Context: an optimization exercise on an open-source flow, tuned for small area and a short achievable clock period. The choices shown serve that exercise and are no tape-out recipe. Not every run is shown, and edits may drop behaviour that the tests do not exercise. No run shown here included a check of the RTL's function; only the layout flow was run.

===== flow/design.v =====
module mas_radix_encoder (
  input  [31:0] in1,
  input  [2:0]  in2,
  output        flag,
  output        flag_n,
  output [32:0] res
);
wire one_n_a, two_n_a, neg_a, one_n_b, two_n_b, neg_b;
mas_radix_xnor a1 (.a(in2[0]), .b(in2[1]), .y(one_n_a));
mas_radix_two  a2 (.b2(in2[2]), .b1(in2[1]), .one_n(one_n_a), .y(two_n_a));
mas_radix_neg  a3 (.b(in2), .y(neg_a));
mas_radix_xnor b1 (.a(in2[0]), .b(in2[1]), .y(one_n_b));
mas_radix_two  b2 (.b2(in2[2]), .b1(in2[1]), .one_n(one_n_b), .y(two_n_b));
mas_radix_neg  b3 (.b(in2), .y(neg_b));
mas_radix_negn c3 (.b(in2), .y(flag_n));
assign flag = neg_a;
wire [33:0] un;
assign un[0]  = flag_n;
assign un[33] = flag_n;
genvar j;
generate
  for (j = 0; j < 32; j = j + 1) begin : g_x
    mas_radix_xnor x (.a(in1[j]), .b(j < 16 ? neg_a : neg_b), .y(un[j+1]));
  end
  for (j = 0; j < 33; j = j + 1) begin : g_s
    mas_radix_sel s (.one_n(j < 16 ? one_n_a : one_n_b), .u1_n(un[j+1]),
                     .two_n(j < 16 ? two_n_a : two_n_b), .u2_n(un[j]), .y(res[j]));
  end
endgenerate
endmodule
module mas_radix_negn (input [2:0] b, output y);
assign y = ~b[2] | (b[1] & b[0]);
endmodule
module mas_radix_two (input b2, b1, one_n, output y);
assign y = ~(one_n & (b2 ^ b1));
endmodule
module mas_radix_neg (input [2:0] b, output y);
assign y = b[2] & ~(b[1] & b[0]);
endmodule
module mas_radix_xnor (input a, b, output y);
assign y = ~(a ^ b);
endmodule
module mas_radix_sel (input one_n, u1_n, two_n, u2_n, output y);
assign y = ~((one_n | u1_n) & (two_n | u2_n));
endmodule
module mas_radix_adder (
  input  a,
  input  b,
  input  ci,
  output s,
  output co
);
assign s  = a ^ b ^ ci;
assign co = (a & b) | (a & ci) | (b & ci);
endmodule
module mas_radix_pfx_a (input gh, ph, gl, output g);
assign g = ~(gh | (ph & gl));
endmodule
module mas_radix_pfx_ap (input gh, ph, gl, pl, output g, p);
assign g = ~(gh | (ph & gl));
assign p = ~(ph & pl);
endmodule
module mas_radix_pfx_o (input gh, ph, gl, output g);
assign g = ~(gh & (ph | gl));
endmodule
module mas_radix_pfx_op (input gh, ph, gl, pl, output g, p);
assign g = ~(gh & (ph | gl));
assign p = ~(ph | pl);
endmodule
module mas_radix_inv (input a, output y);
assign y = ~a;
endmodule
module mas_radix_ha (
  input  a,
  input  b,
  output s,
  output co
);
assign s  = a ^ b;
assign co = a & b;
endmodule
module mas_mul_radix_top (
  input               clk,
  input               rstn,
  input        [31:0] in1,
  input        [31:0] in2,
  output logic [63:0] res
);
wire ng2;
wire nn3;
wire ng5;
wire nn6;
wire ng8;
wire nn9;
wire ng11;
wire nn12;
wire ng14;
wire nn15;
wire ng17;
wire nn18;
wire ng20;
wire nn21;
wire ng23;
wire nn24;
wire ng26;
wire nn27;
wire ng29;
wire nn30;
wire ng32;
wire nn33;
wire ng35;
wire nn36;
wire ng38;
wire nn39;
wire ng41;
wire nn42;
wire ng44;
wire nn45;
wire ng47;
wire nn48;
wire s49;
wire c50;
wire s51;
wire c52;
wire s53;
wire c54;
wire s55;
wire c56;
wire s57;
wire c58;
wire s59;
wire c60;
wire s61;
wire c62;
wire s63;
wire c64;
wire s65;
wire c66;
wire s67;
wire c68;
wire s69;
wire c70;
wire s71;
wire c72;
wire s73;
wire c74;
wire s75;
wire c76;
wire s77;
wire c78;
wire s79;
wire c80;
wire s81;
wire c82;
wire s83;
wire c84;
wire s85;
wire c86;
wire s87;
wire c88;
wire s89;
wire c90;
wire s91;
wire c92;
wire s93;
wire c94;
wire s95;
wire c96;
wire s97;
wire c98;
wire s99;
wire c100;
wire s101;
wire c102;
wire s103;
wire c104;
wire s105;
wire c106;
wire s107;
wire c108;
wire s109;
wire c110;
wire s111;
wire c112;
wire s113;
wire c114;
wire s115;
wire c116;
wire s117;
wire c118;
wire s119;
wire c120;
wire s121;
wire c122;
wire s123;
wire c124;
wire s125;
wire c126;
wire s127;
wire c128;
wire s129;
wire c130;
wire s131;
wire c132;
wire s133;
wire c134;
wire s135;
wire c136;
wire s137;
wire c138;
wire s139;
wire c140;
wire s141;
wire c142;
wire s143;
wire c144;
wire s145;
wire c146;
wire s147;
wire c148;
wire s149;
wire c150;
wire s151;
wire c152;
wire s153;
wire c154;
wire s155;
wire c156;
wire s157;
wire c158;
wire s159;
wire c160;
wire s161;
wire c162;
wire s163;
wire c164;
wire s165;
wire c166;
wire s167;
wire c168;
wire s169;
wire c170;
wire s171;
wire c172;
wire s173;
wire c174;
wire s175;
wire c176;
wire s177;
wire c178;
wire s179;
wire c180;
wire s181;
wire c182;
wire s183;
wire c184;
wire s185;
wire c186;
wire s187;
wire c188;
wire s189;
wire c190;
wire s191;
wire c192;
wire s193;
wire c194;
wire s195;
wire c196;
wire s197;
wire c198;
wire s199;
wire c200;
wire s201;
wire c202;
wire s203;
wire c204;
wire s205;
wire c206;
wire s207;
wire c208;
wire s209;
wire c210;
wire s211;
wire c212;
wire s213;
wire c214;
wire s215;
wire c216;
wire s217;
wire c218;
wire s219;
wire c220;
wire s221;
wire c222;
wire s223;
wire c224;
wire s225;
wire c226;
wire s227;
wire c228;
wire s229;
wire c230;
wire s231;
wire c232;
wire s233;
wire c234;
wire s235;
wire c236;
wire s237;
wire c238;
wire s239;
wire c240;
wire s241;
wire c242;
wire s243;
wire c244;
wire s245;
wire c246;
wire s247;
wire c248;
wire s249;
wire c250;
wire s251;
wire c252;
wire s253;
wire c254;
wire s255;
wire c256;
wire s257;
wire c258;
wire s259;
wire c260;
wire s261;
wire c262;
wire s263;
wire c264;
wire s265;
wire c266;
wire s267;
wire c268;
wire s269;
wire c270;
wire s271;
wire c272;
wire s273;
wire c274;
wire s275;
wire c276;
wire s277;
wire c278;
wire s279;
wire c280;
wire s281;
wire c282;
wire s283;
wire c284;
wire s285;
wire c286;
wire s287;
wire c288;
wire s289;
wire c290;
wire s291;
wire c292;
wire s293;
wire c294;
wire s295;
wire c296;
wire s297;
wire c298;
wire s299;
wire c300;
wire s301;
wire c302;
wire s303;
wire c304;
wire s305;
wire c306;
wire s307;
wire c308;
wire s309;
wire c310;
wire s311;
wire c312;
wire s313;
wire c314;
wire s315;
wire c316;
wire s317;
wire c318;
wire s319;
wire c320;
wire s321;
wire c322;
wire s323;
wire c324;
wire s325;
wire c326;
wire s327;
wire c328;
wire s329;
wire c330;
wire s331;
wire c332;
wire s333;
wire c334;
wire s335;
wire c336;
wire s337;
wire c338;
wire s339;
wire c340;
wire s341;
wire c342;
wire s343;
wire c344;
wire s345;
wire c346;
wire s347;
wire c348;
wire s349;
wire c350;
wire s351;
wire c352;
wire s353;
wire c354;
wire s355;
wire c356;
wire s357;
wire c358;
wire s359;
wire c360;
wire s361;
wire c362;
wire s363;
wire c364;
wire s365;
wire c366;
wire s367;
wire c368;
wire s369;
wire c370;
wire s371;
wire c372;
wire s373;
wire c374;
wire s375;
wire c376;
wire s377;
wire c378;
wire s379;
wire c380;
wire s381;
wire c382;
wire s383;
wire c384;
wire s385;
wire c386;
wire s387;
wire c388;
wire s389;
wire c390;
wire s391;
wire c392;
wire s393;
wire c394;
wire s395;
wire c396;
wire s397;
wire c398;
wire s399;
wire c400;
wire s401;
wire c402;
wire s403;
wire c404;
wire s405;
wire c406;
wire s407;
wire c408;
wire s409;
wire c410;
wire s411;
wire c412;
wire s413;
wire c414;
wire s415;
wire c416;
wire s417;
wire c418;
wire s419;
wire c420;
wire s421;
wire c422;
wire s423;
wire c424;
wire s425;
wire c426;
wire s427;
wire c428;
wire s429;
wire c430;
wire s431;
wire c432;
wire s433;
wire c434;
wire s435;
wire c436;
wire s437;
wire c438;
wire s439;
wire c440;
wire s441;
wire c442;
wire s443;
wire c444;
wire s445;
wire c446;
wire s447;
wire c448;
wire s449;
wire c450;
wire s451;
wire c452;
wire s453;
wire c454;
wire s455;
wire c456;
wire s457;
wire c458;
wire s459;
wire c460;
wire s461;
wire c462;
wire s463;
wire c464;
wire s465;
wire c466;
wire s467;
wire c468;
wire s469;
wire c470;
wire s471;
wire c472;
wire s473;
wire c474;
wire s475;
wire c476;
wire s477;
wire c478;
wire s479;
wire c480;
wire s481;
wire c482;
wire s483;
wire c484;
wire s485;
wire c486;
wire s487;
wire c488;
wire s489;
wire c490;
wire s491;
wire c492;
wire s493;
wire c494;
wire s495;
wire c496;
wire s497;
wire c498;
wire s499;
wire c500;
wire s501;
wire c502;
wire s503;
wire c504;
wire s505;
wire c506;
wire s507;
wire c508;
wire s509;
wire c510;
wire s511;
wire c512;
wire s513;
wire c514;
wire s515;
wire c516;
wire s517;
wire c518;
wire s519;
wire c520;
wire s521;
wire c522;
wire s523;
wire c524;
wire s525;
wire c526;
wire s527;
wire c528;
wire s529;
wire c530;
wire s531;
wire c532;
wire s533;
wire c534;
wire s535;
wire c536;
wire s537;
wire c538;
wire s539;
wire c540;
wire s541;
wire c542;
wire s543;
wire c544;
wire s545;
wire c546;
wire s547;
wire c548;
wire s549;
wire c550;
wire s551;
wire c552;
wire s553;
wire c554;
wire s555;
wire c556;
wire s557;
wire c558;
wire s559;
wire c560;
wire s561;
wire c562;
wire s563;
wire c564;
wire s565;
wire c566;
wire s567;
wire c568;
wire s569;
wire c570;
wire s571;
wire c572;
wire s573;
wire c574;
wire s575;
wire c576;
wire s577;
wire c578;
wire s579;
wire c580;
wire s581;
wire c582;
wire s583;
wire c584;
wire s585;
wire c586;
wire s587;
wire c588;
wire s589;
wire c590;
wire s591;
wire c592;
wire s593;
wire c594;
wire s595;
wire c596;
wire s597;
wire c598;
wire s599;
wire c600;
wire s601;
wire c602;
wire s603;
wire c604;
wire s605;
wire c606;
wire s607;
wire c608;
wire s609;
wire c610;
wire s611;
wire c612;
wire s613;
wire c614;
wire s615;
wire c616;
wire s617;
wire c618;
wire s619;
wire c620;
wire s621;
wire c622;
wire s623;
wire c624;
wire s625;
wire c626;
wire s627;
wire c628;
wire s629;
wire c630;
wire s631;
wire c632;
wire s633;
wire c634;
wire s635;
wire c636;
wire s637;
wire c638;
wire s639;
wire c640;
wire s641;
wire c642;
wire s643;
wire c644;
wire s645;
wire c646;
wire s647;
wire c648;
wire s649;
wire c650;
wire s651;
wire c652;
wire s653;
wire c654;
wire s655;
wire c656;
wire s657;
wire c658;
wire s659;
wire c660;
wire s661;
wire c662;
wire s663;
wire c664;
wire s665;
wire c666;
wire s667;
wire c668;
wire s669;
wire c670;
wire s671;
wire c672;
wire s673;
wire c674;
wire s675;
wire c676;
wire s677;
wire c678;
wire s679;
wire c680;
wire s681;
wire c682;
wire s683;
wire c684;
wire s685;
wire c686;
wire s687;
wire c688;
wire s689;
wire c690;
wire s691;
wire c692;
wire s693;
wire c694;
wire s695;
wire c696;
wire s697;
wire c698;
wire s699;
wire c700;
wire s701;
wire c702;
wire s703;
wire c704;
wire s705;
wire c706;
wire s707;
wire c708;
wire s709;
wire c710;
wire s711;
wire c712;
wire s713;
wire c714;
wire s715;
wire c716;
wire s717;
wire c718;
wire s719;
wire c720;
wire s721;
wire c722;
wire s723;
wire c724;
wire s725;
wire c726;
wire s727;
wire c728;
wire s729;
wire c730;
wire s731;
wire c732;
wire s733;
wire c734;
wire s735;
wire c736;
wire s737;
wire c738;
wire s739;
wire c740;
wire s741;
wire c742;
wire s743;
wire c744;
wire s745;
wire c746;
wire s747;
wire c748;
wire s749;
wire c750;
wire s751;
wire c752;
wire s753;
wire c754;
wire s755;
wire c756;
wire s757;
wire c758;
wire s759;
wire c760;
wire s761;
wire c762;
wire s763;
wire c764;
wire s765;
wire c766;
wire s767;
wire c768;
wire s769;
wire c770;
wire s771;
wire c772;
wire s773;
wire c774;
wire s775;
wire c776;
wire s777;
wire c778;
wire s779;
wire c780;
wire s781;
wire c782;
wire s783;
wire c784;
wire s785;
wire c786;
wire s787;
wire c788;
wire s789;
wire c790;
wire s791;
wire c792;
wire s793;
wire c794;
wire s795;
wire c796;
wire s797;
wire c798;
wire s799;
wire c800;
wire s801;
wire c802;
wire s803;
wire c804;
wire s805;
wire c806;
wire s807;
wire c808;
wire s809;
wire c810;
wire s811;
wire c812;
wire s813;
wire c814;
wire s815;
wire c816;
wire s817;
wire c818;
wire s819;
wire c820;
wire s821;
wire c822;
wire s823;
wire c824;
wire s825;
wire c826;
wire s827;
wire c828;
wire s829;
wire c830;
wire s831;
wire c832;
wire s833;
wire c834;
wire s835;
wire c836;
wire s837;
wire c838;
wire s839;
wire c840;
wire s841;
wire c842;
wire s843;
wire c844;
wire s845;
wire c846;
wire s847;
wire c848;
wire s849;
wire c850;
wire s851;
wire c852;
wire s853;
wire c854;
wire s855;
wire c856;
wire s857;
wire c858;
wire s859;
wire c860;
wire s861;
wire c862;
wire s863;
wire c864;
wire s865;
wire c866;
wire s867;
wire c868;
wire s869;
wire c870;
wire s871;
wire c872;
wire s873;
wire c874;
wire s875;
wire c876;
wire s877;
wire c878;
wire s879;
wire c880;
wire s881;
wire c882;
wire s883;
wire c884;
wire s885;
wire c886;
wire s887;
wire c888;
wire s889;
wire c890;
wire s891;
wire c892;
wire s893;
wire c894;
wire s895;
wire c896;
wire s897;
wire c898;
wire s899;
wire c900;
wire s901;
wire c902;
wire s903;
wire c904;
wire s905;
wire c906;
wire s907;
wire c908;
wire s909;
wire c910;
wire s911;
wire c912;
wire s913;
wire c914;
wire s915;
wire c916;
wire s917;
wire c918;
wire s919;
wire c920;
wire s921;
wire c922;
wire s923;
wire c924;
wire s925;
wire c926;
wire s927;
wire c928;
wire s929;
wire c930;
wire s931;
wire c932;
wire s933;
wire c934;
wire s935;
wire c936;
wire s937;
wire c938;
wire s939;
wire c940;
wire s941;
wire c942;
wire s943;
wire c944;
wire s945;
wire c946;
wire s947;
wire c948;
wire s949;
wire c950;
wire s951;
wire c952;
wire s953;
wire c954;
wire s955;
wire c956;
wire s957;
wire c958;
wire s959;
wire c960;
wire s961;
wire c962;
wire s963;
wire c964;
wire s965;
wire c966;
wire s967;
wire c968;
wire s969;
wire c970;
wire s971;
wire c972;
wire s973;
wire c974;
wire s975;
wire c976;
wire s977;
wire c978;
wire s979;
wire c980;
wire s981;
wire c982;
wire s983;
wire c984;
wire s985;
wire c986;
wire s987;
wire c988;
wire s989;
wire c990;
wire s991;
wire c992;
wire s993;
wire c994;
wire s995;
wire c996;
wire s997;
wire c998;
wire s999;
wire c1000;
wire s1001;
wire c1002;
wire s1003;
wire c1004;
wire s1005;
wire c1006;
wire s1007;
wire c1008;
wire s1009;
wire c1010;
wire s1011;
wire c1012;
wire s1013;
wire c1014;
wire s1015;
wire c1016;
wire s1017;
wire c1018;
wire s1019;
wire c1020;
wire s1021;
wire c1022;
wire s1023;
wire c1024;
wire s1025;
wire c1026;
wire s1027;
wire c1028;
wire s1029;
wire c1030;
wire s1031;
wire c1032;
wire s1033;
wire c1034;
wire s1035;
wire c1036;
wire s1037;
wire c1038;
wire s1039;
wire c1040;
wire s1041;
wire c1042;
wire s1043;
wire c1044;
wire s1045;
wire c1046;
wire s1047;
wire c1048;
wire s1049;
wire c1050;
wire s1051;
wire c1052;
wire s1053;
wire c1054;
wire s1055;
wire c1056;
wire s1057;
wire c1058;
wire s1059;
wire c1060;
wire s1061;
wire c1062;
wire s1063;
wire c1064;
wire s1065;
wire c1066;
wire s1067;
wire c1068;
wire s1069;
wire c1070;
wire s1071;
wire c1072;
wire s1073;
wire c1074;
wire s1075;
wire c1076;
wire s1077;
wire c1078;
wire s1079;
wire c1080;
wire s1081;
wire c1082;
wire s1083;
wire c1084;
wire s1085;
wire c1086;
wire s1087;
wire c1088;
wire s1089;
wire c1090;
wire s1091;
wire c1092;
wire s1093;
wire c1094;
wire s1095;
wire c1096;
wire s1097;
wire c1098;
wire s1099;
wire c1100;
wire pg1101;
wire iv1102;
wire pg1103;
wire iv1104;
wire pg1105;
wire iv1106;
wire pg1107;
wire iv1108;
wire pg1109;
wire iv1110;
wire pg1111;
wire pg1112;
wire pp1113;
wire iv1114;
wire pg1115;
wire pg1116;
wire pg1117;
wire pp1118;
wire pg1119;
wire iv1120;
wire pg1121;
wire pg1122;
wire pp1123;
wire iv1124;
wire pg1125;
wire iv1126;
wire pp1127;
wire pg1128;
wire iv1129;
wire pg1130;
wire pg1131;
wire pg1132;
wire pp1133;
wire iv1134;
wire pg1135;
wire iv1136;
wire pp1137;
wire pg1138;
wire iv1139;
wire pg1140;
wire pg1141;
wire pg1142;
wire pp1143;
wire iv1144;
wire pg1145;
wire iv1146;
wire pp1147;
wire pg1148;
wire iv1149;
wire pg1150;
wire pg1151;
wire pg1152;
wire pp1153;
wire pg1154;
wire pp1155;
wire iv1156;
wire pg1157;
wire iv1158;
wire pp1159;
wire pg1160;
wire pp1161;
wire pg1162;
wire iv1163;
wire pg1164;
wire pg1165;
wire pg1166;
wire pg1167;
wire pp1168;
wire iv1169;
wire pg1170;
wire iv1171;
wire pp1172;
wire iv1173;
wire pg1174;
wire iv1175;
wire pp1176;
wire pg1177;
wire pp1178;
wire iv1179;
wire pg1180;
wire iv1181;
wire pp1182;
wire pg1183;
wire pp1184;
wire iv1185;
wire pg1186;
wire pg1187;
wire pg1188;
wire pg1189;
wire pg1190;
wire pg1191;
wire pg1192;
wire pp1193;
wire pg1194;
wire pp1195;
wire iv1196;
wire pg1197;
wire iv1198;
wire pp1199;
wire pg1200;
wire pp1201;
wire pg1202;
wire pp1203;
wire pg1204;
wire pp1205;
wire iv1206;
wire pg1207;
wire iv1208;
wire pp1209;
wire pg1210;
wire pp1211;
wire pg1212;
wire pp1213;
wire pg1214;
wire pp1215;
wire iv1216;
wire iv1217;
wire pg1218;
wire pp1219;
wire pg1220;
wire pp1221;
wire iv1222;
wire pg1223;
wire pg1224;
wire pg1225;
wire pg1226;
wire pg1227;
wire pg1228;
wire pg1229;
wire pg1230;
wire pg1231;
wire pp1232;
wire iv1233;
wire pg1234;
wire iv1235;
wire pp1236;
wire pg1237;
wire pp1238;
wire pg1239;
wire pp1240;
wire iv1241;
wire pg1242;
wire iv1243;
wire pp1244;
wire pg1245;
wire pp1246;
wire iv1247;
wire pg1248;
wire iv1249;
wire pp1250;
wire pg1251;
wire pp1252;
wire pg1253;
wire pp1254;
wire pg1255;
wire pp1256;
wire pg1257;
wire pp1258;
wire pg1259;
wire pp1260;
wire pg1261;
wire pp1262;
wire iv1263;
wire pg1264;
wire iv1265;
wire pp1266;
wire pg1267;
wire pp1268;
wire iv1269;
wire pg1270;
wire iv1271;
wire pp1272;
wire pg1273;
wire pp1274;
wire pg1275;
wire pp1276;
wire pg1277;
wire pp1278;
wire pg1279;
wire pp1280;
wire pg1281;
wire pp1282;
wire iv1283;
wire iv1284;
wire pg1285;
wire pp1286;
wire pg1287;
wire pp1288;
wire pg1289;
wire pp1290;
wire iv1291;
wire iv1292;
wire pg1293;
wire pp1294;
wire pg1295;
wire pp1296;
wire pg1297;
wire pp1298;
wire pg1299;
wire pp1300;
wire iv1301;
wire pg1302;
wire iv1303;
wire pp1304;
wire pg1305;
wire pp1306;
wire iv1307;
wire pg1308;
wire iv1309;
wire pp1310;
wire pg1311;
wire pp1312;
wire pg1313;
wire pp1314;
wire pg1315;
wire pp1316;
wire iv1317;
wire pg1318;
wire iv1319;
wire pp1320;
wire pg1321;
wire pp1322;
wire pg1323;
wire pp1324;
wire pg1325;
wire pp1326;
wire pg1327;
wire pp1328;
wire pg1329;
wire pp1330;
wire iv1331;
wire pg1332;
wire iv1333;
wire pp1334;
wire pg1335;
wire pp1336;
wire pg1337;
wire pp1338;
wire pg1339;
wire pp1340;
wire pg1341;
wire pp1342;
wire pg1343;
wire pp1344;
wire pg1345;
wire pp1346;
wire pg1347;
wire pp1348;
wire pg1349;
wire pp1350;
wire iv1351;
wire pg1352;
wire iv1353;
wire pp1354;
wire pg1355;
wire pp1356;
wire pg1357;
wire pp1358;
wire pg1359;
wire pp1360;
wire pg1361;
wire pp1362;
wire pg1363;
wire pp1364;
wire pg1365;
wire pp1366;
wire pg1367;
wire pp1368;
wire pg1369;
wire pp1370;
wire pg1371;
wire pp1372;
wire pg1373;
wire pp1374;
wire pg1375;
wire pp1376;
wire iv1377;
wire pg1378;
wire iv1379;
wire pp1380;
wire pg1381;
wire pp1382;
wire pg1383;
wire pp1384;
wire pg1385;
wire pp1386;
wire pg1387;
wire pp1388;
wire pg1389;
wire pp1390;
wire pg1391;
wire pp1392;
wire pg1393;
wire pp1394;
wire pg1395;
wire pp1396;
wire pg1397;
wire pp1398;
wire pg1399;
wire pp1400;
wire pg1401;
wire pp1402;
wire pg1403;
wire pp1404;
wire pg1405;
wire pp1406;
wire pg1407;
wire pp1408;
wire pg1409;
wire pp1410;
wire pg1411;
wire pp1412;
wire pg1413;
wire pp1414;
wire pg1415;
wire iv1416;
wire pg1417;
wire pg1418;
wire pg1419;
wire pg1420;
wire pg1421;
wire pg1422;
wire pg1423;
wire pg1424;
wire pg1425;
wire pg1426;
wire pg1427;
wire pg1428;
wire pg1429;
wire pg1430;
wire pg1431;
wire pg1432;
wire pg1433;
wire pg1434;
wire pg1435;
wire pg1436;
wire pg1437;
wire pg1438;
wire pg1439;
wire pg1440;
wire [32:0] pp1;
mas_radix_encoder enc0 (.in1(in1), .in2({in2[1],in2[0],1'b0}), .flag(ng2), .flag_n(nn3), .res(pp1));
wire [32:0] pp4;
mas_radix_encoder enc1 (.in1(in1), .in2({in2[3],in2[2],in2[1]}), .flag(ng5), .flag_n(nn6), .res(pp4));
wire [32:0] pp7;
mas_radix_encoder enc2 (.in1(in1), .in2({in2[5],in2[4],in2[3]}), .flag(ng8), .flag_n(nn9), .res(pp7));
wire [32:0] pp10;
mas_radix_encoder enc3 (.in1(in1), .in2({in2[7],in2[6],in2[5]}), .flag(ng11), .flag_n(nn12), .res(pp10));
wire [32:0] pp13;
mas_radix_encoder enc4 (.in1(in1), .in2({in2[9],in2[8],in2[7]}), .flag(ng14), .flag_n(nn15), .res(pp13));
wire [32:0] pp16;
mas_radix_encoder enc5 (.in1(in1), .in2({in2[11],in2[10],in2[9]}), .flag(ng17), .flag_n(nn18), .res(pp16));
wire [32:0] pp19;
mas_radix_encoder enc6 (.in1(in1), .in2({in2[13],in2[12],in2[11]}), .flag(ng20), .flag_n(nn21), .res(pp19));
wire [32:0] pp22;
mas_radix_encoder enc7 (.in1(in1), .in2({in2[15],in2[14],in2[13]}), .flag(ng23), .flag_n(nn24), .res(pp22));
wire [32:0] pp25;
mas_radix_encoder enc8 (.in1(in1), .in2({in2[17],in2[16],in2[15]}), .flag(ng26), .flag_n(nn27), .res(pp25));
wire [32:0] pp28;
mas_radix_encoder enc9 (.in1(in1), .in2({in2[19],in2[18],in2[17]}), .flag(ng29), .flag_n(nn30), .res(pp28));
wire [32:0] pp31;
mas_radix_encoder enc10 (.in1(in1), .in2({in2[21],in2[20],in2[19]}), .flag(ng32), .flag_n(nn33), .res(pp31));
wire [32:0] pp34;
mas_radix_encoder enc11 (.in1(in1), .in2({in2[23],in2[22],in2[21]}), .flag(ng35), .flag_n(nn36), .res(pp34));
wire [32:0] pp37;
mas_radix_encoder enc12 (.in1(in1), .in2({in2[25],in2[24],in2[23]}), .flag(ng38), .flag_n(nn39), .res(pp37));
wire [32:0] pp40;
mas_radix_encoder enc13 (.in1(in1), .in2({in2[27],in2[26],in2[25]}), .flag(ng41), .flag_n(nn42), .res(pp40));
wire [32:0] pp43;
mas_radix_encoder enc14 (.in1(in1), .in2({in2[29],in2[28],in2[27]}), .flag(ng44), .flag_n(nn45), .res(pp43));
wire [32:0] pp46;
mas_radix_encoder enc15 (.in1(in1), .in2({in2[31],in2[30],in2[29]}), .flag(ng47), .flag_n(nn48), .res(pp46));
mas_radix_ha ha1 (.a(ng38), .b(pp1[24]), .s(s49), .co(c50));
mas_radix_ha ha2 (.a(pp1[25]), .b(pp4[23]), .s(s51), .co(c52));
mas_radix_adder fa1 (.a(ng41), .b(pp1[26]), .ci(pp4[24]), .s(s53), .co(c54));
mas_radix_ha ha3 (.a(pp7[22]), .b(pp10[20]), .s(s55), .co(c56));
mas_radix_adder fa2 (.a(pp1[27]), .b(pp4[25]), .ci(pp7[23]), .s(s57), .co(c58));
mas_radix_ha ha4 (.a(pp10[21]), .b(pp13[19]), .s(s59), .co(c60));
mas_radix_adder fa3 (.a(ng44), .b(pp1[28]), .ci(pp4[26]), .s(s61), .co(c62));
mas_radix_adder fa4 (.a(pp7[24]), .b(pp10[22]), .ci(pp13[20]), .s(s63), .co(c64));
mas_radix_ha ha5 (.a(pp16[18]), .b(pp19[16]), .s(s65), .co(c66));
mas_radix_adder fa5 (.a(pp1[29]), .b(pp4[27]), .ci(pp7[25]), .s(s67), .co(c68));
mas_radix_adder fa6 (.a(pp10[23]), .b(pp13[21]), .ci(pp16[19]), .s(s69), .co(c70));
mas_radix_ha ha6 (.a(pp19[17]), .b(pp22[15]), .s(s71), .co(c72));
mas_radix_adder fa7 (.a(ng47), .b(pp1[30]), .ci(pp4[28]), .s(s73), .co(c74));
mas_radix_adder fa8 (.a(pp7[26]), .b(pp10[24]), .ci(pp13[22]), .s(s75), .co(c76));
mas_radix_adder fa9 (.a(pp16[20]), .b(pp19[18]), .ci(pp22[16]), .s(s77), .co(c78));
mas_radix_ha ha7 (.a(pp25[14]), .b(pp28[12]), .s(s79), .co(c80));
mas_radix_adder fa10 (.a(pp1[31]), .b(pp4[29]), .ci(pp7[27]), .s(s81), .co(c82));
mas_radix_adder fa11 (.a(pp10[25]), .b(pp13[23]), .ci(pp16[21]), .s(s83), .co(c84));
mas_radix_adder fa12 (.a(pp19[19]), .b(pp22[17]), .ci(pp25[15]), .s(s85), .co(c86));
mas_radix_ha ha8 (.a(pp28[13]), .b(pp31[11]), .s(s87), .co(c88));
mas_radix_adder fa13 (.a((in1[0] & in2[31])), .b(pp1[32]), .ci(pp4[30]), .s(s89), .co(c90));
mas_radix_adder fa14 (.a(pp7[28]), .b(pp10[26]), .ci(pp13[24]), .s(s91), .co(c92));
mas_radix_adder fa15 (.a(pp16[22]), .b(pp19[20]), .ci(pp22[18]), .s(s93), .co(c94));
mas_radix_adder fa16 (.a(pp25[16]), .b(pp28[14]), .ci(pp31[12]), .s(s95), .co(c96));
mas_radix_adder fa17 (.a(1'b1), .b((in1[1] & in2[31])), .ci(nn3), .s(s97), .co(c98));
mas_radix_adder fa18 (.a(pp4[31]), .b(pp7[29]), .ci(pp10[27]), .s(s99), .co(c100));
mas_radix_adder fa19 (.a(pp13[25]), .b(pp16[23]), .ci(pp19[21]), .s(s101), .co(c102));
mas_radix_adder fa20 (.a(pp22[19]), .b(pp25[17]), .ci(pp28[15]), .s(s103), .co(c104));
mas_radix_ha ha9 (.a(pp31[13]), .b(pp34[11]), .s(s105), .co(c106));
mas_radix_adder fa21 (.a(1'b1), .b((in1[2] & in2[31])), .ci(pp4[32]), .s(s107), .co(c108));
mas_radix_adder fa22 (.a(pp7[30]), .b(pp10[28]), .ci(pp13[26]), .s(s109), .co(c110));
mas_radix_adder fa23 (.a(pp16[24]), .b(pp19[22]), .ci(pp22[20]), .s(s111), .co(c112));
mas_radix_adder fa24 (.a(pp25[18]), .b(pp28[16]), .ci(pp31[14]), .s(s113), .co(c114));
mas_radix_ha ha10 (.a(pp34[12]), .b(pp37[10]), .s(s115), .co(c116));
mas_radix_adder fa25 (.a((in1[3] & in2[31])), .b(nn6), .ci(pp7[31]), .s(s117), .co(c118));
mas_radix_adder fa26 (.a(pp10[29]), .b(pp13[27]), .ci(pp16[25]), .s(s119), .co(c120));
mas_radix_adder fa27 (.a(pp19[23]), .b(pp22[21]), .ci(pp25[19]), .s(s121), .co(c122));
mas_radix_adder fa28 (.a(pp28[17]), .b(pp31[15]), .ci(pp34[13]), .s(s123), .co(c124));
mas_radix_adder fa29 (.a(1'b1), .b((in1[4] & in2[31])), .ci(pp7[32]), .s(s125), .co(c126));
mas_radix_adder fa30 (.a(pp10[30]), .b(pp13[28]), .ci(pp16[26]), .s(s127), .co(c128));
mas_radix_adder fa31 (.a(pp19[24]), .b(pp22[22]), .ci(pp25[20]), .s(s129), .co(c130));
mas_radix_ha ha11 (.a(pp28[18]), .b(pp31[16]), .s(s131), .co(c132));
mas_radix_adder fa32 (.a((in1[5] & in2[31])), .b(nn9), .ci(pp10[31]), .s(s133), .co(c134));
mas_radix_adder fa33 (.a(pp13[29]), .b(pp16[27]), .ci(pp19[25]), .s(s135), .co(c136));
mas_radix_adder fa34 (.a(pp22[23]), .b(pp25[21]), .ci(pp28[19]), .s(s137), .co(c138));
mas_radix_adder fa35 (.a(1'b1), .b((in1[6] & in2[31])), .ci(pp10[32]), .s(s139), .co(c140));
mas_radix_adder fa36 (.a(pp13[30]), .b(pp16[28]), .ci(pp19[26]), .s(s141), .co(c142));
mas_radix_ha ha12 (.a(pp22[24]), .b(pp25[22]), .s(s143), .co(c144));
mas_radix_adder fa37 (.a((in1[7] & in2[31])), .b(nn12), .ci(pp13[31]), .s(s145), .co(c146));
mas_radix_adder fa38 (.a(pp16[29]), .b(pp19[27]), .ci(pp22[25]), .s(s147), .co(c148));
mas_radix_adder fa39 (.a(1'b1), .b((in1[8] & in2[31])), .ci(pp13[32]), .s(s149), .co(c150));
mas_radix_ha ha13 (.a(pp16[30]), .b(pp19[28]), .s(s151), .co(c152));
mas_radix_adder fa40 (.a((in1[9] & in2[31])), .b(nn15), .ci(pp16[31]), .s(s153), .co(c154));
mas_radix_ha ha14 (.a(1'b1), .b((in1[10] & in2[31])), .s(s155), .co(c156));
mas_radix_ha ha15 (.a(ng26), .b(pp1[16]), .s(s157), .co(c158));
mas_radix_ha ha16 (.a(pp1[17]), .b(pp4[15]), .s(s159), .co(c160));
mas_radix_adder fa41 (.a(ng29), .b(pp1[18]), .ci(pp4[16]), .s(s161), .co(c162));
mas_radix_ha ha17 (.a(pp7[14]), .b(pp10[12]), .s(s163), .co(c164));
mas_radix_adder fa42 (.a(pp1[19]), .b(pp4[17]), .ci(pp7[15]), .s(s165), .co(c166));
mas_radix_ha ha18 (.a(pp10[13]), .b(pp13[11]), .s(s167), .co(c168));
mas_radix_adder fa43 (.a(ng32), .b(pp1[20]), .ci(pp4[18]), .s(s169), .co(c170));
mas_radix_adder fa44 (.a(pp7[16]), .b(pp10[14]), .ci(pp13[12]), .s(s171), .co(c172));
mas_radix_ha ha19 (.a(pp16[10]), .b(pp19[8]), .s(s173), .co(c174));
mas_radix_adder fa45 (.a(pp1[21]), .b(pp4[19]), .ci(pp7[17]), .s(s175), .co(c176));
mas_radix_adder fa46 (.a(pp10[15]), .b(pp13[13]), .ci(pp16[11]), .s(s177), .co(c178));
mas_radix_ha ha20 (.a(pp19[9]), .b(pp22[7]), .s(s179), .co(c180));
mas_radix_adder fa47 (.a(ng35), .b(pp1[22]), .ci(pp4[20]), .s(s181), .co(c182));
mas_radix_adder fa48 (.a(pp7[18]), .b(pp10[16]), .ci(pp13[14]), .s(s183), .co(c184));
mas_radix_adder fa49 (.a(pp16[12]), .b(pp19[10]), .ci(pp22[8]), .s(s185), .co(c186));
mas_radix_ha ha21 (.a(pp25[6]), .b(pp28[4]), .s(s187), .co(c188));
mas_radix_adder fa50 (.a(pp1[23]), .b(pp4[21]), .ci(pp7[19]), .s(s189), .co(c190));
mas_radix_adder fa51 (.a(pp10[17]), .b(pp13[15]), .ci(pp16[13]), .s(s191), .co(c192));
mas_radix_adder fa52 (.a(pp19[11]), .b(pp22[9]), .ci(pp25[7]), .s(s193), .co(c194));
mas_radix_ha ha22 (.a(pp28[5]), .b(pp31[3]), .s(s195), .co(c196));
mas_radix_adder fa53 (.a(pp4[22]), .b(pp7[20]), .ci(pp10[18]), .s(s197), .co(c198));
mas_radix_adder fa54 (.a(pp13[16]), .b(pp16[14]), .ci(pp19[12]), .s(s199), .co(c200));
mas_radix_adder fa55 (.a(pp22[10]), .b(pp25[8]), .ci(pp28[6]), .s(s201), .co(c202));
mas_radix_adder fa56 (.a(pp31[4]), .b(pp34[2]), .ci(pp37[0]), .s(s203), .co(c204));
mas_radix_adder fa57 (.a(pp7[21]), .b(pp10[19]), .ci(pp13[17]), .s(s205), .co(c206));
mas_radix_adder fa58 (.a(pp16[15]), .b(pp19[13]), .ci(pp22[11]), .s(s207), .co(c208));
mas_radix_adder fa59 (.a(pp25[9]), .b(pp28[7]), .ci(pp31[5]), .s(s209), .co(c210));
mas_radix_adder fa60 (.a(pp34[3]), .b(pp37[1]), .ci(c50), .s(s211), .co(c212));
mas_radix_adder fa61 (.a(pp13[18]), .b(pp16[16]), .ci(pp19[14]), .s(s213), .co(c214));
mas_radix_adder fa62 (.a(pp22[12]), .b(pp25[10]), .ci(pp28[8]), .s(s215), .co(c216));
mas_radix_adder fa63 (.a(pp31[6]), .b(pp34[4]), .ci(pp37[2]), .s(s217), .co(c218));
mas_radix_adder fa64 (.a(pp40[0]), .b(c52), .ci(s55), .s(s219), .co(c220));
mas_radix_adder fa65 (.a(pp16[17]), .b(pp19[15]), .ci(pp22[13]), .s(s221), .co(c222));
mas_radix_adder fa66 (.a(pp25[11]), .b(pp28[9]), .ci(pp31[7]), .s(s223), .co(c224));
mas_radix_adder fa67 (.a(pp34[5]), .b(pp37[3]), .ci(pp40[1]), .s(s225), .co(c226));
mas_radix_adder fa68 (.a(c56), .b(s59), .ci(c54), .s(s227), .co(c228));
mas_radix_adder fa69 (.a(pp22[14]), .b(pp25[12]), .ci(pp28[10]), .s(s229), .co(c230));
mas_radix_adder fa70 (.a(pp31[8]), .b(pp34[6]), .ci(pp37[4]), .s(s231), .co(c232));
mas_radix_adder fa71 (.a(pp40[2]), .b(pp43[0]), .ci(c60), .s(s233), .co(c234));
mas_radix_adder fa72 (.a(s65), .b(c58), .ci(s61), .s(s235), .co(c236));
mas_radix_adder fa73 (.a(pp25[13]), .b(pp28[11]), .ci(pp31[9]), .s(s237), .co(c238));
mas_radix_adder fa74 (.a(pp34[7]), .b(pp37[5]), .ci(pp40[3]), .s(s239), .co(c240));
mas_radix_adder fa75 (.a(pp43[1]), .b(c66), .ci(s71), .s(s241), .co(c242));
mas_radix_adder fa76 (.a(c62), .b(c64), .ci(s67), .s(s243), .co(c244));
mas_radix_adder fa77 (.a(pp31[10]), .b(pp34[8]), .ci(pp37[6]), .s(s245), .co(c246));
mas_radix_adder fa78 (.a(pp40[4]), .b(pp43[2]), .ci(pp46[0]), .s(s247), .co(c248));
mas_radix_adder fa79 (.a(c72), .b(s79), .ci(c68), .s(s249), .co(c250));
mas_radix_adder fa80 (.a(c70), .b(s73), .ci(s75), .s(s251), .co(c252));
mas_radix_adder fa81 (.a(pp34[9]), .b(pp37[7]), .ci(pp40[5]), .s(s253), .co(c254));
mas_radix_adder fa82 (.a(pp43[3]), .b(pp46[1]), .ci(c80), .s(s255), .co(c256));
mas_radix_adder fa83 (.a(s87), .b(c74), .ci(c76), .s(s257), .co(c258));
mas_radix_adder fa84 (.a(c78), .b(s81), .ci(s83), .s(s259), .co(c260));
mas_radix_adder fa85 (.a(pp34[10]), .b(pp37[8]), .ci(pp40[6]), .s(s261), .co(c262));
mas_radix_adder fa86 (.a(pp43[4]), .b(pp46[2]), .ci(c88), .s(s263), .co(c264));
mas_radix_adder fa87 (.a(c82), .b(c84), .ci(c86), .s(s265), .co(c266));
mas_radix_adder fa88 (.a(s89), .b(s91), .ci(s93), .s(s267), .co(c268));
mas_radix_adder fa89 (.a(pp37[9]), .b(pp40[7]), .ci(pp43[5]), .s(s269), .co(c270));
mas_radix_adder fa90 (.a(pp46[3]), .b(s97), .ci(s105), .s(s271), .co(c272));
mas_radix_adder fa91 (.a(c90), .b(c92), .ci(c94), .s(s273), .co(c274));
mas_radix_adder fa92 (.a(c96), .b(s99), .ci(s101), .s(s275), .co(c276));
mas_radix_adder fa93 (.a(pp40[8]), .b(pp43[6]), .ci(pp46[4]), .s(s277), .co(c278));
mas_radix_adder fa94 (.a(c98), .b(c106), .ci(s115), .s(s279), .co(c280));
mas_radix_adder fa95 (.a(c100), .b(c102), .ci(c104), .s(s281), .co(c282));
mas_radix_adder fa96 (.a(s107), .b(s109), .ci(s111), .s(s283), .co(c284));
mas_radix_adder fa97 (.a(pp37[11]), .b(pp40[9]), .ci(pp43[7]), .s(s285), .co(c286));
mas_radix_adder fa98 (.a(pp46[5]), .b(c116), .ci(c108), .s(s287), .co(c288));
mas_radix_adder fa99 (.a(c110), .b(c112), .ci(c114), .s(s289), .co(c290));
mas_radix_adder fa100 (.a(s117), .b(s119), .ci(s121), .s(s291), .co(c292));
mas_radix_adder fa101 (.a(pp34[14]), .b(pp37[12]), .ci(pp40[10]), .s(s293), .co(c294));
mas_radix_adder fa102 (.a(pp43[8]), .b(pp46[6]), .ci(s131), .s(s295), .co(c296));
mas_radix_adder fa103 (.a(c118), .b(c120), .ci(c122), .s(s297), .co(c298));
mas_radix_adder fa104 (.a(c124), .b(s125), .ci(s127), .s(s299), .co(c300));
mas_radix_adder fa105 (.a(pp31[17]), .b(pp34[15]), .ci(pp37[13]), .s(s301), .co(c302));
mas_radix_adder fa106 (.a(pp40[11]), .b(pp43[9]), .ci(pp46[7]), .s(s303), .co(c304));
mas_radix_adder fa107 (.a(c132), .b(c126), .ci(c128), .s(s305), .co(c306));
mas_radix_adder fa108 (.a(c130), .b(s133), .ci(s135), .s(s307), .co(c308));
mas_radix_adder fa109 (.a(pp28[20]), .b(pp31[18]), .ci(pp34[16]), .s(s309), .co(c310));
mas_radix_adder fa110 (.a(pp37[14]), .b(pp40[12]), .ci(pp43[10]), .s(s311), .co(c312));
mas_radix_adder fa111 (.a(pp46[8]), .b(s143), .ci(c134), .s(s313), .co(c314));
mas_radix_adder fa112 (.a(c136), .b(c138), .ci(s139), .s(s315), .co(c316));
mas_radix_adder fa113 (.a(pp25[23]), .b(pp28[21]), .ci(pp31[19]), .s(s317), .co(c318));
mas_radix_adder fa114 (.a(pp34[17]), .b(pp37[15]), .ci(pp40[13]), .s(s319), .co(c320));
mas_radix_adder fa115 (.a(pp43[11]), .b(pp46[9]), .ci(c144), .s(s321), .co(c322));
mas_radix_adder fa116 (.a(c140), .b(c142), .ci(s145), .s(s323), .co(c324));
mas_radix_adder fa117 (.a(pp22[26]), .b(pp25[24]), .ci(pp28[22]), .s(s325), .co(c326));
mas_radix_adder fa118 (.a(pp31[20]), .b(pp34[18]), .ci(pp37[16]), .s(s327), .co(c328));
mas_radix_adder fa119 (.a(pp40[14]), .b(pp43[12]), .ci(pp46[10]), .s(s329), .co(c330));
mas_radix_adder fa120 (.a(s151), .b(c146), .ci(c148), .s(s331), .co(c332));
mas_radix_adder fa121 (.a(pp19[29]), .b(pp22[27]), .ci(pp25[25]), .s(s333), .co(c334));
mas_radix_adder fa122 (.a(pp28[23]), .b(pp31[21]), .ci(pp34[19]), .s(s335), .co(c336));
mas_radix_adder fa123 (.a(pp37[17]), .b(pp40[15]), .ci(pp43[13]), .s(s337), .co(c338));
mas_radix_adder fa124 (.a(pp46[11]), .b(c152), .ci(c150), .s(s339), .co(c340));
mas_radix_adder fa125 (.a(s155), .b(pp16[32]), .ci(pp19[30]), .s(s341), .co(c342));
mas_radix_adder fa126 (.a(pp22[28]), .b(pp25[26]), .ci(pp28[24]), .s(s343), .co(c344));
mas_radix_adder fa127 (.a(pp31[22]), .b(pp34[20]), .ci(pp37[18]), .s(s345), .co(c346));
mas_radix_adder fa128 (.a(pp40[16]), .b(pp43[14]), .ci(pp46[12]), .s(s347), .co(c348));
mas_radix_adder fa129 (.a((in1[11] & in2[31])), .b(c156), .ci(nn18), .s(s349), .co(c350));
mas_radix_adder fa130 (.a(pp19[31]), .b(pp22[29]), .ci(pp25[27]), .s(s351), .co(c352));
mas_radix_adder fa131 (.a(pp28[25]), .b(pp31[23]), .ci(pp34[21]), .s(s353), .co(c354));
mas_radix_adder fa132 (.a(pp37[19]), .b(pp40[17]), .ci(pp43[15]), .s(s355), .co(c356));
mas_radix_adder fa133 (.a(1'b1), .b((in1[12] & in2[31])), .ci(pp19[32]), .s(s357), .co(c358));
mas_radix_adder fa134 (.a(pp22[30]), .b(pp25[28]), .ci(pp28[26]), .s(s359), .co(c360));
mas_radix_adder fa135 (.a(pp31[24]), .b(pp34[22]), .ci(pp37[20]), .s(s361), .co(c362));
mas_radix_ha ha23 (.a(pp40[18]), .b(pp43[16]), .s(s363), .co(c364));
mas_radix_adder fa136 (.a((in1[13] & in2[31])), .b(nn21), .ci(pp22[31]), .s(s365), .co(c366));
mas_radix_adder fa137 (.a(pp25[29]), .b(pp28[27]), .ci(pp31[25]), .s(s367), .co(c368));
mas_radix_adder fa138 (.a(pp34[23]), .b(pp37[21]), .ci(pp40[19]), .s(s369), .co(c370));
mas_radix_adder fa139 (.a(1'b1), .b((in1[14] & in2[31])), .ci(pp22[32]), .s(s371), .co(c372));
mas_radix_adder fa140 (.a(pp25[30]), .b(pp28[28]), .ci(pp31[26]), .s(s373), .co(c374));
mas_radix_ha ha24 (.a(pp34[24]), .b(pp37[22]), .s(s375), .co(c376));
mas_radix_adder fa141 (.a((in1[15] & in2[31])), .b(nn24), .ci(pp25[31]), .s(s377), .co(c378));
mas_radix_adder fa142 (.a(pp28[29]), .b(pp31[27]), .ci(pp34[25]), .s(s379), .co(c380));
mas_radix_adder fa143 (.a(1'b1), .b((in1[16] & in2[31])), .ci(pp25[32]), .s(s381), .co(c382));
mas_radix_ha ha25 (.a(pp28[30]), .b(pp31[28]), .s(s383), .co(c384));
mas_radix_adder fa144 (.a((in1[17] & in2[31])), .b(nn27), .ci(pp28[31]), .s(s385), .co(c386));
mas_radix_ha ha26 (.a(1'b1), .b((in1[18] & in2[31])), .s(s387), .co(c388));
mas_radix_ha ha27 (.a(ng17), .b(pp1[10]), .s(s389), .co(c390));
mas_radix_ha ha28 (.a(pp1[11]), .b(pp4[9]), .s(s391), .co(c392));
mas_radix_adder fa145 (.a(ng20), .b(pp1[12]), .ci(pp4[10]), .s(s393), .co(c394));
mas_radix_ha ha29 (.a(pp7[8]), .b(pp10[6]), .s(s395), .co(c396));
mas_radix_adder fa146 (.a(pp1[13]), .b(pp4[11]), .ci(pp7[9]), .s(s397), .co(c398));
mas_radix_ha ha30 (.a(pp10[7]), .b(pp13[5]), .s(s399), .co(c400));
mas_radix_adder fa147 (.a(ng23), .b(pp1[14]), .ci(pp4[12]), .s(s401), .co(c402));
mas_radix_adder fa148 (.a(pp7[10]), .b(pp10[8]), .ci(pp13[6]), .s(s403), .co(c404));
mas_radix_ha ha31 (.a(pp16[4]), .b(pp19[2]), .s(s405), .co(c406));
mas_radix_adder fa149 (.a(pp1[15]), .b(pp4[13]), .ci(pp7[11]), .s(s407), .co(c408));
mas_radix_adder fa150 (.a(pp10[9]), .b(pp13[7]), .ci(pp16[5]), .s(s409), .co(c410));
mas_radix_ha ha32 (.a(pp19[3]), .b(pp22[1]), .s(s411), .co(c412));
mas_radix_adder fa151 (.a(pp4[14]), .b(pp7[12]), .ci(pp10[10]), .s(s413), .co(c414));
mas_radix_adder fa152 (.a(pp13[8]), .b(pp16[6]), .ci(pp19[4]), .s(s415), .co(c416));
mas_radix_adder fa153 (.a(pp22[2]), .b(pp25[0]), .ci(s157), .s(s417), .co(c418));
mas_radix_adder fa154 (.a(pp7[13]), .b(pp10[11]), .ci(pp13[9]), .s(s419), .co(c420));
mas_radix_adder fa155 (.a(pp16[7]), .b(pp19[5]), .ci(pp22[3]), .s(s421), .co(c422));
mas_radix_adder fa156 (.a(pp25[1]), .b(c158), .ci(s159), .s(s423), .co(c424));
mas_radix_adder fa157 (.a(pp13[10]), .b(pp16[8]), .ci(pp19[6]), .s(s425), .co(c426));
mas_radix_adder fa158 (.a(pp22[4]), .b(pp25[2]), .ci(pp28[0]), .s(s427), .co(c428));
mas_radix_adder fa159 (.a(c160), .b(s163), .ci(s161), .s(s429), .co(c430));
mas_radix_adder fa160 (.a(pp16[9]), .b(pp19[7]), .ci(pp22[5]), .s(s431), .co(c432));
mas_radix_adder fa161 (.a(pp25[3]), .b(pp28[1]), .ci(c164), .s(s433), .co(c434));
mas_radix_adder fa162 (.a(s167), .b(c162), .ci(s165), .s(s435), .co(c436));
mas_radix_adder fa163 (.a(pp22[6]), .b(pp25[4]), .ci(pp28[2]), .s(s437), .co(c438));
mas_radix_adder fa164 (.a(pp31[0]), .b(c168), .ci(s173), .s(s439), .co(c440));
mas_radix_adder fa165 (.a(c166), .b(s169), .ci(s171), .s(s441), .co(c442));
mas_radix_adder fa166 (.a(pp25[5]), .b(pp28[3]), .ci(pp31[1]), .s(s443), .co(c444));
mas_radix_adder fa167 (.a(c174), .b(s179), .ci(c170), .s(s445), .co(c446));
mas_radix_adder fa168 (.a(c172), .b(s175), .ci(s177), .s(s447), .co(c448));
mas_radix_adder fa169 (.a(pp31[2]), .b(pp34[0]), .ci(c180), .s(s449), .co(c450));
mas_radix_adder fa170 (.a(s187), .b(c176), .ci(c178), .s(s451), .co(c452));
mas_radix_adder fa171 (.a(s181), .b(s183), .ci(s185), .s(s453), .co(c454));
mas_radix_adder fa172 (.a(pp34[1]), .b(c188), .ci(s195), .s(s455), .co(c456));
mas_radix_adder fa173 (.a(c182), .b(c184), .ci(c186), .s(s457), .co(c458));
mas_radix_adder fa174 (.a(s189), .b(s191), .ci(s193), .s(s459), .co(c460));
mas_radix_adder fa175 (.a(c196), .b(s49), .ci(c190), .s(s461), .co(c462));
mas_radix_adder fa176 (.a(c192), .b(c194), .ci(s197), .s(s463), .co(c464));
mas_radix_adder fa177 (.a(s199), .b(s201), .ci(s203), .s(s465), .co(c466));
mas_radix_adder fa178 (.a(s51), .b(c198), .ci(c200), .s(s467), .co(c468));
mas_radix_adder fa179 (.a(c202), .b(c204), .ci(s205), .s(s469), .co(c470));
mas_radix_adder fa180 (.a(s207), .b(s209), .ci(s211), .s(s471), .co(c472));
mas_radix_adder fa181 (.a(c206), .b(c208), .ci(c210), .s(s473), .co(c474));
mas_radix_adder fa182 (.a(s53), .b(s213), .ci(s215), .s(s475), .co(c476));
mas_radix_adder fa183 (.a(s217), .b(c212), .ci(s219), .s(s477), .co(c478));
mas_radix_adder fa184 (.a(c214), .b(c216), .ci(c218), .s(s479), .co(c480));
mas_radix_adder fa185 (.a(s221), .b(s223), .ci(s225), .s(s481), .co(c482));
mas_radix_adder fa186 (.a(s57), .b(c220), .ci(s227), .s(s483), .co(c484));
mas_radix_adder fa187 (.a(c222), .b(c224), .ci(c226), .s(s485), .co(c486));
mas_radix_adder fa188 (.a(s229), .b(s231), .ci(s63), .s(s487), .co(c488));
mas_radix_adder fa189 (.a(s233), .b(c228), .ci(s235), .s(s489), .co(c490));
mas_radix_adder fa190 (.a(c230), .b(c232), .ci(s237), .s(s491), .co(c492));
mas_radix_adder fa191 (.a(s239), .b(s69), .ci(c234), .s(s493), .co(c494));
mas_radix_adder fa192 (.a(s241), .b(c236), .ci(s243), .s(s495), .co(c496));
mas_radix_adder fa193 (.a(c238), .b(c240), .ci(s245), .s(s497), .co(c498));
mas_radix_adder fa194 (.a(s247), .b(s77), .ci(c242), .s(s499), .co(c500));
mas_radix_adder fa195 (.a(c244), .b(s249), .ci(s251), .s(s501), .co(c502));
mas_radix_adder fa196 (.a(c246), .b(c248), .ci(s253), .s(s503), .co(c504));
mas_radix_adder fa197 (.a(s85), .b(s255), .ci(c250), .s(s505), .co(c506));
mas_radix_adder fa198 (.a(c252), .b(s257), .ci(s259), .s(s507), .co(c508));
mas_radix_adder fa199 (.a(c254), .b(s261), .ci(s95), .s(s509), .co(c510));
mas_radix_adder fa200 (.a(c256), .b(s263), .ci(c258), .s(s511), .co(c512));
mas_radix_adder fa201 (.a(c260), .b(s265), .ci(s267), .s(s513), .co(c514));
mas_radix_adder fa202 (.a(c262), .b(s269), .ci(s103), .s(s515), .co(c516));
mas_radix_adder fa203 (.a(c264), .b(s271), .ci(c266), .s(s517), .co(c518));
mas_radix_adder fa204 (.a(c268), .b(s273), .ci(s275), .s(s519), .co(c520));
mas_radix_adder fa205 (.a(c270), .b(s277), .ci(s113), .s(s521), .co(c522));
mas_radix_adder fa206 (.a(c272), .b(s279), .ci(c274), .s(s523), .co(c524));
mas_radix_adder fa207 (.a(c276), .b(s281), .ci(s283), .s(s525), .co(c526));
mas_radix_adder fa208 (.a(c278), .b(s285), .ci(s123), .s(s527), .co(c528));
mas_radix_adder fa209 (.a(c280), .b(s287), .ci(c282), .s(s529), .co(c530));
mas_radix_adder fa210 (.a(c284), .b(s289), .ci(s291), .s(s531), .co(c532));
mas_radix_adder fa211 (.a(c286), .b(s293), .ci(s129), .s(s533), .co(c534));
mas_radix_adder fa212 (.a(c288), .b(s295), .ci(c290), .s(s535), .co(c536));
mas_radix_adder fa213 (.a(c292), .b(s297), .ci(s299), .s(s537), .co(c538));
mas_radix_adder fa214 (.a(c294), .b(s301), .ci(s303), .s(s539), .co(c540));
mas_radix_adder fa215 (.a(s137), .b(c296), .ci(c298), .s(s541), .co(c542));
mas_radix_adder fa216 (.a(c300), .b(s305), .ci(s307), .s(s543), .co(c544));
mas_radix_adder fa217 (.a(c302), .b(c304), .ci(s309), .s(s545), .co(c546));
mas_radix_adder fa218 (.a(s311), .b(s141), .ci(c306), .s(s547), .co(c548));
mas_radix_adder fa219 (.a(s313), .b(c308), .ci(s315), .s(s549), .co(c550));
mas_radix_adder fa220 (.a(c310), .b(c312), .ci(s317), .s(s551), .co(c552));
mas_radix_adder fa221 (.a(s319), .b(s147), .ci(s321), .s(s553), .co(c554));
mas_radix_adder fa222 (.a(c314), .b(c316), .ci(s323), .s(s555), .co(c556));
mas_radix_adder fa223 (.a(c318), .b(c320), .ci(s149), .s(s557), .co(c558));
mas_radix_adder fa224 (.a(s325), .b(s327), .ci(s329), .s(s559), .co(c560));
mas_radix_adder fa225 (.a(c322), .b(c324), .ci(s331), .s(s561), .co(c562));
mas_radix_adder fa226 (.a(c326), .b(c328), .ci(c330), .s(s563), .co(c564));
mas_radix_adder fa227 (.a(s153), .b(s333), .ci(s335), .s(s565), .co(c566));
mas_radix_adder fa228 (.a(s337), .b(c332), .ci(s339), .s(s567), .co(c568));
mas_radix_adder fa229 (.a(c154), .b(c334), .ci(c336), .s(s569), .co(c570));
mas_radix_adder fa230 (.a(c338), .b(s341), .ci(s343), .s(s571), .co(c572));
mas_radix_adder fa231 (.a(s345), .b(s347), .ci(c340), .s(s573), .co(c574));
mas_radix_adder fa232 (.a(pp46[13]), .b(s349), .ci(c342), .s(s575), .co(c576));
mas_radix_adder fa233 (.a(c344), .b(c346), .ci(c348), .s(s577), .co(c578));
mas_radix_adder fa234 (.a(s351), .b(s353), .ci(s355), .s(s579), .co(c580));
mas_radix_adder fa235 (.a(pp46[14]), .b(c350), .ci(s363), .s(s581), .co(c582));
mas_radix_adder fa236 (.a(c352), .b(c354), .ci(c356), .s(s583), .co(c584));
mas_radix_adder fa237 (.a(s357), .b(s359), .ci(s361), .s(s585), .co(c586));
mas_radix_adder fa238 (.a(pp43[17]), .b(pp46[15]), .ci(c364), .s(s587), .co(c588));
mas_radix_adder fa239 (.a(c358), .b(c360), .ci(c362), .s(s589), .co(c590));
mas_radix_adder fa240 (.a(s365), .b(s367), .ci(s369), .s(s591), .co(c592));
mas_radix_adder fa241 (.a(pp40[20]), .b(pp43[18]), .ci(pp46[16]), .s(s593), .co(c594));
mas_radix_adder fa242 (.a(s375), .b(c366), .ci(c368), .s(s595), .co(c596));
mas_radix_adder fa243 (.a(c370), .b(s371), .ci(s373), .s(s597), .co(c598));
mas_radix_adder fa244 (.a(pp37[23]), .b(pp40[21]), .ci(pp43[19]), .s(s599), .co(c600));
mas_radix_adder fa245 (.a(pp46[17]), .b(c376), .ci(c372), .s(s601), .co(c602));
mas_radix_adder fa246 (.a(c374), .b(s377), .ci(s379), .s(s603), .co(c604));
mas_radix_adder fa247 (.a(pp34[26]), .b(pp37[24]), .ci(pp40[22]), .s(s605), .co(c606));
mas_radix_adder fa248 (.a(pp43[20]), .b(pp46[18]), .ci(s383), .s(s607), .co(c608));
mas_radix_adder fa249 (.a(c378), .b(c380), .ci(s381), .s(s609), .co(c610));
mas_radix_adder fa250 (.a(pp31[29]), .b(pp34[27]), .ci(pp37[25]), .s(s611), .co(c612));
mas_radix_adder fa251 (.a(pp40[23]), .b(pp43[21]), .ci(pp46[19]), .s(s613), .co(c614));
mas_radix_adder fa252 (.a(c384), .b(c382), .ci(s385), .s(s615), .co(c616));
mas_radix_adder fa253 (.a(s387), .b(pp28[32]), .ci(pp31[30]), .s(s617), .co(c618));
mas_radix_adder fa254 (.a(pp34[28]), .b(pp37[26]), .ci(pp40[24]), .s(s619), .co(c620));
mas_radix_adder fa255 (.a(pp43[22]), .b(pp46[20]), .ci(c386), .s(s621), .co(c622));
mas_radix_adder fa256 (.a((in1[19] & in2[31])), .b(c388), .ci(nn30), .s(s623), .co(c624));
mas_radix_adder fa257 (.a(pp31[31]), .b(pp34[29]), .ci(pp37[27]), .s(s625), .co(c626));
mas_radix_adder fa258 (.a(pp40[25]), .b(pp43[23]), .ci(pp46[21]), .s(s627), .co(c628));
mas_radix_adder fa259 (.a(1'b1), .b((in1[20] & in2[31])), .ci(pp31[32]), .s(s629), .co(c630));
mas_radix_adder fa260 (.a(pp34[30]), .b(pp37[28]), .ci(pp40[26]), .s(s631), .co(c632));
mas_radix_ha ha33 (.a(pp43[24]), .b(pp46[22]), .s(s633), .co(c634));
mas_radix_adder fa261 (.a((in1[21] & in2[31])), .b(nn33), .ci(pp34[31]), .s(s635), .co(c636));
mas_radix_adder fa262 (.a(pp37[29]), .b(pp40[27]), .ci(pp43[25]), .s(s637), .co(c638));
mas_radix_adder fa263 (.a(1'b1), .b((in1[22] & in2[31])), .ci(pp34[32]), .s(s639), .co(c640));
mas_radix_ha ha34 (.a(pp37[30]), .b(pp40[28]), .s(s641), .co(c642));
mas_radix_adder fa264 (.a((in1[23] & in2[31])), .b(nn36), .ci(pp37[31]), .s(s643), .co(c644));
mas_radix_ha ha35 (.a(1'b1), .b((in1[24] & in2[31])), .s(s645), .co(c646));
mas_radix_ha ha36 (.a(ng11), .b(pp1[6]), .s(s647), .co(c648));
mas_radix_ha ha37 (.a(pp1[7]), .b(pp4[5]), .s(s649), .co(c650));
mas_radix_adder fa265 (.a(ng14), .b(pp1[8]), .ci(pp4[6]), .s(s651), .co(c652));
mas_radix_ha ha38 (.a(pp7[4]), .b(pp10[2]), .s(s653), .co(c654));
mas_radix_adder fa266 (.a(pp1[9]), .b(pp4[7]), .ci(pp7[5]), .s(s655), .co(c656));
mas_radix_ha ha39 (.a(pp10[3]), .b(pp13[1]), .s(s657), .co(c658));
mas_radix_adder fa267 (.a(pp4[8]), .b(pp7[6]), .ci(pp10[4]), .s(s659), .co(c660));
mas_radix_adder fa268 (.a(pp13[2]), .b(pp16[0]), .ci(s389), .s(s661), .co(c662));
mas_radix_adder fa269 (.a(pp7[7]), .b(pp10[5]), .ci(pp13[3]), .s(s663), .co(c664));
mas_radix_adder fa270 (.a(pp16[1]), .b(c390), .ci(s391), .s(s665), .co(c666));
mas_radix_adder fa271 (.a(pp13[4]), .b(pp16[2]), .ci(pp19[0]), .s(s667), .co(c668));
mas_radix_adder fa272 (.a(c392), .b(s395), .ci(s393), .s(s669), .co(c670));
mas_radix_adder fa273 (.a(pp16[3]), .b(pp19[1]), .ci(c396), .s(s671), .co(c672));
mas_radix_adder fa274 (.a(s399), .b(c394), .ci(s397), .s(s673), .co(c674));
mas_radix_adder fa275 (.a(pp22[0]), .b(c400), .ci(s405), .s(s675), .co(c676));
mas_radix_adder fa276 (.a(c398), .b(s401), .ci(s403), .s(s677), .co(c678));
mas_radix_adder fa277 (.a(c406), .b(s411), .ci(c402), .s(s679), .co(c680));
mas_radix_adder fa278 (.a(c404), .b(s407), .ci(s409), .s(s681), .co(c682));
mas_radix_adder fa279 (.a(c412), .b(c408), .ci(c410), .s(s683), .co(c684));
mas_radix_adder fa280 (.a(s413), .b(s415), .ci(s417), .s(s685), .co(c686));
mas_radix_adder fa281 (.a(c414), .b(c416), .ci(s419), .s(s687), .co(c688));
mas_radix_adder fa282 (.a(s421), .b(c418), .ci(s423), .s(s689), .co(c690));
mas_radix_adder fa283 (.a(c420), .b(c422), .ci(s425), .s(s691), .co(c692));
mas_radix_adder fa284 (.a(s427), .b(c424), .ci(s429), .s(s693), .co(c694));
mas_radix_adder fa285 (.a(c426), .b(c428), .ci(s431), .s(s695), .co(c696));
mas_radix_adder fa286 (.a(s433), .b(c430), .ci(s435), .s(s697), .co(c698));
mas_radix_adder fa287 (.a(c432), .b(s437), .ci(c434), .s(s699), .co(c700));
mas_radix_adder fa288 (.a(s439), .b(c436), .ci(s441), .s(s701), .co(c702));
mas_radix_adder fa289 (.a(c438), .b(s443), .ci(c440), .s(s703), .co(c704));
mas_radix_adder fa290 (.a(s445), .b(c442), .ci(s447), .s(s705), .co(c706));
mas_radix_adder fa291 (.a(c444), .b(s449), .ci(c446), .s(s707), .co(c708));
mas_radix_adder fa292 (.a(c448), .b(s451), .ci(s453), .s(s709), .co(c710));
mas_radix_adder fa293 (.a(c450), .b(s455), .ci(c452), .s(s711), .co(c712));
mas_radix_adder fa294 (.a(c454), .b(s457), .ci(s459), .s(s713), .co(c714));
mas_radix_adder fa295 (.a(c456), .b(c458), .ci(s461), .s(s715), .co(c716));
mas_radix_adder fa296 (.a(c460), .b(s463), .ci(s465), .s(s717), .co(c718));
mas_radix_adder fa297 (.a(c462), .b(c464), .ci(s467), .s(s719), .co(c720));
mas_radix_adder fa298 (.a(c466), .b(s469), .ci(s471), .s(s721), .co(c722));
mas_radix_adder fa299 (.a(c468), .b(c470), .ci(s473), .s(s723), .co(c724));
mas_radix_adder fa300 (.a(s475), .b(c472), .ci(s477), .s(s725), .co(c726));
mas_radix_adder fa301 (.a(c474), .b(c476), .ci(s479), .s(s727), .co(c728));
mas_radix_adder fa302 (.a(s481), .b(c478), .ci(s483), .s(s729), .co(c730));
mas_radix_adder fa303 (.a(c480), .b(c482), .ci(s485), .s(s731), .co(c732));
mas_radix_adder fa304 (.a(s487), .b(c484), .ci(s489), .s(s733), .co(c734));
mas_radix_adder fa305 (.a(c486), .b(c488), .ci(s491), .s(s735), .co(c736));
mas_radix_adder fa306 (.a(s493), .b(c490), .ci(s495), .s(s737), .co(c738));
mas_radix_adder fa307 (.a(c492), .b(s497), .ci(c494), .s(s739), .co(c740));
mas_radix_adder fa308 (.a(s499), .b(c496), .ci(s501), .s(s741), .co(c742));
mas_radix_adder fa309 (.a(c498), .b(s503), .ci(c500), .s(s743), .co(c744));
mas_radix_adder fa310 (.a(s505), .b(c502), .ci(s507), .s(s745), .co(c746));
mas_radix_adder fa311 (.a(c504), .b(s509), .ci(c506), .s(s747), .co(c748));
mas_radix_adder fa312 (.a(s511), .b(c508), .ci(s513), .s(s749), .co(c750));
mas_radix_adder fa313 (.a(c510), .b(s515), .ci(c512), .s(s751), .co(c752));
mas_radix_adder fa314 (.a(s517), .b(c514), .ci(s519), .s(s753), .co(c754));
mas_radix_adder fa315 (.a(c516), .b(s521), .ci(c518), .s(s755), .co(c756));
mas_radix_adder fa316 (.a(s523), .b(c520), .ci(s525), .s(s757), .co(c758));
mas_radix_adder fa317 (.a(c522), .b(s527), .ci(c524), .s(s759), .co(c760));
mas_radix_adder fa318 (.a(s529), .b(c526), .ci(s531), .s(s761), .co(c762));
mas_radix_adder fa319 (.a(c528), .b(s533), .ci(c530), .s(s763), .co(c764));
mas_radix_adder fa320 (.a(s535), .b(c532), .ci(s537), .s(s765), .co(c766));
mas_radix_adder fa321 (.a(c534), .b(s539), .ci(c536), .s(s767), .co(c768));
mas_radix_adder fa322 (.a(s541), .b(c538), .ci(s543), .s(s769), .co(c770));
mas_radix_adder fa323 (.a(c540), .b(s545), .ci(c542), .s(s771), .co(c772));
mas_radix_adder fa324 (.a(s547), .b(c544), .ci(s549), .s(s773), .co(c774));
mas_radix_adder fa325 (.a(c546), .b(s551), .ci(s553), .s(s775), .co(c776));
mas_radix_adder fa326 (.a(c548), .b(c550), .ci(s555), .s(s777), .co(c778));
mas_radix_adder fa327 (.a(c552), .b(s557), .ci(s559), .s(s779), .co(c780));
mas_radix_adder fa328 (.a(c554), .b(c556), .ci(s561), .s(s781), .co(c782));
mas_radix_adder fa329 (.a(c558), .b(c560), .ci(s563), .s(s783), .co(c784));
mas_radix_adder fa330 (.a(s565), .b(c562), .ci(s567), .s(s785), .co(c786));
mas_radix_adder fa331 (.a(c564), .b(c566), .ci(s569), .s(s787), .co(c788));
mas_radix_adder fa332 (.a(s571), .b(c568), .ci(s573), .s(s789), .co(c790));
mas_radix_adder fa333 (.a(c570), .b(s575), .ci(c572), .s(s791), .co(c792));
mas_radix_adder fa334 (.a(s577), .b(s579), .ci(c574), .s(s793), .co(c794));
mas_radix_adder fa335 (.a(s581), .b(c576), .ci(c578), .s(s795), .co(c796));
mas_radix_adder fa336 (.a(c580), .b(s583), .ci(s585), .s(s797), .co(c798));
mas_radix_adder fa337 (.a(s587), .b(c582), .ci(c584), .s(s799), .co(c800));
mas_radix_adder fa338 (.a(c586), .b(s589), .ci(s591), .s(s801), .co(c802));
mas_radix_adder fa339 (.a(s593), .b(c588), .ci(c590), .s(s803), .co(c804));
mas_radix_adder fa340 (.a(s595), .b(c592), .ci(s597), .s(s805), .co(c806));
mas_radix_adder fa341 (.a(c594), .b(s599), .ci(c596), .s(s807), .co(c808));
mas_radix_adder fa342 (.a(s601), .b(c598), .ci(s603), .s(s809), .co(c810));
mas_radix_adder fa343 (.a(c600), .b(s605), .ci(c602), .s(s811), .co(c812));
mas_radix_adder fa344 (.a(s607), .b(c604), .ci(s609), .s(s813), .co(c814));
mas_radix_adder fa345 (.a(c606), .b(s611), .ci(s613), .s(s815), .co(c816));
mas_radix_adder fa346 (.a(c608), .b(c610), .ci(s615), .s(s817), .co(c818));
mas_radix_adder fa347 (.a(c612), .b(c614), .ci(s617), .s(s819), .co(c820));
mas_radix_adder fa348 (.a(s619), .b(c616), .ci(s621), .s(s821), .co(c822));
mas_radix_adder fa349 (.a(s623), .b(c618), .ci(c620), .s(s823), .co(c824));
mas_radix_adder fa350 (.a(s625), .b(s627), .ci(c622), .s(s825), .co(c826));
mas_radix_adder fa351 (.a(c624), .b(s633), .ci(c626), .s(s827), .co(c828));
mas_radix_adder fa352 (.a(c628), .b(s629), .ci(s631), .s(s829), .co(c830));
mas_radix_adder fa353 (.a(pp46[23]), .b(c634), .ci(c630), .s(s831), .co(c832));
mas_radix_adder fa354 (.a(c632), .b(s635), .ci(s637), .s(s833), .co(c834));
mas_radix_adder fa355 (.a(pp43[26]), .b(pp46[24]), .ci(s641), .s(s835), .co(c836));
mas_radix_adder fa356 (.a(c636), .b(c638), .ci(s639), .s(s837), .co(c838));
mas_radix_adder fa357 (.a(pp40[29]), .b(pp43[27]), .ci(pp46[25]), .s(s839), .co(c840));
mas_radix_adder fa358 (.a(c642), .b(c640), .ci(s643), .s(s841), .co(c842));
mas_radix_adder fa359 (.a(s645), .b(pp37[32]), .ci(pp40[30]), .s(s843), .co(c844));
mas_radix_adder fa360 (.a(pp43[28]), .b(pp46[26]), .ci(c644), .s(s845), .co(c846));
mas_radix_adder fa361 (.a((in1[25] & in2[31])), .b(c646), .ci(nn39), .s(s847), .co(c848));
mas_radix_adder fa362 (.a(pp40[31]), .b(pp43[29]), .ci(pp46[27]), .s(s849), .co(c850));
mas_radix_adder fa363 (.a(1'b1), .b((in1[26] & in2[31])), .ci(pp40[32]), .s(s851), .co(c852));
mas_radix_ha ha40 (.a(pp43[30]), .b(pp46[28]), .s(s853), .co(c854));
mas_radix_adder fa364 (.a((in1[27] & in2[31])), .b(nn42), .ci(pp43[31]), .s(s855), .co(c856));
mas_radix_ha ha41 (.a(1'b1), .b((in1[28] & in2[31])), .s(s857), .co(c858));
mas_radix_ha ha42 (.a(ng8), .b(pp1[4]), .s(s859), .co(c860));
mas_radix_ha ha43 (.a(pp1[5]), .b(pp4[3]), .s(s861), .co(c862));
mas_radix_adder fa365 (.a(pp4[4]), .b(pp7[2]), .ci(pp10[0]), .s(s863), .co(c864));
mas_radix_adder fa366 (.a(pp7[3]), .b(pp10[1]), .ci(c648), .s(s865), .co(c866));
mas_radix_adder fa367 (.a(pp13[0]), .b(c650), .ci(s653), .s(s867), .co(c868));
mas_radix_adder fa368 (.a(c654), .b(s657), .ci(c652), .s(s869), .co(c870));
mas_radix_adder fa369 (.a(c658), .b(c656), .ci(s659), .s(s871), .co(c872));
mas_radix_adder fa370 (.a(c660), .b(s663), .ci(c662), .s(s873), .co(c874));
mas_radix_adder fa371 (.a(c664), .b(s667), .ci(c666), .s(s875), .co(c876));
mas_radix_adder fa372 (.a(c668), .b(s671), .ci(c670), .s(s877), .co(c878));
mas_radix_adder fa373 (.a(c672), .b(s675), .ci(c674), .s(s879), .co(c880));
mas_radix_adder fa374 (.a(c676), .b(s679), .ci(c678), .s(s881), .co(c882));
mas_radix_adder fa375 (.a(c680), .b(c682), .ci(s683), .s(s883), .co(c884));
mas_radix_adder fa376 (.a(c684), .b(s687), .ci(c686), .s(s885), .co(c886));
mas_radix_adder fa377 (.a(c688), .b(s691), .ci(c690), .s(s887), .co(c888));
mas_radix_adder fa378 (.a(c692), .b(s695), .ci(c694), .s(s889), .co(c890));
mas_radix_adder fa379 (.a(c696), .b(s699), .ci(c698), .s(s891), .co(c892));
mas_radix_adder fa380 (.a(c700), .b(s703), .ci(c702), .s(s893), .co(c894));
mas_radix_adder fa381 (.a(c704), .b(s707), .ci(c706), .s(s895), .co(c896));
mas_radix_adder fa382 (.a(c708), .b(s711), .ci(c710), .s(s897), .co(c898));
mas_radix_adder fa383 (.a(c712), .b(s715), .ci(c714), .s(s899), .co(c900));
mas_radix_adder fa384 (.a(c716), .b(s719), .ci(c718), .s(s901), .co(c902));
mas_radix_adder fa385 (.a(c720), .b(s723), .ci(c722), .s(s903), .co(c904));
mas_radix_adder fa386 (.a(c724), .b(s727), .ci(c726), .s(s905), .co(c906));
mas_radix_adder fa387 (.a(c728), .b(s731), .ci(c730), .s(s907), .co(c908));
mas_radix_adder fa388 (.a(c732), .b(s735), .ci(c734), .s(s909), .co(c910));
mas_radix_adder fa389 (.a(c736), .b(s739), .ci(c738), .s(s911), .co(c912));
mas_radix_adder fa390 (.a(c740), .b(s743), .ci(c742), .s(s913), .co(c914));
mas_radix_adder fa391 (.a(c744), .b(s747), .ci(c746), .s(s915), .co(c916));
mas_radix_adder fa392 (.a(c748), .b(s751), .ci(c750), .s(s917), .co(c918));
mas_radix_adder fa393 (.a(c752), .b(s755), .ci(c754), .s(s919), .co(c920));
mas_radix_adder fa394 (.a(c756), .b(s759), .ci(c758), .s(s921), .co(c922));
mas_radix_adder fa395 (.a(c760), .b(s763), .ci(c762), .s(s923), .co(c924));
mas_radix_adder fa396 (.a(c764), .b(s767), .ci(c766), .s(s925), .co(c926));
mas_radix_adder fa397 (.a(c768), .b(s771), .ci(c770), .s(s927), .co(c928));
mas_radix_adder fa398 (.a(s775), .b(c772), .ci(c774), .s(s929), .co(c930));
mas_radix_adder fa399 (.a(s779), .b(c776), .ci(c778), .s(s931), .co(c932));
mas_radix_adder fa400 (.a(c780), .b(s783), .ci(c782), .s(s933), .co(c934));
mas_radix_adder fa401 (.a(c784), .b(s787), .ci(c786), .s(s935), .co(c936));
mas_radix_adder fa402 (.a(c788), .b(s791), .ci(s793), .s(s937), .co(c938));
mas_radix_adder fa403 (.a(c792), .b(s795), .ci(s797), .s(s939), .co(c940));
mas_radix_adder fa404 (.a(c796), .b(s799), .ci(c798), .s(s941), .co(c942));
mas_radix_adder fa405 (.a(c800), .b(s803), .ci(c802), .s(s943), .co(c944));
mas_radix_adder fa406 (.a(c804), .b(s807), .ci(c806), .s(s945), .co(c946));
mas_radix_adder fa407 (.a(c808), .b(s811), .ci(c810), .s(s947), .co(c948));
mas_radix_adder fa408 (.a(s815), .b(c812), .ci(c814), .s(s949), .co(c950));
mas_radix_adder fa409 (.a(c816), .b(s819), .ci(c818), .s(s951), .co(c952));
mas_radix_adder fa410 (.a(c820), .b(s823), .ci(s825), .s(s953), .co(c954));
mas_radix_adder fa411 (.a(c824), .b(s827), .ci(s829), .s(s955), .co(c956));
mas_radix_adder fa412 (.a(c828), .b(s831), .ci(c830), .s(s957), .co(c958));
mas_radix_adder fa413 (.a(c832), .b(s835), .ci(c834), .s(s959), .co(c960));
mas_radix_adder fa414 (.a(s839), .b(c836), .ci(c838), .s(s961), .co(c962));
mas_radix_adder fa415 (.a(c840), .b(s843), .ci(c842), .s(s963), .co(c964));
mas_radix_adder fa416 (.a(s847), .b(c844), .ci(s849), .s(s965), .co(c966));
mas_radix_adder fa417 (.a(c848), .b(s853), .ci(c850), .s(s967), .co(c968));
mas_radix_adder fa418 (.a(pp46[29]), .b(c854), .ci(c852), .s(s969), .co(c970));
mas_radix_adder fa419 (.a(s857), .b(pp43[32]), .ci(pp46[30]), .s(s971), .co(c972));
mas_radix_adder fa420 (.a((in1[29] & in2[31])), .b(c858), .ci(nn45), .s(s973), .co(c974));
mas_radix_ha ha44 (.a(1'b1), .b((in1[30] & in2[31])), .s(s975), .co(c976));
mas_radix_ha ha45 (.a(ng5), .b(pp1[2]), .s(s977), .co(c978));
mas_radix_ha ha46 (.a(pp1[3]), .b(pp4[1]), .s(s979), .co(c980));
mas_radix_adder fa421 (.a(pp4[2]), .b(pp7[0]), .ci(s859), .s(s981), .co(c982));
mas_radix_adder fa422 (.a(pp7[1]), .b(c860), .ci(s861), .s(s983), .co(c984));
mas_radix_adder fa423 (.a(c862), .b(s647), .ci(s863), .s(s985), .co(c986));
mas_radix_adder fa424 (.a(s649), .b(c864), .ci(s865), .s(s987), .co(c988));
mas_radix_adder fa425 (.a(s651), .b(c866), .ci(s867), .s(s989), .co(c990));
mas_radix_adder fa426 (.a(s655), .b(c868), .ci(s869), .s(s991), .co(c992));
mas_radix_adder fa427 (.a(s661), .b(c870), .ci(s871), .s(s993), .co(c994));
mas_radix_adder fa428 (.a(s665), .b(c872), .ci(s873), .s(s995), .co(c996));
mas_radix_adder fa429 (.a(s669), .b(c874), .ci(s875), .s(s997), .co(c998));
mas_radix_adder fa430 (.a(s673), .b(c876), .ci(s877), .s(s999), .co(c1000));
mas_radix_adder fa431 (.a(s677), .b(c878), .ci(s879), .s(s1001), .co(c1002));
mas_radix_adder fa432 (.a(s681), .b(c880), .ci(s881), .s(s1003), .co(c1004));
mas_radix_adder fa433 (.a(s685), .b(c882), .ci(s883), .s(s1005), .co(c1006));
mas_radix_adder fa434 (.a(s689), .b(c884), .ci(s885), .s(s1007), .co(c1008));
mas_radix_adder fa435 (.a(s693), .b(c886), .ci(s887), .s(s1009), .co(c1010));
mas_radix_adder fa436 (.a(s697), .b(c888), .ci(s889), .s(s1011), .co(c1012));
mas_radix_adder fa437 (.a(s701), .b(c890), .ci(s891), .s(s1013), .co(c1014));
mas_radix_adder fa438 (.a(s705), .b(c892), .ci(s893), .s(s1015), .co(c1016));
mas_radix_adder fa439 (.a(s709), .b(c894), .ci(s895), .s(s1017), .co(c1018));
mas_radix_adder fa440 (.a(s713), .b(c896), .ci(s897), .s(s1019), .co(c1020));
mas_radix_adder fa441 (.a(s717), .b(c898), .ci(s899), .s(s1021), .co(c1022));
mas_radix_adder fa442 (.a(s721), .b(c900), .ci(s901), .s(s1023), .co(c1024));
mas_radix_adder fa443 (.a(s725), .b(c902), .ci(s903), .s(s1025), .co(c1026));
mas_radix_adder fa444 (.a(s729), .b(c904), .ci(s905), .s(s1027), .co(c1028));
mas_radix_adder fa445 (.a(s733), .b(c906), .ci(s907), .s(s1029), .co(c1030));
mas_radix_adder fa446 (.a(s737), .b(c908), .ci(s909), .s(s1031), .co(c1032));
mas_radix_adder fa447 (.a(s741), .b(c910), .ci(s911), .s(s1033), .co(c1034));
mas_radix_adder fa448 (.a(s745), .b(c912), .ci(s913), .s(s1035), .co(c1036));
mas_radix_adder fa449 (.a(s749), .b(c914), .ci(s915), .s(s1037), .co(c1038));
mas_radix_adder fa450 (.a(s753), .b(c916), .ci(s917), .s(s1039), .co(c1040));
mas_radix_adder fa451 (.a(s757), .b(c918), .ci(s919), .s(s1041), .co(c1042));
mas_radix_adder fa452 (.a(s761), .b(c920), .ci(s921), .s(s1043), .co(c1044));
mas_radix_adder fa453 (.a(s765), .b(c922), .ci(s923), .s(s1045), .co(c1046));
mas_radix_adder fa454 (.a(s769), .b(c924), .ci(s925), .s(s1047), .co(c1048));
mas_radix_adder fa455 (.a(s773), .b(c926), .ci(s927), .s(s1049), .co(c1050));
mas_radix_adder fa456 (.a(s777), .b(c928), .ci(s929), .s(s1051), .co(c1052));
mas_radix_adder fa457 (.a(s781), .b(c930), .ci(s931), .s(s1053), .co(c1054));
mas_radix_adder fa458 (.a(s785), .b(c932), .ci(s933), .s(s1055), .co(c1056));
mas_radix_adder fa459 (.a(s789), .b(c934), .ci(s935), .s(s1057), .co(c1058));
mas_radix_adder fa460 (.a(c790), .b(s937), .ci(c936), .s(s1059), .co(c1060));
mas_radix_adder fa461 (.a(c794), .b(s939), .ci(c938), .s(s1061), .co(c1062));
mas_radix_adder fa462 (.a(s801), .b(c940), .ci(s941), .s(s1063), .co(c1064));
mas_radix_adder fa463 (.a(s805), .b(c942), .ci(s943), .s(s1065), .co(c1066));
mas_radix_adder fa464 (.a(s809), .b(c944), .ci(s945), .s(s1067), .co(c1068));
mas_radix_adder fa465 (.a(s813), .b(c946), .ci(s947), .s(s1069), .co(c1070));
mas_radix_adder fa466 (.a(s817), .b(c948), .ci(s949), .s(s1071), .co(c1072));
mas_radix_adder fa467 (.a(s821), .b(c950), .ci(s951), .s(s1073), .co(c1074));
mas_radix_adder fa468 (.a(c822), .b(c952), .ci(s953), .s(s1075), .co(c1076));
mas_radix_adder fa469 (.a(c826), .b(s955), .ci(c954), .s(s1077), .co(c1078));
mas_radix_adder fa470 (.a(s833), .b(c956), .ci(s957), .s(s1079), .co(c1080));
mas_radix_adder fa471 (.a(s837), .b(c958), .ci(s959), .s(s1081), .co(c1082));
mas_radix_adder fa472 (.a(s841), .b(c960), .ci(s961), .s(s1083), .co(c1084));
mas_radix_adder fa473 (.a(s845), .b(c962), .ci(s963), .s(s1085), .co(c1086));
mas_radix_adder fa474 (.a(c846), .b(s965), .ci(c964), .s(s1087), .co(c1088));
mas_radix_adder fa475 (.a(s851), .b(c966), .ci(s967), .s(s1089), .co(c1090));
mas_radix_adder fa476 (.a(s855), .b(c968), .ci(s969), .s(s1091), .co(c1092));
mas_radix_adder fa477 (.a(c856), .b(s971), .ci(c970), .s(s1093), .co(c1094));
mas_radix_adder fa478 (.a(pp46[31]), .b(s973), .ci(c972), .s(s1095), .co(c1096));
mas_radix_adder fa479 (.a(s975), .b(pp46[32]), .ci(c974), .s(s1097), .co(c1098));
mas_radix_adder fa480 (.a((in1[31] & in2[31])), .b(c976), .ci(nn48), .s(s1099), .co(c1100));
wire [63:0] opx = {c1098, c1096, c1094, c1092, c1090, c1088, c1086, c1084, c1082, c1080, c1078, c1076, c1074, c1072, c1070, c1068, c1066, c1064, c1062, c1060, c1058, c1056, c1054, c1052, c1050, c1048, c1046, c1044, c1042, c1040, c1038, c1036, c1034, c1032, c1030, c1028, c1026, c1024, c1022, c1020, c1018, c1016, c1014, c1012, c1010, c1008, c1006, c1004, c1002, c1000, c998, c996, c994, c992, c990, c988, c986, c984, c982, c980, c978, s977, pp1[1], ng2};
wire [63:0] opy = {s1099, s1097, s1095, s1093, s1091, s1089, s1087, s1085, s1083, s1081, s1079, s1077, s1075, s1073, s1071, s1069, s1067, s1065, s1063, s1061, s1059, s1057, s1055, s1053, s1051, s1049, s1047, s1045, s1043, s1041, s1039, s1037, s1035, s1033, s1031, s1029, s1027, s1025, s1023, s1021, s1019, s1017, s1015, s1013, s1011, s1009, s1007, s1005, s1003, s1001, s999, s997, s995, s993, s991, s989, s987, s985, s983, s981, s979, pp4[0], 1'b0, pp1[0]};
wire [63:0] g0, p0;
mas_radix_ha pg0 (.a(ng2), .b(pp1[0]), .s(p0[0]), .co(g0[0]));
assign g0[1] = 1'b0; assign p0[1] = pp1[1];
mas_radix_ha pg2 (.a(s977), .b(pp4[0]), .s(p0[2]), .co(g0[2]));
mas_radix_ha pg3 (.a(c978), .b(s979), .s(p0[3]), .co(g0[3]));
mas_radix_ha pg4 (.a(c980), .b(s981), .s(p0[4]), .co(g0[4]));
mas_radix_ha pg5 (.a(c982), .b(s983), .s(p0[5]), .co(g0[5]));
mas_radix_ha pg6 (.a(c984), .b(s985), .s(p0[6]), .co(g0[6]));
mas_radix_ha pg7 (.a(c986), .b(s987), .s(p0[7]), .co(g0[7]));
mas_radix_ha pg8 (.a(c988), .b(s989), .s(p0[8]), .co(g0[8]));
mas_radix_ha pg9 (.a(c990), .b(s991), .s(p0[9]), .co(g0[9]));
mas_radix_ha pg10 (.a(c992), .b(s993), .s(p0[10]), .co(g0[10]));
mas_radix_ha pg11 (.a(c994), .b(s995), .s(p0[11]), .co(g0[11]));
mas_radix_ha pg12 (.a(c996), .b(s997), .s(p0[12]), .co(g0[12]));
mas_radix_ha pg13 (.a(c998), .b(s999), .s(p0[13]), .co(g0[13]));
mas_radix_ha pg14 (.a(c1000), .b(s1001), .s(p0[14]), .co(g0[14]));
mas_radix_ha pg15 (.a(c1002), .b(s1003), .s(p0[15]), .co(g0[15]));
mas_radix_ha pg16 (.a(c1004), .b(s1005), .s(p0[16]), .co(g0[16]));
mas_radix_ha pg17 (.a(c1006), .b(s1007), .s(p0[17]), .co(g0[17]));
mas_radix_ha pg18 (.a(c1008), .b(s1009), .s(p0[18]), .co(g0[18]));
mas_radix_ha pg19 (.a(c1010), .b(s1011), .s(p0[19]), .co(g0[19]));
mas_radix_ha pg20 (.a(c1012), .b(s1013), .s(p0[20]), .co(g0[20]));
mas_radix_ha pg21 (.a(c1014), .b(s1015), .s(p0[21]), .co(g0[21]));
mas_radix_ha pg22 (.a(c1016), .b(s1017), .s(p0[22]), .co(g0[22]));
mas_radix_ha pg23 (.a(c1018), .b(s1019), .s(p0[23]), .co(g0[23]));
mas_radix_ha pg24 (.a(c1020), .b(s1021), .s(p0[24]), .co(g0[24]));
mas_radix_ha pg25 (.a(c1022), .b(s1023), .s(p0[25]), .co(g0[25]));
mas_radix_ha pg26 (.a(c1024), .b(s1025), .s(p0[26]), .co(g0[26]));
mas_radix_ha pg27 (.a(c1026), .b(s1027), .s(p0[27]), .co(g0[27]));
mas_radix_ha pg28 (.a(c1028), .b(s1029), .s(p0[28]), .co(g0[28]));
mas_radix_ha pg29 (.a(c1030), .b(s1031), .s(p0[29]), .co(g0[29]));
mas_radix_ha pg30 (.a(c1032), .b(s1033), .s(p0[30]), .co(g0[30]));
mas_radix_ha pg31 (.a(c1034), .b(s1035), .s(p0[31]), .co(g0[31]));
mas_radix_ha pg32 (.a(c1036), .b(s1037), .s(p0[32]), .co(g0[32]));
mas_radix_ha pg33 (.a(c1038), .b(s1039), .s(p0[33]), .co(g0[33]));
mas_radix_ha pg34 (.a(c1040), .b(s1041), .s(p0[34]), .co(g0[34]));
mas_radix_ha pg35 (.a(c1042), .b(s1043), .s(p0[35]), .co(g0[35]));
mas_radix_ha pg36 (.a(c1044), .b(s1045), .s(p0[36]), .co(g0[36]));
mas_radix_ha pg37 (.a(c1046), .b(s1047), .s(p0[37]), .co(g0[37]));
mas_radix_ha pg38 (.a(c1048), .b(s1049), .s(p0[38]), .co(g0[38]));
mas_radix_ha pg39 (.a(c1050), .b(s1051), .s(p0[39]), .co(g0[39]));
mas_radix_ha pg40 (.a(c1052), .b(s1053), .s(p0[40]), .co(g0[40]));
mas_radix_ha pg41 (.a(c1054), .b(s1055), .s(p0[41]), .co(g0[41]));
mas_radix_ha pg42 (.a(c1056), .b(s1057), .s(p0[42]), .co(g0[42]));
mas_radix_ha pg43 (.a(c1058), .b(s1059), .s(p0[43]), .co(g0[43]));
mas_radix_ha pg44 (.a(c1060), .b(s1061), .s(p0[44]), .co(g0[44]));
mas_radix_ha pg45 (.a(c1062), .b(s1063), .s(p0[45]), .co(g0[45]));
mas_radix_ha pg46 (.a(c1064), .b(s1065), .s(p0[46]), .co(g0[46]));
mas_radix_ha pg47 (.a(c1066), .b(s1067), .s(p0[47]), .co(g0[47]));
mas_radix_ha pg48 (.a(c1068), .b(s1069), .s(p0[48]), .co(g0[48]));
mas_radix_ha pg49 (.a(c1070), .b(s1071), .s(p0[49]), .co(g0[49]));
mas_radix_ha pg50 (.a(c1072), .b(s1073), .s(p0[50]), .co(g0[50]));
mas_radix_ha pg51 (.a(c1074), .b(s1075), .s(p0[51]), .co(g0[51]));
mas_radix_ha pg52 (.a(c1076), .b(s1077), .s(p0[52]), .co(g0[52]));
mas_radix_ha pg53 (.a(c1078), .b(s1079), .s(p0[53]), .co(g0[53]));
mas_radix_ha pg54 (.a(c1080), .b(s1081), .s(p0[54]), .co(g0[54]));
mas_radix_ha pg55 (.a(c1082), .b(s1083), .s(p0[55]), .co(g0[55]));
mas_radix_ha pg56 (.a(c1084), .b(s1085), .s(p0[56]), .co(g0[56]));
mas_radix_ha pg57 (.a(c1086), .b(s1087), .s(p0[57]), .co(g0[57]));
mas_radix_ha pg58 (.a(c1088), .b(s1089), .s(p0[58]), .co(g0[58]));
mas_radix_ha pg59 (.a(c1090), .b(s1091), .s(p0[59]), .co(g0[59]));
mas_radix_ha pg60 (.a(c1092), .b(s1093), .s(p0[60]), .co(g0[60]));
mas_radix_ha pg61 (.a(c1094), .b(s1095), .s(p0[61]), .co(g0[61]));
mas_radix_ha pg62 (.a(c1096), .b(s1097), .s(p0[62]), .co(g0[62]));
mas_radix_ha pg63 (.a(c1098), .b(s1099), .s(p0[63]), .co(g0[63]));
mas_radix_pfx_a npg1101 (.gh(g0[1]), .ph(p0[1]), .gl(g0[0]), .g(pg1101));
mas_radix_inv iiv1102 (.a(pg1101), .y(iv1102));
mas_radix_pfx_a npg1103 (.gh(g0[2]), .ph(p0[2]), .gl(iv1102), .g(pg1103));
mas_radix_inv iiv1104 (.a(pg1103), .y(iv1104));
mas_radix_pfx_a npg1105 (.gh(g0[3]), .ph(p0[3]), .gl(iv1104), .g(pg1105));
mas_radix_inv iiv1106 (.a(pg1105), .y(iv1106));
mas_radix_pfx_a npg1107 (.gh(g0[4]), .ph(p0[4]), .gl(iv1106), .g(pg1107));
mas_radix_inv iiv1108 (.a(pg1107), .y(iv1108));
mas_radix_pfx_a npg1109 (.gh(g0[5]), .ph(p0[5]), .gl(iv1108), .g(pg1109));
mas_radix_inv iiv1110 (.a(pg1109), .y(iv1110));
mas_radix_pfx_a npg1111 (.gh(g0[6]), .ph(p0[6]), .gl(iv1110), .g(pg1111));
mas_radix_pfx_ap npg1112 (.gh(g0[8]), .ph(p0[8]), .gl(g0[7]), .pl(p0[7]), .g(pg1112), .p(pp1113));
mas_radix_inv iiv1114 (.a(pg1111), .y(iv1114));
mas_radix_pfx_a npg1115 (.gh(g0[7]), .ph(p0[7]), .gl(iv1114), .g(pg1115));
mas_radix_pfx_o npg1116 (.gh(pg1112), .ph(pp1113), .gl(pg1111), .g(pg1116));
mas_radix_pfx_ap npg1117 (.gh(g0[10]), .ph(p0[10]), .gl(g0[9]), .pl(p0[9]), .g(pg1117), .p(pp1118));
mas_radix_pfx_a npg1119 (.gh(g0[9]), .ph(p0[9]), .gl(pg1116), .g(pg1119));
mas_radix_inv iiv1120 (.a(pg1116), .y(iv1120));
mas_radix_pfx_o npg1121 (.gh(pg1117), .ph(pp1118), .gl(iv1120), .g(pg1121));
mas_radix_pfx_ap npg1122 (.gh(g0[12]), .ph(p0[12]), .gl(g0[11]), .pl(p0[11]), .g(pg1122), .p(pp1123));
mas_radix_inv iiv1124 (.a(pg1122), .y(iv1124));
mas_radix_inv iiv1126 (.a(pp1123), .y(iv1126));
mas_radix_pfx_ap npg1125 (.gh(g0[13]), .ph(p0[13]), .gl(iv1124), .pl(iv1126), .g(pg1125), .p(pp1127));
mas_radix_pfx_a npg1128 (.gh(g0[11]), .ph(p0[11]), .gl(pg1121), .g(pg1128));
mas_radix_inv iiv1129 (.a(pg1121), .y(iv1129));
mas_radix_pfx_o npg1130 (.gh(pg1122), .ph(pp1123), .gl(iv1129), .g(pg1130));
mas_radix_pfx_o npg1131 (.gh(pg1125), .ph(pp1127), .gl(iv1129), .g(pg1131));
mas_radix_pfx_ap npg1132 (.gh(g0[15]), .ph(p0[15]), .gl(g0[14]), .pl(p0[14]), .g(pg1132), .p(pp1133));
mas_radix_inv iiv1134 (.a(pg1132), .y(iv1134));
mas_radix_inv iiv1136 (.a(pp1133), .y(iv1136));
mas_radix_pfx_ap npg1135 (.gh(g0[16]), .ph(p0[16]), .gl(iv1134), .pl(iv1136), .g(pg1135), .p(pp1137));
mas_radix_pfx_a npg1138 (.gh(g0[14]), .ph(p0[14]), .gl(pg1131), .g(pg1138));
mas_radix_inv iiv1139 (.a(pg1131), .y(iv1139));
mas_radix_pfx_o npg1140 (.gh(pg1132), .ph(pp1133), .gl(iv1139), .g(pg1140));
mas_radix_pfx_o npg1141 (.gh(pg1135), .ph(pp1137), .gl(iv1139), .g(pg1141));
mas_radix_pfx_ap npg1142 (.gh(g0[18]), .ph(p0[18]), .gl(g0[17]), .pl(p0[17]), .g(pg1142), .p(pp1143));
mas_radix_inv iiv1144 (.a(pg1142), .y(iv1144));
mas_radix_inv iiv1146 (.a(pp1143), .y(iv1146));
mas_radix_pfx_ap npg1145 (.gh(g0[19]), .ph(p0[19]), .gl(iv1144), .pl(iv1146), .g(pg1145), .p(pp1147));
mas_radix_pfx_a npg1148 (.gh(g0[17]), .ph(p0[17]), .gl(pg1141), .g(pg1148));
mas_radix_inv iiv1149 (.a(pg1141), .y(iv1149));
mas_radix_pfx_o npg1150 (.gh(pg1142), .ph(pp1143), .gl(iv1149), .g(pg1150));
mas_radix_pfx_o npg1151 (.gh(pg1145), .ph(pp1147), .gl(iv1149), .g(pg1151));
mas_radix_pfx_ap npg1152 (.gh(g0[21]), .ph(p0[21]), .gl(g0[20]), .pl(p0[20]), .g(pg1152), .p(pp1153));
mas_radix_pfx_ap npg1154 (.gh(g0[23]), .ph(p0[23]), .gl(g0[22]), .pl(p0[22]), .g(pg1154), .p(pp1155));
mas_radix_inv iiv1156 (.a(pg1152), .y(iv1156));
mas_radix_inv iiv1158 (.a(pp1153), .y(iv1158));
mas_radix_pfx_ap npg1157 (.gh(g0[22]), .ph(p0[22]), .gl(iv1156), .pl(iv1158), .g(pg1157), .p(pp1159));
mas_radix_pfx_op npg1160 (.gh(pg1154), .ph(pp1155), .gl(pg1152), .pl(pp1153), .g(pg1160), .p(pp1161));
mas_radix_pfx_a npg1162 (.gh(g0[20]), .ph(p0[20]), .gl(pg1151), .g(pg1162));
mas_radix_inv iiv1163 (.a(pg1151), .y(iv1163));
mas_radix_pfx_o npg1164 (.gh(pg1152), .ph(pp1153), .gl(iv1163), .g(pg1164));
mas_radix_pfx_o npg1165 (.gh(pg1157), .ph(pp1159), .gl(iv1163), .g(pg1165));
mas_radix_pfx_a npg1166 (.gh(pg1160), .ph(pp1161), .gl(pg1151), .g(pg1166));
mas_radix_pfx_ap npg1167 (.gh(g0[25]), .ph(p0[25]), .gl(g0[24]), .pl(p0[24]), .g(pg1167), .p(pp1168));
mas_radix_inv iiv1169 (.a(pg1167), .y(iv1169));
mas_radix_inv iiv1171 (.a(pp1168), .y(iv1171));
mas_radix_pfx_ap npg1170 (.gh(g0[26]), .ph(p0[26]), .gl(iv1169), .pl(iv1171), .g(pg1170), .p(pp1172));
mas_radix_inv iiv1173 (.a(pg1170), .y(iv1173));
mas_radix_inv iiv1175 (.a(pp1172), .y(iv1175));
mas_radix_pfx_ap npg1174 (.gh(g0[27]), .ph(p0[27]), .gl(iv1173), .pl(iv1175), .g(pg1174), .p(pp1176));
mas_radix_pfx_ap npg1177 (.gh(g0[29]), .ph(p0[29]), .gl(g0[28]), .pl(p0[28]), .g(pg1177), .p(pp1178));
mas_radix_inv iiv1179 (.a(pg1174), .y(iv1179));
mas_radix_inv iiv1181 (.a(pp1176), .y(iv1181));
mas_radix_pfx_ap npg1180 (.gh(g0[28]), .ph(p0[28]), .gl(iv1179), .pl(iv1181), .g(pg1180), .p(pp1182));
mas_radix_pfx_op npg1183 (.gh(pg1177), .ph(pp1178), .gl(pg1174), .pl(pp1176), .g(pg1183), .p(pp1184));
mas_radix_inv iiv1185 (.a(pg1166), .y(iv1185));
mas_radix_pfx_a npg1186 (.gh(g0[24]), .ph(p0[24]), .gl(iv1185), .g(pg1186));
mas_radix_pfx_o npg1187 (.gh(pg1167), .ph(pp1168), .gl(pg1166), .g(pg1187));
mas_radix_pfx_o npg1188 (.gh(pg1170), .ph(pp1172), .gl(pg1166), .g(pg1188));
mas_radix_pfx_o npg1189 (.gh(pg1174), .ph(pp1176), .gl(pg1166), .g(pg1189));
mas_radix_pfx_o npg1190 (.gh(pg1180), .ph(pp1182), .gl(pg1166), .g(pg1190));
mas_radix_pfx_a npg1191 (.gh(pg1183), .ph(pp1184), .gl(iv1185), .g(pg1191));
mas_radix_pfx_ap npg1192 (.gh(g0[31]), .ph(p0[31]), .gl(g0[30]), .pl(p0[30]), .g(pg1192), .p(pp1193));
mas_radix_pfx_ap npg1194 (.gh(g0[33]), .ph(p0[33]), .gl(g0[32]), .pl(p0[32]), .g(pg1194), .p(pp1195));
mas_radix_inv iiv1196 (.a(pg1192), .y(iv1196));
mas_radix_inv iiv1198 (.a(pp1193), .y(iv1198));
mas_radix_pfx_ap npg1197 (.gh(g0[32]), .ph(p0[32]), .gl(iv1196), .pl(iv1198), .g(pg1197), .p(pp1199));
mas_radix_pfx_op npg1200 (.gh(pg1194), .ph(pp1195), .gl(pg1192), .pl(pp1193), .g(pg1200), .p(pp1201));
mas_radix_pfx_ap npg1202 (.gh(g0[35]), .ph(p0[35]), .gl(g0[34]), .pl(p0[34]), .g(pg1202), .p(pp1203));
mas_radix_pfx_ap npg1204 (.gh(g0[37]), .ph(p0[37]), .gl(g0[36]), .pl(p0[36]), .g(pg1204), .p(pp1205));
mas_radix_inv iiv1206 (.a(pg1202), .y(iv1206));
mas_radix_inv iiv1208 (.a(pp1203), .y(iv1208));
mas_radix_pfx_ap npg1207 (.gh(g0[36]), .ph(p0[36]), .gl(iv1206), .pl(iv1208), .g(pg1207), .p(pp1209));
mas_radix_pfx_op npg1210 (.gh(pg1204), .ph(pp1205), .gl(pg1202), .pl(pp1203), .g(pg1210), .p(pp1211));
mas_radix_pfx_ap npg1212 (.gh(g0[34]), .ph(p0[34]), .gl(pg1200), .pl(pp1201), .g(pg1212), .p(pp1213));
mas_radix_pfx_ap npg1214 (.gh(iv1206), .ph(iv1208), .gl(pg1200), .pl(pp1201), .g(pg1214), .p(pp1215));
mas_radix_inv iiv1216 (.a(pg1207), .y(iv1216));
mas_radix_inv iiv1217 (.a(pp1209), .y(iv1217));
mas_radix_pfx_ap npg1218 (.gh(iv1216), .ph(iv1217), .gl(pg1200), .pl(pp1201), .g(pg1218), .p(pp1219));
mas_radix_pfx_ap npg1220 (.gh(pg1210), .ph(pp1211), .gl(pg1200), .pl(pp1201), .g(pg1220), .p(pp1221));
mas_radix_inv iiv1222 (.a(pg1191), .y(iv1222));
mas_radix_pfx_a npg1223 (.gh(g0[30]), .ph(p0[30]), .gl(iv1222), .g(pg1223));
mas_radix_pfx_o npg1224 (.gh(pg1192), .ph(pp1193), .gl(pg1191), .g(pg1224));
mas_radix_pfx_o npg1225 (.gh(pg1197), .ph(pp1199), .gl(pg1191), .g(pg1225));
mas_radix_pfx_a npg1226 (.gh(pg1200), .ph(pp1201), .gl(iv1222), .g(pg1226));
mas_radix_pfx_o npg1227 (.gh(pg1212), .ph(pp1213), .gl(pg1191), .g(pg1227));
mas_radix_pfx_o npg1228 (.gh(pg1214), .ph(pp1215), .gl(pg1191), .g(pg1228));
mas_radix_pfx_o npg1229 (.gh(pg1218), .ph(pp1219), .gl(pg1191), .g(pg1229));
mas_radix_pfx_o npg1230 (.gh(pg1220), .ph(pp1221), .gl(pg1191), .g(pg1230));
mas_radix_pfx_ap npg1231 (.gh(g0[39]), .ph(p0[39]), .gl(g0[38]), .pl(p0[38]), .g(pg1231), .p(pp1232));
mas_radix_inv iiv1233 (.a(pg1231), .y(iv1233));
mas_radix_inv iiv1235 (.a(pp1232), .y(iv1235));
mas_radix_pfx_ap npg1234 (.gh(g0[40]), .ph(p0[40]), .gl(iv1233), .pl(iv1235), .g(pg1234), .p(pp1236));
mas_radix_pfx_ap npg1237 (.gh(g0[42]), .ph(p0[42]), .gl(g0[41]), .pl(p0[41]), .g(pg1237), .p(pp1238));
mas_radix_pfx_ap npg1239 (.gh(g0[44]), .ph(p0[44]), .gl(g0[43]), .pl(p0[43]), .g(pg1239), .p(pp1240));
mas_radix_inv iiv1241 (.a(pg1237), .y(iv1241));
mas_radix_inv iiv1243 (.a(pp1238), .y(iv1243));
mas_radix_pfx_ap npg1242 (.gh(g0[43]), .ph(p0[43]), .gl(iv1241), .pl(iv1243), .g(pg1242), .p(pp1244));
mas_radix_pfx_op npg1245 (.gh(pg1239), .ph(pp1240), .gl(pg1237), .pl(pp1238), .g(pg1245), .p(pp1246));
mas_radix_inv iiv1247 (.a(pg1234), .y(iv1247));
mas_radix_inv iiv1249 (.a(pp1236), .y(iv1249));
mas_radix_pfx_ap npg1248 (.gh(g0[41]), .ph(p0[41]), .gl(iv1247), .pl(iv1249), .g(pg1248), .p(pp1250));
mas_radix_pfx_op npg1251 (.gh(pg1237), .ph(pp1238), .gl(pg1234), .pl(pp1236), .g(pg1251), .p(pp1252));
mas_radix_pfx_op npg1253 (.gh(pg1242), .ph(pp1244), .gl(pg1234), .pl(pp1236), .g(pg1253), .p(pp1254));
mas_radix_pfx_ap npg1255 (.gh(pg1245), .ph(pp1246), .gl(iv1247), .pl(iv1249), .g(pg1255), .p(pp1256));
mas_radix_pfx_ap npg1257 (.gh(g0[46]), .ph(p0[46]), .gl(g0[45]), .pl(p0[45]), .g(pg1257), .p(pp1258));
mas_radix_pfx_ap npg1259 (.gh(g0[48]), .ph(p0[48]), .gl(g0[47]), .pl(p0[47]), .g(pg1259), .p(pp1260));
mas_radix_pfx_ap npg1261 (.gh(g0[50]), .ph(p0[50]), .gl(g0[49]), .pl(p0[49]), .g(pg1261), .p(pp1262));
mas_radix_inv iiv1263 (.a(pg1259), .y(iv1263));
mas_radix_inv iiv1265 (.a(pp1260), .y(iv1265));
mas_radix_pfx_ap npg1264 (.gh(g0[49]), .ph(p0[49]), .gl(iv1263), .pl(iv1265), .g(pg1264), .p(pp1266));
mas_radix_pfx_op npg1267 (.gh(pg1261), .ph(pp1262), .gl(pg1259), .pl(pp1260), .g(pg1267), .p(pp1268));
mas_radix_inv iiv1269 (.a(pg1257), .y(iv1269));
mas_radix_inv iiv1271 (.a(pp1258), .y(iv1271));
mas_radix_pfx_ap npg1270 (.gh(g0[47]), .ph(p0[47]), .gl(iv1269), .pl(iv1271), .g(pg1270), .p(pp1272));
mas_radix_pfx_op npg1273 (.gh(pg1259), .ph(pp1260), .gl(pg1257), .pl(pp1258), .g(pg1273), .p(pp1274));
mas_radix_pfx_op npg1275 (.gh(pg1264), .ph(pp1266), .gl(pg1257), .pl(pp1258), .g(pg1275), .p(pp1276));
mas_radix_pfx_ap npg1277 (.gh(pg1267), .ph(pp1268), .gl(iv1269), .pl(iv1271), .g(pg1277), .p(pp1278));
mas_radix_pfx_ap npg1279 (.gh(g0[53]), .ph(p0[53]), .gl(g0[52]), .pl(p0[52]), .g(pg1279), .p(pp1280));
mas_radix_pfx_ap npg1281 (.gh(g0[52]), .ph(p0[52]), .gl(g0[51]), .pl(p0[51]), .g(pg1281), .p(pp1282));
mas_radix_inv iiv1283 (.a(pg1279), .y(iv1283));
mas_radix_inv iiv1284 (.a(pp1280), .y(iv1284));
mas_radix_pfx_ap npg1285 (.gh(iv1283), .ph(iv1284), .gl(g0[51]), .pl(p0[51]), .g(pg1285), .p(pp1286));
mas_radix_pfx_ap npg1287 (.gh(g0[56]), .ph(p0[56]), .gl(g0[55]), .pl(p0[55]), .g(pg1287), .p(pp1288));
mas_radix_pfx_ap npg1289 (.gh(g0[55]), .ph(p0[55]), .gl(g0[54]), .pl(p0[54]), .g(pg1289), .p(pp1290));
mas_radix_inv iiv1291 (.a(pg1287), .y(iv1291));
mas_radix_inv iiv1292 (.a(pp1288), .y(iv1292));
mas_radix_pfx_ap npg1293 (.gh(iv1291), .ph(iv1292), .gl(g0[54]), .pl(p0[54]), .g(pg1293), .p(pp1294));
mas_radix_pfx_ap npg1295 (.gh(g0[58]), .ph(p0[58]), .gl(g0[57]), .pl(p0[57]), .g(pg1295), .p(pp1296));
mas_radix_pfx_ap npg1297 (.gh(g0[60]), .ph(p0[60]), .gl(g0[59]), .pl(p0[59]), .g(pg1297), .p(pp1298));
mas_radix_pfx_ap npg1299 (.gh(g0[62]), .ph(p0[62]), .gl(g0[61]), .pl(p0[61]), .g(pg1299), .p(pp1300));
mas_radix_inv iiv1301 (.a(pg1297), .y(iv1301));
mas_radix_inv iiv1303 (.a(pp1298), .y(iv1303));
mas_radix_pfx_ap npg1302 (.gh(g0[61]), .ph(p0[61]), .gl(iv1301), .pl(iv1303), .g(pg1302), .p(pp1304));
mas_radix_pfx_op npg1305 (.gh(pg1299), .ph(pp1300), .gl(pg1297), .pl(pp1298), .g(pg1305), .p(pp1306));
mas_radix_inv iiv1307 (.a(pg1295), .y(iv1307));
mas_radix_inv iiv1309 (.a(pp1296), .y(iv1309));
mas_radix_pfx_ap npg1308 (.gh(g0[59]), .ph(p0[59]), .gl(iv1307), .pl(iv1309), .g(pg1308), .p(pp1310));
mas_radix_pfx_op npg1311 (.gh(pg1297), .ph(pp1298), .gl(pg1295), .pl(pp1296), .g(pg1311), .p(pp1312));
mas_radix_pfx_op npg1313 (.gh(pg1302), .ph(pp1304), .gl(pg1295), .pl(pp1296), .g(pg1313), .p(pp1314));
mas_radix_pfx_ap npg1315 (.gh(pg1305), .ph(pp1306), .gl(iv1307), .pl(iv1309), .g(pg1315), .p(pp1316));
mas_radix_inv iiv1317 (.a(pg1293), .y(iv1317));
mas_radix_inv iiv1319 (.a(pp1294), .y(iv1319));
mas_radix_pfx_ap npg1318 (.gh(g0[57]), .ph(p0[57]), .gl(iv1317), .pl(iv1319), .g(pg1318), .p(pp1320));
mas_radix_pfx_op npg1321 (.gh(pg1295), .ph(pp1296), .gl(pg1293), .pl(pp1294), .g(pg1321), .p(pp1322));
mas_radix_pfx_op npg1323 (.gh(pg1308), .ph(pp1310), .gl(pg1293), .pl(pp1294), .g(pg1323), .p(pp1324));
mas_radix_pfx_ap npg1325 (.gh(pg1311), .ph(pp1312), .gl(iv1317), .pl(iv1319), .g(pg1325), .p(pp1326));
mas_radix_pfx_ap npg1327 (.gh(pg1313), .ph(pp1314), .gl(iv1317), .pl(iv1319), .g(pg1327), .p(pp1328));
mas_radix_pfx_op npg1329 (.gh(pg1315), .ph(pp1316), .gl(pg1293), .pl(pp1294), .g(pg1329), .p(pp1330));
mas_radix_inv iiv1331 (.a(pg1285), .y(iv1331));
mas_radix_inv iiv1333 (.a(pp1286), .y(iv1333));
mas_radix_pfx_ap npg1332 (.gh(g0[54]), .ph(p0[54]), .gl(iv1331), .pl(iv1333), .g(pg1332), .p(pp1334));
mas_radix_pfx_op npg1335 (.gh(pg1289), .ph(pp1290), .gl(pg1285), .pl(pp1286), .g(pg1335), .p(pp1336));
mas_radix_pfx_op npg1337 (.gh(pg1293), .ph(pp1294), .gl(pg1285), .pl(pp1286), .g(pg1337), .p(pp1338));
mas_radix_pfx_op npg1339 (.gh(pg1318), .ph(pp1320), .gl(pg1285), .pl(pp1286), .g(pg1339), .p(pp1340));
mas_radix_pfx_ap npg1341 (.gh(pg1321), .ph(pp1322), .gl(iv1331), .pl(iv1333), .g(pg1341), .p(pp1342));
mas_radix_pfx_ap npg1343 (.gh(pg1323), .ph(pp1324), .gl(iv1331), .pl(iv1333), .g(pg1343), .p(pp1344));
mas_radix_pfx_op npg1345 (.gh(pg1325), .ph(pp1326), .gl(pg1285), .pl(pp1286), .g(pg1345), .p(pp1346));
mas_radix_pfx_op npg1347 (.gh(pg1327), .ph(pp1328), .gl(pg1285), .pl(pp1286), .g(pg1347), .p(pp1348));
mas_radix_pfx_ap npg1349 (.gh(pg1329), .ph(pp1330), .gl(iv1331), .pl(iv1333), .g(pg1349), .p(pp1350));
mas_radix_inv iiv1351 (.a(pg1277), .y(iv1351));
mas_radix_inv iiv1353 (.a(pp1278), .y(iv1353));
mas_radix_pfx_ap npg1352 (.gh(g0[51]), .ph(p0[51]), .gl(iv1351), .pl(iv1353), .g(pg1352), .p(pp1354));
mas_radix_pfx_op npg1355 (.gh(pg1281), .ph(pp1282), .gl(pg1277), .pl(pp1278), .g(pg1355), .p(pp1356));
mas_radix_pfx_op npg1357 (.gh(pg1285), .ph(pp1286), .gl(pg1277), .pl(pp1278), .g(pg1357), .p(pp1358));
mas_radix_pfx_op npg1359 (.gh(pg1332), .ph(pp1334), .gl(pg1277), .pl(pp1278), .g(pg1359), .p(pp1360));
mas_radix_pfx_ap npg1361 (.gh(pg1335), .ph(pp1336), .gl(iv1351), .pl(iv1353), .g(pg1361), .p(pp1362));
mas_radix_pfx_ap npg1363 (.gh(pg1337), .ph(pp1338), .gl(iv1351), .pl(iv1353), .g(pg1363), .p(pp1364));
mas_radix_pfx_ap npg1365 (.gh(pg1339), .ph(pp1340), .gl(iv1351), .pl(iv1353), .g(pg1365), .p(pp1366));
mas_radix_pfx_op npg1367 (.gh(pg1341), .ph(pp1342), .gl(pg1277), .pl(pp1278), .g(pg1367), .p(pp1368));
mas_radix_pfx_op npg1369 (.gh(pg1343), .ph(pp1344), .gl(pg1277), .pl(pp1278), .g(pg1369), .p(pp1370));
mas_radix_pfx_ap npg1371 (.gh(pg1345), .ph(pp1346), .gl(iv1351), .pl(iv1353), .g(pg1371), .p(pp1372));
mas_radix_pfx_ap npg1373 (.gh(pg1347), .ph(pp1348), .gl(iv1351), .pl(iv1353), .g(pg1373), .p(pp1374));
mas_radix_pfx_op npg1375 (.gh(pg1349), .ph(pp1350), .gl(pg1277), .pl(pp1278), .g(pg1375), .p(pp1376));
mas_radix_inv iiv1377 (.a(pg1255), .y(iv1377));
mas_radix_inv iiv1379 (.a(pp1256), .y(iv1379));
mas_radix_pfx_ap npg1378 (.gh(g0[45]), .ph(p0[45]), .gl(iv1377), .pl(iv1379), .g(pg1378), .p(pp1380));
mas_radix_pfx_op npg1381 (.gh(pg1257), .ph(pp1258), .gl(pg1255), .pl(pp1256), .g(pg1381), .p(pp1382));
mas_radix_pfx_op npg1383 (.gh(pg1270), .ph(pp1272), .gl(pg1255), .pl(pp1256), .g(pg1383), .p(pp1384));
mas_radix_pfx_ap npg1385 (.gh(pg1273), .ph(pp1274), .gl(iv1377), .pl(iv1379), .g(pg1385), .p(pp1386));
mas_radix_pfx_ap npg1387 (.gh(pg1275), .ph(pp1276), .gl(iv1377), .pl(iv1379), .g(pg1387), .p(pp1388));
mas_radix_pfx_op npg1389 (.gh(pg1277), .ph(pp1278), .gl(pg1255), .pl(pp1256), .g(pg1389), .p(pp1390));
mas_radix_pfx_op npg1391 (.gh(pg1352), .ph(pp1354), .gl(pg1255), .pl(pp1256), .g(pg1391), .p(pp1392));
mas_radix_pfx_ap npg1393 (.gh(pg1355), .ph(pp1356), .gl(iv1377), .pl(iv1379), .g(pg1393), .p(pp1394));
mas_radix_pfx_ap npg1395 (.gh(pg1357), .ph(pp1358), .gl(iv1377), .pl(iv1379), .g(pg1395), .p(pp1396));
mas_radix_pfx_ap npg1397 (.gh(pg1359), .ph(pp1360), .gl(iv1377), .pl(iv1379), .g(pg1397), .p(pp1398));
mas_radix_pfx_op npg1399 (.gh(pg1361), .ph(pp1362), .gl(pg1255), .pl(pp1256), .g(pg1399), .p(pp1400));
mas_radix_pfx_op npg1401 (.gh(pg1363), .ph(pp1364), .gl(pg1255), .pl(pp1256), .g(pg1401), .p(pp1402));
mas_radix_pfx_op npg1403 (.gh(pg1365), .ph(pp1366), .gl(pg1255), .pl(pp1256), .g(pg1403), .p(pp1404));
mas_radix_pfx_ap npg1405 (.gh(pg1367), .ph(pp1368), .gl(iv1377), .pl(iv1379), .g(pg1405), .p(pp1406));
mas_radix_pfx_ap npg1407 (.gh(pg1369), .ph(pp1370), .gl(iv1377), .pl(iv1379), .g(pg1407), .p(pp1408));
mas_radix_pfx_op npg1409 (.gh(pg1371), .ph(pp1372), .gl(pg1255), .pl(pp1256), .g(pg1409), .p(pp1410));
mas_radix_pfx_op npg1411 (.gh(pg1373), .ph(pp1374), .gl(pg1255), .pl(pp1256), .g(pg1411), .p(pp1412));
mas_radix_pfx_ap npg1413 (.gh(pg1375), .ph(pp1376), .gl(iv1377), .pl(iv1379), .g(pg1413), .p(pp1414));
mas_radix_pfx_a npg1415 (.gh(g0[38]), .ph(p0[38]), .gl(pg1230), .g(pg1415));
mas_radix_inv iiv1416 (.a(pg1230), .y(iv1416));
mas_radix_pfx_o npg1417 (.gh(pg1231), .ph(pp1232), .gl(iv1416), .g(pg1417));
mas_radix_pfx_o npg1418 (.gh(pg1234), .ph(pp1236), .gl(iv1416), .g(pg1418));
mas_radix_pfx_o npg1419 (.gh(pg1248), .ph(pp1250), .gl(iv1416), .g(pg1419));
mas_radix_pfx_a npg1420 (.gh(pg1251), .ph(pp1252), .gl(pg1230), .g(pg1420));
mas_radix_pfx_a npg1421 (.gh(pg1253), .ph(pp1254), .gl(pg1230), .g(pg1421));
mas_radix_pfx_o npg1422 (.gh(pg1255), .ph(pp1256), .gl(iv1416), .g(pg1422));
mas_radix_pfx_o npg1423 (.gh(pg1378), .ph(pp1380), .gl(iv1416), .g(pg1423));
mas_radix_pfx_a npg1424 (.gh(pg1381), .ph(pp1382), .gl(pg1230), .g(pg1424));
mas_radix_pfx_a npg1425 (.gh(pg1383), .ph(pp1384), .gl(pg1230), .g(pg1425));
mas_radix_pfx_o npg1426 (.gh(pg1385), .ph(pp1386), .gl(iv1416), .g(pg1426));
mas_radix_pfx_o npg1427 (.gh(pg1387), .ph(pp1388), .gl(iv1416), .g(pg1427));
mas_radix_pfx_a npg1428 (.gh(pg1389), .ph(pp1390), .gl(pg1230), .g(pg1428));
mas_radix_pfx_a npg1429 (.gh(pg1391), .ph(pp1392), .gl(pg1230), .g(pg1429));
mas_radix_pfx_o npg1430 (.gh(pg1393), .ph(pp1394), .gl(iv1416), .g(pg1430));
mas_radix_pfx_o npg1431 (.gh(pg1395), .ph(pp1396), .gl(iv1416), .g(pg1431));
mas_radix_pfx_o npg1432 (.gh(pg1397), .ph(pp1398), .gl(iv1416), .g(pg1432));
mas_radix_pfx_a npg1433 (.gh(pg1399), .ph(pp1400), .gl(pg1230), .g(pg1433));
mas_radix_pfx_a npg1434 (.gh(pg1401), .ph(pp1402), .gl(pg1230), .g(pg1434));
mas_radix_pfx_a npg1435 (.gh(pg1403), .ph(pp1404), .gl(pg1230), .g(pg1435));
mas_radix_pfx_o npg1436 (.gh(pg1405), .ph(pp1406), .gl(iv1416), .g(pg1436));
mas_radix_pfx_o npg1437 (.gh(pg1407), .ph(pp1408), .gl(iv1416), .g(pg1437));
mas_radix_pfx_a npg1438 (.gh(pg1409), .ph(pp1410), .gl(pg1230), .g(pg1438));
mas_radix_pfx_a npg1439 (.gh(pg1411), .ph(pp1412), .gl(pg1230), .g(pg1439));
mas_radix_pfx_o npg1440 (.gh(pg1413), .ph(pp1414), .gl(iv1416), .g(pg1440));
wire [63:0] res_w;
assign res_w[0] = p0[0];
assign res_w[1] = p0[1] ^ g0[0];
assign res_w[2] = ~p0[2] ^ pg1101;
assign res_w[3] = ~p0[3] ^ pg1103;
assign res_w[4] = ~p0[4] ^ pg1105;
assign res_w[5] = ~p0[5] ^ pg1107;
assign res_w[6] = ~p0[6] ^ pg1109;
assign res_w[7] = ~p0[7] ^ pg1111;
assign res_w[8] = ~p0[8] ^ pg1115;
assign res_w[9] = p0[9] ^ pg1116;
assign res_w[10] = ~p0[10] ^ pg1119;
assign res_w[11] = p0[11] ^ pg1121;
assign res_w[12] = ~p0[12] ^ pg1128;
assign res_w[13] = p0[13] ^ pg1130;
assign res_w[14] = p0[14] ^ pg1131;
assign res_w[15] = ~p0[15] ^ pg1138;
assign res_w[16] = p0[16] ^ pg1140;
assign res_w[17] = p0[17] ^ pg1141;
assign res_w[18] = ~p0[18] ^ pg1148;
assign res_w[19] = p0[19] ^ pg1150;
assign res_w[20] = p0[20] ^ pg1151;
assign res_w[21] = ~p0[21] ^ pg1162;
assign res_w[22] = p0[22] ^ pg1164;
assign res_w[23] = p0[23] ^ pg1165;
assign res_w[24] = ~p0[24] ^ pg1166;
assign res_w[25] = ~p0[25] ^ pg1186;
assign res_w[26] = p0[26] ^ pg1187;
assign res_w[27] = p0[27] ^ pg1188;
assign res_w[28] = p0[28] ^ pg1189;
assign res_w[29] = p0[29] ^ pg1190;
assign res_w[30] = ~p0[30] ^ pg1191;
assign res_w[31] = ~p0[31] ^ pg1223;
assign res_w[32] = p0[32] ^ pg1224;
assign res_w[33] = p0[33] ^ pg1225;
assign res_w[34] = ~p0[34] ^ pg1226;
assign res_w[35] = p0[35] ^ pg1227;
assign res_w[36] = p0[36] ^ pg1228;
assign res_w[37] = p0[37] ^ pg1229;
assign res_w[38] = p0[38] ^ pg1230;
assign res_w[39] = ~p0[39] ^ pg1415;
assign res_w[40] = p0[40] ^ pg1417;
assign res_w[41] = p0[41] ^ pg1418;
assign res_w[42] = p0[42] ^ pg1419;
assign res_w[43] = ~p0[43] ^ pg1420;
assign res_w[44] = ~p0[44] ^ pg1421;
assign res_w[45] = p0[45] ^ pg1422;
assign res_w[46] = p0[46] ^ pg1423;
assign res_w[47] = ~p0[47] ^ pg1424;
assign res_w[48] = ~p0[48] ^ pg1425;
assign res_w[49] = p0[49] ^ pg1426;
assign res_w[50] = p0[50] ^ pg1427;
assign res_w[51] = ~p0[51] ^ pg1428;
assign res_w[52] = ~p0[52] ^ pg1429;
assign res_w[53] = p0[53] ^ pg1430;
assign res_w[54] = p0[54] ^ pg1431;
assign res_w[55] = p0[55] ^ pg1432;
assign res_w[56] = ~p0[56] ^ pg1433;
assign res_w[57] = ~p0[57] ^ pg1434;
assign res_w[58] = ~p0[58] ^ pg1435;
assign res_w[59] = p0[59] ^ pg1436;
assign res_w[60] = p0[60] ^ pg1437;
assign res_w[61] = ~p0[61] ^ pg1438;
assign res_w[62] = ~p0[62] ^ pg1439;
assign res_w[63] = p0[63] ^ pg1440;
always_ff @(posedge clk, negedge rstn) begin
  if (!rstn) res <= '0;
  else       res <= res_w;
end
endmodule

===== flow/constraint.sdc =====
create_clock -name core_clock -period 13.5 [get_ports {clk}]
set_input_delay 2.7000 -clock core_clock [delete_from_list [all_inputs] [get_ports {clk}]]
set_output_delay 2.7000 -clock core_clock [all_outputs]
set_load 0.01 [all_outputs]

===== flow/standard.sh =====
#!/bin/bash
# synth_recipe.tcl (not shown) runs the flow's synth.tcl, then flattens the netlist and writes it again
# the make line also repeats each setting of config.mk as NAME=value (left out here)
make -C /OpenROAD-flow-scripts/flow DESIGN_CONFIG=/design/flow/config.mk WORK_HOME=/design/flow/orfs CLKGATE_MAP_FILE= SYNTH_SCRIPT=/design/flow/synth_recipe.tcl "${@:-finish}"

===== flow/config.mk =====
export PLATFORM = sky130hd
export DESIGN_NAME = mas_mul_radix_top
export DESIGN_NICKNAME = mas_mul_radix_top
export VERILOG_FILES = /design/flow/design.v
export SDC_FILE = /design/flow/constraint.sdc
export NUM_CORES = 4
export LEC_CHECK = 0
export CAP_MARGIN = 30
export CORE_MARGIN = 2
export CORE_UTILIZATION = 60
export SETUP_SLACK_MARGIN = 5
export SLEW_MARGIN = 50
export SYNTH_HIERARCHICAL = 1
export SYNTH_MINIMUM_KEEP_SIZE = 0

===== flow/flow/run.sh =====
#!/bin/bash
# Own layout flow: the standard synthesis and layout, with the port
# buffers made from plain buffers (buffer_ports -buffer_cell) instead of the
# cell buffer_ports picks by itself.  Each tool's output goes to a log here.
set -euo pipefail
bash standard.sh synth > synth.log 2>&1
bash standard.sh "BUFFER_PORTS_ARGS=-buffer_cell sky130_fd_sc_hd__buf_2" finish > layout.log 2>&1

### Clock wires, drivers and flops, run 1

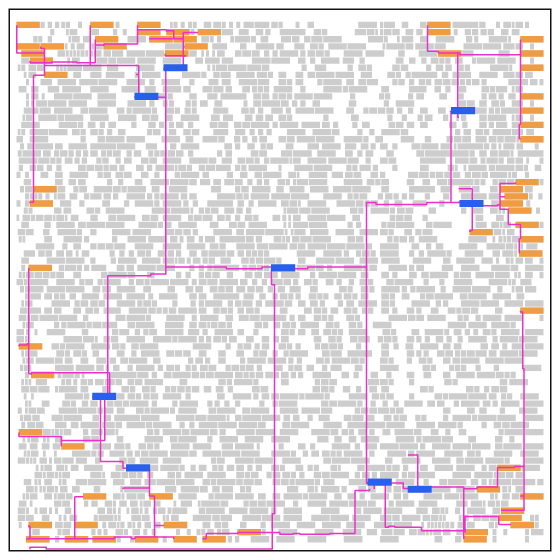
orange -> flip-flops  # count 64
blue -> cells driving clock nets  # count 9
magenta -> clock wires  # length 1760 um
routed clock nets = 10

### M2 wires, run 1

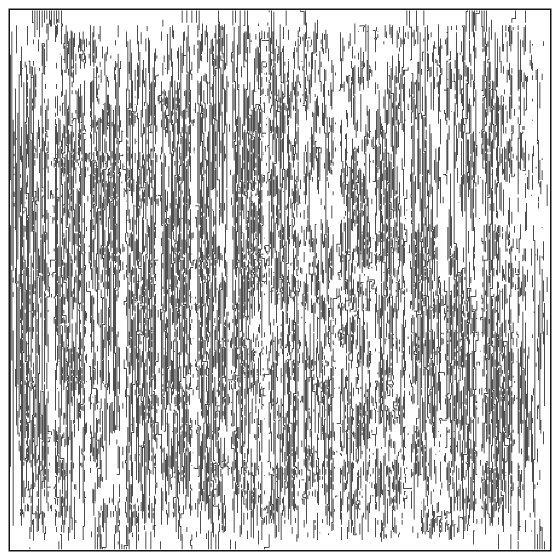
longest straight run = 91.8 um
nets with wire on the layer = 2877
share of all routed wire = 46%
main direction = vertical
wire length on this layer = 40.3 mm

==> flow_summary.json, run 1 <==
{
  "antenna_found_initial": 5,
  "cts_hold_buf": 0,
  "vias": 21195,
  "criticalPathCategory": "in2reg",
  "layout_common_cells": "xnor2_1 (545), o22ai_1 (519), fa_1 (480), ha_1 (109), buf_2 (107)",
  "yosysTopAreaCell": "fa_1",
  "slowest_stage": "fa_1",
  "top_regs": "res (64)",
  "gp_congestion": 1.021,
  "ys_seq_elements": 64,
  "crit_top_cell": "fa_1",
  "synth_area_leaders": "fa_1 (39%), xnor2_1 (21%), o22ai_1 (14%)",
  "die_w_um": 205.6,
  "maxSlewHeadroom": 0.4782,
  "synth_top_area_frac": 0.3940,
  "ys_types": 17,
  "dp_slack_ns": 3.543,
  "drv_slew": 0,
  "crit_path_max_fanout": 10,
  "cts_buffers": 9,
  "die_area_sq_um": 42270,
  "regMostFlops": "res",
  "met2_usage": 0.6756,
  "fmaxAchievable_mhz": 119.1,
  "final_nets": 3199,
  "path_clk_slew_ns": 0.07,
  "critPathMaxStageDelay_ns": 0.53,
  "finalWorstSetupSlack_ns": 5.100,
  "wl_um": 86990,
  "critPathArrivalTime_ns": 8.72,
  "path_cells": "buf_2, a21boi_4, buf_4, xnor2_1, o22ai_1, fa_1, fa_1, fa_1, fa_1, fa_1, ha_1, a21oi_2, inv_1, a21oi_4, inv_1, a21oi_2, o21ai_2, a21oi_2, xnor2_1",
  "vias_per_cell": 6.893,
  "tns_ns": 0,
  "postSynthCellCount": 2277,
  "rsz0062_at_grt": "no",
  "port_buffers": 129,
  "critPathLaunch": "in2[25]",
  "dr.pass1.iters": 6,
  "maxCapViolations": 0,
  "final_hold_viol_count": 0,
  "min_path_type": "in2async",
  "first_iter_violations": 2083,
  "ant_nets": 0,
  "finalCriticalPeriod_ns": 8.400,
  "met3_usage": 0.1074,
  "cts_tree": "built",
  "die_h_um": 205.6,
  "grt_overflow": 0,
  "tightest_slew_ns": 0.7827,
  "grt_pass1_wl_um": 132200,
  "initial_core_util": 0.6110,
  "status": "no timing/DRC/antenna violations",
  "htree_levels": 3,
  "io-pin-count": 130,
  "setup_viol": 0,
  "met1_usage": 0.5155,
  "cts_root_buf": "clkbuf_16",
  "synthToLayoutAreaGrowth_pct": 14.35,
  "wl_per_cell_um": 28.29,
  "largest_reg_flops": 64,
  "yosysWarnings": 7,
  "grt_start_max_net_pins": 65,
  "drcViolationCount": 0,
  "avgSynthCellArea_sq_um": 10.71,
  "cts_max_path_buffers": 2,
  "grt_pass1_vias": 22598,
  "layout_commonest_cell": "xnor2_1",
  "dp_hpwl_um": 67630,
  "grtUsageTotal": 0.4245,
  "endpoint_kind": "flop",
  "cts.sinks": 64,
  "grt_most_used_layer": "met2",
  "drive_above_1_share": 0.2091,
  "syn_area_sq_um": 24390,
  "worst_setup_path_start_kind": "primary input",
  "worst_ep_required_time_ns": 13.82,
  "fin_crit_sh": 0.6222,
  "yosysSeqAreaShare": 0.06567
}
### Cell placement, run 1

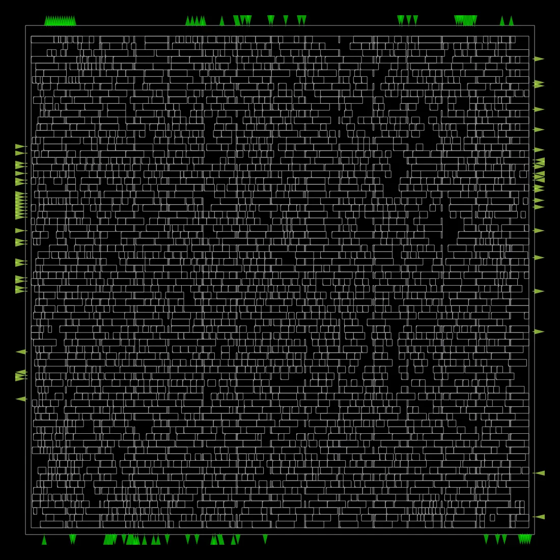
core area: 39910 sq um
fill count: 3145
tapcell count: 525
sequential cells: 64
site row count: 73

[run 1: per-stage QoR]
| step | hold slack, ns | util | cells | instance area, sq um |
|---|---|---|---|---|
| 6_report | 2.297 | 0.6986 | 3075 | 27880 |
| 5_1_grt | 2.350 | 0.6985 | 3074 | 27880 |
| 4_1_cts | 2.326 | 0.6865 | 3049 | 27400 |
| 3_5_place_dp | 2.758 | 0.6703 | 3004 | 26750 |
| 3_3_place_gp | 2.872 | 0.6603 | 2996 | 26360 |
| 2_1_floorplan | 2.404 | - | 2297 | 24680 |
[run 1: worst max path at each step]
stage               to  slack, ns  cells past startpoint
2_1_floorplan  res[45]       5.01                     20
3_3_place_gp   res[49]       2.93                     25
3_5_place_dp   res[49]       3.54                     25
4_1_cts        res[45]       5.00                     26
5_1_grt        res[55]       5.00                     22
6_report       res[52]       5.10                     19
[run 1: Yosys stat by module (local to each module, per instance), a selection]
| module | copies in the design | cells inside | flops+latches | area (sq um) |
|---|---|---|---|---|
| mas_radix_neg | 32 | 1 | 0 | 11.26 |
| mas_radix_inv | 60 | 1 | 0 | 3.754 |
| mas_radix_pfx_o | 33 | 1 | 0 | 5.005 |
| mas_radix_adder | 480 | 1 | 0 | 20.02 |
| mas_radix_two | 32 | 2 | 0 | 12.51 |
| mas_radix_negn | 16 | 1 | 0 | 10.01 |
| mas_radix_sel | 528 | 1 | 0 | 6.256 |
| mas_radix_pfx_a | 29 | 1 | 0 | 8.758 |
| mas_radix_pfx_ap | 73 | 2 | 0 | 12.51 |
| mas_radix_xnor | 544 | 1 | 0 | 8.758 |
| mas_mul_radix_top | 1 | 164 | 64 | 2416 |
| mas_radix_pfx_op | 36 | 2 | 0 | 12.51 |
| mas_radix_ha | 109 | 1 | 0 | 12.51 |
[run 1: critical path: cells and delay by family]
| family | cells | cell delay (ns) |
|---|---|---|
| fa+ha+maj | 6 | 2.69 |
| compound gates | 7 | 1.93 |
| buf+inv | 4 | 1.09 |
| xor+xnor | 2 | 0.28 |
[run 1: cell families (layout without fill, tap and decap cells)]
family                   after synthesis  count (layout)  share of synthesized area
AO/OA/AOI/OAI                        747             747                     0.2131
XOR/XNOR                             639             639                     0.2295
adder cells (fa/ha/maj)              589             589                     0.4500
AND/OR/NAND/NOR                      173             173                    0.03155
flip-flops                            64              64                    0.06567
buffers and inverters                 63             315                   0.009851
other                                  2              23                  0.0003080
[run 1: synthesized netlist by cell type, drive strengths merged]
cell      n
conb      2
inv      60
and2     32
ha      109
fa      480
a21bo    16
nor2     36
nand2   105
dfrtp    64
xor2     66
a21boi   32
o21ai    69
o22ai   528
xnor2   573
clkbuf    3
a21oi   102
[run 1: final cells by class]
type | instances | area, sq um
timing repair buffer | 239 | 1747
multi-input combinational | 2170 | 23360
sequential | 64 | 1602
clock inverter | 4 | 30.03
inverter | 60 | 236.5
tap | 525 | 656.9
antenna | 1 | 2.502
fill | 3145 | 12030
clock buffer | 12 | 246.5
[run 1: layer usage]
metal  vias up  wire [um]  share of wire
li1       8795          -              -
met1     10571      31250           0.36
met2      1390      40320           0.46
met3       431       8914           0.10
met4         8       6449          0.074
met5         -         56        0.00064
[run 1: what timing repair did]
| action | 4_1_cts | 5_1_grt |
|---|---|---|
| buffers inserted | 29 | 24 |
| endpoints found under the setup margin | 36 | 30 |
| pin swaps | 11 | 13 |
| gates resized for setup | 30 | 57 |
### Signal wires by layer, run 1

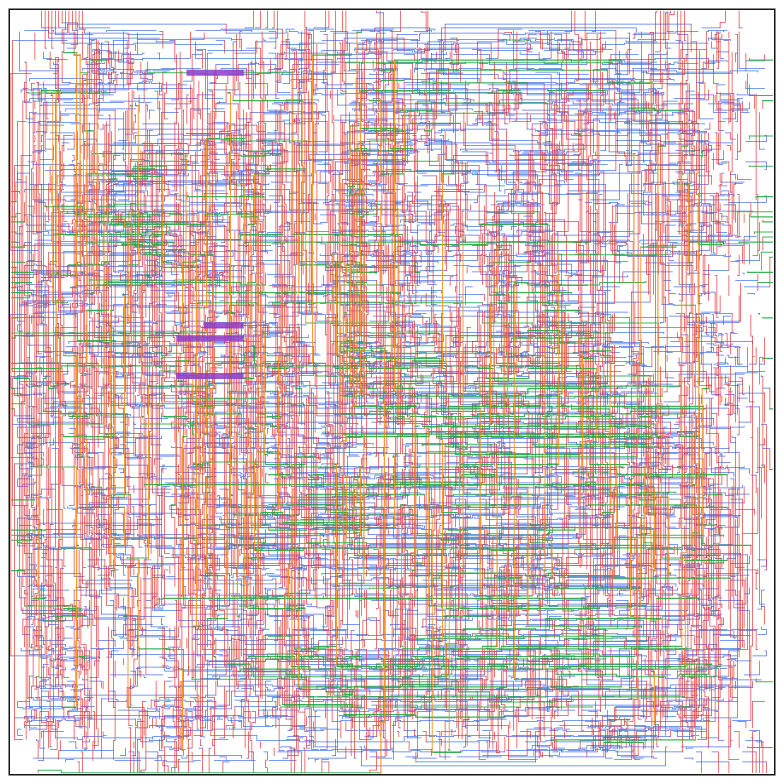

--- run 2: outline of the changes from run 1 ---
flow/design.v: 2438 -> 2389 lines; modules unchanged: 12
  mas_radix_encoder: edited, 30 -> 25 lines
  mas_radix_fa1: new, 4 lines
  mas_mul_radix_top: edited, 2357 -> 2309 lines
==> module mas_radix_encoder as of run 2 <==
module mas_radix_encoder (
  input  [31:0] in1,
  input  [2:0]  in2,
  output        flag,
  output        flag_n,
  output [32:0] res
);
wire one_n = ~(in2[0] ^ in2[1]);
wire two_n = ~((in2[2] & ~in2[1] & ~in2[0]) | (~in2[2] & in2[1] & in2[0]));
assign flag = in2[2] & ~(in2[1] & in2[0]);
mas_radix_negn c3 (.b(in2), .y(flag_n));
wire [33:0] un;
wire s_n = ~in2[2];
assign un[0]  = s_n;
assign un[33] = s_n;
genvar j;
generate
  for (j = 0; j < 32; j = j + 1) begin : g_x
    mas_radix_xnor x (.a(in1[j]), .b(in2[2]), .y(un[j+1]));
  end
  for (j = 0; j < 33; j = j + 1) begin : g_s
    mas_radix_sel s (.one_n(one_n), .u1_n(un[j+1]), .two_n(two_n), .u2_n(un[j]), .y(res[j]));
  end
endgenerate
endmodule
==> module mas_radix_fa1 as of run 2 <==
module mas_radix_fa1 (input a, b, output s, co);
assign s  = ~(a ^ b);
assign co = a | b;
endmodule
### Signal wires by layer, run 2

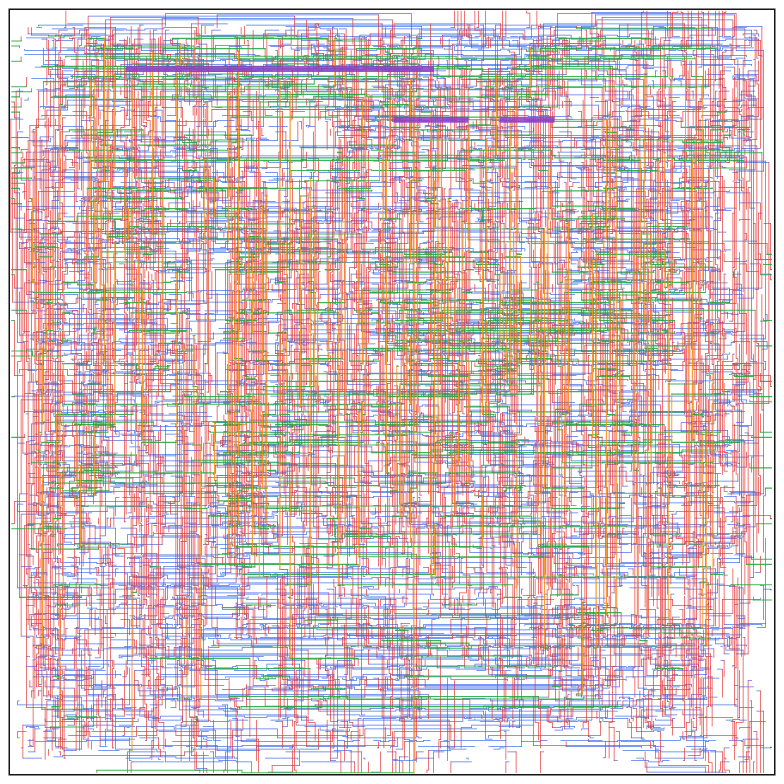
purple -> met5  # wire length 112 um
orange -> met4  # wire length 7880 um
green -> met3  # wire length 10900 um
blue -> met1  # wire length 33.9 mm
red -> met2  # wire length 43.3 mm
Overall Global Routing Usage: 0.4612
drt total wl: 96000 um
wire per inst: 31.60 um

### Cell placement, run 2

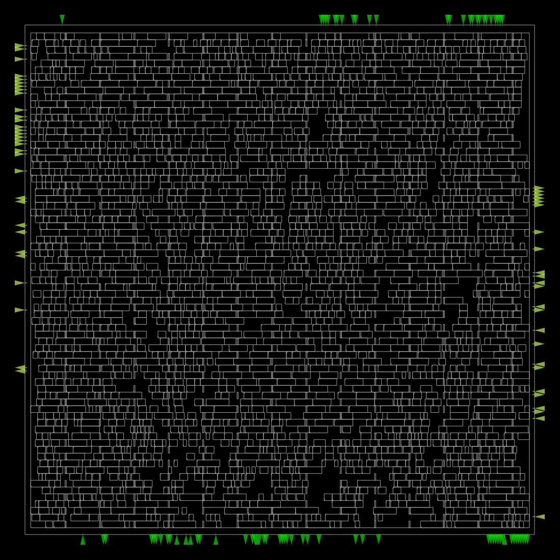
Seq/total area: 0.05898
core area: 39730 sq um
fill count: 3184
Non-Filler Instances: 3038

==> run 2 against run 1 <==
Still clean. Synthesized cell count rose by 0.57%. Design area fell by 2.6%. Via count rose by 2.9%. First-iteration DRC count rose by 16%. Global-route usage rose by 3.7 points.
==> flow_summary.json, run 2 <==
{
  "final_nets": 3174,
  "synth_common_cells": "xnor2_1 (554), o22ai_1 (528), fa_1 (469)",
  "final_hold_viol_count": 0,
  "diodes": 0,
  "yosysWarnings": 7,
  "rsz0062_at_grt": "yes",
  "finalHoldWorstSlack_ns": 2.438,
  "synth_area_leaders": "fa_1 (39%), xnor2_1 (20%), o22ai_1 (14%)",
  "avgSynthCellArea_sq_um": 10.53,
  "grt_pass1_wl_um": 140800,
  "status": "no timing/DRC/antenna violations",
  "htree_levels": 3,
  "regMostFlops": "res",
  "crit_path_max_fanout": 35,
  "cts_tree": "built",
  "top_regs": "res (64)",
  "min_path_type": "in2async",
  "synth_edf_count": 0,
  "finalInstanceArea_sq_um": 27150,
  "ant_nets": 0,
  "die_h_um": 204.5,
  "ys_types": 18,
  "initial_core_util": 0.6069,
  "die_w_um": 204.5,
  "tns_ns": 0,
  "critPathArrivalTime_ns": 8.69,
  "cts_max_path_buffers": 2,
  "tightest_slew_ns": 0.7871,
  "grt_pass1_vias": 22791,
  "finalCriticalPeriod_ns": 8.457,
  "cts_buffers": 9,
  "yosysSeqAreaShare": 0.06642,
  "syn_area_sq_um": 24110,
  "drive_above_1_share": 0.1962,
  "grt_overflow": 0,
  "layout_common_cells": "xnor2_1 (553), o22ai_1 (526), fa_1 (469), ha_1 (129), a21oi_2 (125)",
  "path_clk_slew_ns": 0.07,
  "maxCapViolations": 0,
  "cts_root_buf": "clkbuf_16",
  "async_reset_ff_frac": 1.000,
  "endpoint": "res[49]",
  "placedCellCount": 2998,
  "first_iter_violations": 2417,
  "antenna_found_initial": 2,
  "yosysTopAreaCell": "fa_1",
  "synthToLayoutAreaGrowth_pct": 12.61,
  "cts.sinks": 64,
  "vias_per_cell": 7.178,
  "setup_viol": 0,
  "postSynthCellCount": 2290,
  "cts_hold_buf": 0,
  "endpoint_kind": "flop",
  "dp_hpwl_um": 72810,
  "layout_commonest_cell": "xnor2_1",
  "io-pin-count": 130
}
### M2 wires, run 2

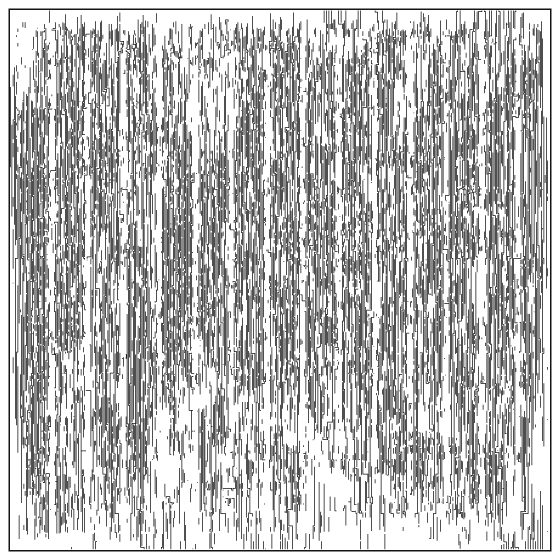
wire length on this layer = 43.3 mm
share of all routed wire = 45%

## run 2: critical path: stages
cell	delay [ns]
buf_2	0.08
clkbuf_8	0.33
buf_12	0.27
and3b_1	0.21
a21oi_2	0.11
buf_6	0.30
o22ai_1	0.15
fa_1	0.54
fa_1	0.45
fa_1	0.55
fa_1	0.44
fa_1	0.53
ha_1	0.41
nand2_1	0.21
nor2_2	0.22
nand2_1	0.18
nor2_1	0.27
nand2_1	0.10
o21ai_2	0.30
a21oi_2	0.10
xnor2_1	0.13
## run 2: metal layers
layer,share of wire,track usage
met1,0.35,0.5725
met2,0.45,0.7238
met3,0.11,0.1130
met4,0.082,0.2896
met5,0.0012,0.01429
## run 2: modules after synthesis, one instance, submodules excluded, a selection
module | cells | cell area (sq um) | flops+latches | copies in the design
mas_radix_xnor | 1 | 8.758 | 0 | 512
mas_mul_radix_top | 163 | 2412 | 64 | 1
mas_radix_sel | 1 | 6.256 | 0 | 528
mas_radix_inv | 1 | 3.754 | 0 | 21
mas_radix_negn | 1 | 10.01 | 0 | 16
mas_radix_pfx_o | 1 | 5.005 | 0 | 20
mas_radix_fa1 | 5 | 27.53 | 0 | 11
mas_radix_encoder | 7 | 41.29 | 0 | 16
mas_radix_pfx_ap | 2 | 12.51 | 0 | 72
mas_radix_ha | 1 | 12.51 | 0 | 104
## run 2: logic make-up after synthesis
logic type / synth area share
buffers and inverters: 0.01572
xor gates and xnor gates: 0.2089
other: 0.0001555
and+or+nand+nor: 0.04006
DFF: 0.06642
adders and majority gates: 0.4574
AOI/OAI and AO/OA: 0.2114
## run 2: layout make-up
cell class	count	area [sq um]
Multi-Input combinational cell	2130	22500
Fill cell	3184	12580
Timing Repair Buffer	205	1679
Sequential cell	64	1602
Tap cell	525	656.9
Inverter	97	389.1
Clock buffer	10	229.0
Clock inverter	6	92.59
Timing Repair inverter	1	5.005
## run 2: how the worst min path moves through the flow
stage,start,to,depth (start not counted)
after floorplan,rstn,res[0],0
after global routing,rstn,res[10],2
after global placement,rstn,res[1],2
after CTS,rstn,res[0],2
after detailed placement,rstn,res[10],2
final,rstn,res[22],2
## run 2: repair_timing
item                       in CTS  in global routing
cloned                          1                  2
pin swaps                       2                  1
setup endpoints to repair      40                 33
resized for setup              90                 60
setup buffers                   9                 12
## run 2: per-stage QoR
stage                     utilization  setup slack, ns
after detailed placement       0.6536            3.687
final                          0.6834            5.043
after CTS                      0.6724            4.974
after global routing           0.6834            4.968
after floorplan                     -            5.015
after global placement         0.6508            3.640
### Clock wires, drivers and flops, run 2

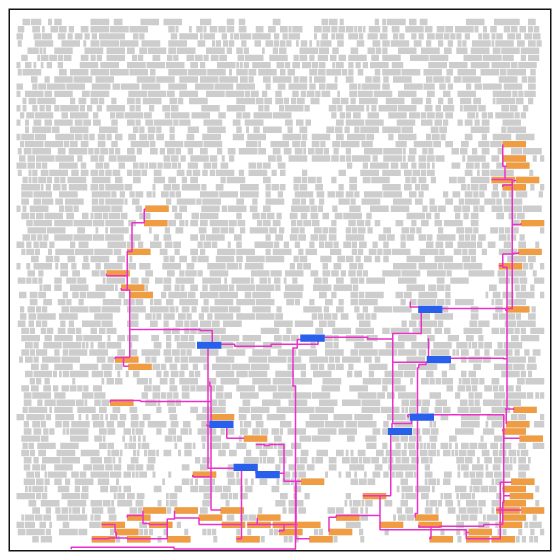

==> inputs of run 3 (changes only) <==
--- a/flow/design.v
+++ b/flow/design.v
@@ -9,5 +9,5 @@
 wire two_n = ~((in2[2] & ~in2[1] & ~in2[0]) | (~in2[2] & in2[1] & in2[0]));
 assign flag = in2[2] & ~(in2[1] & in2[0]);
-mas_radix_negn c3 (.b(in2), .y(flag_n));
+mas_radix_inv c3 (.a(flag), .y(flag_n));
 wire [33:0] un;
 wire s_n = ~in2[2];
### Clock wires, drivers and flops, run 3

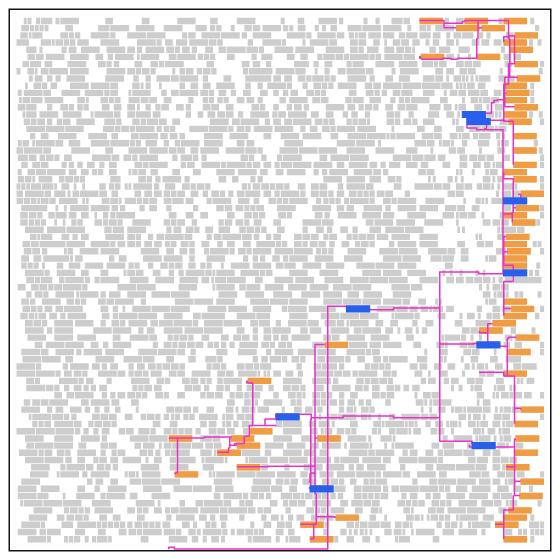

### Cell placement, run 3

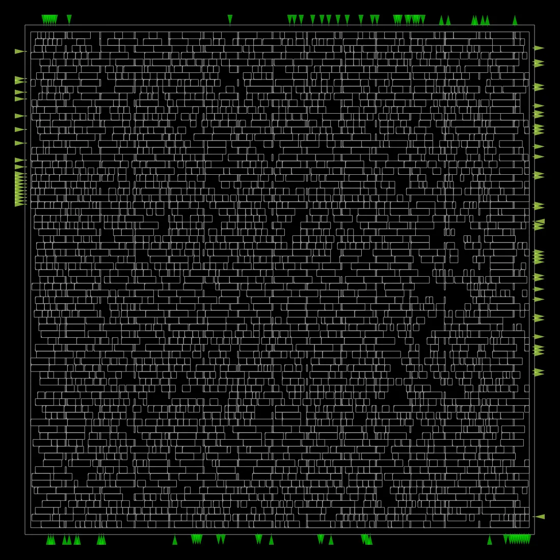
Non-Filler Instances: 3029
fill count: 3237
Seq/total area: 0.05958
core area: 39640 sq um

==> run 3 against run 2 <==
Flip-flop and latch count unchanged. Setup slack worse by 0.027 ns. Via count down 1.4%. Cell count down 0.30%. Largest cell class unchanged.
==> flow_summary.json, run 3 <==
{
  "syn_area_sq_um": 24010,
  "grtUsageTotal": 0.4633,
  "maxCapViolations": 0,
  "io-pin-count": 130,
  "synth_edf_count": 0,
  "die_w_um": 204.1,
  "status": "no timing/DRC/antenna violations",
  "fmaxAchievable_mhz": 117.9,
  "grt_overflow": 0,
  "cts.sinks": 64,
  "top_regs": "res (64)",
  "cts_max_path_buffers": 2,
  "htree_levels": 3,
  "yosysWarnings": 7,
  "worst_setup_path_start_kind": "primary input",
  "yosysSeqAreaShare": 0.06670,
  "die_area_sq_um": 41640,
  "final_hold_viol_count": 0,
  "layout_commonest_cell": "xnor2_1",
  "largest_reg_flops": 64,
  "port_buffers": 129,
  "wl_um": 95120,
  "vias_per_cell": 7.101,
  "die_h_um": 204.1,
  "finalHoldWorstSlack_ns": 2.437,
  "synth-adder-area-share": 0.4593,
  "tns_ns": 0,
  "cts_tree": "built",
  "crit_path_max_fanout": 38,
  "final_nets": 3165,
  "gp_congestion": 1.029,
  "finalCriticalPeriod_ns": 8.484,
  "synthToLayoutAreaGrowth_pct": 11.94,
  "synth_area_leaders": "fa_1 (39%), xnor2_1 (20%), o22ai_1 (14%)",
  "tightest_slew_ns": 0.7838,
  "dr.pass1.iters": 7,
  "criticalPathCategory": "in2reg",
  "synth_most_common_cell": "xnor2_1",
  "synth-xor-area-share": 0.2097,
  "grt_pass1_wl_um": 140800,
  "critPathLaunch": "in2[9]",
  "avgSynthCellArea_sq_um": 10.49,
  "endpoint_kind": "flop",
  "rows": 73,
  "critPathArrivalTime_ns": 8.77,
  "synth-simple-area-share": 0.04023,
  "wl_per_cell_um": 31.40,
  "ys_seq_elements": 64,
  "async_reset_ff_frac": 1.000,
  "yosysTopAreaCell": "fa_1",
  "diodes": 0,
  "postSynthCellCount": 2290,
  "synth_top_area_frac": 0.3910,
  "vias": 21510,
  "setup_viol": 0,
  "synth_compound_area_frac": 0.2056,
  "synth_top_family_by_area": "adder cells",
  "grt_start_max_net_pins": 65,
  "path_clk_slew_ns": 0.06,
  "fin_crit_sh": 0.6284,
  "muxShareOfSynthArea": 0,
  "min_path_type": "in2async",
  "grt_pass1_vias": 22275,
  "rsz0062_at_grt": "yes",
  "drive_above_1_share": 0.1901,
  "drv_slew": 0,
  "first_iter_violations": 2476,
  "synth_common_cells": "xnor2_1 (554), o22ai_1 (528), fa_1 (469)",
  "ant_nets": 0,
  "dp_hpwl_um": 72710,
  "regMostFlops": "res",
  "synth-main-ff-cell": "dfrtp_1",
  "maxSlewHeadroom": 0.4755,
  "cts_root_buf": "clkbuf_16",
  "worst_ep_required_time_ns": 13.78,
  "cts_buffers": 9,
  "antenna_found_initial": 2,
  "ys_types": 17,
  "drcViolationCount": 0,
  "initial_core_util": 0.6057,
  "layout_common_cells": "xnor2_1 (553), o22ai_1 (524), fa_1 (469), ha_1 (128), a21oi_2 (127)"
}
### M2 wires, run 3

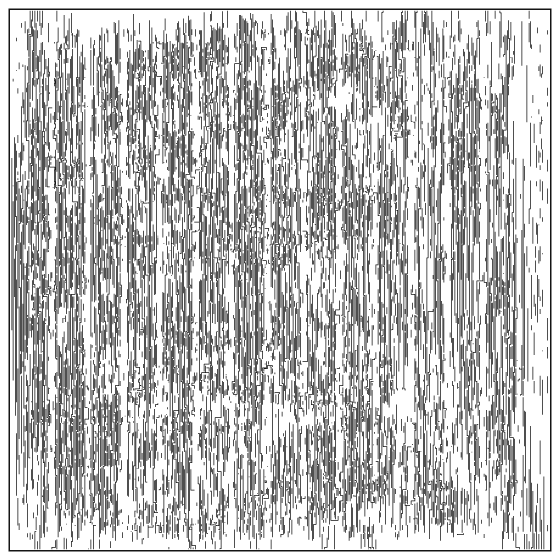
longest straight run = 78.2 um
wire length on this layer = 40.0 mm
main direction = vertical
share of all routed wire = 42%
nets with wire on the layer = 2876

-- run 3: cell types whose count changed after synthesis --
cell	delta
inv_1	+16
a21bo_1	-16
-- run 3: routing by layer --
| layer | global-route usage | vias to the layer above | wire (um) |
|---|---|---|---|
| met5 | 0 | - | 23 |
| met4 | 0.2415 | 4 | 6331 |
| met3 | 0.1712 | 390 | 14340 |
| met2 | 0.6689 | 1828 | 40040 |
| met1 | 0.6100 | 10596 | 34380 |
| li1 | - | 8692 | - |
-- run 3: final timing paths --
path | end | slack, ns | cells after the start
max in group asynchronous | res[22] | 10.62 | 2
hold / removal | res[50] | 2.44 | 2
setup / recovery | res[47] | 5.02 | 20
min in group core_clock | res[0] | 3.23 | 5
-- run 3: logic make-up after synthesis --
logic type | after synthesis
compound gates | 730
fa+ha+maj | 600
xor+xnor | 575
simple gates | 204
buf+inv | 116
flops | 64
other cells | 1
-- run 3: area by class of cell --
class                   count  area [sq um]  area share
flip-flops and latches     64          1602     0.05958
multi-input cells        2113         22280      0.8290
clock inverters             7         72.57    0.002700
clock buffers               9         225.2    0.008379
repair buffers            198          1602     0.05958
inverters                 113         439.2     0.01634
well taps                 525         656.9     0.02444
-- run 3: modules after synthesis, one instance, submodules excluded --
module,area (sq um),cells inside,flip-flops and latches,times used
mas_radix_pfx_op,12.51,2,0,52
mas_mul_radix_top,2412,163,64,1
mas_radix_pfx_o,5.005,1,0,20
mas_radix_encoder,41.29,7,0,16
mas_radix_ha,12.51,1,0,104
mas_radix_inv,3.754,1,0,37
mas_radix_xnor,8.758,1,0,512
mas_radix_pfx_ap,12.51,2,0,72
mas_radix_fa1,27.53,5,0,11
mas_radix_sel,6.256,1,0,528
mas_radix_adder,20.02,1,0,469
mas_radix_pfx_a,8.758,1,0,42
-- run 3: per-stage QoR --
| step | instance area, sq um | setup slack (ns) | instances | util |
|---|---|---|---|---|
| 2_1_floorplan | 24060 | 5.015 | 2293 | - |
| 3_3_place_gp | 25750 | 3.654 | 2994 | 0.6495 |
| 3_5_place_dp | 25900 | 3.554 | 2999 | 0.6535 |
| 4_1_cts | 26480 | 5.006 | 3019 | 0.6680 |
| 5_1_grt | 26880 | 4.940 | 3029 | 0.6781 |
| 6_report | 26880 | 5.016 | 3029 | 0.6781 |
-- run 3: critical path, cell delays in order --
cell and delay (ns):
buf_2 0.11, buf_12 0.18, ha_1 0.36, clkinvlp_4 0.15
buf_4 0.20, o22ai_1 0.42, fa_1 0.54, fa_1 0.50
fa_1 0.58, fa_1 0.45, fa_1 0.47, ha_1 0.44
nand2_1 0.26, nor2_2 0.26, nand2_1 0.16, nor2_2 0.22
nand2_1 0.12, o21ai_4 0.30, a21oi_2 0.10, xnor2_1 0.19
-- run 3: repair_timing --
item	CTS	global route
pin swaps	0	2
gates cloned	0	1
hold buffers	0	0
buffers inserted	4	9
gates resized for setup	62	70
endpoints found under the setup margin	40	32
### Gate families picked out, run 3

The bar under the picture is 50 um long.
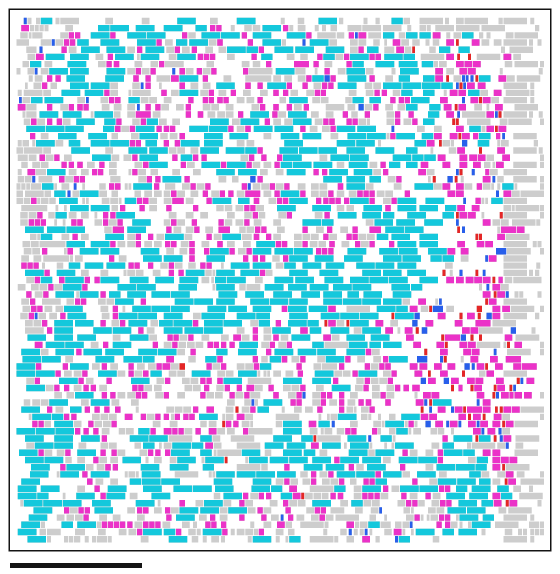

--- run 4: outline of the changes from run 3 ---
flow/design.v: 2389 -> 2383 lines; modules unchanged: 11
  mas_radix_nand2: new, 3 lines
  mas_mul_radix_top: edited, 2309 -> 2309 lines
  removed: mas_radix_negn, mas_radix_two, mas_radix_neg
==> module mas_radix_nand2 as of run 4 <==
module mas_radix_nand2 (input a, b, output y);
assign y = ~(a & b);
endmodule
### Gate families picked out, run 4

The bar under the picture is 50 um long.
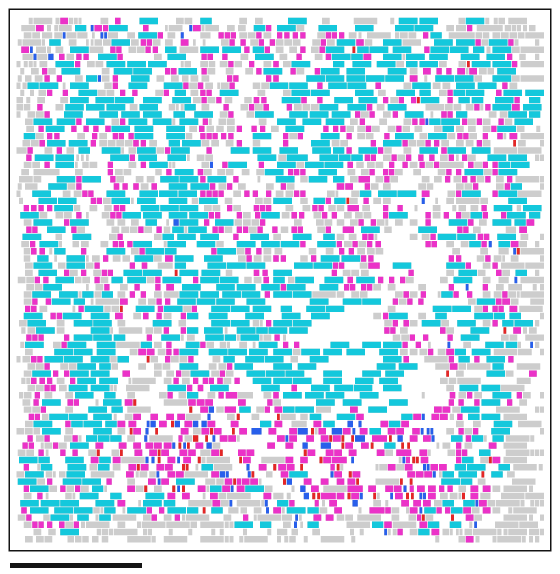
red -> NAND gates  # cells 72
cyan -> adder and majority cells  # cells 600, where all over the die
blue -> NOR gates  # cells 84
magenta -> inverting AOI/OAI gates  # cells 730, where all over the die

### Signal wires by layer, run 4

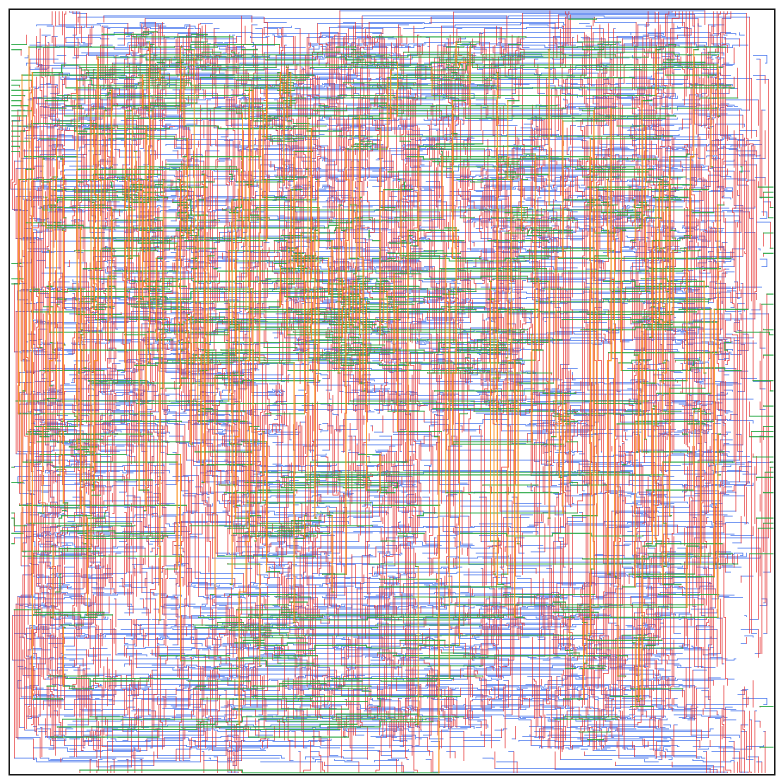
Overall Global Routing Usage: 0.4716
wire per inst: 32.26 um
vias: 21.63k

==> run 4 against run 3 <==
Setup slack got worse by 0.025 ns. Highest routed layer is now met4. Synthesized area is the same. Critical path type unchanged. Maximum frequency down 0.29%.
==> flow_summary.json, run 4 <==
{
  "fin_crit_sh": 0.6303,
  "regMostFlops": "res",
  "maxSlewHeadroom": 0.4686,
  "initial_core_util": 0.6057,
  "status": "no timing/DRC/antenna violations",
  "synth_area_leaders": "fa_1 (39%), xnor2_1 (20%), o22ai_1 (14%)",
  "syn_area_sq_um": 24010,
  "wl_met1_um": 33970,
  "layout_common_cells": "xnor2_1 (549), o22ai_1 (522), fa_1 (468), ha_1 (130), a21oi_2 (128)",
  "antenna_found_initial": 1,
  "worst_setup_path_start_kind": "primary input",
  "ys_types": 17,
  "yosysSeqAreaShare": 0.06670,
  "critPathArrivalTime_ns": 8.79,
  "tns_ns": 0,
  "synth_most_common_cell": "xnor2_1",
  "cts_buffers": 9,
  "path_clk_slew_ns": 0.07,
  "drv_slew": 0,
  "cts_tree": "built",
  "port_buffers": 129,
  "dp_hpwl_um": 72620,
  "grt_pass1_vias": 22649,
  "vias_per_cell": 7.165,
  "rows": 73,
  "wl_um": 97350,
  "synth_edf_count": 0,
  "async_reset_ff_frac": 1.000,
  "grt_pass1_wl_um": 142000,
  "final_nets": 3153,
  "finalHoldWorstSlack_ns": 2.314,
  "htree_levels": 3,
  "worst_ep_required_time_ns": 13.78,
  "dr.pass1.iters": 6,
  "placedCellCount": 2997,
  "fmaxAchievable_mhz": 117.5,
  "top_regs": "res (64)",
  "io-pin-count": 130,
  "highest_layer": "met4",
  "cts.sinks": 64,
  "synth_top_area_frac": 0.3910,
  "yosysWarnings": 7,
  "drcViolationCount": 0,
  "postSynthCellCount": 2290,
  "finalCriticalPeriod_ns": 8.509,
  "rsz0062_at_grt": "yes",
  "ys_seq_elements": 64,
  "synthToLayoutAreaGrowth_pct": 11.69,
  "grt_overflow": 0,
  "min_path_type": "in2async",
  "largest_reg_flops": 64,
  "cts_hold_buf": 0,
  "routed-wl-met2_um": 42880,
  "tightest_slew_ns": 0.7971,
  "endpoint_kind": "flop",
  "synth-main-ff-cell": "dfrtp_1",
  "cts_root_buf": "clkbuf_16",
  "die_w_um": 204.1,
  "yosysTopAreaCell": "fa_1",
  "stdcell_count": 3018,
  "drive_above_1_share": 0.1882,
  "ant_nets": 0,
  "final_hold_viol_count": 0,
  "gp_congestion": 1.021,
  "cts_max_path_buffers": 2,
  "setup_viol": 0,
  "first_iter_violations": 2513,
  "crit_path_max_fanout": 38,
  "core_area_sq_um": 39640,
  "grt_start_max_net_pins": 65,
  "maxCapViolations": 0,
  "avgSynthCellArea_sq_um": 10.49,
  "synth_common_cells": "xnor2_1 (554), o22ai_1 (528), fa_1 (469)",
  "layout_commonest_cell": "xnor2_1",
  "criticalPathCategory": "in2reg"
}
### Cell placement, run 4

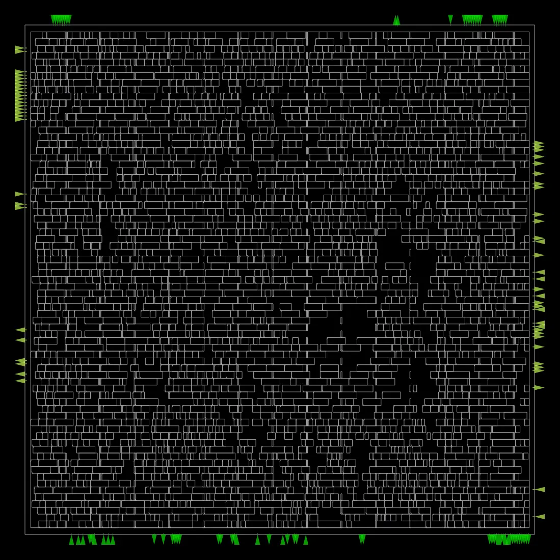
fill count: 3091
Final Util: 0.6765
Seq/total area: 0.05972

-- run 4: final timing paths --
| check | start | end | slack [ns] | cells past startpoint |
|---|---|---|---|---|
| setup / recovery | in2[13] | res[57] | 4.99 | 20 |
| hold / removal | rstn | res[4] | 2.31 | 2 |
| max in group asynchronous | rstn | res[43] | 10.67 | 3 |
| min in group core_clock | in2[30] | res[63] | 3.14 | 7 |
-- run 4: cells by family (layout without fill, tap and decap cells) --
family	after synthesis	after routing	synth area share
compound gates	730	730	0.2056
fa+ha+maj	600	600	0.4593
xor+xnor	575	575	0.2097
simple gates	204	204	0.04023
buf+inv	116	315	0.01829
flops	64	64	0.06670
other cells	1	5	0.0001562
-- run 4: metal layers --
metal,vias up,global-route usage
met4,0,0.3134
li1,8648,-
met1,10817,0.5826
met5,-,0
met3,494,0.1368
met2,1666,0.7219
-- run 4: layout make-up --
type | count | area [sq um] | area share
clock inverter | 7 | 48.80 | 0.001820
tap | 525 | 656.9 | 0.02449
sequential | 64 | 1602 | 0.05972
inverter | 113 | 424.2 | 0.01582
timing repair buffer | 186 | 1548 | 0.05771
clock buffer | 9 | 225.2 | 0.008398
antenna | 1 | 2.502 | 0.00009331
multi-input combinational | 2113 | 22310 | 0.8319
-- run 4: critical path, stage by stage --
cell and delay, ns:
buf_2 0.11, buf_12 0.25, and3b_1 0.23, a21oi_2 0.11
buf_6 0.30, o22ai_1 0.16, fa_1 0.63, fa_1 0.44
fa_1 0.39, fa_1 0.51, fa_1 0.42, ha_1 0.38
nand2_1 0.25, nor2_1 0.37, nand2_1 0.23, nor2_2 0.36
a21oi_4 0.20, o21ai_1 0.34, a21oi_2 0.10, xnor2_1 0.19
-- run 4: per-module statistics from Yosys (local to each module, per instance), excerpt --
| module | flip-flops and latches | copies in the design | cell area [sq um] | cells |
|---|---|---|---|---|
| mas_mul_radix_top | 64 | 1 | 2412 | 163 |
| mas_radix_pfx_op | 0 | 52 | 12.51 | 2 |
| mas_radix_xnor | 0 | 512 | 8.758 | 1 |
| mas_radix_encoder | 0 | 16 | 41.29 | 7 |
| mas_radix_fa1 | 0 | 11 | 27.53 | 5 |
| mas_radix_ha | 0 | 104 | 12.51 | 1 |
| mas_radix_adder | 0 | 469 | 20.02 | 1 |
| mas_radix_sel | 0 | 528 | 6.256 | 1 |
| mas_radix_inv | 0 | 37 | 3.754 | 1 |
-- run 4: what timing repair did --
item	4_1_cts	5_1_grt
gates resized for setup	61	86
setup buffers	0	0
pin swaps	0	1
cloned	0	2
setup endpoints to repair	40	34
-- run 4: per-stage QoR --
step,util,worst slack [ns],cell area [sq um]
2_1_floorplan,-,5.015,24070
3_3_place_gp,0.6499,4.025,25760
3_5_place_dp,0.6520,3.986,25840
4_1_cts,0.6648,5.004,26350
5_1_grt,0.6765,4.956,26820
6_report,0.6765,4.991,26820

==> re-timing with driven ports <==
How much do the figures lean on ideal ports? The routed layouts below were timed once more, with nothing changed but the port constraints. Step 1 sets driving cells, clkbuf_16 on the clock port and buf_2 on the other inputs (assumed; they add their load-dependent delay and slew). Step 2 times the ports against the registers' clock, not the clock port: input delays grow and output delays shrink by t, the midpoint of the rising clock arrivals with the driver on. a / b / c = no drivers / after step 1 / after step 2; a / b = the first two.
run | t, ns | setup slack, ns | worst hold slack (ns)
run 1 | 0.444 | 5.100 / 5.130 / 4.687 | 2.297 / 2.278 / 2.722
run 2 | 0.399 | 5.043 / 5.072 / 4.673 | 2.438 / 2.409 / 2.808
run 3 | 0.406 | 5.016 / 5.035 / 4.629 | 2.437 / 2.408 / 2.814
run 4 | 0.414 | 4.991 / 5.014 / 4.600 | 2.314 / 2.281 / 2.695
After both steps setup and hold are still met in every run listed. The setup slack of run 1, which loses most, moves by +0.030 ns with the drivers and by -0.413 ns with both steps.
